This is an optimization exercise on Yosys and OpenROAD, whose aim is small area and a short achievable clock period, not a production implementation.
At most, simulation tests tie the RTL to the original design; equivalence was not proved.
Not every run is shown, and edits may drop behaviour that the tests do not exercise.
Function not checked in runs 1, 6, 7, 10 to 12 and 22: the RTL went through the layout flow alone.

Figure 1. Final layout (run 1).
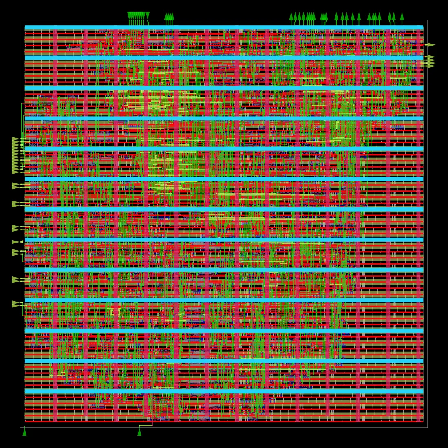
Figure 2. Sequential cells grouped by signal name (run 1).
Other sequential cells in the stronger grey, the rest of the logic in the fainter grey.
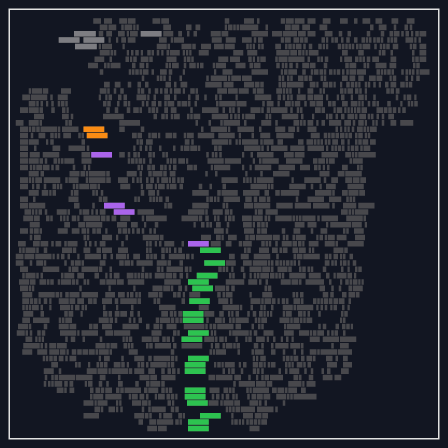
Figure 3. A small window of the routed layout (run 1).
The bar under the picture is 10 um long. Region (71, 108) to (111, 148) um. Cells in grey, sequential cells in the stronger grey; small squares are vias.
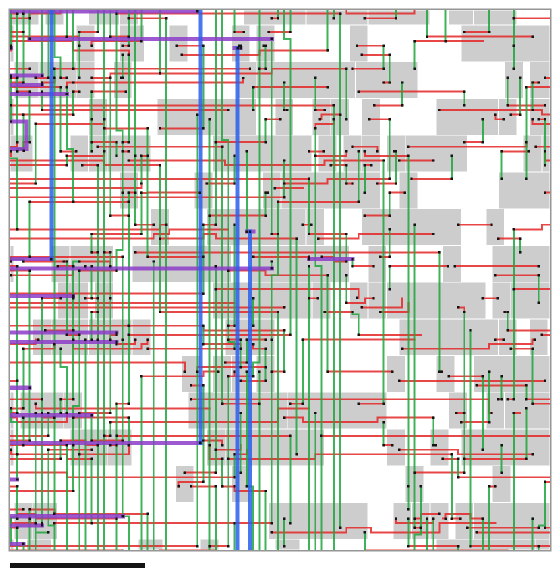
===== config.mk =====
export PLATFORM = sky130hd
export DESIGN_NAME = final_log
export DESIGN_NICKNAME = final_log
export VERILOG_FILES = /design/flow/design.v
export SDC_FILE = /design/flow/constraint.sdc
export NUM_CORES = 4
export LEC_CHECK = 0
export ABC_AREA = 1
export CAP_MARGIN = 20
export CORE_MARGIN = 2
export CORE_UTILIZATION = 40
export SLEW_MARGIN = 20

===== constraint.sdc =====
create_clock -name core_clock -period 60.0 [get_ports {clk}]
set_input_delay 12.0000 -clock core_clock [delete_from_list [all_inputs] [get_ports {clk}]]
set_output_delay 12.0000 -clock core_clock [all_outputs]
set_load 0.01 [all_outputs]

===== design.v =====
`timescale 1ns / 1ps
module final_log(clk, reset, base, in_data, out_data);
    input clk, reset;
    input [1:0] base;
    input [31:0] in_data;
    output reg [31:0] out_data;
    function [20:0] tn0;
        input [1:0] b;
        input [2:0] d;    
        begin
            case ({b[1], b[1] ? 1'b0 : b[0], d})
                5'b00000: tn0 = 21'h1fffff;
                5'b00001: tn0 = 21'h1d2eba;
                5'b00010: tn0 = 21'h1e730d;
                5'b00011: tn0 = 21'h1ba1c8;
                5'b00100: tn0 = 21'h1f2e7a;
                5'b00101: tn0 = 21'h1c5d35;
                5'b00110: tn0 = 21'h1da188;
                5'b00111: tn0 = 21'h1ad043;
                5'b01000: tn0 = 21'h1fffff;
                5'b01001: tn0 = 21'h198336;
                5'b01010: tn0 = 21'h1c6e00;
                5'b01011: tn0 = 21'h15f137;
                5'b01100: tn0 = 21'h1e1d8f;
                5'b01101: tn0 = 21'h17a0c6;
                5'b01110: tn0 = 21'h1a8b90;
                5'b01111: tn0 = 21'h140ec7;
                5'b10000: tn0 = 21'h1fffff;
                5'b10001: tn0 = 21'h16a3fd;
                5'b10010: tn0 = 21'h1ad961;
                5'b10011: tn0 = 21'h117d5f;
                5'b10100: tn0 = 21'h1d47fc;
                5'b10101: tn0 = 21'h13ebfa;
                5'b10110: tn0 = 21'h18215e;
                5'b10111: tn0 = 21'hec55c;
                default: tn0 = 21'h1fffff;
            endcase
        end
    endfunction
    function [17:0] tn1;
        input [1:0] b;
        input [1:0] d;    
        begin
            case ({b[1], b[1] ? 1'b0 : b[0], d})
                4'b0000: tn1 = 18'h3ffff;
                4'b0001: tn1 = 18'h39427;
                4'b0010: tn1 = 18'h3c942;
                4'b0011: tn1 = 18'h35d6a;
                4'b0100: tn1 = 18'h3ffff;
                4'b0101: tn1 = 18'h307ad;
                4'b0110: tn1 = 18'h381f5;
                4'b0111: tn1 = 18'h289a3;
                4'b1000: tn1 = 18'h3ffff;
                4'b1001: tn1 = 18'h299c0;
                4'b1010: tn1 = 18'h34a28;
                4'b1011: tn1 = 18'h1e3e9;
                default: tn1 = 18'h3ffff;
            endcase
        end
    endfunction
    function [15:0] tn2;
        input [1:0] b;
        input [1:0] d;    
        begin
            case ({b[1], b[1] ? 1'b0 : b[0], d})
                4'b0000: tn2 = 16'hffff;
                4'b0001: tn2 = 16'he46b;
                4'b0010: tn2 = 16'hf227;
                4'b0011: tn2 = 16'hd693;
                4'b0100: tn2 = 16'hffff;
                4'b0101: tn2 = 16'hc07e;
                4'b0110: tn2 = 16'he01f;
                4'b0111: tn2 = 16'ha09e;
                4'b1000: tn2 = 16'hffff;
                4'b1001: tn2 = 16'ha461;
                4'b1010: tn2 = 16'hd202;
                4'b1011: tn2 = 16'h7664;
                default: tn2 = 16'hffff;
            endcase
        end
    endfunction
    function [23:0] cst;
        input [1:0] b;
        input [3:0] e;
        begin
            case ({b[1], b[1] ? 1'b0 : b[0], e})
                6'b000000: cst = 24'he4820d;
                6'b000001: cst = 24'he95311;
                6'b000010: cst = 24'hee2416;
                6'b000011: cst = 24'hf2f51b;
                6'b000100: cst = 24'hf7c620;
                6'b000101: cst = 24'hfc9725;
                6'b000110: cst = 24'h01682a;
                6'b000111: cst = 24'h06392e;
                6'b001000: cst = 24'h0b0a33;
                6'b001001: cst = 24'hdae003;
                6'b001010: cst = 24'hdae003;
                6'b001011: cst = 24'hdae003;
                6'b001100: cst = 24'hdae003;
                6'b001101: cst = 24'hdae003;
                6'b001110: cst = 24'hdae003;
                6'b001111: cst = 24'hdfb108;
                6'b010000: cst = 24'hf10e46;
                6'b010001: cst = 24'hfc2567;
                6'b010010: cst = 24'h073c89;
                6'b010011: cst = 24'h1253aa;
                6'b010100: cst = 24'h1d6acc;
                6'b010101: cst = 24'h2881ed;
                6'b010110: cst = 24'h33990f;
                6'b010111: cst = 24'h3eb030;
                6'b011000: cst = 24'h49c752;
                6'b011001: cst = 24'hdae003;
                6'b011010: cst = 24'hdae003;
                6'b011011: cst = 24'hdae003;
                6'b011100: cst = 24'hdae003;
                6'b011101: cst = 24'hdae003;
                6'b011110: cst = 24'hdae003;
                6'b011111: cst = 24'he5f724;
                6'b100000: cst = 24'hfae003;
                6'b100001: cst = 24'h0ae003;
                6'b100010: cst = 24'h1ae003;
                6'b100011: cst = 24'h2ae003;
                6'b100100: cst = 24'h3ae003;
                6'b100101: cst = 24'h4ae003;
                6'b100110: cst = 24'h5ae003;
                6'b100111: cst = 24'h6ae003;
                6'b101000: cst = 24'h7ae003;
                6'b101001: cst = 24'hdae003;
                6'b101010: cst = 24'hdae003;
                6'b101011: cst = 24'hdae003;
                6'b101100: cst = 24'hdae003;
                6'b101101: cst = 24'hdae003;
                6'b101110: cst = 24'hdae003;
                6'b101111: cst = 24'heae003;
                default: cst = 24'hdae003;
            endcase
        end
    endfunction
    wire [7:0] e8 = in_data[30:23];
    wire valid = ~in_data[31] & ((e8 == 8'd127) | ((e8[7:4] == 4'h8) & (e8[3:0] <= 4'd8)));
    wire w0_0 = ~in_data[1];
    wire w0_1 = ~in_data[2];
    wire w0_2 = ~in_data[3];
    wire w0_3 = ~in_data[4];
    wire w0_4 = ~in_data[5];
    wire w0_5 = ~in_data[6];
    wire w0_6 = ~in_data[7];
    wire w0_7 = ~in_data[8];
    wire w0_8 = ~in_data[9];
    wire w0_9 = ~in_data[10];
    wire w0_10 = ~in_data[11];
    wire w0_11 = ~in_data[12];
    wire w0_12 = ~in_data[13];
    wire w0_13 = ~in_data[14];
    wire w0_14 = ~in_data[15];
    wire w0_15 = ~in_data[16];
    wire w0_16 = ~in_data[17];
    wire w0_17 = ~in_data[18];
    wire w0_18 = ~in_data[19];
    wire w0_19 = ~in_data[20];
    wire w0_20 = ~in_data[21];
    wire w0_21 = ~in_data[22];
    wire x1_0 = w0_0 ^ w0_1;
    wire x1_1 = w0_1 ^ w0_2;
    wire x1_2 = w0_2 ^ w0_3;
    wire x1_3 = w0_3 ^ w0_4;
    wire x1_4 = w0_4 ^ w0_5;
    wire x1_5 = w0_5 ^ w0_6;
    wire x1_6 = w0_6 ^ w0_7;
    wire x1_7 = w0_7 ^ w0_8;
    wire x1_8 = w0_8 ^ w0_9;
    wire x1_9 = w0_9 ^ w0_10;
    wire x1_10 = w0_10 ^ w0_11;
    wire x1_11 = w0_11 ^ w0_12;
    wire x1_12 = w0_12 ^ w0_13;
    wire x1_13 = w0_13 ^ w0_14;
    wire x1_14 = w0_14 ^ w0_15;
    wire x1_15 = w0_15 ^ w0_16;
    wire x1_16 = w0_16 ^ w0_17;
    wire x1_17 = w0_17 ^ w0_18;
    wire x1_18 = w0_18 ^ w0_19;
    wire x1_19 = w0_19 ^ w0_20;
    wire x1_20 = w0_20 ^ w0_21;
    wire x1_21 = w0_0 & w0_1;
    wire x1_22 = w0_1 & w0_2;
    wire x1_23 = w0_2 & w0_3;
    wire x1_24 = w0_3 & w0_4;
    wire x1_25 = w0_4 & w0_5;
    wire x1_26 = w0_5 & w0_6;
    wire x1_27 = w0_6 & w0_7;
    wire x1_28 = w0_7 & w0_8;
    wire x1_29 = w0_8 & w0_9;
    wire x1_30 = w0_9 & w0_10;
    wire x1_31 = w0_10 & w0_11;
    wire x1_32 = w0_11 & w0_12;
    wire x1_33 = w0_12 & w0_13;
    wire x1_34 = w0_13 & w0_14;
    wire x1_35 = w0_14 & w0_15;
    wire x1_36 = w0_15 & w0_16;
    wire x1_37 = w0_16 & w0_17;
    wire x1_38 = w0_17 & w0_18;
    wire x1_39 = w0_18 & w0_19;
    wire x1_40 = w0_19 & w0_20;
    wire x1_41 = w0_20 & w0_21;
    wire x1_42 = x1_21 | x1_0;
    wire x1_43 = x1_1 & x1_42;
    wire x1_44 = x1_22 | x1_43;
    wire x1_45 = x1_3 & x1_23;
    wire x1_46 = x1_24 | x1_45;
    wire x1_47 = x1_3 & x1_2;
    wire x1_48 = x1_5 & x1_25;
    wire x1_49 = x1_26 | x1_48;
    wire x1_50 = x1_5 & x1_4;
    wire x1_51 = x1_7 & x1_27;
    wire x1_52 = x1_28 | x1_51;
    wire x1_53 = x1_7 & x1_6;
    wire x1_54 = x1_9 & x1_29;
    wire x1_55 = x1_30 | x1_54;
    wire x1_56 = x1_9 & x1_8;
    wire x1_57 = x1_11 & x1_31;
    wire x1_58 = x1_32 | x1_57;
    wire x1_59 = x1_11 & x1_10;
    wire x1_60 = x1_13 & x1_33;
    wire x1_61 = x1_34 | x1_60;
    wire x1_62 = x1_13 & x1_12;
    wire x1_63 = x1_15 & x1_35;
    wire x1_64 = x1_36 | x1_63;
    wire x1_65 = x1_15 & x1_14;
    wire x1_66 = x1_17 & x1_37;
    wire x1_67 = x1_38 | x1_66;
    wire x1_68 = x1_17 & x1_16;
    wire x1_69 = x1_19 & x1_39;
    wire x1_70 = x1_40 | x1_69;
    wire x1_71 = x1_19 & x1_18;
    wire x1_72 = w0_21 & x1_41;
    wire x1_73 = w0_21 & x1_20;
    wire x1_74 = x1_47 & x1_44;
    wire x1_75 = x1_46 | x1_74;
    wire x1_76 = x1_53 & x1_49;
    wire x1_77 = x1_52 | x1_76;
    wire x1_78 = x1_53 & x1_50;
    wire x1_79 = x1_59 & x1_55;
    wire x1_80 = x1_58 | x1_79;
    wire x1_81 = x1_59 & x1_56;
    wire x1_82 = x1_65 & x1_61;
    wire x1_83 = x1_64 | x1_82;
    wire x1_84 = x1_65 & x1_62;
    wire x1_85 = x1_71 & x1_67;
    wire x1_86 = x1_70 | x1_85;
    wire x1_87 = x1_71 & x1_68;
    wire x1_88 = x1_78 & x1_75;
    wire x1_89 = x1_77 | x1_88;
    wire x1_90 = x1_84 & x1_80;
    wire x1_91 = x1_83 | x1_90;
    wire x1_92 = x1_84 & x1_81;
    wire x1_93 = x1_92 & x1_89;
    wire x1_94 = x1_91 | x1_93;
    wire x1_95 = x1_81 & x1_89;
    wire x1_96 = x1_80 | x1_95;
    wire x1_97 = x1_87 & x1_94;
    wire x1_98 = x1_86 | x1_97;
    wire x1_99 = x1_50 & x1_75;
    wire x1_100 = x1_49 | x1_99;
    wire x1_101 = x1_56 & x1_89;
    wire x1_102 = x1_55 | x1_101;
    wire x1_103 = x1_62 & x1_96;
    wire x1_104 = x1_61 | x1_103;
    wire x1_105 = x1_68 & x1_94;
    wire x1_106 = x1_67 | x1_105;
    wire x1_107 = x1_73 & x1_98;
    wire x1_108 = x1_72 | x1_107;
    wire x1_109 = x1_2 & x1_44;
    wire x1_110 = x1_23 | x1_109;
    wire x1_111 = x1_4 & x1_75;
    wire x1_112 = x1_25 | x1_111;
    wire x1_113 = x1_6 & x1_100;
    wire x1_114 = x1_27 | x1_113;
    wire x1_115 = x1_8 & x1_89;
    wire x1_116 = x1_29 | x1_115;
    wire x1_117 = x1_10 & x1_102;
    wire x1_118 = x1_31 | x1_117;
    wire x1_119 = x1_12 & x1_96;
    wire x1_120 = x1_33 | x1_119;
    wire x1_121 = x1_14 & x1_104;
    wire x1_122 = x1_35 | x1_121;
    wire x1_123 = x1_16 & x1_94;
    wire x1_124 = x1_37 | x1_123;
    wire x1_125 = x1_18 & x1_106;
    wire x1_126 = x1_39 | x1_125;
    wire x1_127 = x1_20 & x1_98;
    wire x1_128 = x1_41 | x1_127;
    wire x1_129 = ~x1_0;
    wire x1_130 = x1_1 ^ x1_42;
    wire x1_131 = x1_2 ^ x1_44;
    wire x1_132 = x1_3 ^ x1_110;
    wire x1_133 = x1_4 ^ x1_75;
    wire x1_134 = x1_5 ^ x1_112;
    wire x1_135 = x1_6 ^ x1_100;
    wire x1_136 = x1_7 ^ x1_114;
    wire x1_137 = x1_8 ^ x1_89;
    wire x1_138 = x1_9 ^ x1_116;
    wire x1_139 = x1_10 ^ x1_102;
    wire x1_140 = x1_11 ^ x1_118;
    wire x1_141 = x1_12 ^ x1_96;
    wire x1_142 = x1_13 ^ x1_120;
    wire x1_143 = x1_14 ^ x1_104;
    wire x1_144 = x1_15 ^ x1_122;
    wire x1_145 = x1_16 ^ x1_94;
    wire x1_146 = x1_17 ^ x1_124;
    wire x1_147 = x1_18 ^ x1_106;
    wire x1_148 = x1_19 ^ x1_126;
    wire x1_149 = x1_20 ^ x1_98;
    wire x1_150 = w0_21 ^ x1_128;
    wire d1 = x1_108;
    wire w1_0 = d1 ? x1_129 : w0_0;
    wire w1_1 = d1 ? x1_130 : w0_1;
    wire w1_2 = d1 ? x1_131 : w0_2;
    wire w1_3 = d1 ? x1_132 : w0_3;
    wire w1_4 = d1 ? x1_133 : w0_4;
    wire w1_5 = d1 ? x1_134 : w0_5;
    wire w1_6 = d1 ? x1_135 : w0_6;
    wire w1_7 = d1 ? x1_136 : w0_7;
    wire w1_8 = d1 ? x1_137 : w0_8;
    wire w1_9 = d1 ? x1_138 : w0_9;
    wire w1_10 = d1 ? x1_139 : w0_10;
    wire w1_11 = d1 ? x1_140 : w0_11;
    wire w1_12 = d1 ? x1_141 : w0_12;
    wire w1_13 = d1 ? x1_142 : w0_13;
    wire w1_14 = d1 ? x1_143 : w0_14;
    wire w1_15 = d1 ? x1_144 : w0_15;
    wire w1_16 = d1 ? x1_145 : w0_16;
    wire w1_17 = d1 ? x1_146 : w0_17;
    wire w1_18 = d1 ? x1_147 : w0_18;
    wire w1_19 = d1 ? x1_148 : w0_19;
    wire w1_20 = d1 ? x1_149 : w0_20;
    wire w1_21 = d1 ? x1_150 : w0_21;
    wire x2_0 = w1_0 ^ w1_2;
    wire x2_1 = w1_1 ^ w1_3;
    wire x2_2 = w1_2 ^ w1_4;
    wire x2_3 = w1_3 ^ w1_5;
    wire x2_4 = w1_4 ^ w1_6;
    wire x2_5 = w1_5 ^ w1_7;
    wire x2_6 = w1_6 ^ w1_8;
    wire x2_7 = w1_7 ^ w1_9;
    wire x2_8 = w1_8 ^ w1_10;
    wire x2_9 = w1_9 ^ w1_11;
    wire x2_10 = w1_10 ^ w1_12;
    wire x2_11 = w1_11 ^ w1_13;
    wire x2_12 = w1_12 ^ w1_14;
    wire x2_13 = w1_13 ^ w1_15;
    wire x2_14 = w1_14 ^ w1_16;
    wire x2_15 = w1_15 ^ w1_17;
    wire x2_16 = w1_16 ^ w1_18;
    wire x2_17 = w1_17 ^ w1_19;
    wire x2_18 = w1_18 ^ w1_20;
    wire x2_19 = w1_19 ^ w1_21;
    wire x2_20 = w1_0 & w1_2;
    wire x2_21 = w1_1 & w1_3;
    wire x2_22 = w1_2 & w1_4;
    wire x2_23 = w1_3 & w1_5;
    wire x2_24 = w1_4 & w1_6;
    wire x2_25 = w1_5 & w1_7;
    wire x2_26 = w1_6 & w1_8;
    wire x2_27 = w1_7 & w1_9;
    wire x2_28 = w1_8 & w1_10;
    wire x2_29 = w1_9 & w1_11;
    wire x2_30 = w1_10 & w1_12;
    wire x2_31 = w1_11 & w1_13;
    wire x2_32 = w1_12 & w1_14;
    wire x2_33 = w1_13 & w1_15;
    wire x2_34 = w1_14 & w1_16;
    wire x2_35 = w1_15 & w1_17;
    wire x2_36 = w1_16 & w1_18;
    wire x2_37 = w1_17 & w1_19;
    wire x2_38 = w1_18 & w1_20;
    wire x2_39 = w1_19 & w1_21;
    wire x2_40 = x2_20 | x2_0;
    wire x2_41 = x2_1 & x2_40;
    wire x2_42 = x2_21 | x2_41;
    wire x2_43 = x2_3 & x2_22;
    wire x2_44 = x2_23 | x2_43;
    wire x2_45 = x2_3 & x2_2;
    wire x2_46 = x2_5 & x2_24;
    wire x2_47 = x2_25 | x2_46;
    wire x2_48 = x2_5 & x2_4;
    wire x2_49 = x2_7 & x2_26;
    wire x2_50 = x2_27 | x2_49;
    wire x2_51 = x2_7 & x2_6;
    wire x2_52 = x2_9 & x2_28;
    wire x2_53 = x2_29 | x2_52;
    wire x2_54 = x2_9 & x2_8;
    wire x2_55 = x2_11 & x2_30;
    wire x2_56 = x2_31 | x2_55;
    wire x2_57 = x2_11 & x2_10;
    wire x2_58 = x2_13 & x2_32;
    wire x2_59 = x2_33 | x2_58;
    wire x2_60 = x2_13 & x2_12;
    wire x2_61 = x2_15 & x2_34;
    wire x2_62 = x2_35 | x2_61;
    wire x2_63 = x2_15 & x2_14;
    wire x2_64 = x2_17 & x2_36;
    wire x2_65 = x2_37 | x2_64;
    wire x2_66 = x2_17 & x2_16;
    wire x2_67 = x2_19 & x2_38;
    wire x2_68 = x2_39 | x2_67;
    wire x2_69 = x2_19 & x2_18;
    wire x2_70 = w1_21 & w1_20;
    wire x2_71 = x2_45 & x2_42;
    wire x2_72 = x2_44 | x2_71;
    wire x2_73 = x2_51 & x2_47;
    wire x2_74 = x2_50 | x2_73;
    wire x2_75 = x2_51 & x2_48;
    wire x2_76 = x2_57 & x2_53;
    wire x2_77 = x2_56 | x2_76;
    wire x2_78 = x2_57 & x2_54;
    wire x2_79 = x2_63 & x2_59;
    wire x2_80 = x2_62 | x2_79;
    wire x2_81 = x2_63 & x2_60;
    wire x2_82 = x2_69 & x2_65;
    wire x2_83 = x2_68 | x2_82;
    wire x2_84 = x2_69 & x2_66;
    wire x2_85 = x2_75 & x2_72;
    wire x2_86 = x2_74 | x2_85;
    wire x2_87 = x2_81 & x2_77;
    wire x2_88 = x2_80 | x2_87;
    wire x2_89 = x2_81 & x2_78;
    wire x2_90 = x2_89 & x2_86;
    wire x2_91 = x2_88 | x2_90;
    wire x2_92 = x2_78 & x2_86;
    wire x2_93 = x2_77 | x2_92;
    wire x2_94 = x2_84 & x2_91;
    wire x2_95 = x2_83 | x2_94;
    wire x2_96 = x2_48 & x2_72;
    wire x2_97 = x2_47 | x2_96;
    wire x2_98 = x2_54 & x2_86;
    wire x2_99 = x2_53 | x2_98;
    wire x2_100 = x2_60 & x2_93;
    wire x2_101 = x2_59 | x2_100;
    wire x2_102 = x2_66 & x2_91;
    wire x2_103 = x2_65 | x2_102;
    wire x2_104 = x2_70 & x2_95;
    wire x2_105 = x2_2 & x2_42;
    wire x2_106 = x2_22 | x2_105;
    wire x2_107 = x2_4 & x2_72;
    wire x2_108 = x2_24 | x2_107;
    wire x2_109 = x2_6 & x2_97;
    wire x2_110 = x2_26 | x2_109;
    wire x2_111 = x2_8 & x2_86;
    wire x2_112 = x2_28 | x2_111;
    wire x2_113 = x2_10 & x2_99;
    wire x2_114 = x2_30 | x2_113;
    wire x2_115 = x2_12 & x2_93;
    wire x2_116 = x2_32 | x2_115;
    wire x2_117 = x2_14 & x2_101;
    wire x2_118 = x2_34 | x2_117;
    wire x2_119 = x2_16 & x2_91;
    wire x2_120 = x2_36 | x2_119;
    wire x2_121 = x2_18 & x2_103;
    wire x2_122 = x2_38 | x2_121;
    wire x2_123 = w1_20 & x2_95;
    wire x2_124 = ~x2_0;
    wire x2_125 = x2_1 ^ x2_40;
    wire x2_126 = x2_2 ^ x2_42;
    wire x2_127 = x2_3 ^ x2_106;
    wire x2_128 = x2_4 ^ x2_72;
    wire x2_129 = x2_5 ^ x2_108;
    wire x2_130 = x2_6 ^ x2_97;
    wire x2_131 = x2_7 ^ x2_110;
    wire x2_132 = x2_8 ^ x2_86;
    wire x2_133 = x2_9 ^ x2_112;
    wire x2_134 = x2_10 ^ x2_99;
    wire x2_135 = x2_11 ^ x2_114;
    wire x2_136 = x2_12 ^ x2_93;
    wire x2_137 = x2_13 ^ x2_116;
    wire x2_138 = x2_14 ^ x2_101;
    wire x2_139 = x2_15 ^ x2_118;
    wire x2_140 = x2_16 ^ x2_91;
    wire x2_141 = x2_17 ^ x2_120;
    wire x2_142 = x2_18 ^ x2_103;
    wire x2_143 = x2_19 ^ x2_122;
    wire x2_144 = w1_20 ^ x2_95;
    wire x2_145 = w1_21 ^ x2_123;
    wire d2 = x2_145;
    wire w2_0 = d2 ? x2_124 : w1_0;
    wire w2_1 = d2 ? x2_125 : w1_1;
    wire w2_2 = d2 ? x2_126 : w1_2;
    wire w2_3 = d2 ? x2_127 : w1_3;
    wire w2_4 = d2 ? x2_128 : w1_4;
    wire w2_5 = d2 ? x2_129 : w1_5;
    wire w2_6 = d2 ? x2_130 : w1_6;
    wire w2_7 = d2 ? x2_131 : w1_7;
    wire w2_8 = d2 ? x2_132 : w1_8;
    wire w2_9 = d2 ? x2_133 : w1_9;
    wire w2_10 = d2 ? x2_134 : w1_10;
    wire w2_11 = d2 ? x2_135 : w1_11;
    wire w2_12 = d2 ? x2_136 : w1_12;
    wire w2_13 = d2 ? x2_137 : w1_13;
    wire w2_14 = d2 ? x2_138 : w1_14;
    wire w2_15 = d2 ? x2_139 : w1_15;
    wire w2_16 = d2 ? x2_140 : w1_16;
    wire w2_17 = d2 ? x2_141 : w1_17;
    wire w2_18 = d2 ? x2_142 : w1_18;
    wire w2_19 = d2 ? x2_143 : w1_19;
    wire w2_20 = d2 ? x2_144 : w1_20;
    wire x3_0 = w2_0 ^ w2_3;
    wire x3_1 = w2_1 ^ w2_4;
    wire x3_2 = w2_2 ^ w2_5;
    wire x3_3 = w2_3 ^ w2_6;
    wire x3_4 = w2_4 ^ w2_7;
    wire x3_5 = w2_5 ^ w2_8;
    wire x3_6 = w2_6 ^ w2_9;
    wire x3_7 = w2_7 ^ w2_10;
    wire x3_8 = w2_8 ^ w2_11;
    wire x3_9 = w2_9 ^ w2_12;
    wire x3_10 = w2_10 ^ w2_13;
    wire x3_11 = w2_11 ^ w2_14;
    wire x3_12 = w2_12 ^ w2_15;
    wire x3_13 = w2_13 ^ w2_16;
    wire x3_14 = w2_14 ^ w2_17;
    wire x3_15 = w2_15 ^ w2_18;
    wire x3_16 = w2_16 ^ w2_19;
    wire x3_17 = w2_17 ^ w2_20;
    wire x3_18 = w2_0 & w2_3;
    wire x3_19 = w2_1 & w2_4;
    wire x3_20 = w2_2 & w2_5;
    wire x3_21 = w2_3 & w2_6;
    wire x3_22 = w2_4 & w2_7;
    wire x3_23 = w2_5 & w2_8;
    wire x3_24 = w2_6 & w2_9;
    wire x3_25 = w2_7 & w2_10;
    wire x3_26 = w2_8 & w2_11;
    wire x3_27 = w2_9 & w2_12;
    wire x3_28 = w2_10 & w2_13;
    wire x3_29 = w2_11 & w2_14;
    wire x3_30 = w2_12 & w2_15;
    wire x3_31 = w2_13 & w2_16;
    wire x3_32 = w2_14 & w2_17;
    wire x3_33 = w2_15 & w2_18;
    wire x3_34 = w2_16 & w2_19;
    wire x3_35 = w2_17 & w2_20;
    wire x3_36 = x3_18 | x3_0;
    wire x3_37 = x3_1 & x3_36;
    wire x3_38 = x3_19 | x3_37;
    wire x3_39 = x3_3 & x3_20;
    wire x3_40 = x3_21 | x3_39;
    wire x3_41 = x3_3 & x3_2;
    wire x3_42 = x3_5 & x3_22;
    wire x3_43 = x3_23 | x3_42;
    wire x3_44 = x3_5 & x3_4;
    wire x3_45 = x3_7 & x3_24;
    wire x3_46 = x3_25 | x3_45;
    wire x3_47 = x3_7 & x3_6;
    wire x3_48 = x3_9 & x3_26;
    wire x3_49 = x3_27 | x3_48;
    wire x3_50 = x3_9 & x3_8;
    wire x3_51 = x3_11 & x3_28;
    wire x3_52 = x3_29 | x3_51;
    wire x3_53 = x3_11 & x3_10;
    wire x3_54 = x3_13 & x3_30;
    wire x3_55 = x3_31 | x3_54;
    wire x3_56 = x3_13 & x3_12;
    wire x3_57 = x3_15 & x3_32;
    wire x3_58 = x3_33 | x3_57;
    wire x3_59 = x3_15 & x3_14;
    wire x3_60 = x3_17 & x3_34;
    wire x3_61 = x3_35 | x3_60;
    wire x3_62 = x3_17 & x3_16;
    wire x3_63 = w2_19 & w2_18;
    wire x3_64 = x3_41 & x3_38;
    wire x3_65 = x3_40 | x3_64;
    wire x3_66 = x3_47 & x3_43;
    wire x3_67 = x3_46 | x3_66;
    wire x3_68 = x3_47 & x3_44;
    wire x3_69 = x3_53 & x3_49;
    wire x3_70 = x3_52 | x3_69;
    wire x3_71 = x3_53 & x3_50;
    wire x3_72 = x3_59 & x3_55;
    wire x3_73 = x3_58 | x3_72;
    wire x3_74 = x3_59 & x3_56;
    wire x3_75 = x3_63 & x3_61;
    wire x3_76 = x3_63 & x3_62;
    wire x3_77 = x3_68 & x3_65;
    wire x3_78 = x3_67 | x3_77;
    wire x3_79 = x3_74 & x3_70;
    wire x3_80 = x3_73 | x3_79;
    wire x3_81 = x3_74 & x3_71;
    wire x3_82 = x3_81 & x3_78;
    wire x3_83 = x3_80 | x3_82;
    wire x3_84 = x3_71 & x3_78;
    wire x3_85 = x3_70 | x3_84;
    wire x3_86 = x3_76 & x3_83;
    wire x3_87 = x3_75 | x3_86;
    wire x3_88 = x3_44 & x3_65;
    wire x3_89 = x3_43 | x3_88;
    wire x3_90 = x3_50 & x3_78;
    wire x3_91 = x3_49 | x3_90;
    wire x3_92 = x3_56 & x3_85;
    wire x3_93 = x3_55 | x3_92;
    wire x3_94 = x3_62 & x3_83;
    wire x3_95 = x3_61 | x3_94;
    wire x3_96 = x3_2 & x3_38;
    wire x3_97 = x3_20 | x3_96;
    wire x3_98 = x3_4 & x3_65;
    wire x3_99 = x3_22 | x3_98;
    wire x3_100 = x3_6 & x3_89;
    wire x3_101 = x3_24 | x3_100;
    wire x3_102 = x3_8 & x3_78;
    wire x3_103 = x3_26 | x3_102;
    wire x3_104 = x3_10 & x3_91;
    wire x3_105 = x3_28 | x3_104;
    wire x3_106 = x3_12 & x3_85;
    wire x3_107 = x3_30 | x3_106;
    wire x3_108 = x3_14 & x3_93;
    wire x3_109 = x3_32 | x3_108;
    wire x3_110 = x3_16 & x3_83;
    wire x3_111 = x3_34 | x3_110;
    wire x3_112 = w2_18 & x3_95;
    wire x3_113 = w2_20 & x3_87;
    wire x3_114 = ~x3_0;
    wire x3_115 = x3_1 ^ x3_36;
    wire x3_116 = x3_2 ^ x3_38;
    wire x3_117 = x3_3 ^ x3_97;
    wire x3_118 = x3_4 ^ x3_65;
    wire x3_119 = x3_5 ^ x3_99;
    wire x3_120 = x3_6 ^ x3_89;
    wire x3_121 = x3_7 ^ x3_101;
    wire x3_122 = x3_8 ^ x3_78;
    wire x3_123 = x3_9 ^ x3_103;
    wire x3_124 = x3_10 ^ x3_91;
    wire x3_125 = x3_11 ^ x3_105;
    wire x3_126 = x3_12 ^ x3_85;
    wire x3_127 = x3_13 ^ x3_107;
    wire x3_128 = x3_14 ^ x3_93;
    wire x3_129 = x3_15 ^ x3_109;
    wire x3_130 = x3_16 ^ x3_83;
    wire x3_131 = x3_17 ^ x3_111;
    wire x3_132 = w2_18 ^ x3_95;
    wire x3_133 = w2_19 ^ x3_112;
    wire x3_134 = w2_20 ^ x3_87;
    wire d3 = x3_134;
    wire w3_0 = d3 ? x3_114 : w2_0;
    wire w3_1 = d3 ? x3_115 : w2_1;
    wire w3_2 = d3 ? x3_116 : w2_2;
    wire w3_3 = d3 ? x3_117 : w2_3;
    wire w3_4 = d3 ? x3_118 : w2_4;
    wire w3_5 = d3 ? x3_119 : w2_5;
    wire w3_6 = d3 ? x3_120 : w2_6;
    wire w3_7 = d3 ? x3_121 : w2_7;
    wire w3_8 = d3 ? x3_122 : w2_8;
    wire w3_9 = d3 ? x3_123 : w2_9;
    wire w3_10 = d3 ? x3_124 : w2_10;
    wire w3_11 = d3 ? x3_125 : w2_11;
    wire w3_12 = d3 ? x3_126 : w2_12;
    wire w3_13 = d3 ? x3_127 : w2_13;
    wire w3_14 = d3 ? x3_128 : w2_14;
    wire w3_15 = d3 ? x3_129 : w2_15;
    wire w3_16 = d3 ? x3_130 : w2_16;
    wire w3_17 = d3 ? x3_131 : w2_17;
    wire w3_18 = d3 ? x3_132 : w2_18;
    wire w3_19 = d3 ? x3_133 : w2_19;
    wire x4_0 = w3_0 ^ w3_4;
    wire x4_1 = w3_1 ^ w3_5;
    wire x4_2 = w3_2 ^ w3_6;
    wire x4_3 = w3_3 ^ w3_7;
    wire x4_4 = w3_4 ^ w3_8;
    wire x4_5 = w3_5 ^ w3_9;
    wire x4_6 = w3_6 ^ w3_10;
    wire x4_7 = w3_7 ^ w3_11;
    wire x4_8 = w3_8 ^ w3_12;
    wire x4_9 = w3_9 ^ w3_13;
    wire x4_10 = w3_10 ^ w3_14;
    wire x4_11 = w3_11 ^ w3_15;
    wire x4_12 = w3_12 ^ w3_16;
    wire x4_13 = w3_13 ^ w3_17;
    wire x4_14 = w3_14 ^ w3_18;
    wire x4_15 = w3_15 ^ w3_19;
    wire x4_16 = w3_0 & w3_4;
    wire x4_17 = w3_1 & w3_5;
    wire x4_18 = w3_2 & w3_6;
    wire x4_19 = w3_3 & w3_7;
    wire x4_20 = w3_4 & w3_8;
    wire x4_21 = w3_5 & w3_9;
    wire x4_22 = w3_6 & w3_10;
    wire x4_23 = w3_7 & w3_11;
    wire x4_24 = w3_8 & w3_12;
    wire x4_25 = w3_9 & w3_13;
    wire x4_26 = w3_10 & w3_14;
    wire x4_27 = w3_11 & w3_15;
    wire x4_28 = w3_12 & w3_16;
    wire x4_29 = w3_13 & w3_17;
    wire x4_30 = w3_14 & w3_18;
    wire x4_31 = w3_15 & w3_19;
    wire x4_32 = x4_16 | x4_0;
    wire x4_33 = x4_1 & x4_32;
    wire x4_34 = x4_17 | x4_33;
    wire x4_35 = x4_3 & x4_18;
    wire x4_36 = x4_19 | x4_35;
    wire x4_37 = x4_3 & x4_2;
    wire x4_38 = x4_5 & x4_20;
    wire x4_39 = x4_21 | x4_38;
    wire x4_40 = x4_5 & x4_4;
    wire x4_41 = x4_7 & x4_22;
    wire x4_42 = x4_23 | x4_41;
    wire x4_43 = x4_7 & x4_6;
    wire x4_44 = x4_9 & x4_24;
    wire x4_45 = x4_25 | x4_44;
    wire x4_46 = x4_9 & x4_8;
    wire x4_47 = x4_11 & x4_26;
    wire x4_48 = x4_27 | x4_47;
    wire x4_49 = x4_11 & x4_10;
    wire x4_50 = x4_13 & x4_28;
    wire x4_51 = x4_29 | x4_50;
    wire x4_52 = x4_13 & x4_12;
    wire x4_53 = x4_15 & x4_30;
    wire x4_54 = x4_31 | x4_53;
    wire x4_55 = x4_15 & x4_14;
    wire x4_56 = w3_17 & w3_16;
    wire x4_57 = w3_19 & w3_18;
    wire x4_58 = x4_37 & x4_34;
    wire x4_59 = x4_36 | x4_58;
    wire x4_60 = x4_43 & x4_39;
    wire x4_61 = x4_42 | x4_60;
    wire x4_62 = x4_43 & x4_40;
    wire x4_63 = x4_49 & x4_45;
    wire x4_64 = x4_48 | x4_63;
    wire x4_65 = x4_49 & x4_46;
    wire x4_66 = x4_55 & x4_51;
    wire x4_67 = x4_54 | x4_66;
    wire x4_68 = x4_55 & x4_52;
    wire x4_69 = x4_57 & x4_56;
    wire x4_70 = x4_62 & x4_59;
    wire x4_71 = x4_61 | x4_70;
    wire x4_72 = x4_68 & x4_64;
    wire x4_73 = x4_67 | x4_72;
    wire x4_74 = x4_68 & x4_65;
    wire x4_75 = x4_74 & x4_71;
    wire x4_76 = x4_73 | x4_75;
    wire x4_77 = x4_65 & x4_71;
    wire x4_78 = x4_64 | x4_77;
    wire x4_79 = x4_69 & x4_76;
    wire x4_80 = x4_40 & x4_59;
    wire x4_81 = x4_39 | x4_80;
    wire x4_82 = x4_46 & x4_71;
    wire x4_83 = x4_45 | x4_82;
    wire x4_84 = x4_52 & x4_78;
    wire x4_85 = x4_51 | x4_84;
    wire x4_86 = x4_56 & x4_76;
    wire x4_87 = x4_2 & x4_34;
    wire x4_88 = x4_18 | x4_87;
    wire x4_89 = x4_4 & x4_59;
    wire x4_90 = x4_20 | x4_89;
    wire x4_91 = x4_6 & x4_81;
    wire x4_92 = x4_22 | x4_91;
    wire x4_93 = x4_8 & x4_71;
    wire x4_94 = x4_24 | x4_93;
    wire x4_95 = x4_10 & x4_83;
    wire x4_96 = x4_26 | x4_95;
    wire x4_97 = x4_12 & x4_78;
    wire x4_98 = x4_28 | x4_97;
    wire x4_99 = x4_14 & x4_85;
    wire x4_100 = x4_30 | x4_99;
    wire x4_101 = w3_16 & x4_76;
    wire x4_102 = w3_18 & x4_86;
    wire x4_103 = ~x4_0;
    wire x4_104 = x4_1 ^ x4_32;
    wire x4_105 = x4_2 ^ x4_34;
    wire x4_106 = x4_3 ^ x4_88;
    wire x4_107 = x4_4 ^ x4_59;
    wire x4_108 = x4_5 ^ x4_90;
    wire x4_109 = x4_6 ^ x4_81;
    wire x4_110 = x4_7 ^ x4_92;
    wire x4_111 = x4_8 ^ x4_71;
    wire x4_112 = x4_9 ^ x4_94;
    wire x4_113 = x4_10 ^ x4_83;
    wire x4_114 = x4_11 ^ x4_96;
    wire x4_115 = x4_12 ^ x4_78;
    wire x4_116 = x4_13 ^ x4_98;
    wire x4_117 = x4_14 ^ x4_85;
    wire x4_118 = x4_15 ^ x4_100;
    wire x4_119 = w3_16 ^ x4_76;
    wire x4_120 = w3_17 ^ x4_101;
    wire x4_121 = w3_18 ^ x4_86;
    wire x4_122 = w3_19 ^ x4_102;
    wire d4 = x4_122;
    wire w4_0 = d4 ? x4_103 : w3_0;
    wire w4_1 = d4 ? x4_104 : w3_1;
    wire w4_2 = d4 ? x4_105 : w3_2;
    wire w4_3 = d4 ? x4_106 : w3_3;
    wire w4_4 = d4 ? x4_107 : w3_4;
    wire w4_5 = d4 ? x4_108 : w3_5;
    wire w4_6 = d4 ? x4_109 : w3_6;
    wire w4_7 = d4 ? x4_110 : w3_7;
    wire w4_8 = d4 ? x4_111 : w3_8;
    wire w4_9 = d4 ? x4_112 : w3_9;
    wire w4_10 = d4 ? x4_113 : w3_10;
    wire w4_11 = d4 ? x4_114 : w3_11;
    wire w4_12 = d4 ? x4_115 : w3_12;
    wire w4_13 = d4 ? x4_116 : w3_13;
    wire w4_14 = d4 ? x4_117 : w3_14;
    wire w4_15 = d4 ? x4_118 : w3_15;
    wire w4_16 = d4 ? x4_119 : w3_16;
    wire w4_17 = d4 ? x4_120 : w3_17;
    wire w4_18 = d4 ? x4_121 : w3_18;
    reg [18:0] wq;         
    reg [3:0] dq;          
    reg [1:0] bq;
    reg [3:0] eq;          
    reg invq;              
    always @(posedge clk or posedge reset)
        if (reset) begin
            wq <= 19'd0; dq <= 4'd0;
            bq <= 2'd0; eq <= 4'd9; invq <= 1'b0;
        end else begin
            wq <= {w4_18, w4_17, w4_16, w4_15, w4_14, w4_13, w4_12, w4_11, w4_10, w4_9, w4_8, w4_7, w4_6, w4_5, w4_4, w4_3, w4_2, w4_1, w4_0};
            dq <= {d4, d3, d2, d1};
            bq <= base; eq <= e8[3:0]; invq <= ~valid;
        end
    wire x5_0 = wq[0] ^ wq[5];
    wire x5_1 = wq[1] ^ wq[6];
    wire x5_2 = wq[2] ^ wq[7];
    wire x5_3 = wq[3] ^ wq[8];
    wire x5_4 = wq[4] ^ wq[9];
    wire x5_5 = wq[5] ^ wq[10];
    wire x5_6 = wq[6] ^ wq[11];
    wire x5_7 = wq[7] ^ wq[12];
    wire x5_8 = wq[8] ^ wq[13];
    wire x5_9 = wq[9] ^ wq[14];
    wire x5_10 = wq[10] ^ wq[15];
    wire x5_11 = wq[11] ^ wq[16];
    wire x5_12 = wq[12] ^ wq[17];
    wire x5_13 = wq[13] ^ wq[18];
    wire x5_14 = wq[0] & wq[5];
    wire x5_15 = wq[1] & wq[6];
    wire x5_16 = wq[2] & wq[7];
    wire x5_17 = wq[3] & wq[8];
    wire x5_18 = wq[4] & wq[9];
    wire x5_19 = wq[5] & wq[10];
    wire x5_20 = wq[6] & wq[11];
    wire x5_21 = wq[7] & wq[12];
    wire x5_22 = wq[8] & wq[13];
    wire x5_23 = wq[9] & wq[14];
    wire x5_24 = wq[10] & wq[15];
    wire x5_25 = wq[11] & wq[16];
    wire x5_26 = wq[12] & wq[17];
    wire x5_27 = wq[13] & wq[18];
    wire x5_28 = x5_14 | x5_0;
    wire x5_29 = x5_1 & x5_28;
    wire x5_30 = x5_15 | x5_29;
    wire x5_31 = x5_3 & x5_16;
    wire x5_32 = x5_17 | x5_31;
    wire x5_33 = x5_3 & x5_2;
    wire x5_34 = x5_5 & x5_18;
    wire x5_35 = x5_19 | x5_34;
    wire x5_36 = x5_5 & x5_4;
    wire x5_37 = x5_7 & x5_20;
    wire x5_38 = x5_21 | x5_37;
    wire x5_39 = x5_7 & x5_6;
    wire x5_40 = x5_9 & x5_22;
    wire x5_41 = x5_23 | x5_40;
    wire x5_42 = x5_9 & x5_8;
    wire x5_43 = x5_11 & x5_24;
    wire x5_44 = x5_25 | x5_43;
    wire x5_45 = x5_11 & x5_10;
    wire x5_46 = x5_13 & x5_26;
    wire x5_47 = x5_27 | x5_46;
    wire x5_48 = x5_13 & x5_12;
    wire x5_49 = wq[15] & wq[14];
    wire x5_50 = wq[17] & wq[16];
    wire x5_51 = x5_33 & x5_30;
    wire x5_52 = x5_32 | x5_51;
    wire x5_53 = x5_39 & x5_35;
    wire x5_54 = x5_38 | x5_53;
    wire x5_55 = x5_39 & x5_36;
    wire x5_56 = x5_45 & x5_41;
    wire x5_57 = x5_44 | x5_56;
    wire x5_58 = x5_45 & x5_42;
    wire x5_59 = x5_49 & x5_47;
    wire x5_60 = x5_49 & x5_48;
    wire x5_61 = x5_55 & x5_52;
    wire x5_62 = x5_54 | x5_61;
    wire x5_63 = x5_60 & x5_57;
    wire x5_64 = x5_59 | x5_63;
    wire x5_65 = x5_60 & x5_58;
    wire x5_66 = x5_65 & x5_62;
    wire x5_67 = x5_64 | x5_66;
    wire x5_68 = x5_58 & x5_62;
    wire x5_69 = x5_57 | x5_68;
    wire x5_70 = x5_36 & x5_52;
    wire x5_71 = x5_35 | x5_70;
    wire x5_72 = x5_42 & x5_62;
    wire x5_73 = x5_41 | x5_72;
    wire x5_74 = x5_48 & x5_69;
    wire x5_75 = x5_47 | x5_74;
    wire x5_76 = x5_50 & x5_67;
    wire x5_77 = x5_2 & x5_30;
    wire x5_78 = x5_16 | x5_77;
    wire x5_79 = x5_4 & x5_52;
    wire x5_80 = x5_18 | x5_79;
    wire x5_81 = x5_6 & x5_71;
    wire x5_82 = x5_20 | x5_81;
    wire x5_83 = x5_8 & x5_62;
    wire x5_84 = x5_22 | x5_83;
    wire x5_85 = x5_10 & x5_73;
    wire x5_86 = x5_24 | x5_85;
    wire x5_87 = x5_12 & x5_69;
    wire x5_88 = x5_26 | x5_87;
    wire x5_89 = wq[14] & x5_75;
    wire x5_90 = wq[16] & x5_67;
    wire x5_91 = wq[18] & x5_76;
    wire x5_92 = ~x5_0;
    wire x5_93 = x5_1 ^ x5_28;
    wire x5_94 = x5_2 ^ x5_30;
    wire x5_95 = x5_3 ^ x5_78;
    wire x5_96 = x5_4 ^ x5_52;
    wire x5_97 = x5_5 ^ x5_80;
    wire x5_98 = x5_6 ^ x5_71;
    wire x5_99 = x5_7 ^ x5_82;
    wire x5_100 = x5_8 ^ x5_62;
    wire x5_101 = x5_9 ^ x5_84;
    wire x5_102 = x5_10 ^ x5_73;
    wire x5_103 = x5_11 ^ x5_86;
    wire x5_104 = x5_12 ^ x5_69;
    wire x5_105 = x5_13 ^ x5_88;
    wire x5_106 = wq[14] ^ x5_75;
    wire x5_107 = wq[15] ^ x5_89;
    wire x5_108 = wq[16] ^ x5_67;
    wire x5_109 = wq[17] ^ x5_90;
    wire x5_110 = wq[18] ^ x5_76;
    wire d5 = x5_110;
    wire w5_0 = d5 ? x5_92 : wq[0];
    wire w5_1 = d5 ? x5_93 : wq[1];
    wire w5_2 = d5 ? x5_94 : wq[2];
    wire w5_3 = d5 ? x5_95 : wq[3];
    wire w5_4 = d5 ? x5_96 : wq[4];
    wire w5_5 = d5 ? x5_97 : wq[5];
    wire w5_6 = d5 ? x5_98 : wq[6];
    wire w5_7 = d5 ? x5_99 : wq[7];
    wire w5_8 = d5 ? x5_100 : wq[8];
    wire w5_9 = d5 ? x5_101 : wq[9];
    wire w5_10 = d5 ? x5_102 : wq[10];
    wire w5_11 = d5 ? x5_103 : wq[11];
    wire w5_12 = d5 ? x5_104 : wq[12];
    wire w5_13 = d5 ? x5_105 : wq[13];
    wire w5_14 = d5 ? x5_106 : wq[14];
    wire w5_15 = d5 ? x5_107 : wq[15];
    wire w5_16 = d5 ? x5_108 : wq[16];
    wire w5_17 = d5 ? x5_109 : wq[17];
    wire x6_0 = w5_0 ^ w5_6;
    wire x6_1 = w5_1 ^ w5_7;
    wire x6_2 = w5_2 ^ w5_8;
    wire x6_3 = w5_3 ^ w5_9;
    wire x6_4 = w5_4 ^ w5_10;
    wire x6_5 = w5_5 ^ w5_11;
    wire x6_6 = w5_6 ^ w5_12;
    wire x6_7 = w5_7 ^ w5_13;
    wire x6_8 = w5_8 ^ w5_14;
    wire x6_9 = w5_9 ^ w5_15;
    wire x6_10 = w5_10 ^ w5_16;
    wire x6_11 = w5_11 ^ w5_17;
    wire x6_12 = w5_0 & w5_6;
    wire x6_13 = w5_1 & w5_7;
    wire x6_14 = w5_2 & w5_8;
    wire x6_15 = w5_3 & w5_9;
    wire x6_16 = w5_4 & w5_10;
    wire x6_17 = w5_5 & w5_11;
    wire x6_18 = w5_6 & w5_12;
    wire x6_19 = w5_7 & w5_13;
    wire x6_20 = w5_8 & w5_14;
    wire x6_21 = w5_9 & w5_15;
    wire x6_22 = w5_10 & w5_16;
    wire x6_23 = w5_11 & w5_17;
    wire x6_24 = x6_12 | x6_0;
    wire x6_25 = x6_1 & x6_24;
    wire x6_26 = x6_13 | x6_25;
    wire x6_27 = x6_3 & x6_14;
    wire x6_28 = x6_15 | x6_27;
    wire x6_29 = x6_3 & x6_2;
    wire x6_30 = x6_5 & x6_16;
    wire x6_31 = x6_17 | x6_30;
    wire x6_32 = x6_5 & x6_4;
    wire x6_33 = x6_7 & x6_18;
    wire x6_34 = x6_19 | x6_33;
    wire x6_35 = x6_7 & x6_6;
    wire x6_36 = x6_9 & x6_20;
    wire x6_37 = x6_21 | x6_36;
    wire x6_38 = x6_9 & x6_8;
    wire x6_39 = x6_11 & x6_22;
    wire x6_40 = x6_23 | x6_39;
    wire x6_41 = x6_11 & x6_10;
    wire x6_42 = w5_13 & w5_12;
    wire x6_43 = w5_15 & w5_14;
    wire x6_44 = w5_17 & w5_16;
    wire x6_45 = x6_29 & x6_26;
    wire x6_46 = x6_28 | x6_45;
    wire x6_47 = x6_35 & x6_31;
    wire x6_48 = x6_34 | x6_47;
    wire x6_49 = x6_35 & x6_32;
    wire x6_50 = x6_41 & x6_37;
    wire x6_51 = x6_40 | x6_50;
    wire x6_52 = x6_41 & x6_38;
    wire x6_53 = x6_43 & x6_42;
    wire x6_54 = x6_49 & x6_46;
    wire x6_55 = x6_48 | x6_54;
    wire x6_56 = x6_53 & x6_51;
    wire x6_57 = x6_53 & x6_52;
    wire x6_58 = x6_57 & x6_55;
    wire x6_59 = x6_56 | x6_58;
    wire x6_60 = x6_52 & x6_55;
    wire x6_61 = x6_51 | x6_60;
    wire x6_62 = x6_32 & x6_46;
    wire x6_63 = x6_31 | x6_62;
    wire x6_64 = x6_38 & x6_55;
    wire x6_65 = x6_37 | x6_64;
    wire x6_66 = x6_42 & x6_61;
    wire x6_67 = x6_44 & x6_59;
    wire x6_68 = x6_2 & x6_26;
    wire x6_69 = x6_14 | x6_68;
    wire x6_70 = x6_4 & x6_46;
    wire x6_71 = x6_16 | x6_70;
    wire x6_72 = x6_6 & x6_63;
    wire x6_73 = x6_18 | x6_72;
    wire x6_74 = x6_8 & x6_55;
    wire x6_75 = x6_20 | x6_74;
    wire x6_76 = x6_10 & x6_65;
    wire x6_77 = x6_22 | x6_76;
    wire x6_78 = w5_12 & x6_61;
    wire x6_79 = w5_14 & x6_66;
    wire x6_80 = w5_16 & x6_59;
    wire x6_81 = ~x6_0;
    wire x6_82 = x6_1 ^ x6_24;
    wire x6_83 = x6_2 ^ x6_26;
    wire x6_84 = x6_3 ^ x6_69;
    wire x6_85 = x6_4 ^ x6_46;
    wire x6_86 = x6_5 ^ x6_71;
    wire x6_87 = x6_6 ^ x6_63;
    wire x6_88 = x6_7 ^ x6_73;
    wire x6_89 = x6_8 ^ x6_55;
    wire x6_90 = x6_9 ^ x6_75;
    wire x6_91 = x6_10 ^ x6_65;
    wire x6_92 = x6_11 ^ x6_77;
    wire x6_93 = w5_12 ^ x6_61;
    wire x6_94 = w5_13 ^ x6_78;
    wire x6_95 = w5_14 ^ x6_66;
    wire x6_96 = w5_15 ^ x6_79;
    wire x6_97 = w5_16 ^ x6_59;
    wire x6_98 = w5_17 ^ x6_80;
    wire d6 = x6_98;
    wire w6_0 = d6 ? x6_81 : w5_0;
    wire w6_1 = d6 ? x6_82 : w5_1;
    wire w6_2 = d6 ? x6_83 : w5_2;
    wire w6_3 = d6 ? x6_84 : w5_3;
    wire w6_4 = d6 ? x6_85 : w5_4;
    wire w6_5 = d6 ? x6_86 : w5_5;
    wire w6_6 = d6 ? x6_87 : w5_6;
    wire w6_7 = d6 ? x6_88 : w5_7;
    wire w6_8 = d6 ? x6_89 : w5_8;
    wire w6_9 = d6 ? x6_90 : w5_9;
    wire w6_10 = d6 ? x6_91 : w5_10;
    wire w6_11 = d6 ? x6_92 : w5_11;
    wire w6_12 = d6 ? x6_93 : w5_12;
    wire w6_13 = d6 ? x6_94 : w5_13;
    wire w6_14 = d6 ? x6_95 : w5_14;
    wire w6_15 = d6 ? x6_96 : w5_15;
    wire w6_16 = d6 ? x6_97 : w5_16;
    wire x7_0 = w6_0 ^ w6_7;
    wire x7_1 = w6_1 ^ w6_8;
    wire x7_2 = w6_2 ^ w6_9;
    wire x7_3 = w6_3 ^ w6_10;
    wire x7_4 = w6_4 ^ w6_11;
    wire x7_5 = w6_5 ^ w6_12;
    wire x7_6 = w6_6 ^ w6_13;
    wire x7_7 = w6_7 ^ w6_14;
    wire x7_8 = w6_8 ^ w6_15;
    wire x7_9 = w6_9 ^ w6_16;
    wire x7_10 = w6_0 & w6_7;
    wire x7_11 = w6_1 & w6_8;
    wire x7_12 = w6_2 & w6_9;
    wire x7_13 = w6_3 & w6_10;
    wire x7_14 = w6_4 & w6_11;
    wire x7_15 = w6_5 & w6_12;
    wire x7_16 = w6_6 & w6_13;
    wire x7_17 = w6_7 & w6_14;
    wire x7_18 = w6_8 & w6_15;
    wire x7_19 = w6_9 & w6_16;
    wire x7_20 = x7_10 | x7_0;
    wire x7_21 = x7_1 & x7_20;
    wire x7_22 = x7_11 | x7_21;
    wire x7_23 = x7_3 & x7_12;
    wire x7_24 = x7_13 | x7_23;
    wire x7_25 = x7_3 & x7_2;
    wire x7_26 = x7_5 & x7_14;
    wire x7_27 = x7_15 | x7_26;
    wire x7_28 = x7_5 & x7_4;
    wire x7_29 = x7_7 & x7_16;
    wire x7_30 = x7_17 | x7_29;
    wire x7_31 = x7_7 & x7_6;
    wire x7_32 = x7_9 & x7_18;
    wire x7_33 = x7_19 | x7_32;
    wire x7_34 = x7_9 & x7_8;
    wire x7_35 = w6_11 & w6_10;
    wire x7_36 = w6_13 & w6_12;
    wire x7_37 = w6_15 & w6_14;
    wire x7_38 = x7_25 & x7_22;
    wire x7_39 = x7_24 | x7_38;
    wire x7_40 = x7_31 & x7_27;
    wire x7_41 = x7_30 | x7_40;
    wire x7_42 = x7_31 & x7_28;
    wire x7_43 = x7_35 & x7_33;
    wire x7_44 = x7_35 & x7_34;
    wire x7_45 = x7_37 & x7_36;
    wire x7_46 = x7_42 & x7_39;
    wire x7_47 = x7_41 | x7_46;
    wire x7_48 = x7_45 & x7_43;
    wire x7_49 = x7_45 & x7_44;
    wire x7_50 = x7_49 & x7_47;
    wire x7_51 = x7_48 | x7_50;
    wire x7_52 = x7_44 & x7_47;
    wire x7_53 = x7_43 | x7_52;
    wire x7_54 = x7_28 & x7_39;
    wire x7_55 = x7_27 | x7_54;
    wire x7_56 = x7_34 & x7_47;
    wire x7_57 = x7_33 | x7_56;
    wire x7_58 = x7_36 & x7_53;
    wire x7_59 = x7_2 & x7_22;
    wire x7_60 = x7_12 | x7_59;
    wire x7_61 = x7_4 & x7_39;
    wire x7_62 = x7_14 | x7_61;
    wire x7_63 = x7_6 & x7_55;
    wire x7_64 = x7_16 | x7_63;
    wire x7_65 = x7_8 & x7_47;
    wire x7_66 = x7_18 | x7_65;
    wire x7_67 = w6_10 & x7_57;
    wire x7_68 = w6_12 & x7_53;
    wire x7_69 = w6_14 & x7_58;
    wire x7_70 = w6_16 & x7_51;
    wire x7_71 = ~x7_0;
    wire x7_72 = x7_1 ^ x7_20;
    wire x7_73 = x7_2 ^ x7_22;
    wire x7_74 = x7_3 ^ x7_60;
    wire x7_75 = x7_4 ^ x7_39;
    wire x7_76 = x7_5 ^ x7_62;
    wire x7_77 = x7_6 ^ x7_55;
    wire x7_78 = x7_7 ^ x7_64;
    wire x7_79 = x7_8 ^ x7_47;
    wire x7_80 = x7_9 ^ x7_66;
    wire x7_81 = w6_10 ^ x7_57;
    wire x7_82 = w6_11 ^ x7_67;
    wire x7_83 = w6_12 ^ x7_53;
    wire x7_84 = w6_13 ^ x7_68;
    wire x7_85 = w6_14 ^ x7_58;
    wire x7_86 = w6_15 ^ x7_69;
    wire x7_87 = w6_16 ^ x7_51;
    wire d7 = x7_87;
    wire w7_0 = d7 ? x7_71 : w6_0;
    wire w7_1 = d7 ? x7_72 : w6_1;
    wire w7_2 = d7 ? x7_73 : w6_2;
    wire w7_3 = d7 ? x7_74 : w6_3;
    wire w7_4 = d7 ? x7_75 : w6_4;
    wire w7_5 = d7 ? x7_76 : w6_5;
    wire w7_6 = d7 ? x7_77 : w6_6;
    wire w7_7 = d7 ? x7_78 : w6_7;
    wire w7_8 = d7 ? x7_79 : w6_8;
    wire w7_9 = d7 ? x7_80 : w6_9;
    wire w7_10 = d7 ? x7_81 : w6_10;
    wire w7_11 = d7 ? x7_82 : w6_11;
    wire w7_12 = d7 ? x7_83 : w6_12;
    wire w7_13 = d7 ? x7_84 : w6_13;
    wire w7_14 = d7 ? x7_85 : w6_14;
    wire w7_15 = d7 ? x7_86 : w6_15;
    wire c7 = w7_0 & w7_1 & w7_2;    
    wire [23:0] yc = cst(bq, eq);
    wire [20:0] yt0 = tn0(bq, {dq[2], dq[1], dq[0]});
    wire [17:0] yt1 = tn1(bq, {d5, dq[3]});
    wire [15:0] yt2 = tn2(bq, {d7, d6});
    wire y_0 = yc[0] ^ yt0[0];
    wire y_1 = y_0 ^ yt1[0];
    wire y_2 = (yc[0] & yt0[0]) | (yc[0] & yt1[0]) | (yt0[0] & yt1[0]);
    wire y_3 = yc[1] ^ yt0[1];
    wire y_4 = y_3 ^ yt1[1];
    wire y_5 = (yc[1] & yt0[1]) | (yc[1] & yt1[1]) | (yt0[1] & yt1[1]);
    wire y_6 = yc[2] ^ yt0[2];
    wire y_7 = y_6 ^ yt1[2];
    wire y_8 = (yc[2] & yt0[2]) | (yc[2] & yt1[2]) | (yt0[2] & yt1[2]);
    wire y_9 = yc[3] ^ yt0[3];
    wire y_10 = y_9 ^ yt1[3];
    wire y_11 = (yc[3] & yt0[3]) | (yc[3] & yt1[3]) | (yt0[3] & yt1[3]);
    wire y_12 = yc[4] ^ yt0[4];
    wire y_13 = y_12 ^ yt1[4];
    wire y_14 = (yc[4] & yt0[4]) | (yc[4] & yt1[4]) | (yt0[4] & yt1[4]);
    wire y_15 = yc[5] ^ yt0[5];
    wire y_16 = y_15 ^ yt1[5];
    wire y_17 = (yc[5] & yt0[5]) | (yc[5] & yt1[5]) | (yt0[5] & yt1[5]);
    wire y_18 = yc[6] ^ yt0[6];
    wire y_19 = y_18 ^ yt1[6];
    wire y_20 = (yc[6] & yt0[6]) | (yc[6] & yt1[6]) | (yt0[6] & yt1[6]);
    wire y_21 = yc[7] ^ yt0[7];
    wire y_22 = y_21 ^ yt1[7];
    wire y_23 = (yc[7] & yt0[7]) | (yc[7] & yt1[7]) | (yt0[7] & yt1[7]);
    wire y_24 = yc[8] ^ yt0[8];
    wire y_25 = y_24 ^ yt1[8];
    wire y_26 = (yc[8] & yt0[8]) | (yc[8] & yt1[8]) | (yt0[8] & yt1[8]);
    wire y_27 = yc[9] ^ yt0[9];
    wire y_28 = y_27 ^ yt1[9];
    wire y_29 = (yc[9] & yt0[9]) | (yc[9] & yt1[9]) | (yt0[9] & yt1[9]);
    wire y_30 = yc[10] ^ yt0[10];
    wire y_31 = y_30 ^ yt1[10];
    wire y_32 = (yc[10] & yt0[10]) | (yc[10] & yt1[10]) | (yt0[10] & yt1[10]);
    wire y_33 = yc[11] ^ yt0[11];
    wire y_34 = y_33 ^ yt1[11];
    wire y_35 = (yc[11] & yt0[11]) | (yc[11] & yt1[11]) | (yt0[11] & yt1[11]);
    wire y_36 = yc[12] ^ yt0[12];
    wire y_37 = y_36 ^ yt1[12];
    wire y_38 = (yc[12] & yt0[12]) | (yc[12] & yt1[12]) | (yt0[12] & yt1[12]);
    wire y_39 = yc[13] ^ yt0[13];
    wire y_40 = y_39 ^ yt1[13];
    wire y_41 = (yc[13] & yt0[13]) | (yc[13] & yt1[13]) | (yt0[13] & yt1[13]);
    wire y_42 = yc[14] ^ yt0[14];
    wire y_43 = y_42 ^ yt1[14];
    wire y_44 = (yc[14] & yt0[14]) | (yc[14] & yt1[14]) | (yt0[14] & yt1[14]);
    wire y_45 = yc[15] ^ yt0[15];
    wire y_46 = y_45 ^ yt1[15];
    wire y_47 = (yc[15] & yt0[15]) | (yc[15] & yt1[15]) | (yt0[15] & yt1[15]);
    wire y_48 = yc[16] ^ yt0[16];
    wire y_49 = y_48 ^ yt1[16];
    wire y_50 = (yc[16] & yt0[16]) | (yc[16] & yt1[16]) | (yt0[16] & yt1[16]);
    wire y_51 = yc[17] ^ yt0[17];
    wire y_52 = y_51 ^ yt1[17];
    wire y_53 = (yc[17] & yt0[17]) | (yc[17] & yt1[17]) | (yt0[17] & yt1[17]);
    wire y_54 = yc[18] ^ yt0[18];
    wire y_55 = yc[18] & yt0[18];
    wire y_56 = yc[18] ^ yt0[18];
    wire y_57 = yc[19] ^ yt0[19];
    wire y_58 = yc[19] & yt0[19];
    wire y_59 = yc[19] ^ yt0[19];
    wire y_60 = yc[20] ^ yt0[20];
    wire y_61 = yc[20] & yt0[20];
    wire y_62 = yc[20] ^ yt0[20];
    wire y_63 = y_1 ^ yt2[0];
    wire y_64 = y_1 & yt2[0];
    wire y_65 = y_4 ^ y_2;
    wire y_66 = y_65 ^ yt2[1];
    wire y_67 = (y_4 & y_2) | (y_4 & yt2[1]) | (y_2 & yt2[1]);
    wire y_68 = y_7 ^ y_5;
    wire y_69 = y_68 ^ yt2[2];
    wire y_70 = (y_7 & y_5) | (y_7 & yt2[2]) | (y_5 & yt2[2]);
    wire y_71 = y_10 ^ y_8;
    wire y_72 = y_71 ^ yt2[3];
    wire y_73 = (y_10 & y_8) | (y_10 & yt2[3]) | (y_8 & yt2[3]);
    wire y_74 = y_13 ^ y_11;
    wire y_75 = y_74 ^ yt2[4];
    wire y_76 = (y_13 & y_11) | (y_13 & yt2[4]) | (y_11 & yt2[4]);
    wire y_77 = y_16 ^ y_14;
    wire y_78 = y_77 ^ yt2[5];
    wire y_79 = (y_16 & y_14) | (y_16 & yt2[5]) | (y_14 & yt2[5]);
    wire y_80 = y_19 ^ y_17;
    wire y_81 = y_80 ^ yt2[6];
    wire y_82 = (y_19 & y_17) | (y_19 & yt2[6]) | (y_17 & yt2[6]);
    wire y_83 = y_22 ^ y_20;
    wire y_84 = y_83 ^ yt2[7];
    wire y_85 = (y_22 & y_20) | (y_22 & yt2[7]) | (y_20 & yt2[7]);
    wire y_86 = y_25 ^ y_23;
    wire y_87 = y_86 ^ yt2[8];
    wire y_88 = (y_25 & y_23) | (y_25 & yt2[8]) | (y_23 & yt2[8]);
    wire y_89 = y_28 ^ y_26;
    wire y_90 = y_89 ^ yt2[9];
    wire y_91 = (y_28 & y_26) | (y_28 & yt2[9]) | (y_26 & yt2[9]);
    wire y_92 = y_31 ^ y_29;
    wire y_93 = y_92 ^ yt2[10];
    wire y_94 = (y_31 & y_29) | (y_31 & yt2[10]) | (y_29 & yt2[10]);
    wire y_95 = y_34 ^ y_32;
    wire y_96 = y_95 ^ yt2[11];
    wire y_97 = (y_34 & y_32) | (y_34 & yt2[11]) | (y_32 & yt2[11]);
    wire y_98 = y_37 ^ y_35;
    wire y_99 = y_98 ^ yt2[12];
    wire y_100 = (y_37 & y_35) | (y_37 & yt2[12]) | (y_35 & yt2[12]);
    wire y_101 = y_40 ^ y_38;
    wire y_102 = y_101 ^ yt2[13];
    wire y_103 = (y_40 & y_38) | (y_40 & yt2[13]) | (y_38 & yt2[13]);
    wire y_104 = y_43 ^ y_41;
    wire y_105 = y_104 ^ yt2[14];
    wire y_106 = (y_43 & y_41) | (y_43 & yt2[14]) | (y_41 & yt2[14]);
    wire y_107 = y_46 ^ y_44;
    wire y_108 = y_107 ^ yt2[15];
    wire y_109 = (y_46 & y_44) | (y_46 & yt2[15]) | (y_44 & yt2[15]);
    wire y_110 = y_49 ^ y_47;
    wire y_111 = y_49 & y_47;
    wire y_112 = y_49 ^ y_47;
    wire y_113 = y_52 ^ y_50;
    wire y_114 = y_52 & y_50;
    wire y_115 = y_52 ^ y_50;
    wire y_116 = y_54 ^ y_53;
    wire y_117 = y_54 & y_53;
    wire y_118 = y_54 ^ y_53;
    wire y_119 = y_57 ^ y_55;
    wire y_120 = y_57 & y_55;
    wire y_121 = y_57 ^ y_55;
    wire y_122 = y_60 ^ y_58;
    wire y_123 = y_60 & y_58;
    wire y_124 = y_60 ^ y_58;
    wire y_125 = yc[21] ^ y_61;
    wire y_126 = yc[21] & y_61;
    wire y_127 = yc[21] ^ y_61;
    wire y_128 = y_63 ^ ~w7_3;
    wire y_129 = y_63 & ~w7_3;
    wire y_130 = y_66 ^ y_64;
    wire y_131 = y_130 ^ ~w7_4;
    wire y_132 = (y_66 & y_64) | (y_66 & ~w7_4) | (y_64 & ~w7_4);
    wire y_133 = y_69 ^ y_67;
    wire y_134 = y_133 ^ ~w7_5;
    wire y_135 = (y_69 & y_67) | (y_69 & ~w7_5) | (y_67 & ~w7_5);
    wire y_136 = y_72 ^ y_70;
    wire y_137 = y_136 ^ ~w7_6;
    wire y_138 = (y_72 & y_70) | (y_72 & ~w7_6) | (y_70 & ~w7_6);
    wire y_139 = y_75 ^ y_73;
    wire y_140 = y_139 ^ ~w7_7;
    wire y_141 = (y_75 & y_73) | (y_75 & ~w7_7) | (y_73 & ~w7_7);
    wire y_142 = y_78 ^ y_76;
    wire y_143 = y_142 ^ ~w7_8;
    wire y_144 = (y_78 & y_76) | (y_78 & ~w7_8) | (y_76 & ~w7_8);
    wire y_145 = y_81 ^ y_79;
    wire y_146 = y_145 ^ ~w7_9;
    wire y_147 = (y_81 & y_79) | (y_81 & ~w7_9) | (y_79 & ~w7_9);
    wire y_148 = y_84 ^ y_82;
    wire y_149 = y_148 ^ ~w7_10;
    wire y_150 = (y_84 & y_82) | (y_84 & ~w7_10) | (y_82 & ~w7_10);
    wire y_151 = y_87 ^ y_85;
    wire y_152 = y_151 ^ ~w7_11;
    wire y_153 = (y_87 & y_85) | (y_87 & ~w7_11) | (y_85 & ~w7_11);
    wire y_154 = y_90 ^ y_88;
    wire y_155 = y_154 ^ ~w7_12;
    wire y_156 = (y_90 & y_88) | (y_90 & ~w7_12) | (y_88 & ~w7_12);
    wire y_157 = y_93 ^ y_91;
    wire y_158 = y_157 ^ ~w7_13;
    wire y_159 = (y_93 & y_91) | (y_93 & ~w7_13) | (y_91 & ~w7_13);
    wire y_160 = y_96 ^ y_94;
    wire y_161 = y_160 ^ ~w7_14;
    wire y_162 = (y_96 & y_94) | (y_96 & ~w7_14) | (y_94 & ~w7_14);
    wire y_163 = y_99 ^ y_97;
    wire y_164 = y_163 ^ ~w7_15;
    wire y_165 = (y_99 & y_97) | (y_99 & ~w7_15) | (y_97 & ~w7_15);
    wire y_166 = y_102 ^ y_100;
    wire y_167 = y_102 & y_100;
    wire y_168 = y_102 ^ y_100;
    wire y_169 = y_105 ^ y_103;
    wire y_170 = y_105 & y_103;
    wire y_171 = y_105 ^ y_103;
    wire y_172 = y_108 ^ y_106;
    wire y_173 = y_108 & y_106;
    wire y_174 = y_108 ^ y_106;
    wire y_175 = y_110 ^ y_109;
    wire y_176 = y_110 & y_109;
    wire y_177 = y_110 ^ y_109;
    wire y_178 = y_113 ^ y_111;
    wire y_179 = y_113 & y_111;
    wire y_180 = y_113 ^ y_111;
    wire y_181 = y_116 ^ y_114;
    wire y_182 = y_116 & y_114;
    wire y_183 = y_116 ^ y_114;
    wire y_184 = y_119 ^ y_117;
    wire y_185 = y_119 & y_117;
    wire y_186 = y_119 ^ y_117;
    wire y_187 = y_122 ^ y_120;
    wire y_188 = y_122 & y_120;
    wire y_189 = y_122 ^ y_120;
    wire y_190 = y_125 ^ y_123;
    wire y_191 = y_125 & y_123;
    wire y_192 = y_125 ^ y_123;
    wire y_193 = yc[22] ^ y_126;
    wire y_194 = yc[22] & y_126;
    wire y_195 = yc[22] ^ y_126;
    wire y_196 = y_131 ^ y_129;
    wire y_197 = y_134 ^ y_132;
    wire y_198 = y_137 ^ y_135;
    wire y_199 = y_140 ^ y_138;
    wire y_200 = y_143 ^ y_141;
    wire y_201 = y_146 ^ y_144;
    wire y_202 = y_149 ^ y_147;
    wire y_203 = y_152 ^ y_150;
    wire y_204 = y_155 ^ y_153;
    wire y_205 = y_158 ^ y_156;
    wire y_206 = y_161 ^ y_159;
    wire y_207 = y_164 ^ y_162;
    wire y_208 = y_166 ^ y_165;
    wire y_209 = y_169 ^ y_167;
    wire y_210 = y_172 ^ y_170;
    wire y_211 = y_175 ^ y_173;
    wire y_212 = y_178 ^ y_176;
    wire y_213 = y_181 ^ y_179;
    wire y_214 = y_184 ^ y_182;
    wire y_215 = y_187 ^ y_185;
    wire y_216 = y_190 ^ y_188;
    wire y_217 = y_193 ^ y_191;
    wire y_218 = yc[23] ^ y_194;
    wire y_219 = y_131 & y_129;
    wire y_220 = y_134 & y_132;
    wire y_221 = y_137 & y_135;
    wire y_222 = y_140 & y_138;
    wire y_223 = y_143 & y_141;
    wire y_224 = y_146 & y_144;
    wire y_225 = y_149 & y_147;
    wire y_226 = y_152 & y_150;
    wire y_227 = y_155 & y_153;
    wire y_228 = y_158 & y_156;
    wire y_229 = y_161 & y_159;
    wire y_230 = y_164 & y_162;
    wire y_231 = y_166 & y_165;
    wire y_232 = y_169 & y_167;
    wire y_233 = y_172 & y_170;
    wire y_234 = y_175 & y_173;
    wire y_235 = y_178 & y_176;
    wire y_236 = y_181 & y_179;
    wire y_237 = y_184 & y_182;
    wire y_238 = y_187 & y_185;
    wire y_239 = y_190 & y_188;
    wire y_240 = y_193 & y_191;
    wire y_241 = yc[23] & y_194;
    wire y_242 = y_128 & ~c7;
    wire y_243 = y_196 & y_242;
    wire y_244 = y_219 | y_243;
    wire y_245 = y_198 & y_220;
    wire y_246 = y_221 | y_245;
    wire y_247 = y_198 & y_197;
    wire y_248 = y_200 & y_222;
    wire y_249 = y_223 | y_248;
    wire y_250 = y_200 & y_199;
    wire y_251 = y_202 & y_224;
    wire y_252 = y_225 | y_251;
    wire y_253 = y_202 & y_201;
    wire y_254 = y_204 & y_226;
    wire y_255 = y_227 | y_254;
    wire y_256 = y_204 & y_203;
    wire y_257 = y_206 & y_228;
    wire y_258 = y_229 | y_257;
    wire y_259 = y_206 & y_205;
    wire y_260 = y_208 & y_230;
    wire y_261 = y_231 | y_260;
    wire y_262 = y_208 & y_207;
    wire y_263 = y_210 & y_232;
    wire y_264 = y_233 | y_263;
    wire y_265 = y_210 & y_209;
    wire y_266 = y_212 & y_234;
    wire y_267 = y_235 | y_266;
    wire y_268 = y_212 & y_211;
    wire y_269 = y_214 & y_236;
    wire y_270 = y_237 | y_269;
    wire y_271 = y_214 & y_213;
    wire y_272 = y_216 & y_238;
    wire y_273 = y_239 | y_272;
    wire y_274 = y_216 & y_215;
    wire y_275 = y_218 & y_240;
    wire y_276 = y_241 | y_275;
    wire y_277 = y_218 & y_217;
    wire y_278 = y_247 & y_244;
    wire y_279 = y_246 | y_278;
    wire y_280 = y_253 & y_249;
    wire y_281 = y_252 | y_280;
    wire y_282 = y_253 & y_250;
    wire y_283 = y_259 & y_255;
    wire y_284 = y_258 | y_283;
    wire y_285 = y_259 & y_256;
    wire y_286 = y_265 & y_261;
    wire y_287 = y_264 | y_286;
    wire y_288 = y_265 & y_262;
    wire y_289 = y_271 & y_267;
    wire y_290 = y_270 | y_289;
    wire y_291 = y_271 & y_268;
    wire y_292 = y_277 & y_273;
    wire y_293 = y_276 | y_292;
    wire y_294 = y_277 & y_274;
    wire y_295 = y_282 & y_279;
    wire y_296 = y_281 | y_295;
    wire y_297 = y_288 & y_284;
    wire y_298 = y_287 | y_297;
    wire y_299 = y_288 & y_285;
    wire y_300 = y_294 & y_290;
    wire y_301 = y_293 | y_300;
    wire y_302 = y_294 & y_291;
    wire y_303 = y_299 & y_296;
    wire y_304 = y_298 | y_303;
    wire y_305 = y_302 & y_304;
    wire y_306 = y_301 | y_305;
    wire y_307 = y_285 & y_296;
    wire y_308 = y_284 | y_307;
    wire y_309 = y_291 & y_304;
    wire y_310 = y_290 | y_309;
    wire y_311 = y_250 & y_279;
    wire y_312 = y_249 | y_311;
    wire y_313 = y_256 & y_296;
    wire y_314 = y_255 | y_313;
    wire y_315 = y_262 & y_308;
    wire y_316 = y_261 | y_315;
    wire y_317 = y_268 & y_304;
    wire y_318 = y_267 | y_317;
    wire y_319 = y_274 & y_310;
    wire y_320 = y_273 | y_319;
    wire y_321 = y_197 & y_244;
    wire y_322 = y_220 | y_321;
    wire y_323 = y_199 & y_279;
    wire y_324 = y_222 | y_323;
    wire y_325 = y_201 & y_312;
    wire y_326 = y_224 | y_325;
    wire y_327 = y_203 & y_296;
    wire y_328 = y_226 | y_327;
    wire y_329 = y_205 & y_314;
    wire y_330 = y_228 | y_329;
    wire y_331 = y_207 & y_308;
    wire y_332 = y_230 | y_331;
    wire y_333 = y_209 & y_316;
    wire y_334 = y_232 | y_333;
    wire y_335 = y_211 & y_304;
    wire y_336 = y_234 | y_335;
    wire y_337 = y_213 & y_318;
    wire y_338 = y_236 | y_337;
    wire y_339 = y_215 & y_310;
    wire y_340 = y_238 | y_339;
    wire y_341 = y_217 & y_320;
    wire y_342 = y_240 | y_341;
    wire y_343 = y_128 ^ ~c7;
    wire y_344 = y_196 ^ y_242;
    wire y_345 = y_197 ^ y_244;
    wire y_346 = y_198 ^ y_322;
    wire y_347 = y_199 ^ y_279;
    wire y_348 = y_200 ^ y_324;
    wire y_349 = y_201 ^ y_312;
    wire y_350 = y_202 ^ y_326;
    wire y_351 = y_203 ^ y_296;
    wire y_352 = y_204 ^ y_328;
    wire y_353 = y_205 ^ y_314;
    wire y_354 = y_206 ^ y_330;
    wire y_355 = y_207 ^ y_308;
    wire y_356 = y_208 ^ y_332;
    wire y_357 = y_209 ^ y_316;
    wire y_358 = y_210 ^ y_334;
    wire y_359 = y_211 ^ y_304;
    wire y_360 = y_212 ^ y_336;
    wire y_361 = y_213 ^ y_318;
    wire y_362 = y_214 ^ y_338;
    wire y_363 = y_215 ^ y_310;
    wire y_364 = y_216 ^ y_340;
    wire y_365 = y_217 ^ y_320;
    wire y_366 = y_218 ^ y_342;
    wire [23:0] y = {y_366, y_365, y_364, y_363, y_362, y_361, y_360, y_359, y_358, y_357, y_356, y_355, y_354, y_353, y_352, y_351, y_350, y_349, y_348, y_347, y_346, y_345, y_344, y_343};
    reg [4:0] cnt;
    integer i;
    always @(*) begin
        cnt = 5'd24;
        for (i = 0; i < 24; i = i + 1)
            if (y[i]) cnt = 5'd23 - i;
    end
    wire [23:0] ys16 = cnt[4] ? {y[7:0], 16'd0} : y;
    wire [23:0] ys8 = cnt[3] ? {ys16[15:0], 8'd0} : ys16;
    wire [23:0] ys4 = cnt[2] ? {ys8[19:0], 4'd0} : ys8;
    wire [23:0] ys2 = cnt[1] ? {ys4[21:0], 2'd0} : ys4;
    wire [23:0] ys = cnt[0] ? {ys2[22:0], 1'd0} : ys2;
    wire [7:0] expo = (8'd130 - {3'd0, cnt}) & {8{eq != 4'd9}};    
    always @(*) out_data = invq ? 32'hffffffff : {1'b0, expo, ys[22:3], 3'b0};
endmodule

===== flow/run.sh =====
#!/bin/bash
# The standard layout (standard.sh: ORFS from synthesis to the final
# layout, unchanged), with ORFS's timing repair asked to leave 35 ns of setup
# slack instead of none, so that it sizes and buffers the critical paths.
# The ORFS logs keep each tool's output; run.log keeps make's.
set -euo pipefail
bash standard.sh SETUP_SLACK_MARGIN=35 finish > run.log 2>&1

===== standard.sh =====
#!/bin/bash
# synth_recipe.tcl (not shown) runs the flow's synth.tcl, then flattens the netlist and writes it again
# the make line also repeats each setting of config.mk as NAME=value (left out here)
make -C /OpenROAD-flow-scripts/flow DESIGN_CONFIG=/design/flow/config.mk WORK_HOME=/design/flow/orfs CLKGATE_MAP_FILE= SYNTH_SCRIPT=/design/flow/synth_recipe.tcl "${@:-finish}"

==> metrics.csv, run 1 <==
metric,value,unit
run_status,finished clean,
final_cell_mix,"408 x nand2_1, 343 x inv_1, 176 x ha_1, 124 x nand3_1, 107 x o21ai_0",
ant_nets,0,
worst-slew-pin-transition,0.9277,ns
seq_share,0.05089,
largest_register_ff_count,19,
yosys.area.top_type_share,0.1770,
hold_buffers,0,
groute.usage.overall,0.1992,
final_common_cell,nand2_1,
drive_above_1_share,0.1157,
synth_area_leaders,"ha_1 18%, fa_1 17%, nand2_1 12%",
dr_wl_met2,16560,um
synth_top_family_by_area,adder cells,
critPathMaxStageDelay,0.50,ns
synthCells,1897,
placed_cells,2309,
dominant_cells,multi-input gates,
ff_latch_area,753.2,um2
nNonClkInverters,361,
area_growth,15.68,%
yosysMostFrequentCell,nand2_1,
die_area,33430,um2
place_ws,33.44,ns
whs,12.09,ns
grt_max_degree,42,
clk_pin_slew,0.06,ns
synthFlopType,dfrtp_1,
top_regs,"wq x19, dq x4, eq x4",
cts_root_buf,clkbuf_16,
tap_cells,402,
drt-met1-wl,15270,um
synth_simple_gate_area_frac,0.2492,
wire_per_inst,14.24,um
grt.busiest_layer,met2,
critPathCapture,out_data[17],
slowest_stage,fa_1,
cp_max_fo,5,
rsz0062_at_grt,yes,
via_per_inst,5.140,
final-setup-viol-count,0,
top_register,wq,
synth_area,12790,um2
grt_pass1_vias,11514,
cts_buffers,5,
ys_ff_latch,30,
yosys.area.top_type,ha_1,
synth_cell_type_count,67,
cp-start-kind,register,
finalMaxSlewViolations,0,
startpoint,wq[0],
synth_compound_area_frac,0.1631,
fill_cells,3233,
min_path_type,input port to async pin,
multi_input_cells,1452,
synthArstFlopShare,1.000,
placed_area,13700,um2
core,31560,um2
grt_antenna_before_repair,0,
clock_buffer_count,6,
die_w,182.9,um
top_layer_used,met4,
wl_met3,1361,um
postRouteWirelength,33780,um
globalRouteMet2Util,0.3559,
drt_iter0_markers,699,
buf_share,0.07008,
vias,12192,
end_kind,output pin,
met3_usage,0.01410,
overflow,0,
syn_nets,2223,
initial_core_util,0.4055,
cts-resized-gates,84,
period_share,0.4025,
clock.fmax,41.40,MHz
synth_area_per_cell,6.745,um2
post-cts-setup-buffers,14,
drc_errors,0,
layout.cells.non_filler,2372,
arrival,12.15,ns
synth_fa_ha_area_frac,0.3475,
htreeDepth,2,
clock_path_buffers,2,
n_all_buffers,119,
design.seq.count,30,
synthMuxAreaShare,0.004009,
grt_pass1_wl,55670,um
path_delay_family,adder cells,
finalWorstSetupSlack,35.85,ns
synth_warnings,1,
critPathRequiredTime,48.00,ns
io_pins,68,
synth_xor_xnor_area_share,0.04929,
maxSlewHeadroom,0.3792,
multi_input_area,10960,um2
-- Figure 1 (at the start) --
Site Rows: 65
Final Instance Area: 14800 um2
Util after Layout: 0.4690

-- Figure 2 (at the start) --
colour	netlist name	sequential cells
orange	bq	2
purple	dq	4
green	wq	19
not coloured	5

-- Figure 3 (at the start) --
colour	layer
red	met1
purple	met3
green	met2
blue	met4
sequential cells in the window	0
cells with their middle in the window	103
most frequent	inv_1 (37), nand2_1 (19), fa_1 (19)

==> run 1 -> run 2 <==
--- a/design.v
+++ b/design.v
@@ -1549,7 +1549,3 @@
     end
-    wire [23:0] ys16 = cnt[4] ? {y[7:0], 16'd0} : y;
-    wire [23:0] ys8 = cnt[3] ? {ys16[15:0], 8'd0} : ys16;
-    wire [23:0] ys4 = cnt[2] ? {ys8[19:0], 4'd0} : ys8;
-    wire [23:0] ys2 = cnt[1] ? {ys4[21:0], 2'd0} : ys4;
-    wire [23:0] ys = cnt[0] ? {ys2[22:0], 1'd0} : ys2;
+    wire [23:0] ys = y << cnt;
     wire [7:0] expo = (8'd130 - {3'd0, cnt}) & {8{eq != 4'd9}};    
==> flow/run.sh (replaced) <==
#!/bin/bash
set -euo pipefail
bash standard.sh SETUP_SLACK_MARGIN=35 "BUFFER_PORTS_ARGS=-buffer_cell sky130_fd_sc_hd__buf_1" SKIP_GATE_CLONING=1 finish > run.log 2>&1
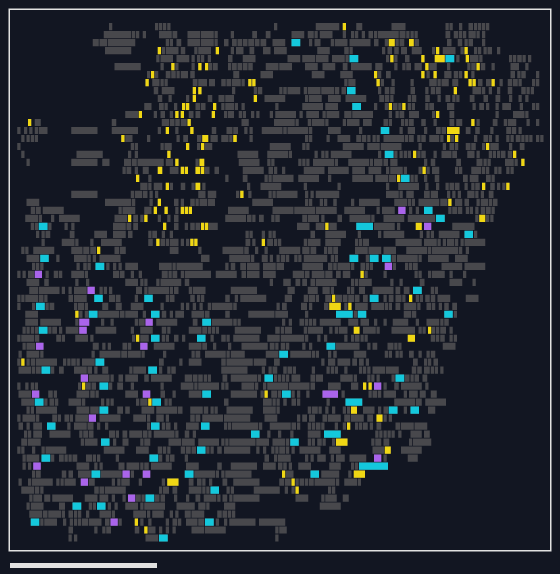
Figure 4: run 2, logic cells by family.
The bar under the picture is 50 um long.
colour	family	cells
purple	AND-OR and OR-AND gates	23
cyan	XOR/XNOR gates	69
yellow	NOR gates	124

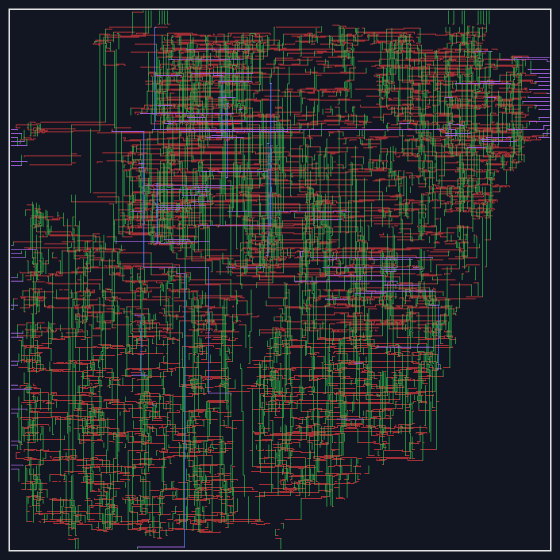
Figure 5: run 2, signal wires by layer.
colour	layer	wire length
green	met2	15100 um
blue	met4	411 um
red	met1	15400 um
purple	met3	1220 um

==> run 2 against run 1 <==
  * Critical path type unchanged
  * Final cell count fell by 0.63%
  * Maximum frequency rose by 0.39%
  * Via count fell by 2.5%
  * Global-route usage fell by 0.33 points
  * Hold slack got worse by 0.34 ns
  * Cell area fell by 5.4%
  * Flip-flop and latch count did not move
==> metrics.csv, run 2 <==
metric,value,unit
clk_pin_slew,0.06,ns
postRouteWirelength,32180,um
io_pins,68,
run_status,finished clean,
synth_simple_gate_area_frac,0.2434,
synthArstFlopShare,1.000,
synthFlopType,dfrtp_1,
core,31720,um2
top_layer_used,met4,
yosysMostFrequentCell,nand2_1,
hold_buffers,0,
min_path_type,input port to async pin,
placed_area,13420,um2
design.seq.count,30,
grt_pass1_wl,55180,um
cts_buffers,5,
cts_root_buf,clkbuf_16,
grt.busiest_layer,met2,
slowest_stage,fa_1,
dr_wl_met2,15140,um
globalRouteMet2Util,0.3413,
grt_pass1_vias,11620,
die_w,183.8,um
ys_ff_latch,30,
via_per_inst,5.046,
finalMaxSlewViolations,0,
multi_input_cells,1452,
grt_max_degree,42,
multi_input_area,10710,um2
synth_area_leaders,"ha_1 18%, fa_1 17%, nand2_1 12%",
vias,11893,
drc_errors,0,
initial_core_util,0.4078,
finalNetCount,2280,
nNonClkInverters,371,
ant_nets,0,
synthCells,1911,
largest_register_ff_count,19,
path_delay_family,adder cells,
wire_per_inst,13.65,um
tap_cells,402,
top_register,wq,
buf_share,0.03449,
maxCapViolCount,0,
end_kind,output pin,
clock.fmax,41.56,MHz
htreeDepth,2,
final-setup-viol-count,0,
ff_latch_area,753.2,um2
top_regs,"wq x19, dq x4, eq x4",
maxSlewHeadroom,0.3988,
fp-row-count,65,
synth_fa_ha_area_frac,0.3438,
met3_usage,0.01426,
final_cell_mix,"423 x nand2_1, 356 x inv_1, 176 x ha_1, 144 x o21ai_0, 104 x nor2_1",
groute.usage.overall,0.1958,
dieHeight,183.8,um
cts_sinks,30,
clock_path_buffers,2,
n_all_buffers,94,
drt-met1-wl,15410,um
area_growth,8.281,%
post-cts-setup-buffers,11,
final_common_cell,nand2_1,
critPathRequiredTime,48.00,ns
synthMuxAreaShare,0.005611,
synth_area_per_cell,6.768,um2
cp_max_fo,18,
syn_nets,2237,
die_area,33790,um2
synth_top_family_by_area,adder cells,
synth_area,12930,um2
yosys.area.top_type_share,0.1751,
overflow,0,
whs,11.75,ns
synth_xor_xnor_area_share,0.04992,
met1_usage,0.2674,
rsz0062_at_grt,no,
drive_above_1_share,0.08696,
fill_cells,3366,
seq_share,0.05378,
arrival,12.06,ns
diodes,0,
dominant_cells,multi-input gates,
worst-slew-pin-transition,0.8924,ns
cts-resized-gates,26,
period_share,0.4010,
critPathCapture,out_data[12],
path_depth,80,
startpoint,wq[0],
drtPass1Iterations,6,
grt_antenna_before_repair,0,
drt_iter0_markers,636,
clock_buffer_count,6,
wl_met3,1218,um
place_ws,33.63,ns
synth_cell_type_count,64,
cp-start-kind,register,
design_area,14000,um2
synth_compound_area_frac,0.1674,
critPathMaxStageDelay,0.54,ns
synth_warnings,1,
yosys.area.top_type,ha_1,
placed_cells,2327,
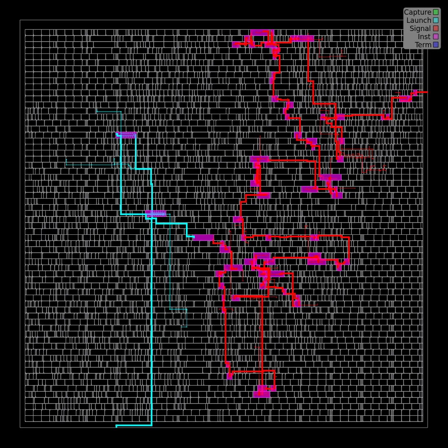
Figure 6: run 2, critical path on the layout.
Util after Layout: 0.4415
post-route insts no fill: 2357
minimum clock period: 24.06 ns
Setup WS post-layout: 35.94 ns
setup TNS: 0 ns

==> run 2 -> run 3 <==
--- a/config.mk
+++ b/config.mk
@@ -11,2 +11,5 @@
 export CORE_UTILIZATION = 40
+export CTS_BUF_LIST = sky130_fd_sc_hd__clkbuf_8
+export CTS_CLUSTER_DIAMETER = 200
+export CTS_CLUSTER_SIZE = 30
 export SLEW_MARGIN = 20
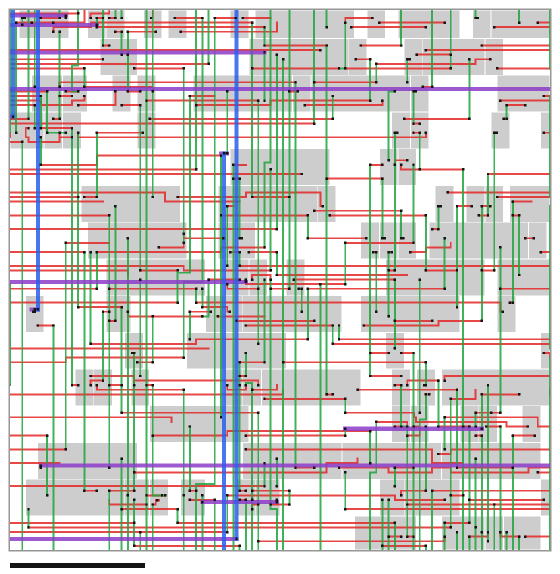
Figure 7: run 3, a small window of the routed layout.
The bar under the picture is 10 um long. Region (72, 109) to (112, 149) um. Cells in grey, sequential cells in the stronger grey; small squares are vias.
colour	layer
green	met2
blue	met4
purple	met3
red	met1
sequential cells in the window	0
cells with their middle in the window	98
most frequent	inv_1 (34), fa_1 (22), nand2_1 (19)

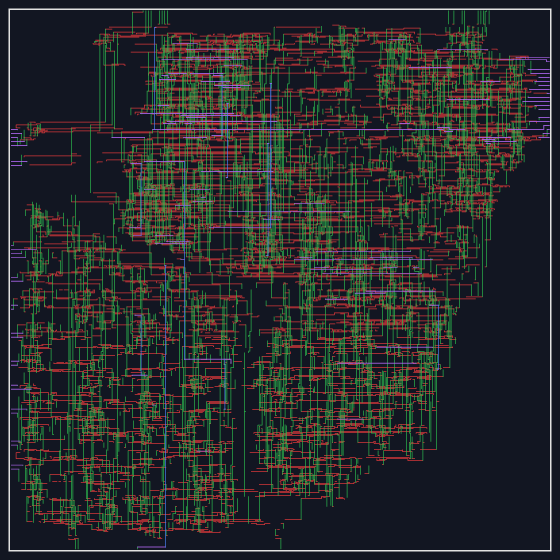
Figure 8: run 3, signal wires by layer.
colour	layer	wire length
blue	met4	414 um
red	met1	15400 um
purple	met3	1150 um
green	met2	15100 um

==> run 3 against run 2 <==
  * Cell area decreased by 0.32%
  * Flip-flop and latch count unchanged
  * Maximum frequency decreased by 0.11%
  * Via count increased by 0.20%
  * Utilization decreased by 0.14 points
  * Non-clock buffer count unchanged
  * Sequential share of layout area about the same
  * Clock-buffer cell count unchanged
  * Critical path depth increased by 1
==> metrics.csv, run 3 <==
metric,value,unit
run_status,finished clean,
cts_buffers,5,
area_growth,7.932,%
largest_register_ff_count,19,
top_register,wq,
maxSlewHeadroom,0.3960,
startpoint,wq[0],
final-setup-viol-count,0,
fp-row-count,65,
grt_pass1_vias,11650,
synth_cell_type_count,64,
ant_nets,0,
nNonClkInverters,371,
critPathMaxStageDelay,0.54,ns
slowest_stage,fa_1,
design_area,13960,um2
clk_pin_slew,0.07,ns
synth_compound_area_frac,0.1674,
path_depth,81,
synth_area_leaders,"ha_1 18%, fa_1 17%, nand2_1 12%",
dr_wl_met2,15110,um
placed_area,13420,um2
die_w,183.8,um
synth_warnings,1,
buf_share,0.03460,
setup_tns,0,ns
drt_iter0_markers,576,
die_area,33790,um2
yosysMostFrequentCell,nand2_1,
globalRouteMet2Util,0.3402,
yosys.area.top_type_share,0.1751,
hold_buffers,0,
fin_util,0.4401,
grt.busiest_layer,met2,
final_common_cell,nand2_1,
synthArstFlopShare,1.000,
period_share,0.4014,
grt_pass1_wl,55160,um
synthFlopType,dfrtp_1,
met1_usage,0.2673,
synth_area_per_cell,6.768,um2
finalNetCount,2280,
cp_max_fo,18,
synth_fa_ha_area_frac,0.3438,
drive_above_1_share,0.08747,
initial_core_util,0.4078,
n_all_buffers,94,
post-cts-setup-buffers,11,
design.seq.count,30,
path_delay_family,adder cells,
arrival,12.09,ns
cts_root_buf,clkbuf_8,
met3_usage,0.01347,
finalMaxSlewViolations,0,
multi_input_area,10720,um2
synthCells,1911,
synth_area,12930,um2
via_per_inst,5.056,
clock.fmax,41.52,MHz
period_minus_slack,24.09,ns
worst-slew-pin-transition,0.8965,ns
wire_per_inst,13.63,um
placed_cells,2327,
cts_sinks,30,
drc_errors,0,
diodes,0,
top_layer_used,met4,
postRouteWirelength,32120,um
grt_max_degree,42,
vias,11917,
top_regs,"wq x19, dq x4, eq x4",
maxCapViolCount,0,
dominant_cells,multi-input gates,
ff_latch_area,753.2,um2
layout.cells.non_filler,2357,
seq_share,0.05396,
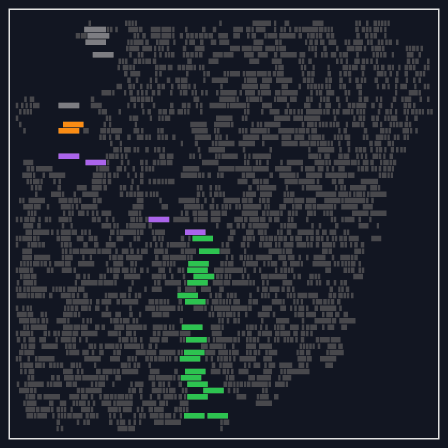
Figure 9: run 3, sequential cells grouped by signal name.
Other sequential cells in the stronger grey, the rest of the logic in the fainter grey.
colour	netlist name	sequential cells
orange	bq	2
green	wq	19
purple	dq	4
not coloured	5

==> run 3 -> run 4 <==
==> flow/run.sh (replaced) <==
#!/bin/bash
set -euo pipefail
bash standard.sh SETUP_SLACK_MARGIN=37 "BUFFER_PORTS_ARGS=-buffer_cell sky130_fd_sc_hd__buf_1" SKIP_GATE_CLONING=1 finish > run.log 2>&1
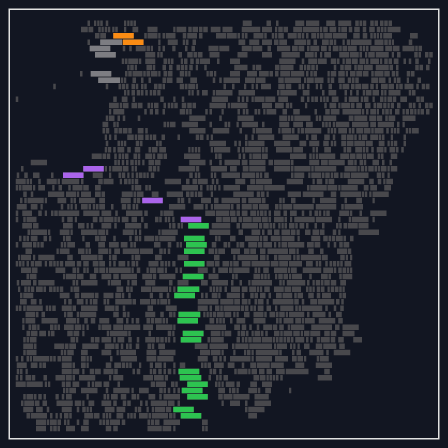
Figure 10: run 4, sequential cells grouped by signal name.
Other sequential cells in the stronger grey, the rest of the logic in the fainter grey.
colour	netlist name	sequential cells
green	wq	19
orange	bq	2
purple	dq	4
not coloured	5

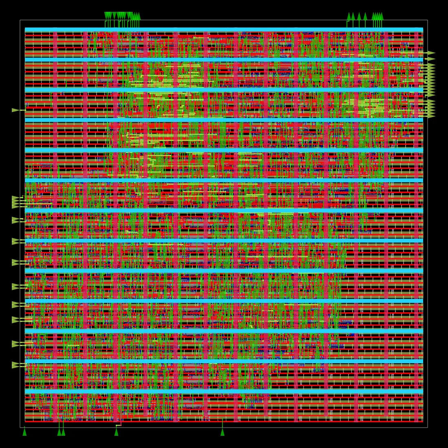
Figure 11: run 4, final layout.
Die Y: 183.8 um
die area: 33790 um2
I/O pin count: 68
Die X: 183.8 um

==> run 4 against run 3 <==
  * Cell area is 16% higher
  * Sequential share of layout area down 0.74 points
  * Utilization grew 7.2 points
  * Critical path type unchanged
  * Setup slack improved by 0.74 ns
  * Final cell count rose by 4.8%
  * Critical endpoint is now out_data[22]
  * Synthesized cell count did not move
  * Via count rose by 6.9%
==> metrics.csv, run 4 <==
metric,value,unit
drive_above_1_share,0.2455,
core,31720,um2
clock.fmax,42.83,MHz
top_regs,"wq x19, dq x4, eq x4",
design_area,16260,um2
tap_cells,402,
clk_pin_slew,0.07,ns
wl_met3,1363,um
slowest_stage,fa_2,
port_buffers,66,
synth_common_cells,"430 x nand2_1, 360 x inv_1, 181 x ha_1",
drt-met1-wl,15760,um
area_growth,25.70,%
placed_area,13600,um2
yosys.area.top_type_share,0.1751,
syn_nets,2237,
min_path_type,input port to async pin,
final-setup-viol-count,0,
cts_sinks,30,
arrival,11.35,ns
place_ws,34.67,ns
hold_buffers,0,
globalRouteMet2Util,0.3608,
groute.usage.overall,0.1991,
finalWorstSetupSlack,36.65,ns
synth_warnings,1,
synthFlopType,dfrtp_1,
top_register,wq,
critPathCapture,out_data[22],
multi_input_cells,1452,
synth_area_per_cell,6.768,um2
post-cts-setup-buffers,73,
htreeDepth,2,
yosysMostFrequentCell,nand2_1,
nNonClkInverters,371,
dr_wl_met2,17530,um
synth_area_leaders,"ha_1 18%, fa_1 17%, nand2_1 12%",
synth_top_family_by_area,adder cells,
worst-path-buf-inv,13,
vias,12734,
layout.cells.non_filler,2471,
worstSetupPathType,register to output pin,
cts-resized-gates,177,
period_share,0.3891,
diodes,0,
setup_tns,0,ns
clk_share,0.005849,
end_kind,output pin,
drtPass1Iterations,5,
final_cell_mix,"386 x nand2_1, 326 x inv_1, 160 x ha_1, 117 x buf_4, 99 x fa_1",
largest_register_ff_count,19,
synth_cell_type_count,64,
fill_cells,3066,
maxCapViolCount,0,
run_status,finished clean,
cts_tree,done,
synthMuxAreaShare,0.005611,
met3_usage,0.01327,
postRouteWirelength,35130,um
overflow,0,
seq_share,0.04656,
initial_core_util,0.4078,
via_per_inst,5.153,
synth_simple_gate_area_frac,0.2434,
period_minus_slack,23.35,ns
synth_area,12930,um2
ys_seq_area_frac,0.05824,
grt_max_degree,42,
path_depth,80,
fin_util,0.5126,
whs,11.74,ns
synthCells,1911,
clock_path_buffers,2,
grt_antenna_before_repair,0,
grt_pass1_wl,56390,um
rsz0062_at_grt,yes,
cp_max_fo,7,
design.seq.count,30,
drt_iter0_markers,727,
n_all_buffers,208,
grt.busiest_layer,met2,
dominant_cells,multi-input gates,
placed_cells,2326,
wire_per_inst,14.22,um
synth_fa_ha_area_frac,0.3438,
met1_usage,0.2607,
grt_pass1_vias,12119,
hpwlAfterDp,26510,um
finalMaxSlewViolations,0,
maxSlewHeadroom,0.4448,
fp-row-count,65,
synth_xor_xnor_area_share,0.04992,
worst-slew-pin-transition,0.8241,ns
hold_violations,0,
multi_input_area_share,0.7363,
multi_input_area,11970,um2
path_common_cell,nand2_4,
synth_edf_count,0,
ff_latch_area,757.0,um2
drc_errors,0,
cp-start-kind,register,
synth_compound_area_frac,0.1674,
startpoint,wq[0],
top_layer_used,met4,
cts_root_buf,clkbuf_8,
critPathMaxStageDelay,0.60,ns
ys_ff_latch,30,
gp_congestion,0.9410,
buf_share,0.09235,
ant_nets,0,
cts_buffers,5,
finalNetCount,2394,
yosys.area.top_type,ha_1,
critPathRequiredTime,48.00,ns
path_delay_family,simple AND/OR/NAND/NOR gates,
final_common_cell,nand2_1,
clock_buffer_count,6,
synthArstFlopShare,1.000,
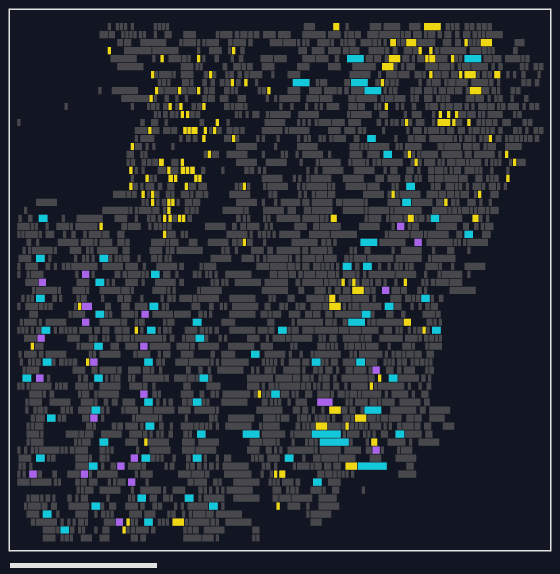
Figure 12: run 4, logic cells by family.
The bar under the picture is 50 um long.
colour	family	cells
yellow	NOR gates	124
purple	AND-OR and OR-AND gates	23
cyan	XOR/XNOR gates	69

==> run 4 -> run 5 <==
==> flow/run.sh (replaced) <==
#!/bin/bash
# The standard layout, with ORFS's timing repair asked to leave 35 ns of setup
# slack (a 25 ns period) instead of none, so that it sizes and buffers the
# critical paths; every tool's output is kept in the ORFS logs and in run.log.
set -euo pipefail
bash standard.sh SETUP_SLACK_MARGIN=35 finish > run.log 2>&1
--- a/config.mk
+++ b/config.mk
@@ -11,5 +11,2 @@
 export CORE_UTILIZATION = 40
-export CTS_BUF_LIST = sky130_fd_sc_hd__clkbuf_8
-export CTS_CLUSTER_DIAMETER = 200
-export CTS_CLUSTER_SIZE = 30
 export SLEW_MARGIN = 20
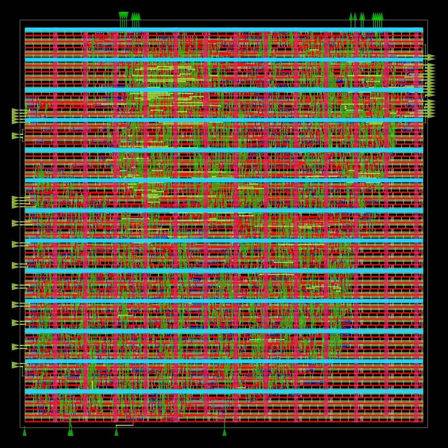
Figure 13: run 5, final layout.
Final Instance Area: 14700 um2
post-route insts no fill: 2370
WL final: 32300 um

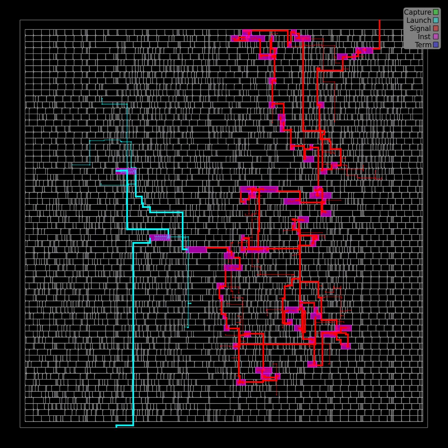
Figure 14: run 5, critical path on the layout.
Setup WS post-layout: 35.73 ns
Util after Layout: 0.4635
minimum clock period: 24.27 ns

==> run 5 against run 4 <==
  * Flip-flop and latch count unchanged
  * Setup slack worse by 0.93 ns
  * Sequential share of layout area up 0.47 points
  * Still clean
==> metrics.csv, run 5 <==
metric,value,unit
end_kind,output pin,
final_cell_mix,"419 x nand2_1, 355 x inv_1, 176 x ha_1, 131 x o21ai_0, 104 x nor2_1",
htreeDepth,2,
yosys.area.top_type_share,0.1751,
finalMaxSlewViolations,0,
drtPass1Iterations,7,
finalNetCount,2293,
die_w,183.8,um
final-setup-viol-count,0,
dr_wl_met2,15410,um
synthArstFlopShare,1.000,
wl_met3,1250,um
setup_tns,0,ns
hold_buffers,0,
slowest_stage,o21ai_0,
syn_nets,2237,
tap_cells,402,
multi_input_area,10810,um2
clk_pin_slew,0.06,ns
hold_violations,0,
gp_congestion,0.9354,
synthCells,1911,
yosys.area.top_type,ha_1,
drt_iter0_markers,673,
synth_area,12930,um2
ff_latch_area,753.2,um2
worst-slew-pin-transition,0.9248,ns
initial_core_util,0.4078,
synth_area_per_cell,6.768,um2
yosysMostFrequentCell,nand2_1,
dominant_cells,multi-input gates,
via_per_inst,5.039,
grt_pass1_vias,11658,
rsz0062_at_grt,yes,
cts_sinks,30,
met1_usage,0.2615,
wire_per_inst,13.63,um
cp_max_fo,28,
largest_register_ff_count,19,
seq_share,0.05124,
critPathRequiredTime,48.00,ns
top_regs,"wq x19, dq x4, eq x4",
hpwlAfterDp,26920,um
path_depth,78,
fp-row-count,65,
synth_xor_xnor_area_share,0.04992,
clock.fmax,41.20,MHz
maxSlewHeadroom,0.3769,
cp-start-kind,register,
grt_pass1_wl,54570,um
period_share,0.4045,
cts-resized-gates,42,
placed_area,13840,um2
groute.usage.overall,0.1930,
drive_above_1_share,0.09553,
whs,12.09,ns
run_status,finished clean,
synth_warnings,1,
synth_area_leaders,"ha_1 18%, fa_1 17%, nand2_1 12%",
cts_buffers,5,
cts_root_buf,clkbuf_16,
clock_buffer_count,6,
drt-met1-wl,15290,um
vias,11942,
clk_share,0.01353,
nNonClkInverters,372,
synth_top_family_by_area,adder cells,
synth_edf_count,0,
diodes,0,
clock_path_buffers,2,
critPathCapture,out_data[25],
buf_share,0.06920,
overflow,0,
maxCapViolCount,0,
worstSetupPathType,register to output pin,
port_buffers,66,
io_pins,68,
multi_input_cells,1454,
top_layer_used,met4,
area_growth,13.66,%
grt_max_degree,42,
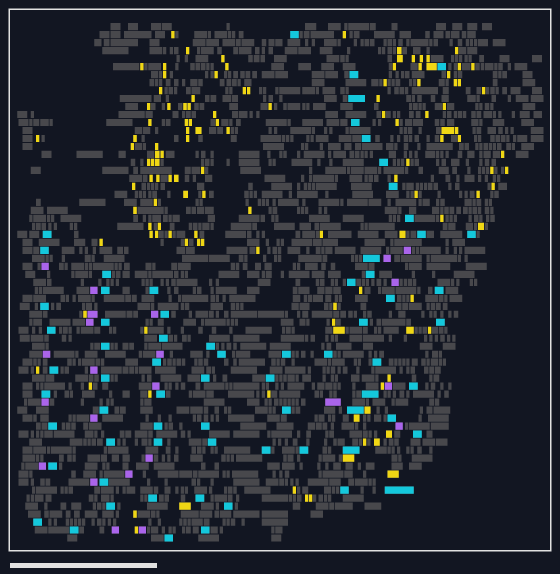
Figure 15: run 5, logic cells by family.
The bar under the picture is 50 um long.
multi-input gate share of the layout cell area: 0.7352
most common cell after layout, fill and taps aside: nand2_1

==> run 5 -> run 6 <==
--- a/design.v
+++ b/design.v
@@ -803,44 +803,30 @@
     wire w4_18 = d4 ? x4_121 : w3_18;
-    reg [18:0] wq;         
-    reg [3:0] dq;          
-    reg [1:0] bq;
-    reg [3:0] eq;          
-    reg invq;              
-    always @(posedge clk or posedge reset)
-        if (reset) begin
-            wq <= 19'd0; dq <= 4'd0;
-            bq <= 2'd0; eq <= 4'd9; invq <= 1'b0;
-        end else begin
-            wq <= {w4_18, w4_17, w4_16, w4_15, w4_14, w4_13, w4_12, w4_11, w4_10, w4_9, w4_8, w4_7, w4_6, w4_5, w4_4, w4_3, w4_2, w4_1, w4_0};
-            dq <= {d4, d3, d2, d1};
-            bq <= base; eq <= e8[3:0]; invq <= ~valid;
-        end
-    wire x5_0 = wq[0] ^ wq[5];
-    wire x5_1 = wq[1] ^ wq[6];
-    wire x5_2 = wq[2] ^ wq[7];
-    wire x5_3 = wq[3] ^ wq[8];
-    wire x5_4 = wq[4] ^ wq[9];
-    wire x5_5 = wq[5] ^ wq[10];
-    wire x5_6 = wq[6] ^ wq[11];
-    wire x5_7 = wq[7] ^ wq[12];
-    wire x5_8 = wq[8] ^ wq[13];
-    wire x5_9 = wq[9] ^ wq[14];
-    wire x5_10 = wq[10] ^ wq[15];
-    wire x5_11 = wq[11] ^ wq[16];
-    wire x5_12 = wq[12] ^ wq[17];
-    wire x5_13 = wq[13] ^ wq[18];
-    wire x5_14 = wq[0] & wq[5];
-    wire x5_15 = wq[1] & wq[6];
-    wire x5_16 = wq[2] & wq[7];
-    wire x5_17 = wq[3] & wq[8];
-    wire x5_18 = wq[4] & wq[9];
-    wire x5_19 = wq[5] & wq[10];
-    wire x5_20 = wq[6] & wq[11];
-    wire x5_21 = wq[7] & wq[12];
-    wire x5_22 = wq[8] & wq[13];
-    wire x5_23 = wq[9] & wq[14];
-    wire x5_24 = wq[10] & wq[15];
-    wire x5_25 = wq[11] & wq[16];
-    wire x5_26 = wq[12] & wq[17];
-    wire x5_27 = wq[13] & wq[18];
+    wire x5_0 = w4_0 ^ w4_5;
+    wire x5_1 = w4_1 ^ w4_6;
+    wire x5_2 = w4_2 ^ w4_7;
+    wire x5_3 = w4_3 ^ w4_8;
+    wire x5_4 = w4_4 ^ w4_9;
+    wire x5_5 = w4_5 ^ w4_10;
+    wire x5_6 = w4_6 ^ w4_11;
+    wire x5_7 = w4_7 ^ w4_12;
+    wire x5_8 = w4_8 ^ w4_13;
+    wire x5_9 = w4_9 ^ w4_14;
+    wire x5_10 = w4_10 ^ w4_15;
+    wire x5_11 = w4_11 ^ w4_16;
+    wire x5_12 = w4_12 ^ w4_17;
+    wire x5_13 = w4_13 ^ w4_18;
+    wire x5_14 = w4_0 & w4_5;
+    wire x5_15 = w4_1 & w4_6;
+    wire x5_16 = w4_2 & w4_7;
+    wire x5_17 = w4_3 & w4_8;
+    wire x5_18 = w4_4 & w4_9;
+    wire x5_19 = w4_5 & w4_10;
+    wire x5_20 = w4_6 & w4_11;
+    wire x5_21 = w4_7 & w4_12;
+    wire x5_22 = w4_8 & w4_13;
+    wire x5_23 = w4_9 & w4_14;
+    wire x5_24 = w4_10 & w4_15;
+    wire x5_25 = w4_11 & w4_16;
+    wire x5_26 = w4_12 & w4_17;
+    wire x5_27 = w4_13 & w4_18;
     wire x5_28 = x5_14 | x5_0;
@@ -866,4 +852,4 @@
     wire x5_48 = x5_13 & x5_12;
-    wire x5_49 = wq[15] & wq[14];
-    wire x5_50 = wq[17] & wq[16];
+    wire x5_49 = w4_15 & w4_14;
+    wire x5_50 = w4_17 & w4_16;
     wire x5_51 = x5_33 & x5_30;
@@ -906,5 +892,5 @@
     wire x5_88 = x5_26 | x5_87;
-    wire x5_89 = wq[14] & x5_75;
-    wire x5_90 = wq[16] & x5_67;
-    wire x5_91 = wq[18] & x5_76;
+    wire x5_89 = w4_14 & x5_75;
+    wire x5_90 = w4_16 & x5_67;
+    wire x5_91 = w4_18 & x5_76;
     wire x5_92 = ~x5_0;
@@ -923,50 +909,64 @@
     wire x5_105 = x5_13 ^ x5_88;
-    wire x5_106 = wq[14] ^ x5_75;
-    wire x5_107 = wq[15] ^ x5_89;
-    wire x5_108 = wq[16] ^ x5_67;
-    wire x5_109 = wq[17] ^ x5_90;
-    wire x5_110 = wq[18] ^ x5_76;
+    wire x5_106 = w4_14 ^ x5_75;
+    wire x5_107 = w4_15 ^ x5_89;
+    wire x5_108 = w4_16 ^ x5_67;
+    wire x5_109 = w4_17 ^ x5_90;
+    wire x5_110 = w4_18 ^ x5_76;
     wire d5 = x5_110;
-    wire w5_0 = d5 ? x5_92 : wq[0];
-    wire w5_1 = d5 ? x5_93 : wq[1];
-    wire w5_2 = d5 ? x5_94 : wq[2];
-    wire w5_3 = d5 ? x5_95 : wq[3];
-    wire w5_4 = d5 ? x5_96 : wq[4];
-    wire w5_5 = d5 ? x5_97 : wq[5];
-    wire w5_6 = d5 ? x5_98 : wq[6];
-    wire w5_7 = d5 ? x5_99 : wq[7];
-    wire w5_8 = d5 ? x5_100 : wq[8];
-    wire w5_9 = d5 ? x5_101 : wq[9];
-    wire w5_10 = d5 ? x5_102 : wq[10];
-    wire w5_11 = d5 ? x5_103 : wq[11];
-    wire w5_12 = d5 ? x5_104 : wq[12];
-    wire w5_13 = d5 ? x5_105 : wq[13];
-    wire w5_14 = d5 ? x5_106 : wq[14];
-    wire w5_15 = d5 ? x5_107 : wq[15];
-    wire w5_16 = d5 ? x5_108 : wq[16];
-    wire w5_17 = d5 ? x5_109 : wq[17];
-    wire x6_0 = w5_0 ^ w5_6;
-    wire x6_1 = w5_1 ^ w5_7;
-    wire x6_2 = w5_2 ^ w5_8;
-    wire x6_3 = w5_3 ^ w5_9;
-    wire x6_4 = w5_4 ^ w5_10;
-    wire x6_5 = w5_5 ^ w5_11;
-    wire x6_6 = w5_6 ^ w5_12;
-    wire x6_7 = w5_7 ^ w5_13;
-    wire x6_8 = w5_8 ^ w5_14;
-    wire x6_9 = w5_9 ^ w5_15;
-    wire x6_10 = w5_10 ^ w5_16;
-    wire x6_11 = w5_11 ^ w5_17;
-    wire x6_12 = w5_0 & w5_6;
-    wire x6_13 = w5_1 & w5_7;
-    wire x6_14 = w5_2 & w5_8;
-    wire x6_15 = w5_3 & w5_9;
-    wire x6_16 = w5_4 & w5_10;
-    wire x6_17 = w5_5 & w5_11;
-    wire x6_18 = w5_6 & w5_12;
-    wire x6_19 = w5_7 & w5_13;
-    wire x6_20 = w5_8 & w5_14;
-    wire x6_21 = w5_9 & w5_15;
-    wire x6_22 = w5_10 & w5_16;
-    wire x6_23 = w5_11 & w5_17;
+    wire w5_0 = d5 ? x5_92 : w4_0;
+    wire w5_1 = d5 ? x5_93 : w4_1;
+    wire w5_2 = d5 ? x5_94 : w4_2;
+    wire w5_3 = d5 ? x5_95 : w4_3;
+    wire w5_4 = d5 ? x5_96 : w4_4;
+    wire w5_5 = d5 ? x5_97 : w4_5;
+    wire w5_6 = d5 ? x5_98 : w4_6;
+    wire w5_7 = d5 ? x5_99 : w4_7;
+    wire w5_8 = d5 ? x5_100 : w4_8;
+    wire w5_9 = d5 ? x5_101 : w4_9;
+    wire w5_10 = d5 ? x5_102 : w4_10;
+    wire w5_11 = d5 ? x5_103 : w4_11;
+    wire w5_12 = d5 ? x5_104 : w4_12;
+    wire w5_13 = d5 ? x5_105 : w4_13;
+    wire w5_14 = d5 ? x5_106 : w4_14;
+    wire w5_15 = d5 ? x5_107 : w4_15;
+    wire w5_16 = d5 ? x5_108 : w4_16;
+    wire w5_17 = d5 ? x5_109 : w4_17;
+    reg [17:0] wq;         
+    reg [4:0] dq;          
+    reg [1:0] bq;
+    reg [3:0] eq;          
+    reg invq;              
+    always @(posedge clk or posedge reset)
+        if (reset) begin
+            wq <= 18'd0; dq <= 5'd0;
+            bq <= 2'd0; eq <= 4'd9; invq <= 1'b0;
+        end else begin
+            wq <= {w5_17, w5_16, w5_15, w5_14, w5_13, w5_12, w5_11, w5_10, w5_9, w5_8, w5_7, w5_6, w5_5, w5_4, w5_3, w5_2, w5_1, w5_0};
+            dq <= {d5, d4, d3, d2, d1};
+            bq <= base; eq <= e8[3:0]; invq <= ~valid;
+        end
+    wire x6_0 = wq[0] ^ wq[6];
+    wire x6_1 = wq[1] ^ wq[7];
+    wire x6_2 = wq[2] ^ wq[8];
+    wire x6_3 = wq[3] ^ wq[9];
+    wire x6_4 = wq[4] ^ wq[10];
+    wire x6_5 = wq[5] ^ wq[11];
+    wire x6_6 = wq[6] ^ wq[12];
+    wire x6_7 = wq[7] ^ wq[13];
+    wire x6_8 = wq[8] ^ wq[14];
+    wire x6_9 = wq[9] ^ wq[15];
+    wire x6_10 = wq[10] ^ wq[16];
+    wire x6_11 = wq[11] ^ wq[17];
+    wire x6_12 = wq[0] & wq[6];
+    wire x6_13 = wq[1] & wq[7];
+    wire x6_14 = wq[2] & wq[8];
+    wire x6_15 = wq[3] & wq[9];
+    wire x6_16 = wq[4] & wq[10];
+    wire x6_17 = wq[5] & wq[11];
+    wire x6_18 = wq[6] & wq[12];
+    wire x6_19 = wq[7] & wq[13];
+    wire x6_20 = wq[8] & wq[14];
+    wire x6_21 = wq[9] & wq[15];
+    wire x6_22 = wq[10] & wq[16];
+    wire x6_23 = wq[11] & wq[17];
     wire x6_24 = x6_12 | x6_0;
@@ -989,5 +989,5 @@
     wire x6_41 = x6_11 & x6_10;
-    wire x6_42 = w5_13 & w5_12;
-    wire x6_43 = w5_15 & w5_14;
-    wire x6_44 = w5_17 & w5_16;
+    wire x6_42 = wq[13] & wq[12];
+    wire x6_43 = wq[15] & wq[14];
+    wire x6_44 = wq[17] & wq[16];
     wire x6_45 = x6_29 & x6_26;
@@ -1025,5 +1025,5 @@
     wire x6_77 = x6_22 | x6_76;
-    wire x6_78 = w5_12 & x6_61;
-    wire x6_79 = w5_14 & x6_66;
-    wire x6_80 = w5_16 & x6_59;
+    wire x6_78 = wq[12] & x6_61;
+    wire x6_79 = wq[14] & x6_66;
+    wire x6_80 = wq[16] & x6_59;
     wire x6_81 = ~x6_0;
@@ -1040,26 +1040,26 @@
     wire x6_92 = x6_11 ^ x6_77;
-    wire x6_93 = w5_12 ^ x6_61;
-    wire x6_94 = w5_13 ^ x6_78;
-    wire x6_95 = w5_14 ^ x6_66;
-    wire x6_96 = w5_15 ^ x6_79;
-    wire x6_97 = w5_16 ^ x6_59;
-    wire x6_98 = w5_17 ^ x6_80;
+    wire x6_93 = wq[12] ^ x6_61;
+    wire x6_94 = wq[13] ^ x6_78;
+    wire x6_95 = wq[14] ^ x6_66;
+    wire x6_96 = wq[15] ^ x6_79;
+    wire x6_97 = wq[16] ^ x6_59;
+    wire x6_98 = wq[17] ^ x6_80;
     wire d6 = x6_98;
-    wire w6_0 = d6 ? x6_81 : w5_0;
-    wire w6_1 = d6 ? x6_82 : w5_1;
-    wire w6_2 = d6 ? x6_83 : w5_2;
-    wire w6_3 = d6 ? x6_84 : w5_3;
-    wire w6_4 = d6 ? x6_85 : w5_4;
-    wire w6_5 = d6 ? x6_86 : w5_5;
-    wire w6_6 = d6 ? x6_87 : w5_6;
-    wire w6_7 = d6 ? x6_88 : w5_7;
-    wire w6_8 = d6 ? x6_89 : w5_8;
-    wire w6_9 = d6 ? x6_90 : w5_9;
-    wire w6_10 = d6 ? x6_91 : w5_10;
-    wire w6_11 = d6 ? x6_92 : w5_11;
-    wire w6_12 = d6 ? x6_93 : w5_12;
-    wire w6_13 = d6 ? x6_94 : w5_13;
-    wire w6_14 = d6 ? x6_95 : w5_14;
-    wire w6_15 = d6 ? x6_96 : w5_15;
-    wire w6_16 = d6 ? x6_97 : w5_16;
+    wire w6_0 = d6 ? x6_81 : wq[0];
+    wire w6_1 = d6 ? x6_82 : wq[1];
+    wire w6_2 = d6 ? x6_83 : wq[2];
+    wire w6_3 = d6 ? x6_84 : wq[3];
+    wire w6_4 = d6 ? x6_85 : wq[4];
+    wire w6_5 = d6 ? x6_86 : wq[5];
+    wire w6_6 = d6 ? x6_87 : wq[6];
+    wire w6_7 = d6 ? x6_88 : wq[7];
+    wire w6_8 = d6 ? x6_89 : wq[8];
+    wire w6_9 = d6 ? x6_90 : wq[9];
+    wire w6_10 = d6 ? x6_91 : wq[10];
+    wire w6_11 = d6 ? x6_92 : wq[11];
+    wire w6_12 = d6 ? x6_93 : wq[12];
+    wire w6_13 = d6 ? x6_94 : wq[13];
+    wire w6_14 = d6 ? x6_95 : wq[14];
+    wire w6_15 = d6 ? x6_96 : wq[15];
+    wire w6_16 = d6 ? x6_97 : wq[16];
     wire x7_0 = w6_0 ^ w6_7;
@@ -1172,3 +1172,3 @@
     wire [20:0] yt0 = tn0(bq, {dq[2], dq[1], dq[0]});
-    wire [17:0] yt1 = tn1(bq, {d5, dq[3]});
+    wire [17:0] yt1 = tn1(bq, {dq[4], dq[3]});
     wire [15:0] yt2 = tn2(bq, {d7, d6});
==> flow/run.sh (replaced) <==
#!/bin/bash
# The standard layout (standard.sh: ORFS from synthesis to the final
# layout, unchanged), with ORFS's timing repair asked to leave 35 ns of setup
# slack instead of none, so that it sizes and buffers the critical paths.
# The ORFS logs keep each tool's output; run.log keeps make's.
set -euo pipefail
bash standard.sh SETUP_SLACK_MARGIN=35 finish > run.log 2>&1
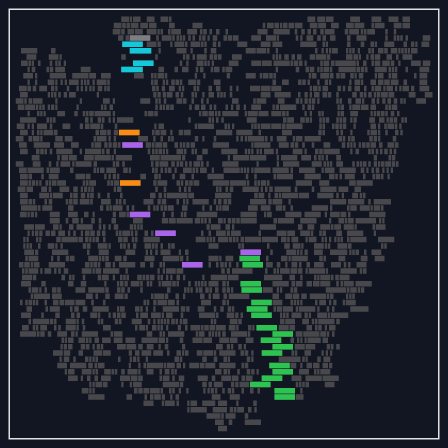
Figure 16: run 6, sequential cells grouped by signal name.
Other sequential cells in the stronger grey, the rest of the logic in the fainter grey.
Storage cell area: 753.2 um2
Seq/total area: 0.05099

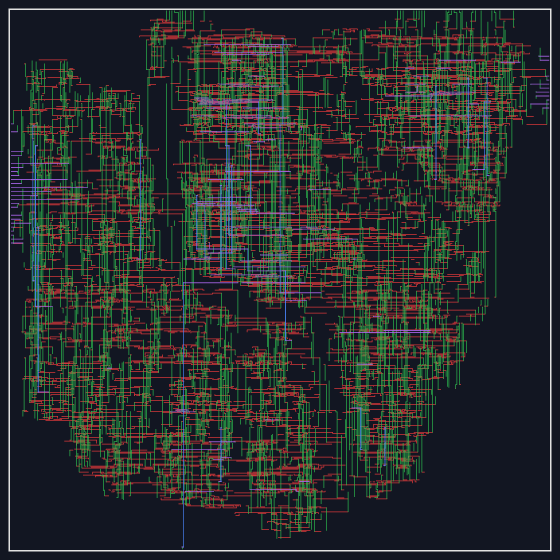
Figure 17: run 6, signal wires by layer.
wire per inst: 14.24 um
WL final: 34600 um
via count: 12324

==> run 6 against run 5 <==
  * Synthesized area up 1.1%
  * Critical endpoint is now out_data[22]
  * Still clean
  * Global-route usage up 0.84 points
  * Utilization down 0.71 points
  * Wire length up 7.1%
  * Non-clock buffer count down 6
  * Maximum frequency about the same
==> metrics.csv, run 6 <==
metric,value,unit
cts_root_buf,clkbuf_16,
io_pins,68,
cp_max_fo,19,
hold_buffers,0,
grt_pass1_wl,56860,um
critPathMaxStageDelay,0.49,ns
drt_iter0_markers,612,
maxCapViolCount,0,
path_common_cell,nand2_1,
finalWorstSetupSlack,35.75,ns
setup_tns,0,ns
maxSlewHeadroom,0.4692,
synth_xor_xnor_area_share,0.04620,
cts_buffers,5,
synthFlopType,dfrtp_1,
end_kind,output pin,
synthArstFlopShare,1.000,
diodes,0,
synth_simple_gate_area_frac,0.2642,
multi_input_area_share,0.7387,
startpoint,wq[6],
rsz0062_at_grt,yes,
initial_core_util,0.4041,
design.seq.count,30,
synthMuxAreaShare,0.005357,
syn_nets,2260,
wl_met3,1198,um
grt.busiest_layer,met2,
period_share,0.4042,
ant_nets,0,
top_layer_used,met4,
synth_compound_area_frac,0.1595,
grt_antenna_before_repair,0,
whs,12.08,ns
worst-path-buf-inv,17,
run_status,finished clean,
layout.cells.non_filler,2429,
largest_register_ff_count,18,
place_ws,33.43,ns
path_delay_family,simple AND/OR/NAND/NOR gates,
critPathRequiredTime,48.00,ns
clock_path_buffers,2,
worstSetupPathType,register to output pin,
yosysMostFrequentCell,nand2_1,
die_w,184.8,um
path_depth,81,
final-setup-viol-count,0,
finalMaxSlewViolations,0,
slowest_stage,fa_1,
synthCells,1934,
placed_area,14050,um2
synth_edf_count,0,
placed_cells,2390,
area_growth,12.94,%
ys_ff_latch,30,
synth_area,13080,um2
tap_cells,442,
globalRouteMet2Util,0.3643,
dominant_cells,multi-input gates,
synth_fa_ha_area_frac,0.3388,
yosys.area.top_type_share,0.1751,
synth_warnings,1,
synth_area_leaders,"ha_1 18%, fa_1 16%, nand2_1 12%",
n_all_buffers,98,
drt-met1-wl,15540,um
gp_congestion,0.9111,
clk_share,0.01025,
met1_usage,0.2610,
hold_violations,0,
via_per_inst,5.074,
core,32370,um2
synth_top_family_by_area,adder cells,
fill_cells,3402,
cts_tree,done,
drc_errors,0,
post-cts-setup-buffers,8,
die_area,34160,um2
design_area,14770,um2
arrival,12.25,ns
multi_input_area,10910,um2
finalNetCount,2312,
cp-start-kind,register,
clk_pin_slew,0.05,ns
worst-slew-pin-transition,0.7878,ns
synth_common_cells,"423 x nand2_1, 354 x inv_1, 183 x ha_1",
clock.fmax,41.23,MHz
final_common_cell,nand2_1,
yosys.area.top_type,ha_1,
nNonClkInverters,369,
ys_seq_area_frac,0.05759,
synth_cell_type_count,61,
synth_area_per_cell,6.763,um2
clock_buffer_count,6,
drive_above_1_share,0.09612,
port_buffers,66,
cts_sinks,30,
groute.usage.overall,0.2014,
grt_max_degree,43,
grt_pass1_vias,11894,
top_register,wq,
dr_wl_met2,17070,um
htreeDepth,2,
period_minus_slack,24.25,ns
multi_input_cells,1482,
met3_usage,0.01062,
min_path_type,input port to async pin,
final_cell_mix,"418 x nand2_1, 348 x inv_1, 181 x ha_1, 143 x o21ai_0, 119 x nor2_1",
cts-resized-gates,32,
overflow,0,
drtPass1Iterations,6,
critPathCapture,out_data[22],
buf_share,0.06623,
hpwlAfterDp,28430,um
top_regs,"wq x18, dq x5, eq x4",
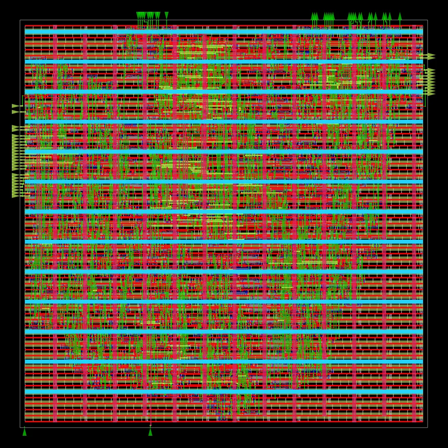
Figure 18: run 6, final layout.
Util after Layout: 0.4564
Die Y: 184.8 um
Site Rows: 66

## Run 7: large edit since run 6, in outline
design.v: 1553 -> 1701 lines; modules unchanged: 0
  final_log: edited, 1552 -> 1700 lines
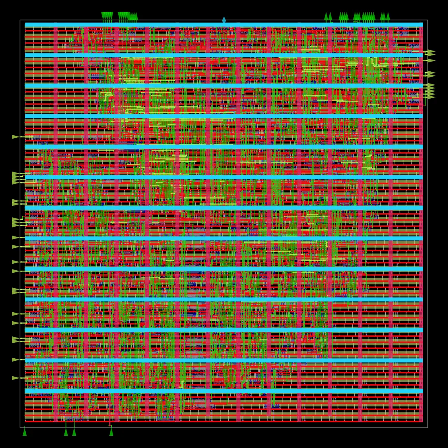
Figure 19: run 7, final layout.
post-route insts no fill: 2385
Final Instance Area: 14710 um2
Util after Layout: 0.4697
Die Y: 181.6 um

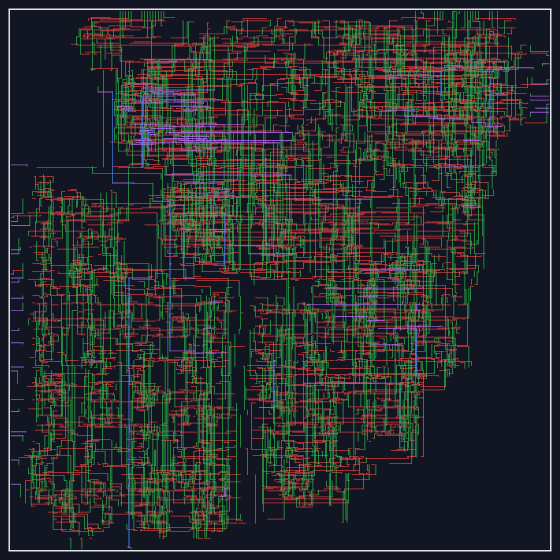
Figure 20: run 7, signal wires by layer.
colour	layer	wire length
green	met2	16700 um
red	met1	15900 um
purple	met3	1260 um
blue	met4	386 um

==> run 7 against run 6 <==
  * Still clean
  * Flip-flop and latch count unchanged
  * Synthesized area shrank 3.5%
==> metrics.csv, run 7 <==
metric,value,unit
yosys.area.top_type_share,0.1735,
synth_area_per_cell,6.603,um2
worst-path-buf-inv,12,
end_kind,output pin,
finalMaxSlewViolations,0,
yosys.area.top_type,ha_1,
hpwlAfterDp,26820,um
drtPass1Iterations,6,
slowest_stage,fa_2,
critPathCapture,out_data[22],
die_area,32980,um2
fill_cells,3153,
port_buffers,66,
multi_input_cells,1502,
drive_above_1_share,0.1225,
clk_pin_slew,0.06,ns
synth_warnings,1,
critPathMaxStageDelay,0.56,ns
die_w,181.6,um
core,31310,um2
synth_area_leaders,"ha_1 17%, fa_1 13%, nand2_1 13%",
tap_cells,402,
htreeDepth,2,
synth_area,12620,um2
vias,12443,
ys_seq_area_frac,0.05969,
ff_latch_area,753.2,um2
postRouteWirelength,34210,um
largest_register_ff_count,19,
met3_usage,0.008424,
multi_input_area,10860,um2
grt_antenna_before_repair,0,
top_regs,"wq x19, dq x4, eq x4",
cts_root_buf,clkbuf_16,
cp_max_fo,20,
syn_nets,2207,
io_pins,68,
clock_path_buffers,2,
top_layer_used,met4,
startpoint,wq[0],
fp-row-count,65,
design.seq.count,30,
drc_errors,0,
arrival,12.21,ns
initial_core_util,0.4030,
wire_per_inst,14.34,um
overflow,0,
run_status,finished clean,
synthArstFlopShare,1.000,
clk_share,0.01353,
synthCells,1911,
period_share,0.4035,
synthFlopType,dfrtp_1,
dominant_cells,multi-input gates,
final_cell_mix,"417 x nand2_1, 309 x inv_1, 169 x ha_1, 133 x o21ai_0, 114 x nand3_1",
placed_area,13520,um2
setup_tns,0,ns
diodes,0,
worst-slew-pin-transition,0.8931,ns
rsz0062_at_grt,yes,
clock.fmax,41.31,MHz
place_ws,33.19,ns
met1_usage,0.2700,
synthMuxAreaShare,0.005553,
placed_cells,2323,
gp_congestion,0.9453,
via_per_inst,5.217,
synth_fa_ha_area_frac,0.3084,
path_delay_family,simple AND/OR/NAND/NOR gates,
yosysMostFrequentCell,nand2_1,
grt_pass1_wl,55410,um
drt_iter0_markers,727,
cp-start-kind,register,
worstSetupPathType,register to output pin,
critPathRequiredTime,48.00,ns
grt_pass1_vias,11763,
post-cts-setup-buffers,6,
seq_share,0.05121,
whs,12.10,ns
synth_compound_area_frac,0.1775,
cts_sinks,30,
synth_common_cells,"423 x nand2_1, 315 x inv_1, 175 x ha_1",
cts_tree,done,
top_register,wq,
grt.busiest_layer,met2,
maxCapViolCount,0,
multi_input_area_share,0.7382,
globalRouteMet2Util,0.3503,
hold_violations,0,
buf_share,0.07537,
ant_nets,0,
synth_cell_type_count,63,
cts-resized-gates,53,
synth_top_family_by_area,adder cells,
dr_wl_met2,16700,um
area_growth,16.56,%
final_common_cell,nand2_1,
hold_buffers,0,
wl_met3,1259,um
cts_buffers,5,
final-setup-viol-count,0,
path_depth,80,
n_all_buffers,111,
clock_buffer_count,6,
ys_ff_latch,30,
finalNetCount,2278,
grt_max_degree,44,
synth_xor_xnor_area_share,0.05751,
groute.usage.overall,0.1992,
drt-met1-wl,15870,um
maxSlewHeadroom,0.3983,
nNonClkInverters,332,
min_path_type,input port to async pin,
synth_edf_count,0,
synth_simple_gate_area_frac,0.2696,
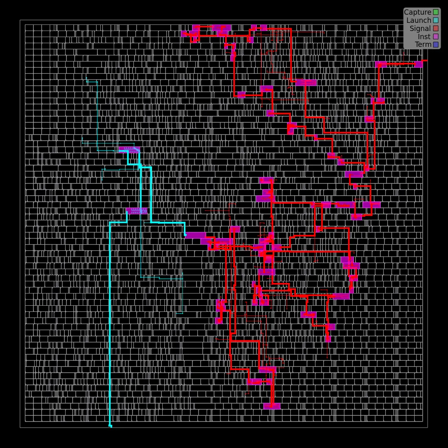
Figure 21: run 7, critical path on the layout.
minimum clock period: 24.21 ns
Setup WS post-layout: 35.79 ns

--- run 8: outline of the changes from run 7 ---
design.v: 1701 -> 2113 lines; modules unchanged: 0
  final_log: edited, 1700 -> 2112 lines
==> flow/run.sh (replaced) <==
#!/bin/bash
set -euo pipefail
bash standard.sh SETUP_SLACK_MARGIN=38 "BUFFER_PORTS_ARGS=-buffer_cell sky130_fd_sc_hd__buf_1" SKIP_GATE_CLONING=1 finish > run.log 2>&1
--- a/config.mk
+++ b/config.mk
@@ -10,3 +10,6 @@
 export CORE_MARGIN = 2
 export CORE_UTILIZATION = 40
+export CTS_BUF_LIST = sky130_fd_sc_hd__clkbuf_8
+export CTS_CLUSTER_DIAMETER = 200
+export CTS_CLUSTER_SIZE = 30
 export SLEW_MARGIN = 20
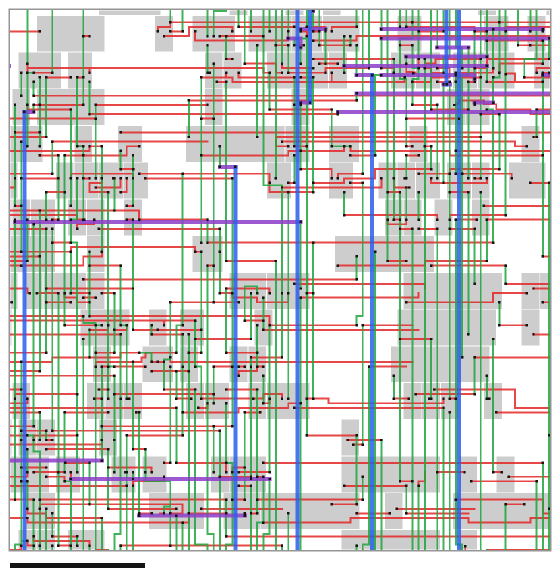
Figure 22: run 8, a small window of the routed layout.
The bar under the picture is 10 um long. Region (73, 110) to (113, 150) um. Cells in grey, sequential cells in the stronger grey; small squares are vias.

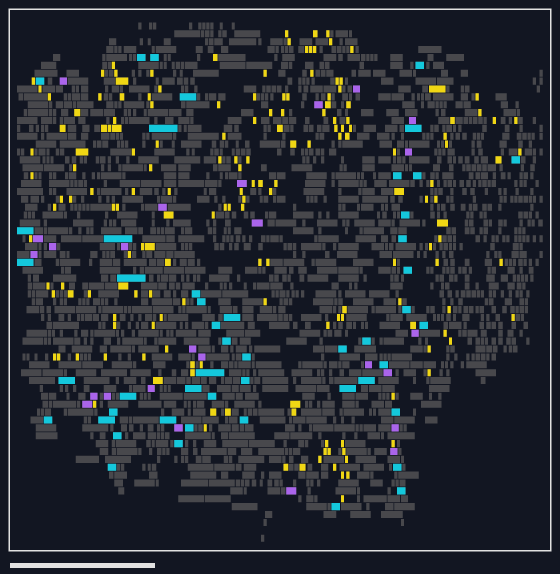
Figure 23: run 8, logic cells by family.
The bar under the picture is 50 um long.
colour	family	cells
yellow	NOR gates	171
purple	AND-OR and OR-AND gates	25
cyan	XOR/XNOR gates	49

==> run 8 against run 7 <==
  * First-iteration DRC count rose by 3.7%
  * Clock-buffer cell count unchanged
  * Wire length rose by 10%
  * Hold slack got worse by 0.36 ns
  * Synthesized cell count is 0.47% lower
  * Via count up 1.8%
  * Critical endpoint is now wq[14]
  * Global-route usage rose by 1.1 points
  * Non-clock buffer count is 53 higher
  * Die area increased by 5.3%
  * Critical path type is now input port to register
  * Still clean
  * Synthesized area increased by 5.4%
==> metrics.csv, run 8 <==
metric,value,unit
cts_sinks,30,
largest_register_ff_count,18,
synth_top_family_by_area,adder cells,
multi_input_cells,1406,
synth_area,13310,um2
synth_compound_area_frac,0.1157,
clk_pin_slew,0.07,ns
run_status,finished clean,
multi_input_area,11780,um2
via_per_inst,5.142,
core,32620,um2
yosys.area.top_type,fa_1,
post-cts-setup-buffers,48,
grt_max_degree,34,
synth_fa_ha_area_frac,0.4209,
fill_cells,3302,
critPathMaxStageDelay,0.58,ns
die_w,186.4,um
n_all_buffers,164,
period_share,0.3650,
synth_warnings,1,
synth_xor_xnor_area_share,0.03226,
drtPass1Iterations,6,
finalMaxSlewViolations,0,
design_area,15890,um2
wire_per_inst,15.31,um
grt_antenna_before_repair,0,
drc_errors,0,
gp_congestion,0.9149,
ant_nets,0,
place_ws,34.40,ns
wl_met3,1227,um
htreeDepth,2,
multi_input_area_share,0.7412,
final-setup-viol-count,0,
rsz0062_at_grt,yes,
fp-row-count,66,
synthCells,1902,
final_cell_mix,"391 x nand2_1, 378 x inv_1, 163 x fa_1, 140 x ha_1, 135 x nor2_1",
top_regs,"wq x18, dq x5, eq x4",
yosysMostFrequentCell,nand2_1,
tap_cells,442,
nNonClkInverters,414,
synth_simple_gate_area_frac,0.2405,
maxCapViolCount,0,
synth_cell_type_count,57,
ff_latch_area,754.5,um2
finalNetCount,2396,
slowest_stage,fa_1,
clock_path_buffers,2,
cts-resized-gates,134,
layout.cells.non_filler,2463,
setup_tns,0,ns
yosys.area.top_type_share,0.2723,
vias,12665,
area_growth,19.46,%
drt-met1-wl,15810,um
drt_iter0_markers,754,
cp_max_fo,8,
synth_area_leaders,"fa_1 27%, ha_1 15%, nand2_1 12%",
end_kind,register,
hold_buffers,0,
ys_ff_latch,30,
synth_edf_count,0,
synth_area_per_cell,6.995,um2
drive_above_1_share,0.1588,
cts_buffers,5,
synthArstFlopShare,1.000,
dr_wl_met2,19530,um
postRouteWirelength,37710,um
grt.busiest_layer,met2,
top_register,wq,
buf_share,0.06912,
startpoint,in_data[2],
initial_core_util,0.4079,
final_common_cell,nand2_1,
ys_seq_area_frac,0.05661,
whs,11.73,ns
arrival,22.11,ns
top_layer_used,met4,
hold_violations,0,
critPathCapture,wq[14],
cp-start-kind,input port,
synthFlopType,dfrtp_1,
grt_pass1_wl,61210,um
worst-path-buf-inv,11,
io_pins,68,
seq_share,0.04747,
dieHeight,186.4,um
diodes,0,
port_buffers,66,
path_delay_family,adder cells,
die_area,34740,um2
clk_share,0.007085,
cts_root_buf,clkbuf_8,
clock_buffer_count,6,
path_depth,54,
synthMuxAreaShare,0,
overflow,0,
met1_usage,0.2547,
groute.usage.overall,0.2102,
met3_usage,0.009216,
clock.fmax,45.66,MHz
grt_pass1_vias,12964,
synth_common_cells,"422 x nand2_1, 404 x inv_1, 181 x fa_1",
worst-slew-pin-transition,0.7826,ns
syn_nets,2277,
cts_tree,done,
placed_area,13940,um2
design.seq.count,30,
placed_cells,2364,
worstSetupPathType,input port to register,
dominant_cells,multi-input gates,
globalRouteMet2Util,0.3967,
critPathRequiredTime,60.21,ns
min_path_type,input port to async pin,
maxSlewHeadroom,0.4734,
hpwlAfterDp,29550,um
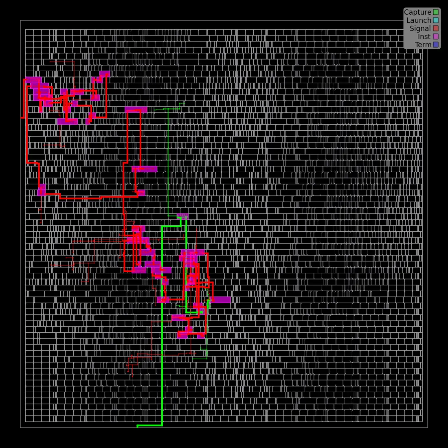
Figure 24: run 8, critical path on the layout.
minimum clock period: 21.90 ns
Util after Layout: 0.4873
Setup WS post-layout: 38.10 ns

==> run 8 -> run 9 <==
==> flow/run.sh (replaced) <==
#!/bin/bash
set -euo pipefail
bash standard.sh SETUP_SLACK_MARGIN=37 "BUFFER_PORTS_ARGS=-buffer_cell sky130_fd_sc_hd__buf_1" SKIP_GATE_CLONING=1 finish > run.log 2>&1
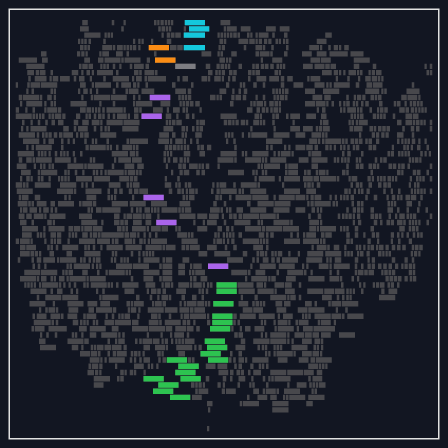
Figure 25: run 9, sequential cells grouped by signal name.
Other sequential cells in the stronger grey, the rest of the logic in the fainter grey.
Seq/total area: 0.05129
Util after Layout: 0.4502

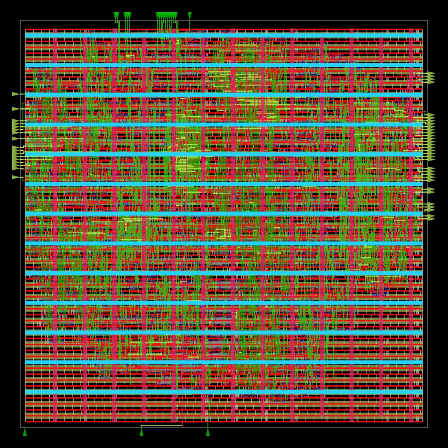
Figure 26: run 9, final layout.
WL final: 35780 um
die area: 34740 um2
Die X: 186.4 um
Die Y: 186.4 um

==> run 9 against run 8 <==
  * Still clean on timing, DRC and antenna
  * First-iteration DRC count fell by 6.4%
  * Non-clock buffer count fell by 58
  * Sequential share of layout area rose by 0.38 points
  * Setup slack got worse by 0.47 ns
  * Final cell count fell by 2.3%
  * Synthesized area did not move
  * Utilization fell by 3.7 points
  * Wire length fell by 5.1%
  * Critical path depth rose by 3
  * Die area did not move
  * Hold slack improved by 0.0025 ns
  * Critical path type unchanged
==> metrics.csv, run 9 <==
metric,value,unit
run_status,finished clean,
worst-slew-pin-transition,0.8657,ns
whs,11.74,ns
synth_compound_area_frac,0.1157,
synth_warnings,1,
globalRouteMet2Util,0.3750,
placed_area,13910,um2
maxSlewHeadroom,0.4179,
path_depth,57,
hpwlAfterDp,29540,um
design.seq.count,30,
hold_buffers,0,
diodes,0,
arrival,22.58,ns
dominant_cells,multi-input gates,
fp-row-count,66,
synth_edf_count,0,
ys_seq_area_frac,0.05661,
overflow,0,
rsz0062_at_grt,no,
synth_xor_xnor_area_share,0.03226,
ant_nets,0,
port_buffers,66,
synth_area_per_cell,6.995,um2
period_share,0.3729,
yosysMostFrequentCell,nand2_1,
finalNetCount,2338,
gp_congestion,0.9083,
placed_cells,2363,
slowest_stage,fa_1,
synth_cell_type_count,57,
cts_sinks,30,
dr_wl_met2,18290,um
vias,12337,
worst-path-buf-inv,7,
clock.fmax,44.70,MHz
n_all_buffers,106,
drive_above_1_share,0.07536,
top_register,wq,
multi_input_area,11120,um2
critPathMaxStageDelay,0.47,ns
groute.usage.overall,0.2016,
min_path_type,input port to async pin,
drtPass1Iterations,5,
grt_antenna_before_repair,0,
via_per_inst,5.128,
synthCells,1902,
synth_common_cells,"422 x nand2_1, 404 x inv_1, 181 x fa_1",
largest_register_ff_count,18,
synth_simple_gate_area_frac,0.2405,
top_layer_used,met4,
tap_cells,442,
cts_buffers,5,
path_common_cell,fa_1,
final_common_cell,nand2_1,
drc_errors,0,
critPathCapture,wq[5],
clock_buffer_count,6,
multi_input_area_share,0.7569,
synth_area,13310,um2
end_kind,register,
drt-met1-wl,15410,um
fill_cells,3395,
met1_usage,0.2538,
post-cts-setup-buffers,14,
ys_ff_latch,30,
grt_pass1_wl,58860,um
core,32620,um2
setup_tns,0,ns
multi_input_cells,1406,
cts_root_buf,clkbuf_8,
synth_top_family_by_area,adder cells,
synthArstFlopShare,1.000,
ff_latch_area,753.2,um2
area_growth,10.38,%
top_regs,"wq x18, dq x5, eq x4",
wl_met3,1249,um
clock_path_buffers,2,
syn_nets,2277,
final_cell_mix,"408 x nand2_1, 395 x inv_1, 174 x fa_1, 155 x ha_1, 142 x nor2_1",
startpoint,in_data[2],
nNonClkInverters,414,
drt_iter0_markers,706,
synthFlopType,dfrtp_1,
hold_violations,0,
worstSetupPathType,input port to register,
cp_max_fo,11,
final-setup-viol-count,0,
cts_tree,done,
cp-start-kind,input port,
buf_share,0.03936,
clk_pin_slew,0.08,ns
critPathRequiredTime,60.21,ns
yosys.area.top_type_share,0.2723,
place_ws,34.11,ns
maxCapViolCount,0,
finalMaxSlewViolations,0,
synth_fa_ha_area_frac,0.4209,
htreeDepth,2,
grt_pass1_vias,12175,
yosys.area.top_type,fa_1,
grt_max_degree,34,
initial_core_util,0.4079,
cts-resized-gates,49,
synth_area_leaders,"fa_1 27%, ha_1 15%, nand2_1 12%",
synthMuxAreaShare,0,
clk_share,0.006475,
io_pins,68,
met3_usage,0.008275,
wire_per_inst,14.87,um
design_area,14690,um2
grt.busiest_layer,met2,
path_delay_family,adder cells,
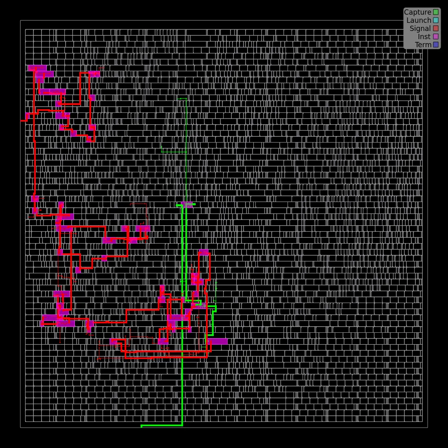
Figure 27: run 9, critical path on the layout.
Setup WS post-layout: 37.63 ns
post-route insts no fill: 2406
minimum clock period: 22.37 ns

==> run 9 -> run 10 <==
--- a/design.v
+++ b/design.v
@@ -1729,3 +1729,2 @@
     wire w7_15 = x6_389;
-    wire c7 = w7_0 & w7_1 & w7_2;    
     wire [23:0] yc = cst(bq, eq);
@@ -1734,2 +1733,3 @@
     wire [15:0] yt2 = tn2(bq, {d7, d6});
+    wire c7 = w7_0 & w7_1 & w7_2;    
     wire y_0 = yc[0] ^ yt0[0];
@@ -2109,3 +2109,7 @@
     end
-    wire [23:0] ys = y << cnt;
+    wire [23:0] ys16 = cnt[4] ? {y[7:0], 16'd0} : y;
+    wire [23:0] ys8 = cnt[3] ? {ys16[15:0], 8'd0} : ys16;
+    wire [23:0] ys4 = cnt[2] ? {ys8[19:0], 4'd0} : ys8;
+    wire [23:0] ys2 = cnt[1] ? {ys4[21:0], 2'd0} : ys4;
+    wire [23:0] ys = cnt[0] ? {ys2[22:0], 1'd0} : ys2;
     wire [7:0] expo = (8'd130 - {3'd0, cnt}) & {8{eq != 4'd9}};    
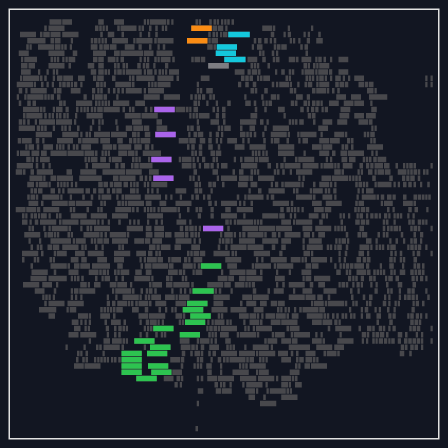
Figure 28: run 10, sequential cells grouped by signal name.
Other sequential cells in the stronger grey, the rest of the logic in the fainter grey.
colour	netlist name	sequential cells
green	wq	18
cyan	eq	4
purple	dq	5
orange	bq	2

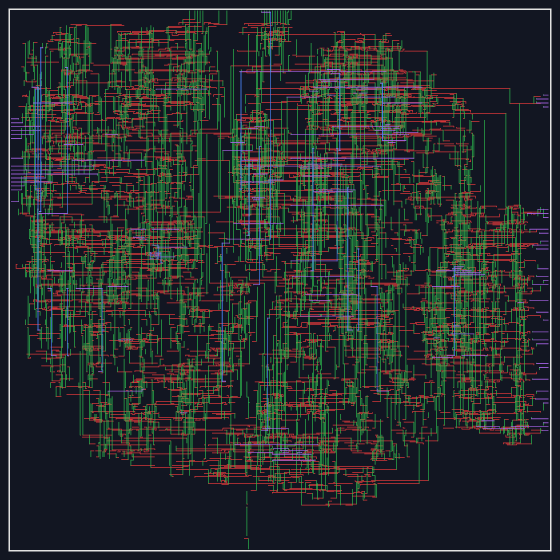
Figure 29: run 10, signal wires by layer.
colour	layer	wire length
blue	met4	858 um
red	met1	14500 um
green	met2	17500 um
purple	met3	1300 um

==> run 10 against run 9 <==
  * Final cell count fell by 1.5%
  * Cell area fell by 0.85%
  * Synthesized cell count decreased by 1.6%
  * Die area fell by 0.34%
  * Utilization fell by 0.38 points
  * First-iteration DRC count down 27%
  * Critical endpoint is now wq[8]
==> metrics.csv, run 10 <==
metric,value,unit
drtPass1Iterations,6,
post-cts-setup-buffers,7,
port_buffers,66,
cts_buffers,5,
hold_violations,0,
top_regs,"wq x18, dq x5, eq x4",
slowest_stage,fa_2,
synth_area,13260,um2
drt-met1-wl,14470,um
end_kind,register,
tap_cells,442,
placed_area,13850,um2
synth_xor_xnor_area_share,0.03284,
grt_pass1_wl,57290,um
path_depth,61,
cts-resized-gates,23,
clock_path_buffers,2,
seq_share,0.05181,
met3_usage,0.01096,
synth_cell_type_count,62,
globalRouteMet2Util,0.3731,
diodes,0,
startpoint,in_data[3],
synth_compound_area_frac,0.1185,
largest_register_ff_count,18,
syn_nets,2247,
postRouteWirelength,34140,um
synthArstFlopShare,1.000,
ys_ff_latch,30,
clk_pin_slew,0.08,ns
synthMuxAreaShare,0,
multi_input_cells,1379,
die_area,34620,um2
synth_edf_count,0,
yosysMostFrequentCell,nand2_1,
nNonClkInverters,415,
design_area,14560,um2
synth_area_leaders,"fa_1 27%, ha_1 15%, nand2_1 12%",
top_register,wq,
arrival,22.64,ns
grt.busiest_layer,met2,
synth_top_family_by_area,adder cells,
top_layer_used,met4,
final-setup-viol-count,0,
place_ws,34.55,ns
cts_tree,done,
maxCapViolCount,0,
drc_errors,0,
multi_input_area,11060,um2
cp_max_fo,15,
dr_wl_met2,17500,um
area_growth,9.824,%
synthCells,1872,
worst-path-buf-inv,11,
clock.fmax,44.52,MHz
core,32620,um2
synth_simple_gate_area_frac,0.2332,
overflow,0,
cp-start-kind,input port,
ff_latch_area,754.5,um2
finalMaxSlewViolations,0,
critPathMaxStageDelay,0.63,ns
drt_iter0_markers,518,
via_per_inst,5.100,
grt_max_degree,34,
critPathRequiredTime,60.18,ns
buf_share,0.03489,
yosys.area.top_type,fa_1,
dieHeight,186.1,um
hpwlAfterDp,28760,um
n_all_buffers,96,
run_status,finished clean,
ant_nets,0,
ys_seq_area_frac,0.05681,
die_w,186.1,um
cts_sinks,30,
htreeDepth,2,
period_share,0.3743,
multi_input_area_share,0.7598,
yosys.area.top_type_share,0.2733,
vias,12087,
fill_cells,3440,
path_delay_family,adder cells,
io_pins,68,
synth_common_cells,"431 x nand2_1, 402 x inv_1, 181 x fa_1",
path_common_cell,nand2_1,
wire_per_inst,14.40,um
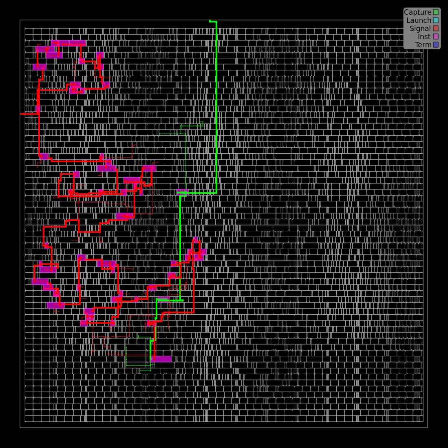
Figure 30: run 10, critical path on the layout.
post-route insts no fill: 2370
Util after Layout: 0.4464
minimum clock period: 22.46 ns
Setup WS post-layout: 37.54 ns

==> run 10 -> run 11 <==
--- a/design.v
+++ b/design.v
@@ -1729,2 +1729,3 @@
     wire w7_15 = x6_389;
+    wire c7 = w7_0 & w7_1 & w7_2;    
     wire [23:0] yc = cst(bq, eq);
@@ -1733,3 +1734,2 @@
     wire [15:0] yt2 = tn2(bq, {d7, d6});
-    wire c7 = w7_0 & w7_1 & w7_2;    
     wire y_0 = yc[0] ^ yt0[0];
==> flow/run.sh (replaced) <==
#!/bin/bash
set -euo pipefail
bash standard.sh SETUP_SLACK_MARGIN=36 "BUFFER_PORTS_ARGS=-buffer_cell sky130_fd_sc_hd__buf_1" SKIP_GATE_CLONING=1 finish > run.log 2>&1
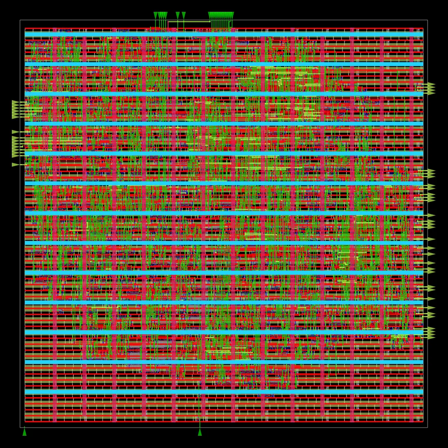
Figure 31: run 11, final layout.
Util after Layout: 0.4326
post-route insts no fill: 2355
Die Y: 186.1 um
Die X: 186.1 um

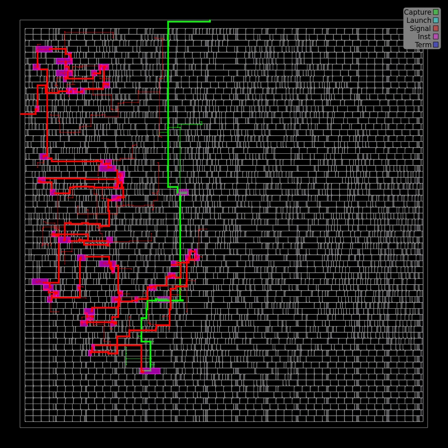
Figure 32: run 11, critical path on the layout.
Setup WS post-layout: 37.11 ns
minimum clock period: 22.89 ns

==> run 11 against run 10 <==
  * Global-route usage decreased by 0.11 points
  * Sequential share of layout area increased by 0.16 points
  * Flip-flop and latch count did not move
  * Clock-buffer cell count unchanged
  * Synthesized area is the same
  * Highest routed layer unchanged
  * Maximum frequency down 1.9%
  * Still clean on timing, DRC and antenna
==> metrics.csv, run 11 <==
metric,value,unit
final_cell_mix,"428 x nand2_1, 399 x inv_1, 180 x fa_1, 156 x ha_1, 143 x nor2_1",
initial_core_util,0.4065,
design_area,14110,um2
place_ws,34.55,ns
startpoint,in_data[3],
clock.fmax,43.69,MHz
clk_share,0.006739,
area_growth,6.417,%
globalRouteMet2Util,0.3712,
whs,11.75,ns
synth_common_cells,"431 x nand2_1, 402 x inv_1, 181 x fa_1",
io_pins,68,
die_area,34620,um2
period_share,0.3815,
grt_pass1_wl,56990,um
rsz0062_at_grt,no,
worst-slew-pin-transition,0.8416,ns
grt_max_degree,34,
vias,12006,
cts-resized-gates,8,
wl_met3,1125,um
path_depth,58,
synthArstFlopShare,1.000,
gp_congestion,0.9464,
buf_share,0.02554,
syn_nets,2247,
slowest_stage,fa_1,
grt.busiest_layer,met2,
cp-start-kind,input port,
finalNetCount,2287,
ant_nets,0,
synth_compound_area_frac,0.1185,
hold_buffers,0,
drt-met1-wl,14620,um
arrival,23.06,ns
finalMaxSlewViolations,0,
fp-row-count,66,
yosys.area.top_type_share,0.2733,
critPathMaxStageDelay,0.59,ns
synthMuxAreaShare,0,
post-cts-setup-buffers,1,
drc_errors,0,
design.seq.count,30,
hold_violations,0,
wire_per_inst,14.34,um
largest_register_ff_count,18,
diodes,0,
met1_usage,0.2525,
run_status,finished clean,
dominant_cells,multi-input gates,
overflow,0,
multi_input_area,10770,um2
drive_above_1_share,0.04705,
end_kind,register,
synth_area,13260,um2
cts_buffers,5,
critPathRequiredTime,60.17,ns
critPathCapture,wq[0],
tap_cells,442,
path_common_cell,nand2_1,
yosys.area.top_type,fa_1,
synth_area_leaders,"fa_1 27%, ha_1 15%, nand2_1 12%",
postRouteWirelength,33780,um
top_layer_used,met4,
met3_usage,0.01076,
grt_pass1_vias,11992,
min_path_type,input port to async pin,
synth_fa_ha_area_frac,0.4224,
clk_pin_slew,0.08,ns
ys_ff_latch,30,
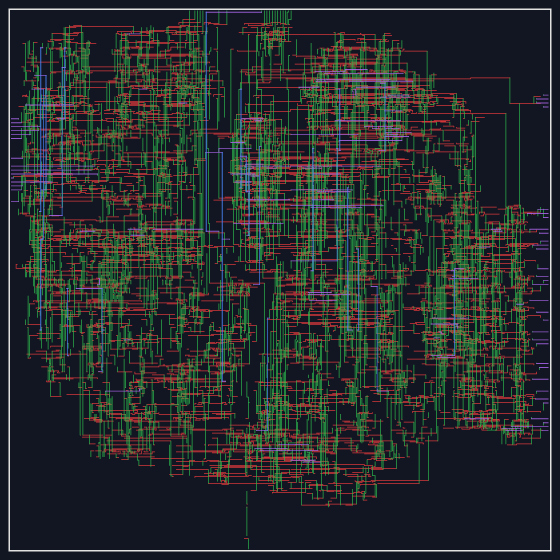
Figure 33: run 11, signal wires by layer.
colour	layer	wire length
green	met2	17100 um
blue	met4	885 um
purple	met3	1130 um
red	met1	14600 um

==> run 11 -> run 12 <==
--- a/design.v
+++ b/design.v
@@ -1729,3 +1729,2 @@
     wire w7_15 = x6_389;
-    wire c7 = w7_0 & w7_1 & w7_2;    
     wire [23:0] yc = cst(bq, eq);
@@ -1734,2 +1733,3 @@
     wire [15:0] yt2 = tn2(bq, {d7, d6});
+    wire c7 = w7_0 & w7_1 & w7_2;    
     wire y_0 = yc[0] ^ yt0[0];
==> flow/run.sh (replaced) <==
#!/bin/bash
set -euo pipefail
bash standard.sh SETUP_SLACK_MARGIN=35 "BUFFER_PORTS_ARGS=-buffer_cell sky130_fd_sc_hd__buf_1" SKIP_GATE_CLONING=1 finish > run.log 2>&1
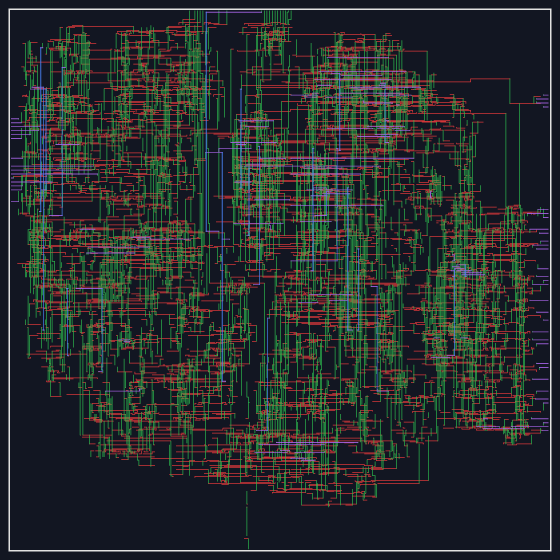
Figure 34: run 12, signal wires by layer.
colour	layer	wire length
green	met2	17100 um
red	met1	14400 um
blue	met4	858 um
purple	met3	1230 um

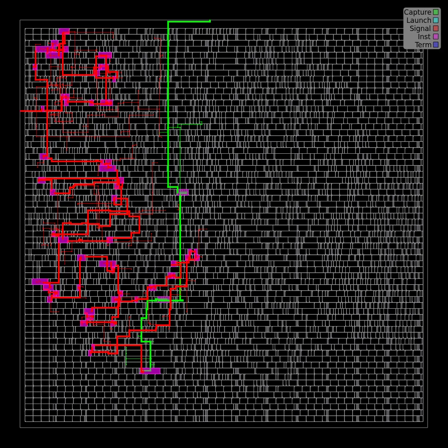
Figure 35: run 12, critical path on the layout.
Setup WS post-layout: 36.16 ns
Util after Layout: 0.4291
minimum clock period: 23.84 ns
post-route insts no fill: 2347

==> run 12 against run 11 <==
  * Still clean
  * Hold slack improved by 0.0014 ns
  * Flip-flop and latch count stayed put
  * Wire length shrank 0.54%
  * Setup slack lost 0.96 ns
  * Global-route usage barely moved
  * Die area did not move
  * Final cell count down 0.34%
  * Synthesized area unchanged
  * Critical path type unchanged
==> metrics.csv, run 12 <==
metric,value,unit
run_status,finished clean,
worst-path-buf-inv,11,
dominant_cells,multi-input gates,
synth_area_leaders,"fa_1 27%, ha_1 15%, nand2_1 12%",
final_common_cell,nand2_1,
cts_root_buf,clkbuf_8,
n_all_buffers,73,
groute.usage.overall,0.2012,
startpoint,in_data[6],
path_delay_family,adder cells,
arrival,24.02,ns
drt-met1-wl,14440,um
post-cts-setup-buffers,0,
drc_errors,0,
gp_congestion,0.9464,
hpwlAfterDp,28760,um
grt_antenna_before_repair,0,
synthMuxAreaShare,0,
synth_top_family_by_area,adder cells,
period_share,0.3974,
final-setup-viol-count,0,
top_regs,"wq x18, dq x5, eq x4",
cp-start-kind,input port,
largest_register_ff_count,18,
buf_share,0.02146,
place_ws,34.55,ns
top_layer_used,met4,
wire_per_inst,14.31,um
grt.busiest_layer,met2,
synth_area,13260,um2
ys_ff_latch,30,
dr_wl_met2,17070,um
port_buffers,66,
worstSetupPathType,input port to register,
synth_xor_xnor_area_share,0.03284,
grt_pass1_wl,56950,um
synthFlopType,dfrtp_1,
clock.fmax,41.94,MHz
core,32620,um2
multi_input_area_share,0.7659,
die_w,186.1,um
area_growth,5.558,%
clock_path_buffers,2,
top_register,wq,
design.seq.count,30,
hold_violations,0,
finalNetCount,2279,
grt_max_degree,34,
synth_cell_type_count,62,
finalMaxSlewViolations,0,
cp_max_fo,19,
nNonClkInverters,415,
multi_input_cells,1379,
synth_compound_area_frac,0.1185,
clock_buffer_count,6,
wl_met3,1227,um
synthArstFlopShare,1.000,
globalRouteMet2Util,0.3710,
io_pins,68,
yosysMostFrequentCell,nand2_1,
grt_pass1_vias,11979,
path_common_cell,nand2_1,
yosys.area.top_type_share,0.2733,
synth_area_per_cell,7.083,um2
tap_cells,442,
synth_warnings,1,
min_path_type,input port to async pin,
placed_cells,2337,
maxSlewHeadroom,0.4264,
seq_share,0.05382,
setup_tns,0,ns
initial_core_util,0.4065,
hold_buffers,0,
dieHeight,186.1,um
synth_simple_gate_area_frac,0.2332,
multi_input_area,10720,um2
vias,11993,
met1_usage,0.2519,
diodes,0,
syn_nets,2247,
cts_sinks,30,
clk_pin_slew,0.08,ns
via_per_inst,5.110,
synthCells,1872,
whs,11.75,ns
rsz0062_at_grt,no,
slowest_stage,fa_1,
cts_buffers,5,
ys_seq_area_frac,0.05681,
clk_share,0.006794,
drt_iter0_markers,530,
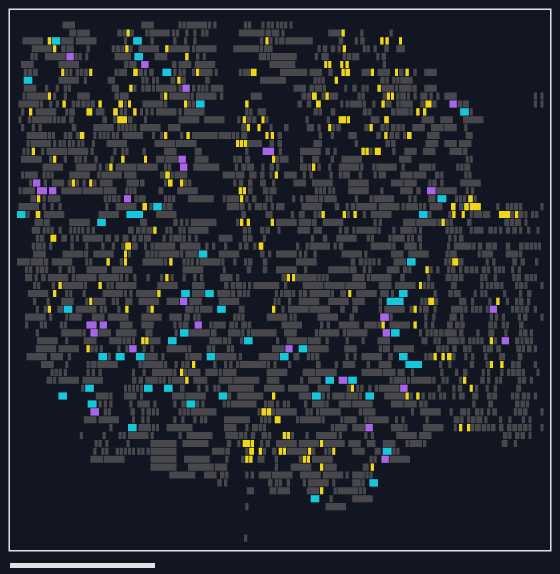
Figure 36: run 12, logic cells by family.
The bar under the picture is 50 um long.
colour	family	cells
cyan	XOR/XNOR gates	48
purple	AND-OR and OR-AND gates	28
yellow	NOR gates	178

==> run 12 -> run 13 <==
--- a/design.v
+++ b/design.v
@@ -1729,2 +1729,3 @@
     wire w7_15 = x6_389;
+    wire c7 = w7_0 & w7_1 & w7_2;    
     wire [23:0] yc = cst(bq, eq);
@@ -1733,3 +1734,2 @@
     wire [15:0] yt2 = tn2(bq, {d7, d6});
-    wire c7 = w7_0 & w7_1 & w7_2;    
     wire y_0 = yc[0] ^ yt0[0];
@@ -2109,7 +2109,3 @@
     end
-    wire [23:0] ys16 = cnt[4] ? {y[7:0], 16'd0} : y;
-    wire [23:0] ys8 = cnt[3] ? {ys16[15:0], 8'd0} : ys16;
-    wire [23:0] ys4 = cnt[2] ? {ys8[19:0], 4'd0} : ys8;
-    wire [23:0] ys2 = cnt[1] ? {ys4[21:0], 2'd0} : ys4;
-    wire [23:0] ys = cnt[0] ? {ys2[22:0], 1'd0} : ys2;
+    wire [23:0] ys = y << cnt;
     wire [7:0] expo = (8'd130 - {3'd0, cnt}) & {8{eq != 4'd9}};    
==> flow/run.sh (replaced) <==
#!/bin/bash
set -euo pipefail
bash standard.sh SETUP_SLACK_MARGIN=36 "BUFFER_PORTS_ARGS=-buffer_cell sky130_fd_sc_hd__buf_1" SKIP_GATE_CLONING=1 finish > run.log 2>&1
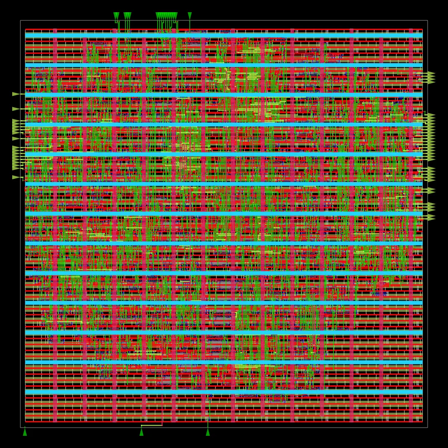
Figure 37: run 13, final layout.
Final Instance Area: 14180 um2
Util after Layout: 0.4348

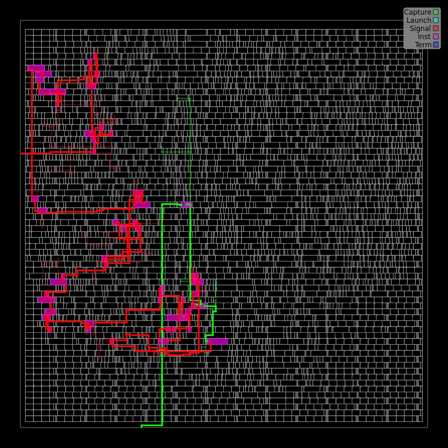
Figure 38: run 13, critical path on the layout.
post-route insts no fill: 2378
minimum clock period: 23.12 ns
Setup WS post-layout: 36.88 ns

==> run 13 against run 12 <==
  * Global-route usage down 0.22 points
  * Setup slack better by 0.73 ns
  * Critical endpoint is now wq[5]
  * Flip-flop and latch count unchanged
  * Maximum frequency up 3.1%
  * Hold slack worse by 0.016 ns
  * Critical path type unchanged
==> metrics.csv, run 13 <==
metric,value,unit
met1_usage,0.2512,
drtPass1Iterations,5,
hold_buffers,0,
n_all_buffers,78,
synthMuxAreaShare,0,
yosys.area.top_type,fa_1,
grt_antenna_before_repair,0,
io_pins,68,
worstSetupPathType,input port to register,
clock.fmax,43.26,MHz
critPathMaxStageDelay,0.50,ns
synth_simple_gate_area_frac,0.2405,
synthFlopType,dfrtp_1,
critPathCapture,wq[5],
synth_area_per_cell,6.995,um2
top_regs,"wq x18, dq x5, eq x4",
dr_wl_met2,17610,um
fp-row-count,66,
multi_input_area,10870,um2
nNonClkInverters,414,
yosysMostFrequentCell,nand2_1,
placed_area,13910,um2
synth_cell_type_count,57,
worst-path-buf-inv,7,
port_buffers,66,
clk_share,0.006704,
buf_share,0.02382,
place_ws,34.11,ns
top_layer_used,met4,
synth_top_family_by_area,adder cells,
synth_xor_xnor_area_share,0.03226,
top_register,wq,
diodes,0,
hold_violations,0,
wl_met3,1187,um
groute.usage.overall,0.1989,
synth_area,13310,um2
setup_tns,0,ns
globalRouteMet2Util,0.3651,
largest_register_ff_count,18,
synth_compound_area_frac,0.1157,
tap_cells,442,
final_common_cell,nand2_1,
arrival,23.31,ns
area_growth,6.601,%
synth_common_cells,"422 x nand2_1, 404 x inv_1, 181 x fa_1",
cts_tree,done,
rsz0062_at_grt,no,
vias,12188,
run_status,finished clean,
clock_buffer_count,6,
path_delay_family,adder cells,
cts-resized-gates,18,
cts_buffers,5,
ys_ff_latch,30,
cp_max_fo,20,
whs,11.74,ns
met3_usage,0.01016,
die_area,34740,um2
dieHeight,186.4,um
seq_share,0.05311,
hpwlAfterDp,29540,um
maxSlewHeadroom,0.4727,
drc_errors,0,
overflow,0,
path_common_cell,fa_1,
path_depth,55,
startpoint,in_data[15],
end_kind,register,
grt_pass1_wl,58060,um
cp-start-kind,input port,
initial_core_util,0.4079,
critPathRequiredTime,60.19,ns
placed_cells,2363,
gp_congestion,0.9083,
maxCapViolCount,0,
cts_root_buf,clkbuf_8,
grt.busiest_layer,met2,
htreeDepth,2,
ys_seq_area_frac,0.05661,
ff_latch_area,753.2,um2
min_path_type,input port to async pin,
drt-met1-wl,15200,um
drive_above_1_share,0.03512,
multi_input_cells,1406,
multi_input_area_share,0.7665,
design.seq.count,30,
die_w,186.4,um
period_share,0.3853,
core,32620,um2
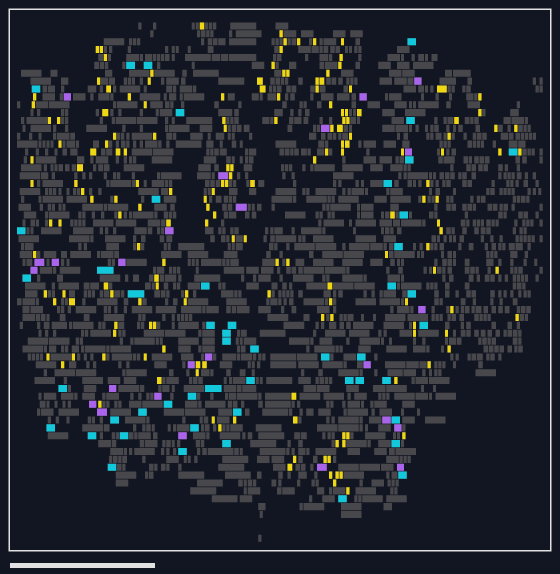
Figure 39: run 13, logic cells by family.
The bar under the picture is 50 um long.
colour	family	cells
purple	AND-OR and OR-AND gates	25
yellow	NOR gates	171
cyan	XOR/XNOR gates	49

--- run 14: outline of the changes from run 13 ---
design.v: 2113 -> 2060 lines; modules unchanged: 0
  final_log: edited, 2112 -> 2059 lines
--- a/config.mk
+++ b/config.mk
@@ -13,3 +13,4 @@
 export CTS_CLUSTER_DIAMETER = 200
 export CTS_CLUSTER_SIZE = 30
+export PLACE_DENSITY = 0.85
 export SLEW_MARGIN = 20
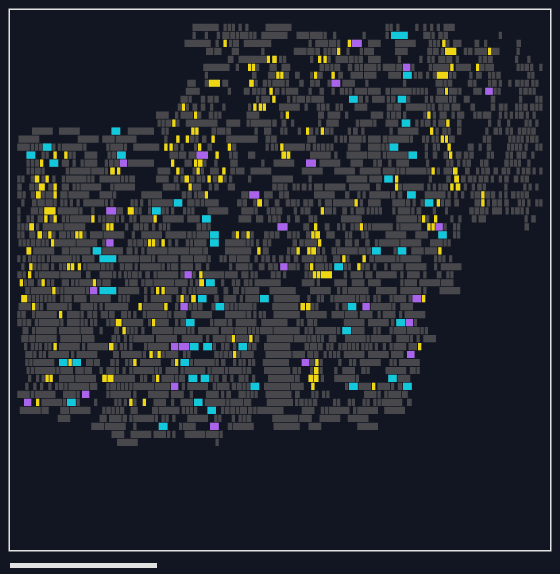
Figure 40: run 14, logic cells by family.
The bar under the picture is 50 um long.
colour	family	cells
cyan	XOR/XNOR gates	51
purple	AND-OR and OR-AND gates	27
yellow	NOR gates	180

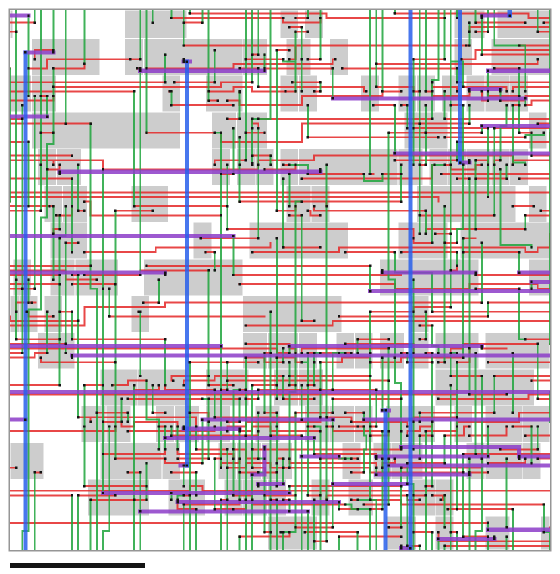
Figure 41: run 14, a small window of the routed layout.
The bar under the picture is 10 um long. Region (72, 109) to (112, 149) um. Cells in grey, sequential cells in the stronger grey; small squares are vias.

==> run 14 against run 13 <==
  * Still clean on timing, DRC and antenna
  * Flip-flop and latch count stayed put
  * Clock-buffer cell count stayed put
  * Hold slack better by 0.0039 ns
  * Critical path depth is 10 higher
  * Synthesized area is 2.5% lower
  * Via count is 2.4% higher
==> metrics.csv, run 14 <==
metric,value,unit
run_status,finished clean,
dieHeight,184.1,um
buf_share,0.03228,
met1_usage,0.2534,
multi_input_cells,1395,
multi_input_area,10600,um2
worst-path-buf-inv,13,
clk_pin_slew,0.08,ns
slowest_stage,fa_1,
syn_nets,2218,
cp-start-kind,input port,
place_ws,35.34,ns
nNonClkInverters,384,
synthMuxAreaShare,0.0007715,
htreeDepth,2,
yosys.area.top_type_share,0.2546,
synth_area_leaders,"fa_1 25%, ha_1 15%, nand2_1 12%",
die_w,184.1,um
worst-slew-pin-transition,0.8081,ns
clock.fmax,42.90,MHz
fp-row-count,65,
startpoint,in_data[3],
synth_compound_area_frac,0.1403,
grt_pass1_vias,12251,
design.seq.count,30,
cts_root_buf,clkbuf_8,
clk_share,0.01025,
critPathCapture,wq[8],
final_common_cell,nand2_1,
yosys.area.top_type,fa_1,
grt_max_degree,38,
clock_path_buffers,2,
cts-resized-gates,4,
fin_util,0.4388,
finalNetCount,2261,
largest_register_ff_count,18,
ant_nets,0,
ys_seq_area_frac,0.05806,
via_per_inst,5.395,
multi_input_area_share,0.7618,
wl_met3,1916,um
hpwlAfterDp,28760,um
grt_pass1_wl,57770,um
port_buffers,66,
synth_common_cells,"417 x nand2_1, 373 x inv_1, 165 x fa_1",
synth_area,12970,um2
synth_cell_type_count,65,
hold_buffers,0,
vias,12478,
placed_area,13500,um2
grt.busiest_layer,met2,
rsz0062_at_grt,no,
synth_warnings,1,
path_common_cell,nand2_1,
path_delay_family,adder cells,
gp_congestion,1.005,
min_path_type,input port to async pin,
hold_violations,0,
path_depth,65,
cts_buffers,5,
ff_latch_area,753.2,um2
final_cell_mix,"415 x nand2_1, 368 x inv_1, 164 x fa_1, 149 x ha_1, 143 x nor2_1",
drt-met1-wl,14450,um
met3_usage,0.01581,
whs,11.74,ns
n_all_buffers,93,
synth_edf_count,0,
period_minus_slack,23.31,ns
cp_max_fo,14,
top_regs,"wq x18, dq x5, eq x4",
tap_cells,402,
synth_area_per_cell,6.953,um2
final-setup-viol-count,0,
cts_sinks,30,
dominant_cells,multi-input gates,
globalRouteMet2Util,0.3760,
clock_buffer_count,6,
post-cts-setup-buffers,3,
drc_errors,0,
cts_tree,done,
drt_iter0_markers,1091,
worstSetupPathType,input port to register,
area_growth,7.272,%
fill_cells,3175,
critPathMaxStageDelay,0.50,ns
grt_antenna_before_repair,1,
diodes,1,
io_pins,68,
die_area,33890,um2
drive_above_1_share,0.05131,
yosysMostFrequentCell,nand2_1,
wire_per_inst,15.07,um
seq_share,0.05412,
synthCells,1866,
end_kind,register,
layout.cells.non_filler,2313,
top_layer_used,met4,
arrival,23.49,ns
finalMaxSlewViolations,0,
synth_xor_xnor_area_share,0.03501,
setup_tns,0,ns
period_share,0.3885,
synth_fa_ha_area_frac,0.4002,
placed_cells,2283,
postRouteWirelength,34850,um
synthArstFlopShare,1.000,
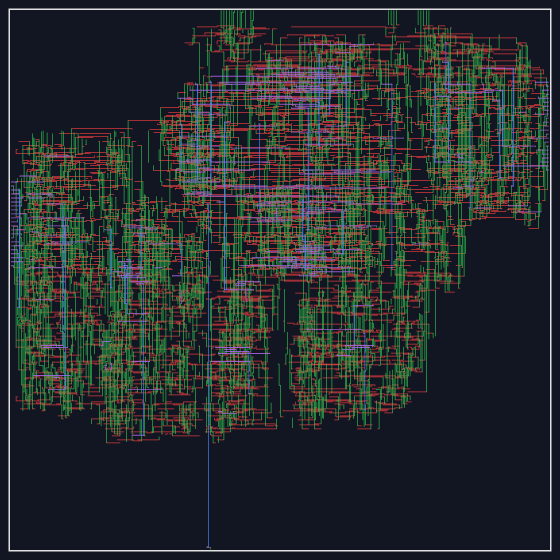
Figure 42: run 14, signal wires by layer.
colour	layer	wire length
blue	met4	1030 um
red	met1	14500 um
green	met2	17500 um
purple	met3	1920 um

==> run 14 -> run 15 <==
--- a/config.mk
+++ b/config.mk
@@ -14,3 +14,2 @@
 export CTS_CLUSTER_SIZE = 30
-export PLACE_DENSITY = 0.85
 export SLEW_MARGIN = 20
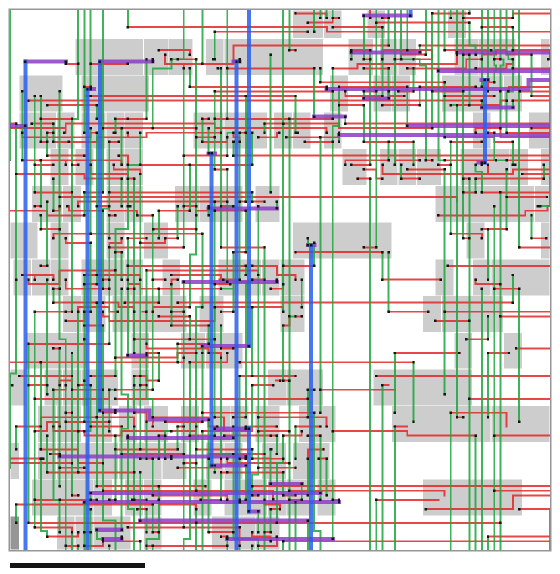
Figure 43: run 15, a small window of the routed layout.
The bar under the picture is 10 um long. Region (72, 109) to (112, 149) um. Cells in grey, sequential cells in the stronger grey; small squares are vias.
colour	layer
red	met1
blue	met4
purple	met3
green	met2
sequential cells in the window	0
cells with their middle in the window	130
most frequent	inv_1 (24), nor2_1 (24), nand2_1 (24)

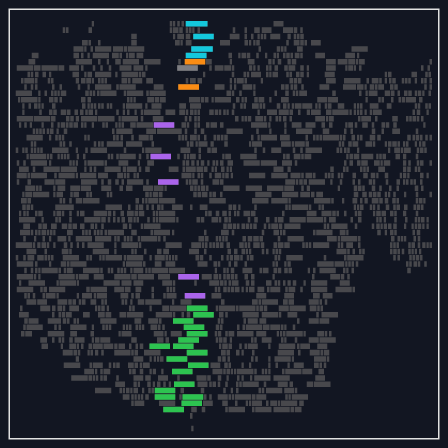
Figure 44: run 15, sequential cells grouped by signal name.
Other sequential cells in the stronger grey, the rest of the logic in the fainter grey.
Seq/total area: 0.05447
Util after Layout: 0.4360

==> run 15 against run 14 <==
  * Final cell count is 0.26% lower
  * Die area stayed put
  * First-iteration DRC count shrank 20%
  * Synthesized cell count unchanged
  * Clock-buffer cell count is the same
  * Non-clock buffer count shrank 4
  * Critical path depth fell by 1
  * Cell area fell by 0.64%
  * Critical path type unchanged
  * Critical endpoint is now wq[16]
  * Largest cell class unchanged
==> metrics.csv, run 15 <==
metric,value,unit
met1_usage,0.2635,
run_status,finished clean,
initial_core_util,0.4090,
tap_cells,402,
hpwlAfterDp,29110,um
synth_area_leaders,"fa_1 25%, ha_1 15%, nand2_1 12%",
arrival,23.36,ns
synth_edf_count,0,
nNonClkInverters,384,
dieHeight,184.1,um
synth_xor_xnor_area_share,0.03501,
grt_pass1_wl,56190,um
final_cell_mix,"417 x nand2_1, 370 x inv_1, 164 x fa_1, 149 x ha_1, 144 x nor2_1",
wire_per_inst,14.92,um
cp_max_fo,25,
setup_tns,0,ns
via_per_inst,5.221,
n_all_buffers,89,
placed_cells,2285,
grt_antenna_before_repair,0,
globalRouteMet2Util,0.3653,
die_w,184.1,um
drc_errors,0,
finalNetCount,2257,
ys_seq_area_frac,0.05806,
top_register,wq,
final-setup-viol-count,0,
synth_simple_gate_area_frac,0.2335,
drt-met1-wl,15190,um
hold_buffers,0,
synth_top_family_by_area,adder cells,
groute.usage.overall,0.2036,
hold_violations,0,
post-cts-setup-buffers,3,
synth_area_per_cell,6.953,um2
startpoint,in_data[3],
grt_max_degree,38,
slowest_stage,fa_1,
clock.fmax,43.11,MHz
cts-resized-gates,5,
worst-path-buf-inv,14,
io_pins,68,
buf_share,0.03049,
yosysMostFrequentCell,nand2_1,
core,31720,um2
synth_cell_type_count,65,
clk_pin_slew,0.08,ns
synthArstFlopShare,1.000,
maxSlewHeadroom,0.4034,
port_buffers,66,
place_ws,35.11,ns
worst-slew-pin-transition,0.8836,ns
synth_common_cells,"417 x nand2_1, 373 x inv_1, 165 x fa_1",
drt_iter0_markers,873,
synth_area,12970,um2
critPathCapture,wq[16],
path_depth,64,
ant_nets,0,
gp_congestion,0.8962,
multi_input_area,10570,um2
synth_compound_area_frac,0.1403,
yosys.area.top_type_share,0.2546,
finalMaxSlewViolations,0,
largest_register_ff_count,18,
synth_warnings,1,
wl_met3,1166,um
final_common_cell,nand2_1,
period_share,0.3866,
worstSetupPathType,input port to register,
design.seq.count,30,
top_regs,"wq x18, dq x5, eq x4",
clock_buffer_count,6,
synthCells,1866,
whs,11.74,ns
diodes,0,
synthMuxAreaShare,0.0007715,
cts_tree,done,
ff_latch_area,753.2,um2
grt.busiest_layer,met2,
grt_pass1_vias,11497,
overflow,0,
fp-row-count,65,
critPathMaxStageDelay,0.58,ns
top_layer_used,met4,
vias,12045,
dominant_cells,multi-input gates,
critPathRequiredTime,60.17,ns
syn_nets,2218,
design_area,13830,um2
multi_input_cells,1395,
cts_buffers,5,
yosys.area.top_type,fa_1,
cts_root_buf,clkbuf_8,
drive_above_1_share,0.04567,
clk_share,0.008143,
path_delay_family,adder cells,
drtPass1Iterations,6,
postRouteWirelength,34420,um
area_growth,6.587,%
met3_usage,0.008694,
dr_wl_met2,17150,um
clock_path_buffers,2,
htreeDepth,2,
cp-start-kind,input port,
placed_area,13520,um2
rsz0062_at_grt,no,
fill_cells,3363,
end_kind,register,
die_area,33890,um2
maxCapViolCount,0,
synthFlopType,dfrtp_1,
multi_input_area_share,0.7646,
cts_sinks,30,
min_path_type,input port to async pin,
ys_ff_latch,30,
synth_fa_ha_area_frac,0.4002,
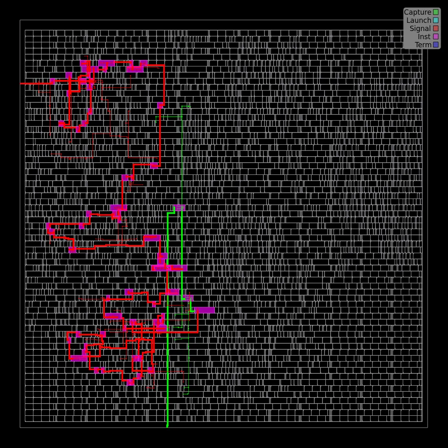
Figure 45: run 15, critical path on the layout.
Setup WS post-layout: 36.81 ns
post-route insts no fill: 2307
minimum clock period: 23.19 ns

==> run 15 -> run 16 <==
==> run.sh (new file) <==
#!/bin/bash
# synth_recipe.tcl (not shown) runs the flow's synth.tcl, then flattens the netlist and writes it again
# the make line also repeats each setting of config.mk as NAME=value (left out here)
make -C /OpenROAD-flow-scripts/flow DESIGN_CONFIG=/design/flow/config.mk WORK_HOME=/design/flow/orfs CLKGATE_MAP_FILE= SYNTH_SCRIPT=/design/flow/synth_recipe.tcl finish
--- a/config.mk
+++ b/config.mk
@@ -14,2 +14,3 @@
 export CTS_CLUSTER_SIZE = 30
+export SETUP_SLACK_MARGIN = 5
 export SLEW_MARGIN = 20
removed: flow/run.sh
removed: standard.sh
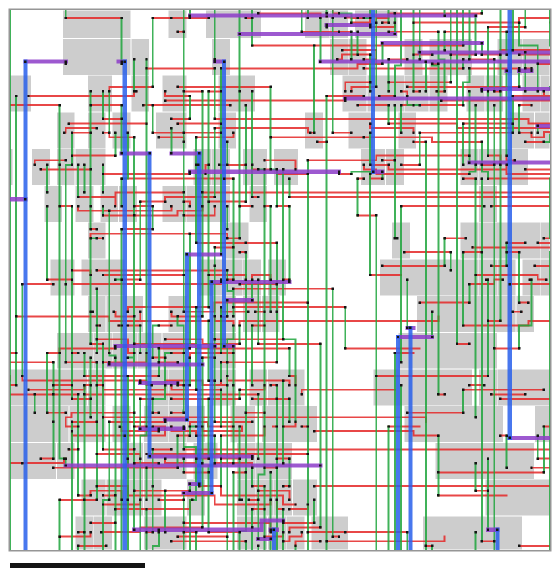
Figure 46: run 16, a small window of the routed layout.
The bar under the picture is 10 um long. Region (72, 109) to (112, 149) um. Cells in grey, sequential cells in the stronger grey; small squares are vias.
colour	layer
blue	met4
purple	met3
green	met2
red	met1
sequential cells in the window	0
most frequent	inv_1 (23), nand2_1 (23), nor2_1 (22)
cells with their middle in the window	130

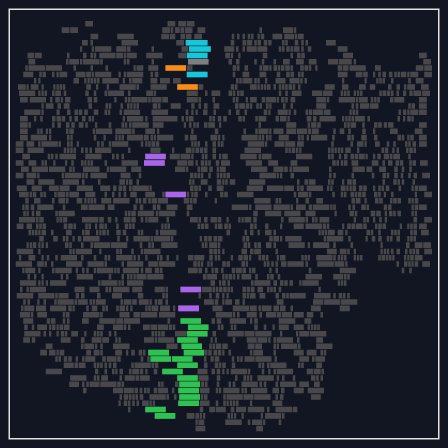
Figure 47: run 16, sequential cells grouped by signal name.
Other sequential cells in the stronger grey, the rest of the logic in the fainter grey.
colour	netlist name	sequential cells
purple	dq	5
cyan	eq	4
orange	bq	2
green	wq	18
not coloured	1

==> run 16 against run 15 <==
  * Cell area increased by 1.6%
  * First-iteration DRC count decreased by 1.9%
  * Setup slack got worse by 1.9 ns
  * Critical path depth unchanged
  * Maximum frequency decreased by 7.4%
  * Hold slack improved by 0.33 ns
  * Non-clock buffer count decreased by 15
  * Final cell count decreased by 0.65%
  * Synthesized area unchanged
  * Critical path type unchanged
==> metrics.csv, run 16 <==
metric,value,unit
run_status,finished clean,
grt_pass1_vias,11865,
multi_input_cells,1395,
core,31720,um2
dr_wl_met2,17250,um
synth_xor_xnor_area_share,0.03501,
design_area,14040,um2
clock.fmax,39.91,MHz
dieHeight,184.1,um
multi_input_area_share,0.7482,
cts_tree,done,
synth_warnings,1,
synth_fa_ha_area_frac,0.4002,
cts_buffers,5,
via_per_inst,5.254,
synthMuxAreaShare,0.0007715,
initial_core_util,0.4090,
top_layer_used,met4,
drc_errors,0,
seq_share,0.05363,
grt_max_degree,38,
postRouteWirelength,34300,um
htreeDepth,2,
vias,12043,
met3_usage,0.009879,
rsz0062_at_grt,no,
startpoint,in_data[19],
synth_simple_gate_area_frac,0.2335,
yosys.area.top_type_share,0.2546,
final_common_cell,nand2_1,
clk_pin_slew,0.08,ns
cp_max_fo,25,
placed_cells,2285,
synth_common_cells,"417 x nand2_1, 373 x inv_1, 165 x fa_1",
synth_compound_area_frac,0.1403,
drt-met1-wl,14690,um
n_all_buffers,74,
clock_path_buffers,2,
final_cell_mix,"417 x nand2_1, 373 x inv_1, 165 x fa_1, 151 x ha_1, 145 x nor2_1",
slowest_stage,fa_1,
synth_area_per_cell,6.953,um2
synth_edf_count,0,
synth_cell_type_count,65,
yosys.area.top_type,fa_1,
hpwlAfterDp,29320,um
path_depth,64,
drive_above_1_share,0.02910,
groute.usage.overall,0.2115,
fill_cells,3311,
hold_buffers,0,
whs,12.07,ns
cts_sinks,30,
worst-path-buf-inv,13,
synthFlopType,dfrtp_1,
finalMaxSlewViolations,0,
grt_pass1_wl,58170,um
hold_violations,0,
top_register,wq,
post-cts-setup-buffers,0,
grt_antenna_before_repair,0,
synth_area,12970,um2
clk_share,0.008018,
worst-slew-pin-transition,0.9540,ns
cts-resized-gates,0,
drt_iter0_markers,856,
finalNetCount,2242,
io_pins,68,
top_regs,"wq x18, dq x5, eq x4",
synth_top_family_by_area,adder cells,
drtPass1Iterations,5,
period_share,0.4177,
largest_register_ff_count,18,
maxCapViolCount,0,
overflow,0,
arrival,25.26,ns
end_kind,register,
clock_buffer_count,6,
final-setup-viol-count,0,
design.seq.count,30,
globalRouteMet2Util,0.3775,
gp_congestion,0.9226,
wl_met3,1264,um
critPathRequiredTime,60.20,ns
die_w,184.1,um
finalWorstSetupSlack,34.94,ns
ys_seq_area_frac,0.05806,
synth_area_leaders,"fa_1 25%, ha_1 15%, nand2_1 12%",
ff_latch_area,753.2,um2
tap_cells,402,
cp-start-kind,input port,
syn_nets,2218,
diodes,0,
wire_per_inst,14.96,um
critPathMaxStageDelay,0.62,ns
critPathCapture,wq[11],
ant_nets,0,
dominant_cells,multi-input gates,
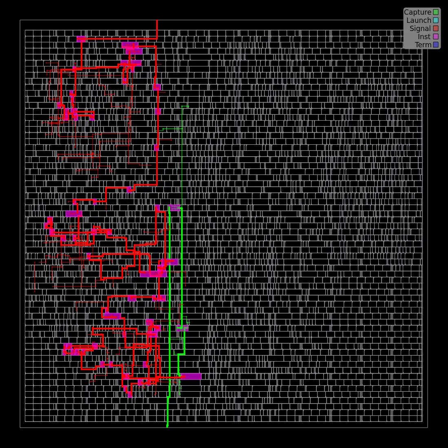
Figure 48: run 16, critical path on the layout.
minimum clock period: 25.06 ns
post-route insts no fill: 2292
Util after Layout: 0.4428

==> run 16 -> run 17 <==
==> flow/run.sh (new file) <==
#!/bin/bash
set -euo pipefail
bash standard.sh SETUP_SLACK_MARGIN=37 "BUFFER_PORTS_ARGS=-buffer_cell sky130_fd_sc_hd__buf_1" SKIP_GATE_CLONING=1 finish > run.log 2>&1
==> standard.sh (new file) <==
#!/bin/bash
# synth_recipe.tcl (not shown) runs the flow's synth.tcl, then flattens the netlist and writes it again
# the make line also repeats each setting of config.mk as NAME=value (left out here)
make -C /OpenROAD-flow-scripts/flow DESIGN_CONFIG=/design/flow/config.mk WORK_HOME=/design/flow/orfs CLKGATE_MAP_FILE= SYNTH_SCRIPT=/design/flow/synth_recipe.tcl "${@:-finish}"
--- a/config.mk
+++ b/config.mk
@@ -14,3 +14,2 @@
 export CTS_CLUSTER_SIZE = 30
-export SETUP_SLACK_MARGIN = 5
 export SLEW_MARGIN = 20
removed: run.sh
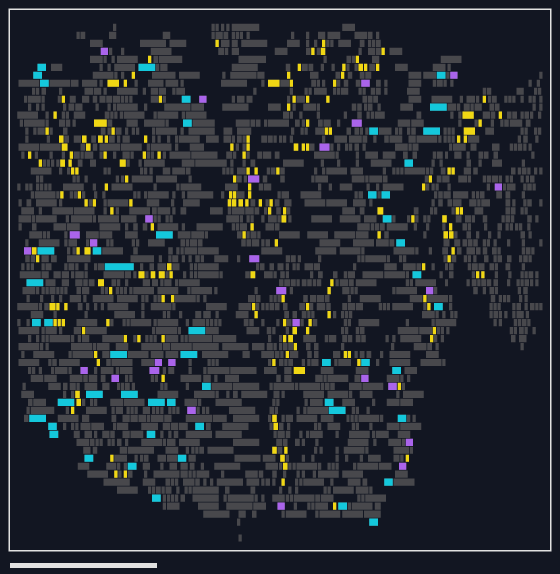
Figure 49: run 17, logic cells by family.
The bar under the picture is 50 um long.
colour	family	cells
purple	AND-OR and OR-AND gates	27
cyan	XOR/XNOR gates	51
yellow	NOR gates	180

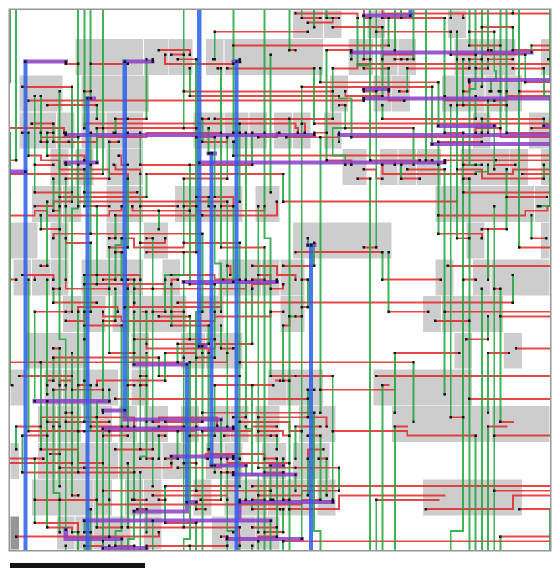
Figure 50: run 17, a small window of the routed layout.
The bar under the picture is 10 um long. Region (72, 109) to (112, 149) um. Cells in grey, sequential cells in the stronger grey; small squares are vias.
colour	layer
blue	met4
green	met2
purple	met3
red	met1
sequential cells in the window	0
cells with their middle in the window	130
most frequent	inv_1 (24), nor2_1 (24), nand2_1 (24)

==> run 17 against run 16 <==
  * Final cell count is 2.2% higher
  * Critical path type unchanged
  * Still clean on timing, DRC and antenna
  * Largest cell class unchanged
  * Synthesized area stayed put
  * Sequential share of layout area is 0.18 points lower
==> metrics.csv, run 17 <==
metric,value,unit
n_all_buffers,124,
fp-row-count,65,
diodes,0,
yosysMostFrequentCell,nand2_1,
synthCells,1866,
synth_common_cells,"417 x nand2_1, 373 x inv_1, 165 x fa_1",
port_buffers,66,
critPathMaxStageDelay,0.57,ns
end_kind,register,
clk_share,0.007745,
area_growth,12.07,%
drc_errors,0,
hold_violations,0,
worst-path-buf-inv,14,
synth_edf_count,0,
post-cts-setup-buffers,17,
dr_wl_met2,17760,um
buf_share,0.04965,
placed_cells,2285,
place_ws,35.11,ns
hold_buffers,0,
setup_tns,0,ns
synth_area,12970,um2
met1_usage,0.2650,
cts-resized-gates,20,
multi_input_cells,1395,
groute.usage.overall,0.2058,
synth_xor_xnor_area_share,0.03501,
largest_register_ff_count,18,
grt_pass1_wl,56790,um
cts_buffers,5,
io_pins,68,
cts_root_buf,clkbuf_8,
synth_cell_type_count,65,
htreeDepth,2,
placed_area,13520,um2
fin_util,0.4584,
synth_compound_area_frac,0.1403,
fill_cells,3334,
path_common_cell,nand2_1,
cp-start-kind,input port,
critPathRequiredTime,60.17,ns
synth_simple_gate_area_frac,0.2335,
ys_ff_latch,30,
vias,12304,
grt_antenna_before_repair,0,
wire_per_inst,15.12,um
min_path_type,input port to async pin,
synthMuxAreaShare,0.0007715,
ff_latch_area,753.2,um2
dominant_cells,multi-input gates,
path_depth,62,
synthFlopType,dfrtp_1,
top_layer_used,met4,
worst-slew-pin-transition,0.8806,ns
final_common_cell,nand2_1,
drt_iter0_markers,870,
final_cell_mix,"412 x nand2_1, 354 x inv_1, 158 x fa_1, 139 x nor2_1, 139 x ha_1",
dieHeight,184.1,um
maxSlewHeadroom,0.4055,
slowest_stage,fa_2,
synth_fa_ha_area_frac,0.4002,
die_w,184.1,um
finalMaxSlewViolations,0,
nNonClkInverters,384,
synthArstFlopShare,1.000,
via_per_inst,5.254,
top_register,wq,
globalRouteMet2Util,0.3701,
ant_nets,0,
run_status,finished clean,
postRouteWirelength,35420,um
yosys.area.top_type_share,0.2546,
multi_input_area,10970,um2
clock_buffer_count,6,
critPathCapture,wq[16],
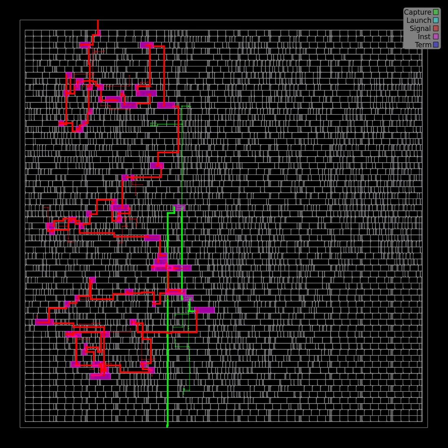
Figure 51: run 17, critical path on the layout.
Setup WS post-layout: 37.48 ns
minimum clock period: 22.52 ns
post-route insts no fill: 2342

==> run 17 -> run 18 <==
--- a/design.v
+++ b/design.v
@@ -609,97 +609,121 @@
     wire x1_429 = x1_376 & x1_375;
-    wire x1_430 = x1_405 & x1_402;
-    wire x1_431 = x1_404 | x1_430;
-    wire x1_432 = x1_411 & x1_407;
-    wire x1_433 = x1_410 | x1_432;
-    wire x1_434 = x1_411 & x1_408;
-    wire x1_435 = x1_417 & x1_413;
-    wire x1_436 = x1_416 | x1_435;
-    wire x1_437 = x1_417 & x1_414;
-    wire x1_438 = x1_423 & x1_419;
-    wire x1_439 = x1_422 | x1_438;
-    wire x1_440 = x1_423 & x1_420;
-    wire x1_441 = x1_429 & x1_425;
-    wire x1_442 = x1_428 | x1_441;
-    wire x1_443 = x1_429 & x1_426;
-    wire x1_444 = x1_434 & x1_431;
-    wire x1_445 = x1_433 | x1_444;
-    wire x1_446 = x1_440 & x1_436;
-    wire x1_447 = x1_439 | x1_446;
-    wire x1_448 = x1_440 & x1_437;
-    wire x1_449 = x1_448 & x1_445;
-    wire x1_450 = x1_447 | x1_449;
-    wire x1_451 = x1_437 & x1_445;
-    wire x1_452 = x1_436 | x1_451;
-    wire x1_453 = x1_443 & x1_450;
-    wire x1_454 = x1_442 | x1_453;
-    wire x1_455 = x1_408 & x1_431;
-    wire x1_456 = x1_407 | x1_455;
-    wire x1_457 = x1_414 & x1_445;
-    wire x1_458 = x1_413 | x1_457;
-    wire x1_459 = x1_420 & x1_452;
-    wire x1_460 = x1_419 | x1_459;
-    wire x1_461 = x1_426 & x1_450;
-    wire x1_462 = x1_425 | x1_461;
-    wire x1_463 = x1_359 & x1_402;
-    wire x1_464 = x1_380 | x1_463;
-    wire x1_465 = x1_361 & x1_431;
-    wire x1_466 = x1_382 | x1_465;
-    wire x1_467 = x1_363 & x1_456;
-    wire x1_468 = x1_384 | x1_467;
-    wire x1_469 = x1_365 & x1_445;
-    wire x1_470 = x1_386 | x1_469;
-    wire x1_471 = x1_367 & x1_458;
-    wire x1_472 = x1_388 | x1_471;
-    wire x1_473 = x1_369 & x1_452;
-    wire x1_474 = x1_390 | x1_473;
-    wire x1_475 = x1_371 & x1_460;
-    wire x1_476 = x1_392 | x1_475;
-    wire x1_477 = x1_373 & x1_450;
-    wire x1_478 = x1_394 | x1_477;
-    wire x1_479 = x1_375 & x1_462;
-    wire x1_480 = x1_396 | x1_479;
-    wire x1_481 = x1_377 & x1_454;
-    wire x1_482 = x1_398 | x1_481;
-    wire x1_483 = x1_357 ^ x1_230;
-    wire x1_484 = x1_358 ^ x1_400;
-    wire x1_485 = x1_359 ^ x1_402;
-    wire x1_486 = x1_360 ^ x1_464;
-    wire x1_487 = x1_361 ^ x1_431;
-    wire x1_488 = x1_362 ^ x1_466;
-    wire x1_489 = x1_363 ^ x1_456;
-    wire x1_490 = x1_364 ^ x1_468;
-    wire x1_491 = x1_365 ^ x1_445;
-    wire x1_492 = x1_366 ^ x1_470;
-    wire x1_493 = x1_367 ^ x1_458;
-    wire x1_494 = x1_368 ^ x1_472;
-    wire x1_495 = x1_369 ^ x1_452;
-    wire x1_496 = x1_370 ^ x1_474;
-    wire x1_497 = x1_371 ^ x1_460;
-    wire x1_498 = x1_372 ^ x1_476;
-    wire x1_499 = x1_373 ^ x1_450;
-    wire x1_500 = x1_374 ^ x1_478;
-    wire x1_501 = x1_375 ^ x1_462;
-    wire x1_502 = x1_376 ^ x1_480;
-    wire x1_503 = x1_377 ^ x1_454;
-    wire w2_0 = x1_483;
-    wire w2_1 = x1_484;
-    wire w2_2 = x1_485;
-    wire w2_3 = x1_486;
-    wire w2_4 = x1_487;
-    wire w2_5 = x1_488;
-    wire w2_6 = x1_489;
-    wire w2_7 = x1_490;
-    wire w2_8 = x1_491;
-    wire w2_9 = x1_492;
-    wire w2_10 = x1_493;
-    wire w2_11 = x1_494;
-    wire w2_12 = x1_495;
-    wire w2_13 = x1_496;
-    wire w2_14 = x1_497;
-    wire w2_15 = x1_498;
-    wire w2_16 = x1_499;
-    wire w2_17 = x1_500;
-    wire w2_18 = x1_501;
-    wire w2_19 = x1_502;
-    wire w2_20 = x1_503;
+    wire x1_430 = x1_359 & x1_402;
+    wire x1_431 = x1_380 | x1_430;
+    wire x1_432 = x1_405 & x1_402;
+    wire x1_433 = x1_404 | x1_432;
+    wire x1_434 = x1_363 & x1_407;
+    wire x1_435 = x1_384 | x1_434;
+    wire x1_436 = x1_363 & x1_408;
+    wire x1_437 = x1_411 & x1_407;
+    wire x1_438 = x1_410 | x1_437;
+    wire x1_439 = x1_411 & x1_408;
+    wire x1_440 = x1_367 & x1_413;
+    wire x1_441 = x1_388 | x1_440;
+    wire x1_442 = x1_367 & x1_414;
+    wire x1_443 = x1_417 & x1_413;
+    wire x1_444 = x1_416 | x1_443;
+    wire x1_445 = x1_417 & x1_414;
+    wire x1_446 = x1_371 & x1_419;
+    wire x1_447 = x1_392 | x1_446;
+    wire x1_448 = x1_371 & x1_420;
+    wire x1_449 = x1_423 & x1_419;
+    wire x1_450 = x1_422 | x1_449;
+    wire x1_451 = x1_423 & x1_420;
+    wire x1_452 = x1_375 & x1_425;
+    wire x1_453 = x1_396 | x1_452;
+    wire x1_454 = x1_375 & x1_426;
+    wire x1_455 = x1_429 & x1_425;
+    wire x1_456 = x1_428 | x1_455;
+    wire x1_457 = x1_429 & x1_426;
+    wire x1_458 = x1_361 & x1_433;
+    wire x1_459 = x1_382 | x1_458;
+    wire x1_460 = x1_408 & x1_433;
+    wire x1_461 = x1_407 | x1_460;
+    wire x1_462 = x1_436 & x1_433;
+    wire x1_463 = x1_435 | x1_462;
+    wire x1_464 = x1_439 & x1_433;
+    wire x1_465 = x1_438 | x1_464;
+    wire x1_466 = x1_369 & x1_444;
+    wire x1_467 = x1_390 | x1_466;
+    wire x1_468 = x1_369 & x1_445;
+    wire x1_469 = x1_420 & x1_444;
+    wire x1_470 = x1_419 | x1_469;
+    wire x1_471 = x1_420 & x1_445;
+    wire x1_472 = x1_448 & x1_444;
+    wire x1_473 = x1_447 | x1_472;
+    wire x1_474 = x1_448 & x1_445;
+    wire x1_475 = x1_451 & x1_444;
+    wire x1_476 = x1_450 | x1_475;
+    wire x1_477 = x1_451 & x1_445;
+    wire x1_478 = x1_377 & x1_456;
+    wire x1_479 = x1_398 | x1_478;
+    wire x1_480 = x1_377 & x1_457;
+    wire x1_481 = x1_365 & x1_465;
+    wire x1_482 = x1_386 | x1_481;
+    wire x1_483 = x1_414 & x1_465;
+    wire x1_484 = x1_413 | x1_483;
+    wire x1_485 = x1_442 & x1_465;
+    wire x1_486 = x1_441 | x1_485;
+    wire x1_487 = x1_445 & x1_465;
+    wire x1_488 = x1_444 | x1_487;
+    wire x1_489 = x1_468 & x1_465;
+    wire x1_490 = x1_467 | x1_489;
+    wire x1_491 = x1_471 & x1_465;
+    wire x1_492 = x1_470 | x1_491;
+    wire x1_493 = x1_474 & x1_465;
+    wire x1_494 = x1_473 | x1_493;
+    wire x1_495 = x1_477 & x1_465;
+    wire x1_496 = x1_476 | x1_495;
+    wire x1_497 = x1_373 & x1_496;
+    wire x1_498 = x1_394 | x1_497;
+    wire x1_499 = x1_426 & x1_496;
+    wire x1_500 = x1_425 | x1_499;
+    wire x1_501 = x1_454 & x1_496;
+    wire x1_502 = x1_453 | x1_501;
+    wire x1_503 = x1_457 & x1_496;
+    wire x1_504 = x1_456 | x1_503;
+    wire x1_505 = x1_480 & x1_496;
+    wire x1_506 = x1_479 | x1_505;
+    wire x1_507 = x1_357 ^ x1_230;
+    wire x1_508 = x1_358 ^ x1_400;
+    wire x1_509 = x1_359 ^ x1_402;
+    wire x1_510 = x1_360 ^ x1_431;
+    wire x1_511 = x1_361 ^ x1_433;
+    wire x1_512 = x1_362 ^ x1_459;
+    wire x1_513 = x1_363 ^ x1_461;
+    wire x1_514 = x1_364 ^ x1_463;
+    wire x1_515 = x1_365 ^ x1_465;
+    wire x1_516 = x1_366 ^ x1_482;
+    wire x1_517 = x1_367 ^ x1_484;
+    wire x1_518 = x1_368 ^ x1_486;
+    wire x1_519 = x1_369 ^ x1_488;
+    wire x1_520 = x1_370 ^ x1_490;
+    wire x1_521 = x1_371 ^ x1_492;
+    wire x1_522 = x1_372 ^ x1_494;
+    wire x1_523 = x1_373 ^ x1_496;
+    wire x1_524 = x1_374 ^ x1_498;
+    wire x1_525 = x1_375 ^ x1_500;
+    wire x1_526 = x1_376 ^ x1_502;
+    wire x1_527 = x1_377 ^ x1_504;
+    wire w2_0 = x1_507;
+    wire w2_1 = x1_508;
+    wire w2_2 = x1_509;
+    wire w2_3 = x1_510;
+    wire w2_4 = x1_511;
+    wire w2_5 = x1_512;
+    wire w2_6 = x1_513;
+    wire w2_7 = x1_514;
+    wire w2_8 = x1_515;
+    wire w2_9 = x1_516;
+    wire w2_10 = x1_517;
+    wire w2_11 = x1_518;
+    wire w2_12 = x1_519;
+    wire w2_13 = x1_520;
+    wire w2_14 = x1_521;
+    wire w2_15 = x1_522;
+    wire w2_16 = x1_523;
+    wire w2_17 = x1_524;
+    wire w2_18 = x1_525;
+    wire w2_19 = x1_526;
+    wire w2_20 = x1_527;
     wire x3_0 = ~w2_20;
@@ -1108,86 +1132,107 @@
     wire x3_401 = x3_353 & x3_352;
-    wire x3_402 = x3_380 & x3_377;
-    wire x3_403 = x3_379 | x3_402;
-    wire x3_404 = x3_386 & x3_382;
-    wire x3_405 = x3_385 | x3_404;
-    wire x3_406 = x3_386 & x3_383;
-    wire x3_407 = x3_392 & x3_388;
-    wire x3_408 = x3_391 | x3_407;
-    wire x3_409 = x3_392 & x3_389;
-    wire x3_410 = x3_398 & x3_394;
-    wire x3_411 = x3_397 | x3_410;
-    wire x3_412 = x3_398 & x3_395;
-    wire x3_413 = x3_406 & x3_403;
-    wire x3_414 = x3_405 | x3_413;
-    wire x3_415 = x3_412 & x3_408;
-    wire x3_416 = x3_411 | x3_415;
-    wire x3_417 = x3_412 & x3_409;
-    wire x3_418 = x3_417 & x3_414;
-    wire x3_419 = x3_416 | x3_418;
-    wire x3_420 = x3_409 & x3_414;
-    wire x3_421 = x3_408 | x3_420;
-    wire x3_422 = x3_383 & x3_403;
-    wire x3_423 = x3_382 | x3_422;
-    wire x3_424 = x3_389 & x3_414;
-    wire x3_425 = x3_388 | x3_424;
-    wire x3_426 = x3_395 & x3_421;
-    wire x3_427 = x3_394 | x3_426;
-    wire x3_428 = x3_401 & x3_419;
-    wire x3_429 = x3_400 | x3_428;
-    wire x3_430 = x3_338 & x3_377;
-    wire x3_431 = x3_357 | x3_430;
-    wire x3_432 = x3_340 & x3_403;
-    wire x3_433 = x3_359 | x3_432;
-    wire x3_434 = x3_342 & x3_423;
-    wire x3_435 = x3_361 | x3_434;
-    wire x3_436 = x3_344 & x3_414;
-    wire x3_437 = x3_363 | x3_436;
-    wire x3_438 = x3_346 & x3_425;
-    wire x3_439 = x3_365 | x3_438;
-    wire x3_440 = x3_348 & x3_421;
-    wire x3_441 = x3_367 | x3_440;
-    wire x3_442 = x3_350 & x3_427;
-    wire x3_443 = x3_369 | x3_442;
-    wire x3_444 = x3_352 & x3_419;
-    wire x3_445 = x3_371 | x3_444;
-    wire x3_446 = x3_354 & x3_429;
-    wire x3_447 = x3_373 | x3_446;
-    wire x3_448 = x3_336 ^ x3_224;
-    wire x3_449 = x3_337 ^ x3_375;
-    wire x3_450 = x3_338 ^ x3_377;
-    wire x3_451 = x3_339 ^ x3_431;
-    wire x3_452 = x3_340 ^ x3_403;
-    wire x3_453 = x3_341 ^ x3_433;
-    wire x3_454 = x3_342 ^ x3_423;
-    wire x3_455 = x3_343 ^ x3_435;
-    wire x3_456 = x3_344 ^ x3_414;
-    wire x3_457 = x3_345 ^ x3_437;
-    wire x3_458 = x3_346 ^ x3_425;
-    wire x3_459 = x3_347 ^ x3_439;
-    wire x3_460 = x3_348 ^ x3_421;
-    wire x3_461 = x3_349 ^ x3_441;
-    wire x3_462 = x3_350 ^ x3_427;
-    wire x3_463 = x3_351 ^ x3_443;
-    wire x3_464 = x3_352 ^ x3_419;
-    wire x3_465 = x3_353 ^ x3_445;
-    wire x3_466 = x3_354 ^ x3_429;
-    wire w4_0 = x3_448;
-    wire w4_1 = x3_449;
-    wire w4_2 = x3_450;
-    wire w4_3 = x3_451;
-    wire w4_4 = x3_452;
-    wire w4_5 = x3_453;
-    wire w4_6 = x3_454;
-    wire w4_7 = x3_455;
-    wire w4_8 = x3_456;
-    wire w4_9 = x3_457;
-    wire w4_10 = x3_458;
-    wire w4_11 = x3_459;
-    wire w4_12 = x3_460;
-    wire w4_13 = x3_461;
-    wire w4_14 = x3_462;
-    wire w4_15 = x3_463;
-    wire w4_16 = x3_464;
-    wire w4_17 = x3_465;
-    wire w4_18 = x3_466;
+    wire x3_402 = x3_338 & x3_377;
+    wire x3_403 = x3_357 | x3_402;
+    wire x3_404 = x3_380 & x3_377;
+    wire x3_405 = x3_379 | x3_404;
+    wire x3_406 = x3_342 & x3_382;
+    wire x3_407 = x3_361 | x3_406;
+    wire x3_408 = x3_342 & x3_383;
+    wire x3_409 = x3_386 & x3_382;
+    wire x3_410 = x3_385 | x3_409;
+    wire x3_411 = x3_386 & x3_383;
+    wire x3_412 = x3_346 & x3_388;
+    wire x3_413 = x3_365 | x3_412;
+    wire x3_414 = x3_346 & x3_389;
+    wire x3_415 = x3_392 & x3_388;
+    wire x3_416 = x3_391 | x3_415;
+    wire x3_417 = x3_392 & x3_389;
+    wire x3_418 = x3_350 & x3_394;
+    wire x3_419 = x3_369 | x3_418;
+    wire x3_420 = x3_350 & x3_395;
+    wire x3_421 = x3_398 & x3_394;
+    wire x3_422 = x3_397 | x3_421;
+    wire x3_423 = x3_398 & x3_395;
+    wire x3_424 = x3_354 & x3_400;
+    wire x3_425 = x3_373 | x3_424;
+    wire x3_426 = x3_354 & x3_401;
+    wire x3_427 = x3_340 & x3_405;
+    wire x3_428 = x3_359 | x3_427;
+    wire x3_429 = x3_383 & x3_405;
+    wire x3_430 = x3_382 | x3_429;
+    wire x3_431 = x3_408 & x3_405;
+    wire x3_432 = x3_407 | x3_431;
+    wire x3_433 = x3_411 & x3_405;
+    wire x3_434 = x3_410 | x3_433;
+    wire x3_435 = x3_348 & x3_416;
+    wire x3_436 = x3_367 | x3_435;
+    wire x3_437 = x3_348 & x3_417;
+    wire x3_438 = x3_395 & x3_416;
+    wire x3_439 = x3_394 | x3_438;
+    wire x3_440 = x3_395 & x3_417;
+    wire x3_441 = x3_420 & x3_416;
+    wire x3_442 = x3_419 | x3_441;
+    wire x3_443 = x3_420 & x3_417;
+    wire x3_444 = x3_423 & x3_416;
+    wire x3_445 = x3_422 | x3_444;
+    wire x3_446 = x3_423 & x3_417;
+    wire x3_447 = x3_344 & x3_434;
+    wire x3_448 = x3_363 | x3_447;
+    wire x3_449 = x3_389 & x3_434;
+    wire x3_450 = x3_388 | x3_449;
+    wire x3_451 = x3_414 & x3_434;
+    wire x3_452 = x3_413 | x3_451;
+    wire x3_453 = x3_417 & x3_434;
+    wire x3_454 = x3_416 | x3_453;
+    wire x3_455 = x3_437 & x3_434;
+    wire x3_456 = x3_436 | x3_455;
+    wire x3_457 = x3_440 & x3_434;
+    wire x3_458 = x3_439 | x3_457;
+    wire x3_459 = x3_443 & x3_434;
+    wire x3_460 = x3_442 | x3_459;
+    wire x3_461 = x3_446 & x3_434;
+    wire x3_462 = x3_445 | x3_461;
+    wire x3_463 = x3_352 & x3_462;
+    wire x3_464 = x3_371 | x3_463;
+    wire x3_465 = x3_401 & x3_462;
+    wire x3_466 = x3_400 | x3_465;
+    wire x3_467 = x3_426 & x3_462;
+    wire x3_468 = x3_425 | x3_467;
+    wire x3_469 = x3_336 ^ x3_224;
+    wire x3_470 = x3_337 ^ x3_375;
+    wire x3_471 = x3_338 ^ x3_377;
+    wire x3_472 = x3_339 ^ x3_403;
+    wire x3_473 = x3_340 ^ x3_405;
+    wire x3_474 = x3_341 ^ x3_428;
+    wire x3_475 = x3_342 ^ x3_430;
+    wire x3_476 = x3_343 ^ x3_432;
+    wire x3_477 = x3_344 ^ x3_434;
+    wire x3_478 = x3_345 ^ x3_448;
+    wire x3_479 = x3_346 ^ x3_450;
+    wire x3_480 = x3_347 ^ x3_452;
+    wire x3_481 = x3_348 ^ x3_454;
+    wire x3_482 = x3_349 ^ x3_456;
+    wire x3_483 = x3_350 ^ x3_458;
+    wire x3_484 = x3_351 ^ x3_460;
+    wire x3_485 = x3_352 ^ x3_462;
+    wire x3_486 = x3_353 ^ x3_464;
+    wire x3_487 = x3_354 ^ x3_466;
+    wire w4_0 = x3_469;
+    wire w4_1 = x3_470;
+    wire w4_2 = x3_471;
+    wire w4_3 = x3_472;
+    wire w4_4 = x3_473;
+    wire w4_5 = x3_474;
+    wire w4_6 = x3_475;
+    wire w4_7 = x3_476;
+    wire w4_8 = x3_477;
+    wire w4_9 = x3_478;
+    wire w4_10 = x3_479;
+    wire w4_11 = x3_480;
+    wire w4_12 = x3_481;
+    wire w4_13 = x3_482;
+    wire w4_14 = x3_483;
+    wire w4_15 = x3_484;
+    wire w4_16 = x3_485;
+    wire w4_17 = x3_486;
+    wire w4_18 = x3_487;
     wire x5_0 = w4_0 ^ w4_5;
==> flow/run.sh (replaced) <==
#!/bin/bash
set -euo pipefail
bash standard.sh SETUP_SLACK_MARGIN=36 "BUFFER_PORTS_ARGS=-buffer_cell sky130_fd_sc_hd__buf_1" SKIP_GATE_CLONING=1 finish > run.log 2>&1
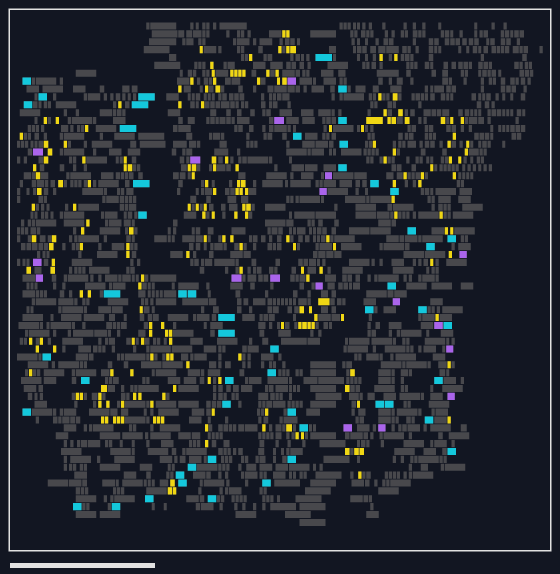
Figure 52: run 18, logic cells by family.
The bar under the picture is 50 um long.
colour	family	cells
cyan	XOR/XNOR gates	52
purple	AND-OR and OR-AND gates	18
yellow	NOR gates	208

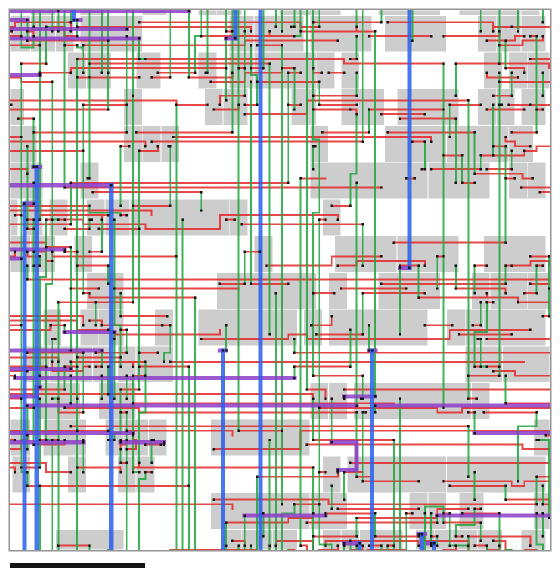
Figure 53: run 18, a small window of the routed layout.
The bar under the picture is 10 um long. Region (73, 110) to (113, 150) um. Cells in grey, sequential cells in the stronger grey; small squares are vias.
colour	layer
purple	met3
red	met1
green	met2
blue	met4
most frequent	inv_1 (24), nand2_1 (23), ha_1 (13)
sequential cells in the window	0
cells with their middle in the window	120

==> run 18 against run 17 <==
  * Utilization shrank 2.6 points
  * Synthesized cell count grew 6.4%
  * Global-route usage grew 0.087 points
  * Setup slack lost 0.47 ns
  * Hold slack gained 0.014 ns
  * Largest cell class unchanged
  * Highest routed layer unchanged
==> metrics.csv, run 18 <==
metric,value,unit
critPathMaxStageDelay,0.52,ns
yosys.area.top_type,fa_1,
cts_root_buf,clkbuf_8,
fill_cells,3435,
synth_xor_xnor_area_share,0.03704,
period_share,0.3831,
top_regs,"wq x18, dq x5, eq x4",
hold_buffers,0,
port_buffers,66,
synth_compound_area_frac,0.1138,
syn_nets,2326,
met1_usage,0.2703,
synthMuxAreaShare,0.001504,
ys_seq_area_frac,0.05660,
seq_share,0.05345,
path_common_cell,nand2_1,
synth_area_leaders,"fa_1 23%, ha_1 14%, nand2_1 14%",
synth_simple_gate_area_frac,0.2881,
path_depth,49,
yosysMostFrequentCell,nand2_1,
overflow,0,
final-setup-viol-count,0,
setup_tns,0,ns
die_w,186.4,um
synthCells,1985,
clock_path_buffers,2,
top_register,wq,
cts-resized-gates,0,
critPathCapture,out_data[18],
clk_pin_slew,0.10,ns
postRouteWirelength,35940,um
design_area,14090,um2
finalWorstSetupSlack,37.02,ns
tap_cells,442,
finalMaxSlewViolations,0,
gp_congestion,0.9338,
clock_buffer_count,6,
area_growth,5.886,%
n_all_buffers,81,
slowest_stage,fa_1,
drc_errors,0,
die_area,34750,um2
cp_max_fo,30,
worst-slew-pin-transition,0.9656,ns
core,32620,um2
globalRouteMet2Util,0.3662,
htreeDepth,2,
synth_top_family_by_area,adder cells,
run_status,finished clean,
synth_area_per_cell,6.704,um2
initial_core_util,0.4080,
worst-path-buf-inv,9,
groute.usage.overall,0.2067,
ff_latch_area,753.2,um2
place_ws,35.93,ns
met3_usage,0.01166,
whs,11.75,ns
drtPass1Iterations,6,
io_pins,68,
cp-start-kind,register,
largest_register_ff_count,18,
multi_input_cells,1515,
vias,12731,
nNonClkInverters,384,
dominant_cells,multi-input gates,
clock.fmax,43.51,MHz
wire_per_inst,14.61,um
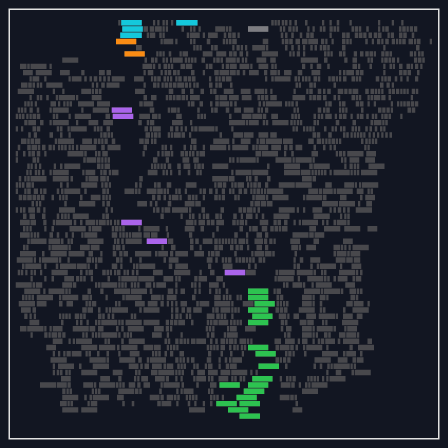
Figure 54: run 18, sequential cells grouped by signal name.
Other sequential cells in the stronger grey, the rest of the logic in the fainter grey.
colour	netlist name	sequential cells
green	wq	18
orange	bq	2
purple	dq	5
cyan	eq	4

==> run 18 -> run 19 <==
==> flow/run.sh (replaced) <==
#!/bin/bash
set -euo pipefail
bash standard.sh SETUP_SLACK_MARGIN=38 "BUFFER_PORTS_ARGS=-buffer_cell sky130_fd_sc_hd__buf_1" SKIP_GATE_CLONING=1 finish > run.log 2>&1
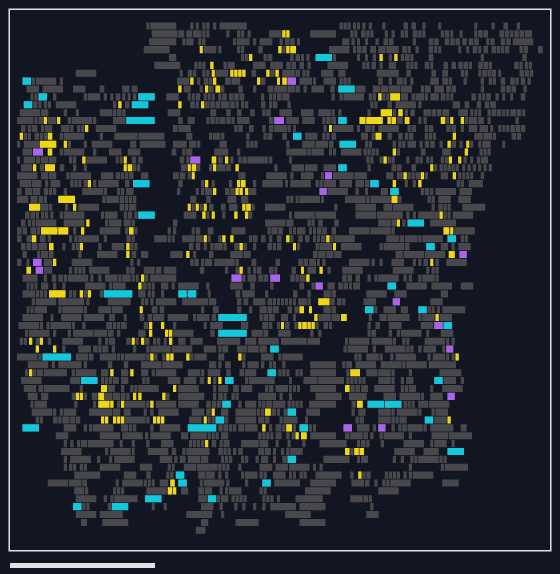
Figure 55: run 19, logic cells by family.
The bar under the picture is 50 um long.
colour	family	cells
yellow	NOR gates	208
purple	AND-OR and OR-AND gates	18
cyan	XOR/XNOR gates	52

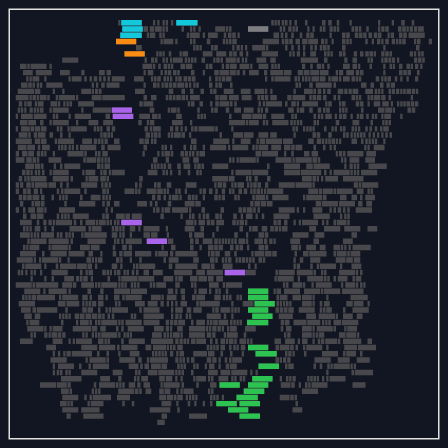
Figure 56: run 19, sequential cells grouped by signal name.
Other sequential cells in the stronger grey, the rest of the logic in the fainter grey.
colour	netlist name	sequential cells
green	wq	18
cyan	eq	4
orange	bq	2
purple	dq	5
not coloured	1

==> run 19 against run 18 <==
  * Wire length grew 5.9%
  * Setup slack gained 1.3 ns
  * Highest routed layer unchanged
  * Cell area grew 10%
  * First-iteration DRC count grew 22%
  * Still clean on timing, DRC and antenna
  * Critical path type is now input port to register
==> metrics.csv, run 19 <==
metric,value,unit
end_kind,register,
core,32620,um2
drive_above_1_share,0.1488,
final_cell_mix,"471 x nand2_1, 351 x inv_1, 157 x nor2_1, 146 x nand3_1, 140 x fa_1",
arrival,21.83,ns
buf_share,0.06295,
worstSetupPathType,input port to register,
clock_buffer_count,6,
cts_sinks,30,
path_common_cell,nand2_2,
grt_pass1_wl,61130,um
final_common_cell,nand2_1,
worst-slew-pin-transition,0.9812,ns
synth_simple_gate_area_frac,0.2881,
synth_common_cells,"492 x nand2_1, 370 x inv_1, 170 x nor2_1",
grt.busiest_layer,met2,
met1_usage,0.2750,
rsz0062_at_grt,yes,
largest_register_ff_count,18,
dieHeight,186.4,um
critPathCapture,wq[13],
met3_usage,0.01166,
yosys.area.top_type_share,0.2332,
critPathRequiredTime,60.19,ns
n_all_buffers,139,
diodes,1,
multi_input_area_share,0.7505,
via_per_inst,5.204,
nNonClkInverters,384,
layout.cells.non_filler,2519,
fin_util,0.4753,
globalRouteMet2Util,0.3749,
final-setup-viol-count,0,
die_area,34750,um2
synthArstFlopShare,1.000,
maxCapViolCount,0,
top_regs,"wq x18, dq x5, eq x4",
place_ws,35.93,ns
multi_input_area,11640,um2
htreeDepth,2,
period_share,0.3607,
wl_met3,1756,um
area_growth,16.50,%
hold_buffers,0,
dominant_cells,multi-input gates,
hold_violations,0,
io_pins,68,
drtPass1Iterations,5,
synth_cell_type_count,67,
cts_tree,done,
design_area,15500,um2
design.seq.count,30,
cts_root_buf,clkbuf_8,
fill_cells,3306,
tap_cells,442,
seq_share,0.04883,
grt_antenna_before_repair,0,
synth_area_leaders,"fa_1 23%, ha_1 14%, nand2_1 14%",
ys_seq_area_frac,0.05660,
grt_max_degree,34,
yosys.area.top_type,fa_1,
finalNetCount,2416,
path_depth,63,
synthCells,1985,
syn_nets,2326,
cts_buffers,5,
top_register,wq,
hpwlAfterDp,30240,um
slowest_stage,fa_1,
ff_latch_area,757.0,um2
ant_nets,0,
period_minus_slack,21.64,ns
cp_max_fo,10,
setup_tns,0,ns
synth_top_family_by_area,adder cells,
ys_ff_latch,30,
synth_edf_count,0,
port_buffers,66,
synth_area_per_cell,6.704,um2
placed_area,13900,um2
maxSlewHeadroom,0.3376,
gp_congestion,0.9338,
cp-start-kind,input port,
die_w,186.4,um
synthMuxAreaShare,0.001504,
drt_iter0_markers,1135,
synth_area,13310,um2
placed_cells,2445,
path_delay_family,adder cells,
post-cts-setup-buffers,14,
synthFlopType,dfrtp_1,
cts-resized-gates,77,
drc_errors,0,
clk_pin_slew,0.10,ns
worst-path-buf-inv,10,
finalWorstSetupSlack,38.36,ns
synth_compound_area_frac,0.1138,
startpoint,in_data[3],
fp-row-count,66,
synth_warnings,1,
yosysMostFrequentCell,nand2_1,
grt_pass1_vias,12637,
finalMaxSlewViolations,0,
min_path_type,input port to async pin,
overflow,0,
critPathMaxStageDelay,0.58,ns
top_layer_used,met4,
multi_input_cells,1515,
dr_wl_met2,18910,um
synth_fa_ha_area_frac,0.3742,
whs,11.76,ns
clock.fmax,46.21,MHz
synth_xor_xnor_area_share,0.03704,
clk_share,0.006133,
clock_path_buffers,2,
initial_core_util,0.4080,
run_status,finished clean,
drt-met1-wl,16460,um
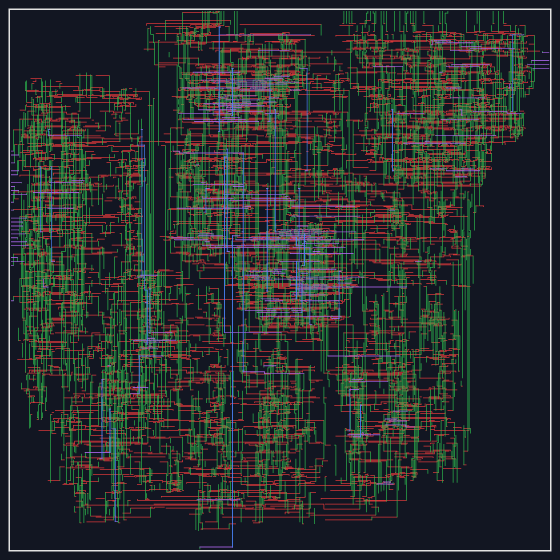
Figure 57: run 19, signal wires by layer.
Tot GR Track Use: 0.2108
wire per inst: 15.11 um
via count: 13109
WL final: 38070 um

==> run 19 -> run 20 <==
==> flow/run.sh (replaced) <==
#!/bin/bash
set -euo pipefail
bash standard.sh SETUP_SLACK_MARGIN=37 "BUFFER_PORTS_ARGS=-buffer_cell sky130_fd_sc_hd__buf_1" SKIP_GATE_CLONING=1 finish > run.log 2>&1
--- a/config.mk
+++ b/config.mk
@@ -14,2 +14,3 @@
 export CTS_CLUSTER_SIZE = 30
+export GPL_TIMING_DRIVEN = 0
 export SLEW_MARGIN = 20
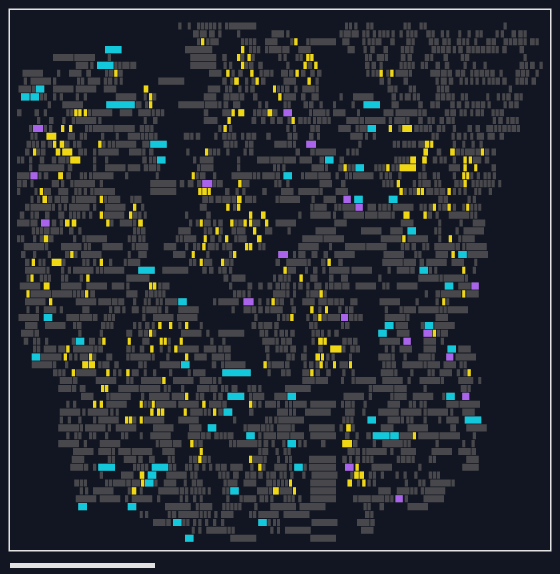
Figure 58: run 20, logic cells by family.
The bar under the picture is 50 um long.
colour	family	cells
purple	AND-OR and OR-AND gates	18
yellow	NOR gates	208
cyan	XOR/XNOR gates	52

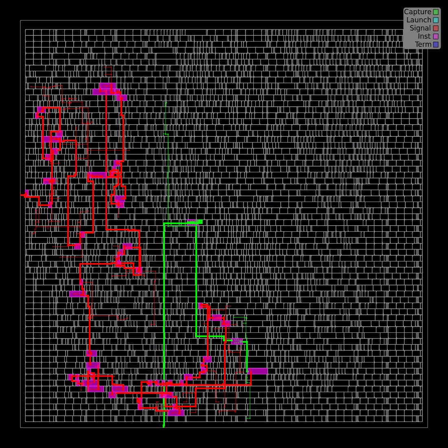
Figure 59: run 20, critical path on the layout.
Util after Layout: 0.4432
Setup WS post-layout: 37.81 ns
minimum clock period: 22.19 ns
post-route insts no fill: 2504

==> run 20 against run 19 <==
  * First-iteration DRC count down 5.6%
  * Synthesized cell count unchanged
  * Flip-flop and latch count unchanged
  * Global-route usage up 0.83 points
  * Cell area down 6.7%
  * Critical endpoint is now wq[5]
  * Critical path depth down 2
  * Clock-buffer cell count unchanged
==> metrics.csv, run 20 <==
metric,value,unit
design_area,14460,um2
drtPass1Iterations,5,
syn_nets,2326,
path_depth,61,
run_status,finished clean,
clock_path_buffers,2,
critPathCapture,wq[5],
top_register,wq,
port_buffers,66,
arrival,22.41,ns
synth_cell_type_count,67,
vias,12945,
multi_input_area,11030,um2
die_area,34750,um2
fp-row-count,66,
synth_area,13310,um2
min_path_type,input port to async pin,
synth_area_per_cell,6.704,um2
synth_top_family_by_area,adder cells,
dr_wl_met2,18740,um
cts_buffers,5,
grt.busiest_layer,met2,
ys_ff_latch,30,
cts_sinks,30,
synth_xor_xnor_area_share,0.03704,
hpwlAfterDp,32630,um
design.seq.count,30,
worst-path-buf-inv,13,
synth_compound_area_frac,0.1138,
synthArstFlopShare,1.000,
finalMaxSlewViolations,0,
synthCells,1985,
critPathRequiredTime,60.22,ns
synth_simple_gate_area_frac,0.2881,
finalNetCount,2402,
tap_cells,442,
hold_buffers,0,
top_regs,"wq x18, dq x5, eq x4",
die_w,186.4,um
globalRouteMet2Util,0.3919,
synth_fa_ha_area_frac,0.3742,
final_common_cell,nand2_1,
met3_usage,0.01561,
setup_tns,0,ns
place_ws,35.67,ns
final_cell_mix,"492 x nand2_1, 367 x inv_1, 166 x nor2_1, 156 x nand3_1, 154 x fa_1",
worst-slew-pin-transition,0.9759,ns
fill_cells,3461,
wl_met3,1729,um
hold_violations,0,
placed_area,14110,um2
diodes,0,
ant_nets,0,
cp-start-kind,input port,
yosysMostFrequentCell,nand2_1,
overflow,0,
synth_warnings,1,
drive_above_1_share,0.06984,
initial_core_util,0.4080,
final-setup-viol-count,0,
yosys.area.top_type,fa_1,
dominant_cells,multi-input gates,
ys_seq_area_frac,0.05660,
critPathMaxStageDelay,0.47,ns
htreeDepth,2,
placed_cells,2493,
cp_max_fo,11,
clk_pin_slew,0.08,ns
multi_input_cells,1515,
path_delay_family,adder cells,
slowest_stage,fa_1,
whs,11.78,ns
post-cts-setup-buffers,0,
grt_antenna_before_repair,0,
nNonClkInverters,384,
groute.usage.overall,0.2192,
synthMuxAreaShare,0.001504,
largest_register_ff_count,18,
maxCapViolCount,0,
gp_congestion,0.9385,
clock_buffer_count,6,
met1_usage,0.2779,
postRouteWirelength,38170,um
cts_root_buf,clkbuf_8,
multi_input_area_share,0.7627,
rsz0062_at_grt,no,
maxSlewHeadroom,0.3326,
drt-met1-wl,16550,um
wire_per_inst,15.24,um
yosys.area.top_type_share,0.2332,
top_layer_used,met4,
startpoint,in_data[6],
synth_edf_count,0,
drt_iter0_markers,1071,
worstSetupPathType,input port to register,
synth_area_leaders,"fa_1 23%, ha_1 14%, nand2_1 14%",
area_growth,8.640,%
grt_pass1_vias,12845,
clock.fmax,45.07,MHz
buf_share,0.03981,
grt_max_degree,31,
n_all_buffers,125,
end_kind,register,
drc_errors,0,
io_pins,68,
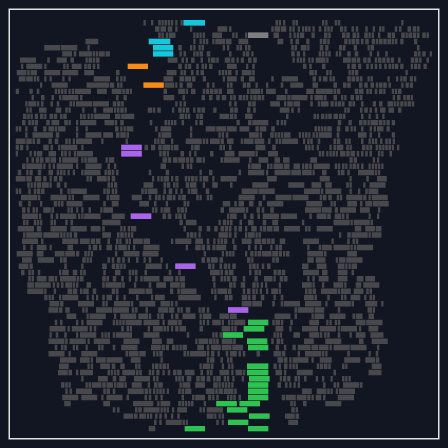
Figure 60: run 20, sequential cells grouped by signal name.
Other sequential cells in the stronger grey, the rest of the logic in the fainter grey.
Storage cell area: 755.7 um2
Seq/total area: 0.05227

==> run 20 -> run 21 <==
--- a/config.mk
+++ b/config.mk
@@ -14,3 +14,2 @@
 export CTS_CLUSTER_SIZE = 30
-export GPL_TIMING_DRIVEN = 0
 export SLEW_MARGIN = 20
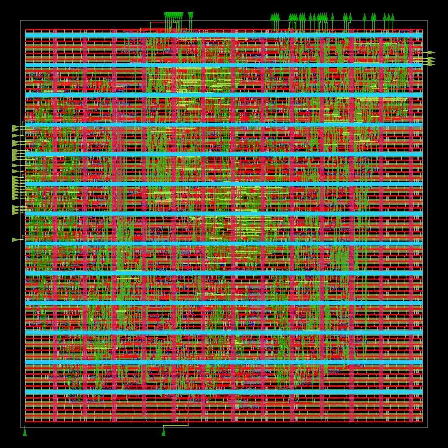
Figure 61: run 21, final layout.
WL final: 36580 um
Die Y: 186.4 um
Die X: 186.4 um
Final Instance Area: 14360 um2
Util after Layout: 0.4402

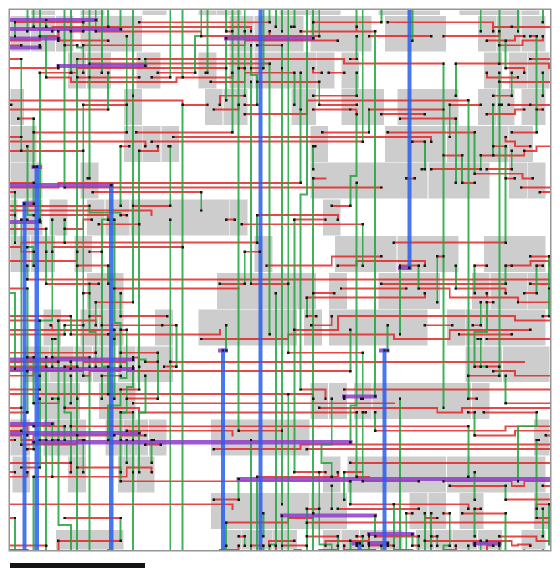
Figure 62: run 21, a small window of the routed layout.
The bar under the picture is 10 um long. Region (73, 110) to (113, 150) um. Cells in grey, sequential cells in the stronger grey; small squares are vias.
colour	layer
blue	met4
red	met1
green	met2
purple	met3
sequential cells in the window	0
most frequent	inv_1 (24), nand2_1 (23), ha_1 (13)
cells with their middle in the window	120

==> run 21 against run 20 <==
  * Wire length shrank 4.2%
  * Clock-buffer cell count is the same
  * Synthesized cell count is the same
  * Sequential share of layout area is essentially flat
  * Maximum frequency is essentially flat
  * Hold slack lost 0.036 ns
  * Setup slack gained 0.015 ns
  * Critical endpoint is now out_data[20]
  * Die area is the same
  * Critical path type is now register to output pin
==> metrics.csv, run 21 <==
metric,value,unit
yosys.area.top_type_share,0.2332,
ant_nets,0,
path_delay_family,adder cells,
synthMuxAreaShare,0.001504,
groute.usage.overall,0.2074,
synth_area_leaders,"fa_1 23%, ha_1 14%, nand2_1 14%",
worst-path-buf-inv,8,
worstSetupPathType,register to output pin,
synth_area_per_cell,6.704,um2
multi_input_area,10970,um2
met3_usage,0.01166,
synth_common_cells,"492 x nand2_1, 370 x inv_1, 170 x nor2_1",
drt-met1-wl,16420,um
synthCells,1985,
synthFlopType,dfrtp_1,
htreeDepth,2,
cp_max_fo,30,
critPathMaxStageDelay,0.56,ns
whs,11.74,ns
overflow,0,
buf_share,0.03616,
via_per_inst,5.164,
met1_usage,0.2713,
finalMaxSlewViolations,0,
grt.busiest_layer,met2,
io_pins,68,
synth_warnings,1,
final_common_cell,nand2_1,
cp-start-kind,register,
synth_compound_area_frac,0.1138,
cts_sinks,30,
clock_buffer_count,6,
nNonClkInverters,384,
synth_cell_type_count,67,
top_regs,"wq x18, dq x5, eq x4",
hold_violations,0,
critPathRequiredTime,48.00,ns
yosys.area.top_type,fa_1,
largest_register_ff_count,18,
multi_input_cells,1515,
place_ws,35.93,ns
path_common_cell,nand2_1,
cts_root_buf,clkbuf_8,
synth_fa_ha_area_frac,0.3742,
fp-row-count,66,
syn_nets,2326,
slowest_stage,fa_1,
grt_pass1_wl,60240,um
placed_area,13900,um2
cts-resized-gates,9,
gp_congestion,0.9338,
ys_ff_latch,30,
top_register,wq,
vias,12785,
startpoint,wq[11],
ys_seq_area_frac,0.05660,
clk_share,0.006623,
globalRouteMet2Util,0.3665,
hold_buffers,0,
synth_xor_xnor_area_share,0.03704,
synthArstFlopShare,1.000,
finalNetCount,2373,
run_status,finished clean,
cts_tree,done,
top_layer_used,met4,
synth_area,13310,um2
synth_top_family_by_area,adder cells,
cts_buffers,5,
area_growth,7.898,%
ff_latch_area,753.2,um2
critPathCapture,out_data[20],
drt_iter0_markers,1022,
finalWorstSetupSlack,37.83,ns
n_all_buffers,96,
drtPass1Iterations,5,
core,32620,um2
tap_cells,442,
end_kind,output pin,
path_depth,46,
post-cts-setup-buffers,7,
synth_edf_count,0,
clock.fmax,45.10,MHz
min_path_type,input port to async pin,
period_share,0.3695,
worst-slew-pin-transition,0.9762,ns
fill_cells,3408,
diodes,1,
maxSlewHeadroom,0.3409,
placed_cells,2445,
setup_tns,0,ns
wl_met3,1523,um
maxCapViolCount,0,
period_minus_slack,22.17,ns
dr_wl_met2,17740,um
arrival,10.17,ns
die_area,34750,um2
grt_pass1_vias,12453,
drive_above_1_share,0.06493,
wire_per_inst,14.77,um
final-setup-viol-count,0,
yosysMostFrequentCell,nand2_1,
clock_path_buffers,2,
seq_share,0.05246,
initial_core_util,0.4080,
grt_antenna_before_repair,0,
port_buffers,66,
hpwlAfterDp,30240,um
dominant_cells,multi-input gates,
design.seq.count,30,
drc_errors,0,
rsz0062_at_grt,no,
synth_simple_gate_area_frac,0.2881,
clk_pin_slew,0.10,ns
grt_max_degree,34,
final_cell_mix,"490 x nand2_1, 368 x inv_1, 166 x nor2_1, 156 x nand3_1, 154 x fa_1",
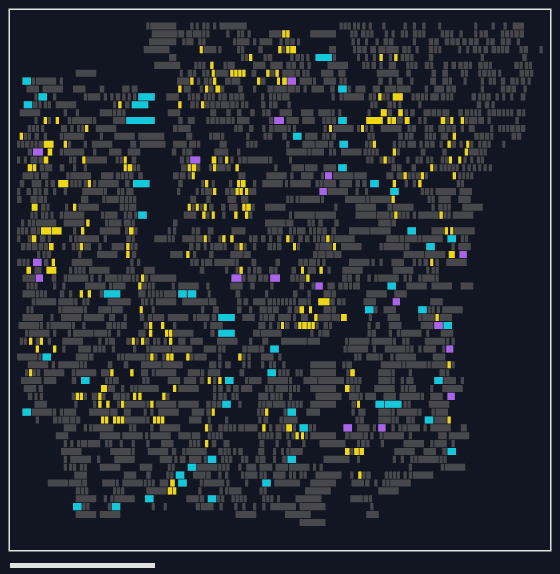
Figure 63: run 21, logic cells by family.
The bar under the picture is 50 um long.
multi-input gate share of the layout cell area: 0.7642
post-route insts no fill: 2476

==> run 21 -> run 22 <==
--- a/design.v
+++ b/design.v
@@ -1717,74 +1717,92 @@
     wire x6_333 = x6_292 & x6_291;
-    wire x6_334 = x6_315 & x6_312;
-    wire x6_335 = x6_314 | x6_334;
-    wire x6_336 = x6_321 & x6_317;
-    wire x6_337 = x6_320 | x6_336;
-    wire x6_338 = x6_321 & x6_318;
-    wire x6_339 = x6_327 & x6_323;
-    wire x6_340 = x6_326 | x6_339;
-    wire x6_341 = x6_327 & x6_324;
-    wire x6_342 = x6_333 & x6_329;
-    wire x6_343 = x6_332 | x6_342;
-    wire x6_344 = x6_333 & x6_330;
-    wire x6_345 = x6_338 & x6_335;
-    wire x6_346 = x6_337 | x6_345;
-    wire x6_347 = x6_344 & x6_340;
-    wire x6_348 = x6_343 | x6_347;
-    wire x6_349 = x6_344 & x6_341;
-    wire x6_350 = x6_349 & x6_346;
-    wire x6_351 = x6_348 | x6_350;
-    wire x6_352 = x6_341 & x6_346;
-    wire x6_353 = x6_340 | x6_352;
-    wire x6_354 = x6_318 & x6_335;
-    wire x6_355 = x6_317 | x6_354;
-    wire x6_356 = x6_324 & x6_346;
-    wire x6_357 = x6_323 | x6_356;
-    wire x6_358 = x6_330 & x6_353;
-    wire x6_359 = x6_329 | x6_358;
-    wire x6_360 = x6_279 & x6_312;
-    wire x6_361 = x6_295 | x6_360;
-    wire x6_362 = x6_281 & x6_335;
-    wire x6_363 = x6_297 | x6_362;
-    wire x6_364 = x6_283 & x6_355;
-    wire x6_365 = x6_299 | x6_364;
-    wire x6_366 = x6_285 & x6_346;
-    wire x6_367 = x6_301 | x6_366;
-    wire x6_368 = x6_287 & x6_357;
-    wire x6_369 = x6_303 | x6_368;
-    wire x6_370 = x6_289 & x6_353;
-    wire x6_371 = x6_305 | x6_370;
-    wire x6_372 = x6_291 & x6_359;
-    wire x6_373 = x6_307 | x6_372;
-    wire x6_374 = x6_277 ^ x6_195;
-    wire x6_375 = x6_278 ^ x6_310;
-    wire x6_376 = x6_279 ^ x6_312;
-    wire x6_377 = x6_280 ^ x6_361;
-    wire x6_378 = x6_281 ^ x6_335;
-    wire x6_379 = x6_282 ^ x6_363;
-    wire x6_380 = x6_283 ^ x6_355;
-    wire x6_381 = x6_284 ^ x6_365;
-    wire x6_382 = x6_285 ^ x6_346;
-    wire x6_383 = x6_286 ^ x6_367;
-    wire x6_384 = x6_287 ^ x6_357;
-    wire x6_385 = x6_288 ^ x6_369;
-    wire x6_386 = x6_289 ^ x6_353;
-    wire x6_387 = x6_290 ^ x6_371;
-    wire x6_388 = x6_291 ^ x6_359;
-    wire x6_389 = x6_292 ^ x6_373;
-    wire w7_0 = x6_374;
-    wire w7_1 = x6_375;
-    wire w7_2 = x6_376;
-    wire w7_3 = x6_377;
-    wire w7_4 = x6_378;
-    wire w7_5 = x6_379;
-    wire w7_6 = x6_380;
-    wire w7_7 = x6_381;
-    wire w7_8 = x6_382;
-    wire w7_9 = x6_383;
-    wire w7_10 = x6_384;
-    wire w7_11 = x6_385;
-    wire w7_12 = x6_386;
-    wire w7_13 = x6_387;
-    wire w7_14 = x6_388;
-    wire w7_15 = x6_389;
+    wire x6_334 = x6_279 & x6_312;
+    wire x6_335 = x6_295 | x6_334;
+    wire x6_336 = x6_315 & x6_312;
+    wire x6_337 = x6_314 | x6_336;
+    wire x6_338 = x6_283 & x6_317;
+    wire x6_339 = x6_299 | x6_338;
+    wire x6_340 = x6_283 & x6_318;
+    wire x6_341 = x6_321 & x6_317;
+    wire x6_342 = x6_320 | x6_341;
+    wire x6_343 = x6_321 & x6_318;
+    wire x6_344 = x6_287 & x6_323;
+    wire x6_345 = x6_303 | x6_344;
+    wire x6_346 = x6_287 & x6_324;
+    wire x6_347 = x6_327 & x6_323;
+    wire x6_348 = x6_326 | x6_347;
+    wire x6_349 = x6_327 & x6_324;
+    wire x6_350 = x6_291 & x6_329;
+    wire x6_351 = x6_307 | x6_350;
+    wire x6_352 = x6_291 & x6_330;
+    wire x6_353 = x6_333 & x6_329;
+    wire x6_354 = x6_332 | x6_353;
+    wire x6_355 = x6_333 & x6_330;
+    wire x6_356 = x6_281 & x6_337;
+    wire x6_357 = x6_297 | x6_356;
+    wire x6_358 = x6_318 & x6_337;
+    wire x6_359 = x6_317 | x6_358;
+    wire x6_360 = x6_340 & x6_337;
+    wire x6_361 = x6_339 | x6_360;
+    wire x6_362 = x6_343 & x6_337;
+    wire x6_363 = x6_342 | x6_362;
+    wire x6_364 = x6_289 & x6_348;
+    wire x6_365 = x6_305 | x6_364;
+    wire x6_366 = x6_289 & x6_349;
+    wire x6_367 = x6_330 & x6_348;
+    wire x6_368 = x6_329 | x6_367;
+    wire x6_369 = x6_330 & x6_349;
+    wire x6_370 = x6_352 & x6_348;
+    wire x6_371 = x6_351 | x6_370;
+    wire x6_372 = x6_352 & x6_349;
+    wire x6_373 = x6_355 & x6_348;
+    wire x6_374 = x6_354 | x6_373;
+    wire x6_375 = x6_355 & x6_349;
+    wire x6_376 = x6_285 & x6_363;
+    wire x6_377 = x6_301 | x6_376;
+    wire x6_378 = x6_324 & x6_363;
+    wire x6_379 = x6_323 | x6_378;
+    wire x6_380 = x6_346 & x6_363;
+    wire x6_381 = x6_345 | x6_380;
+    wire x6_382 = x6_349 & x6_363;
+    wire x6_383 = x6_348 | x6_382;
+    wire x6_384 = x6_366 & x6_363;
+    wire x6_385 = x6_365 | x6_384;
+    wire x6_386 = x6_369 & x6_363;
+    wire x6_387 = x6_368 | x6_386;
+    wire x6_388 = x6_372 & x6_363;
+    wire x6_389 = x6_371 | x6_388;
+    wire x6_390 = x6_375 & x6_363;
+    wire x6_391 = x6_374 | x6_390;
+    wire x6_392 = x6_277 ^ x6_195;
+    wire x6_393 = x6_278 ^ x6_310;
+    wire x6_394 = x6_279 ^ x6_312;
+    wire x6_395 = x6_280 ^ x6_335;
+    wire x6_396 = x6_281 ^ x6_337;
+    wire x6_397 = x6_282 ^ x6_357;
+    wire x6_398 = x6_283 ^ x6_359;
+    wire x6_399 = x6_284 ^ x6_361;
+    wire x6_400 = x6_285 ^ x6_363;
+    wire x6_401 = x6_286 ^ x6_377;
+    wire x6_402 = x6_287 ^ x6_379;
+    wire x6_403 = x6_288 ^ x6_381;
+    wire x6_404 = x6_289 ^ x6_383;
+    wire x6_405 = x6_290 ^ x6_385;
+    wire x6_406 = x6_291 ^ x6_387;
+    wire x6_407 = x6_292 ^ x6_389;
+    wire w7_0 = x6_392;
+    wire w7_1 = x6_393;
+    wire w7_2 = x6_394;
+    wire w7_3 = x6_395;
+    wire w7_4 = x6_396;
+    wire w7_5 = x6_397;
+    wire w7_6 = x6_398;
+    wire w7_7 = x6_399;
+    wire w7_8 = x6_400;
+    wire w7_9 = x6_401;
+    wire w7_10 = x6_402;
+    wire w7_11 = x6_403;
+    wire w7_12 = x6_404;
+    wire w7_13 = x6_405;
+    wire w7_14 = x6_406;
+    wire w7_15 = x6_407;
     wire [23:0] yc = cst(bq, eq);
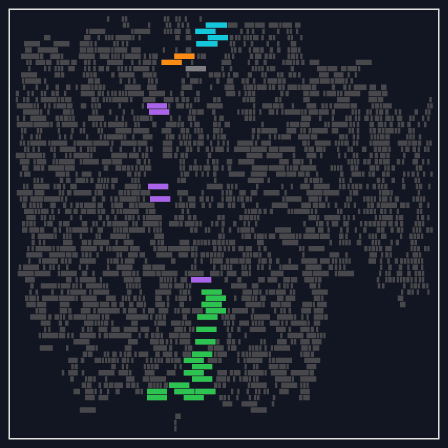
Figure 64: run 22, sequential cells grouped by signal name.
Other sequential cells in the stronger grey, the rest of the logic in the fainter grey.
Util after Layout: 0.4400
Storage cell area: 753.2 um2

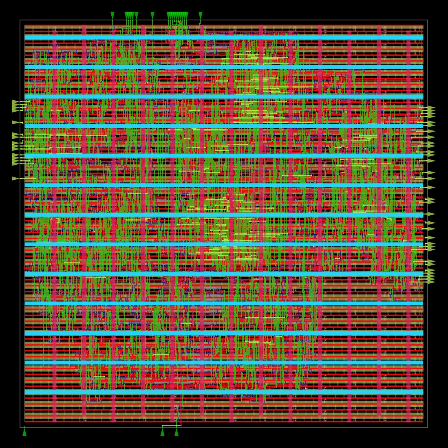
Figure 65: run 22, final layout.
die area: 35170 um2
Final Instance Area: 14680 um2
WL final: 36250 um
post-route insts no fill: 2450
Die Y: 187.5 um

==> run 22 against run 21 <==
  * Critical endpoint is now out_data[6]
  * Cell area up 2.2%
  * Synthesized cell count down 2.0%
  * Wire length down 0.90%
==> metrics.csv, run 22 <==
metric,value,unit
synthCells,1946,
via_per_inst,5.175,
clock_buffer_count,6,
arrival,10.22,ns
largest_register_ff_count,18,
path_common_cell,nand2_1,
initial_core_util,0.4038,
period_share,0.3704,
final-setup-viol-count,0,
critPathMaxStageDelay,0.51,ns
die_w,187.5,um
worst-path-buf-inv,12,
ys_ff_latch,30,
finalMaxSlewViolations,0,
groute.usage.overall,0.2037,
synthFlopType,dfrtp_1,
io_pins,68,
setup_tns,0,ns
clk_share,0.006477,
startpoint,wq[6],
synth_fa_ha_area_frac,0.3646,
critPathRequiredTime,48.00,ns
fp-row-count,67,
clock_path_buffers,2,
clk_pin_slew,0.08,ns
fill_cells,3599,
syn_nets,2284,
cts_tree,done,
dr_wl_met2,18460,um
grt_antenna_before_repair,0,
cp_max_fo,29,
finalNetCount,2338,
area_growth,8.971,%
grt_pass1_vias,12524,
path_delay_family,adder cells,
htreeDepth,2,
maxSlewHeadroom,0.4232,
nNonClkInverters,391,
multi_input_area,11210,um2
top_layer_used,met4,
worst-slew-pin-transition,0.8544,ns
vias,12679,
ant_nets,0,
cts_root_buf,clkbuf_8,
yosysMostFrequentCell,nand2_1,
wire_per_inst,14.80,um
drt-met1-wl,15410,um
top_register,wq,
port_buffers,66,
top_regs,"wq x18, dq x5, eq x4",
slowest_stage,fa_1,
multi_input_cells,1468,
tap_cells,448,
synth_area,13470,um2
synth_area_per_cell,6.923,um2
dominant_cells,multi-input gates,
ys_seq_area_frac,0.05591,
drc_errors,0,
yosys.area.top_type_share,0.2244,
synth_edf_count,0,
place_ws,35.36,ns
path_depth,57,
wl_met3,1428,um
diodes,1,
core,33360,um2
seq_share,0.05130,
buf_share,0.03792,
synth_area_leaders,"fa_1 22%, ha_1 14%, nand2_1 12%",
globalRouteMet2Util,0.3792,
cts_sinks,30,
grt_max_degree,37,
hpwlAfterDp,29950,um
synth_simple_gate_area_frac,0.2681,
run_status,finished clean,
met3_usage,0.008609,
final_common_cell,nand2_1,
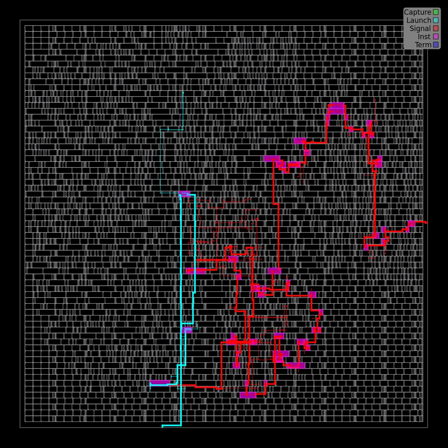
Figure 66: run 22, critical path on the layout.
Setup WS post-layout: 37.78 ns
minimum clock period: 22.22 ns

[re-timing with driven ports]
No port has a modelled driver above. Below, the same layouts with a new extraction and two added sets of constraints. Step 1: set_driving_cell puts a clkbuf_16 on clk and a buf_2 on each other input, an assumption about the parent block. Step 2 adds t to the input delays and takes it off the output delays; t is the mean of the earliest and latest rising clock arrival at the registers after step 1. Input paths then give back, and output paths get back, about the clock's delay inside the block. Three values: ideal, step 1, step 2; two values: the first two.
| run | t, ns | slack for setup (ns) | worst setup path at the end | slew at the worst register clock pin (ns) |
|---|---|---|---|---|
| run 1 | 0.322 | 35.847 / 35.807 / 35.809 | input to register | 0.06 / 0.06 |
| run 2 | 0.327 | 35.941 / 35.898 / 36.172 | input to register | 0.06 / 0.06 |
| run 3 | 0.336 | 35.915 / 35.880 / 36.177 | input to register | 0.07 / 0.07 |
| run 4 | 0.327 | 36.654 / 36.618 / 36.945 | register to output | 0.07 / 0.07 |
| run 5 | 0.327 | 35.728 / 35.689 / 35.899 | input to register | 0.06 / 0.06 |
| run 6 | 0.322 | 35.745 / 35.703 / 36.025 | register to output | 0.06 / 0.06 |
| run 7 | 0.322 | 35.791 / 35.752 / 35.895 | input to register | 0.06 / 0.06 |
| run 8 | 0.338 | 38.099 / 38.084 / 37.747 | input to register | 0.08 / 0.08 |
| run 9 | 0.339 | 37.627 / 37.643 / 37.305 | input to register | 0.08 / 0.08 |
| run 10 | 0.331 | 37.540 / 37.549 / 37.219 | input to register | 0.08 / 0.08 |
| run 11 | 0.330 | 37.110 / 37.118 / 36.789 | input to register | 0.08 / 0.08 |
| run 12 | 0.330 | 36.155 / 36.166 / 35.836 | input to register | 0.08 / 0.08 |
| run 13 | 0.338 | 36.882 / 36.868 / 36.534 | input to register | 0.08 / 0.08 |
| run 14 | 0.336 | 36.689 / 36.705 / 36.369 | input to register | 0.08 / 0.08 |
| run 15 | 0.332 | 36.806 / 36.810 / 36.478 | input to register | 0.08 / 0.08 |
| run 16 | 0.326 | 34.941 / 34.918 / 34.592 | input to register | 0.08 / 0.08 |
| run 17 | 0.331 | 37.484 / 37.500 / 37.169 | input to register | 0.08 / 0.08 |
| run 18 | 0.345 | 37.016 / 36.979 / 36.742 | input to register | 0.10 / 0.10 |
| run 19 | 0.349 | 38.358 / 38.360 / 38.012 | input to register | 0.10 / 0.10 |
| run 20 | 0.340 | 37.813 / 37.829 / 37.489 | input to register | 0.08 / 0.08 |
| run 21 | 0.350 | 37.828 / 37.789 / 37.513 | input to register | 0.10 / 0.10 |
| run 22 | 0.336 | 37.779 / 37.740 / 37.495 | input to register | 0.08 / 0.08 |
After both steps setup and hold are still met in every run listed. For run 8, which loses most, drivers alone change the setup slack by -0.015 ns; drivers and shift together by -0.352 ns.
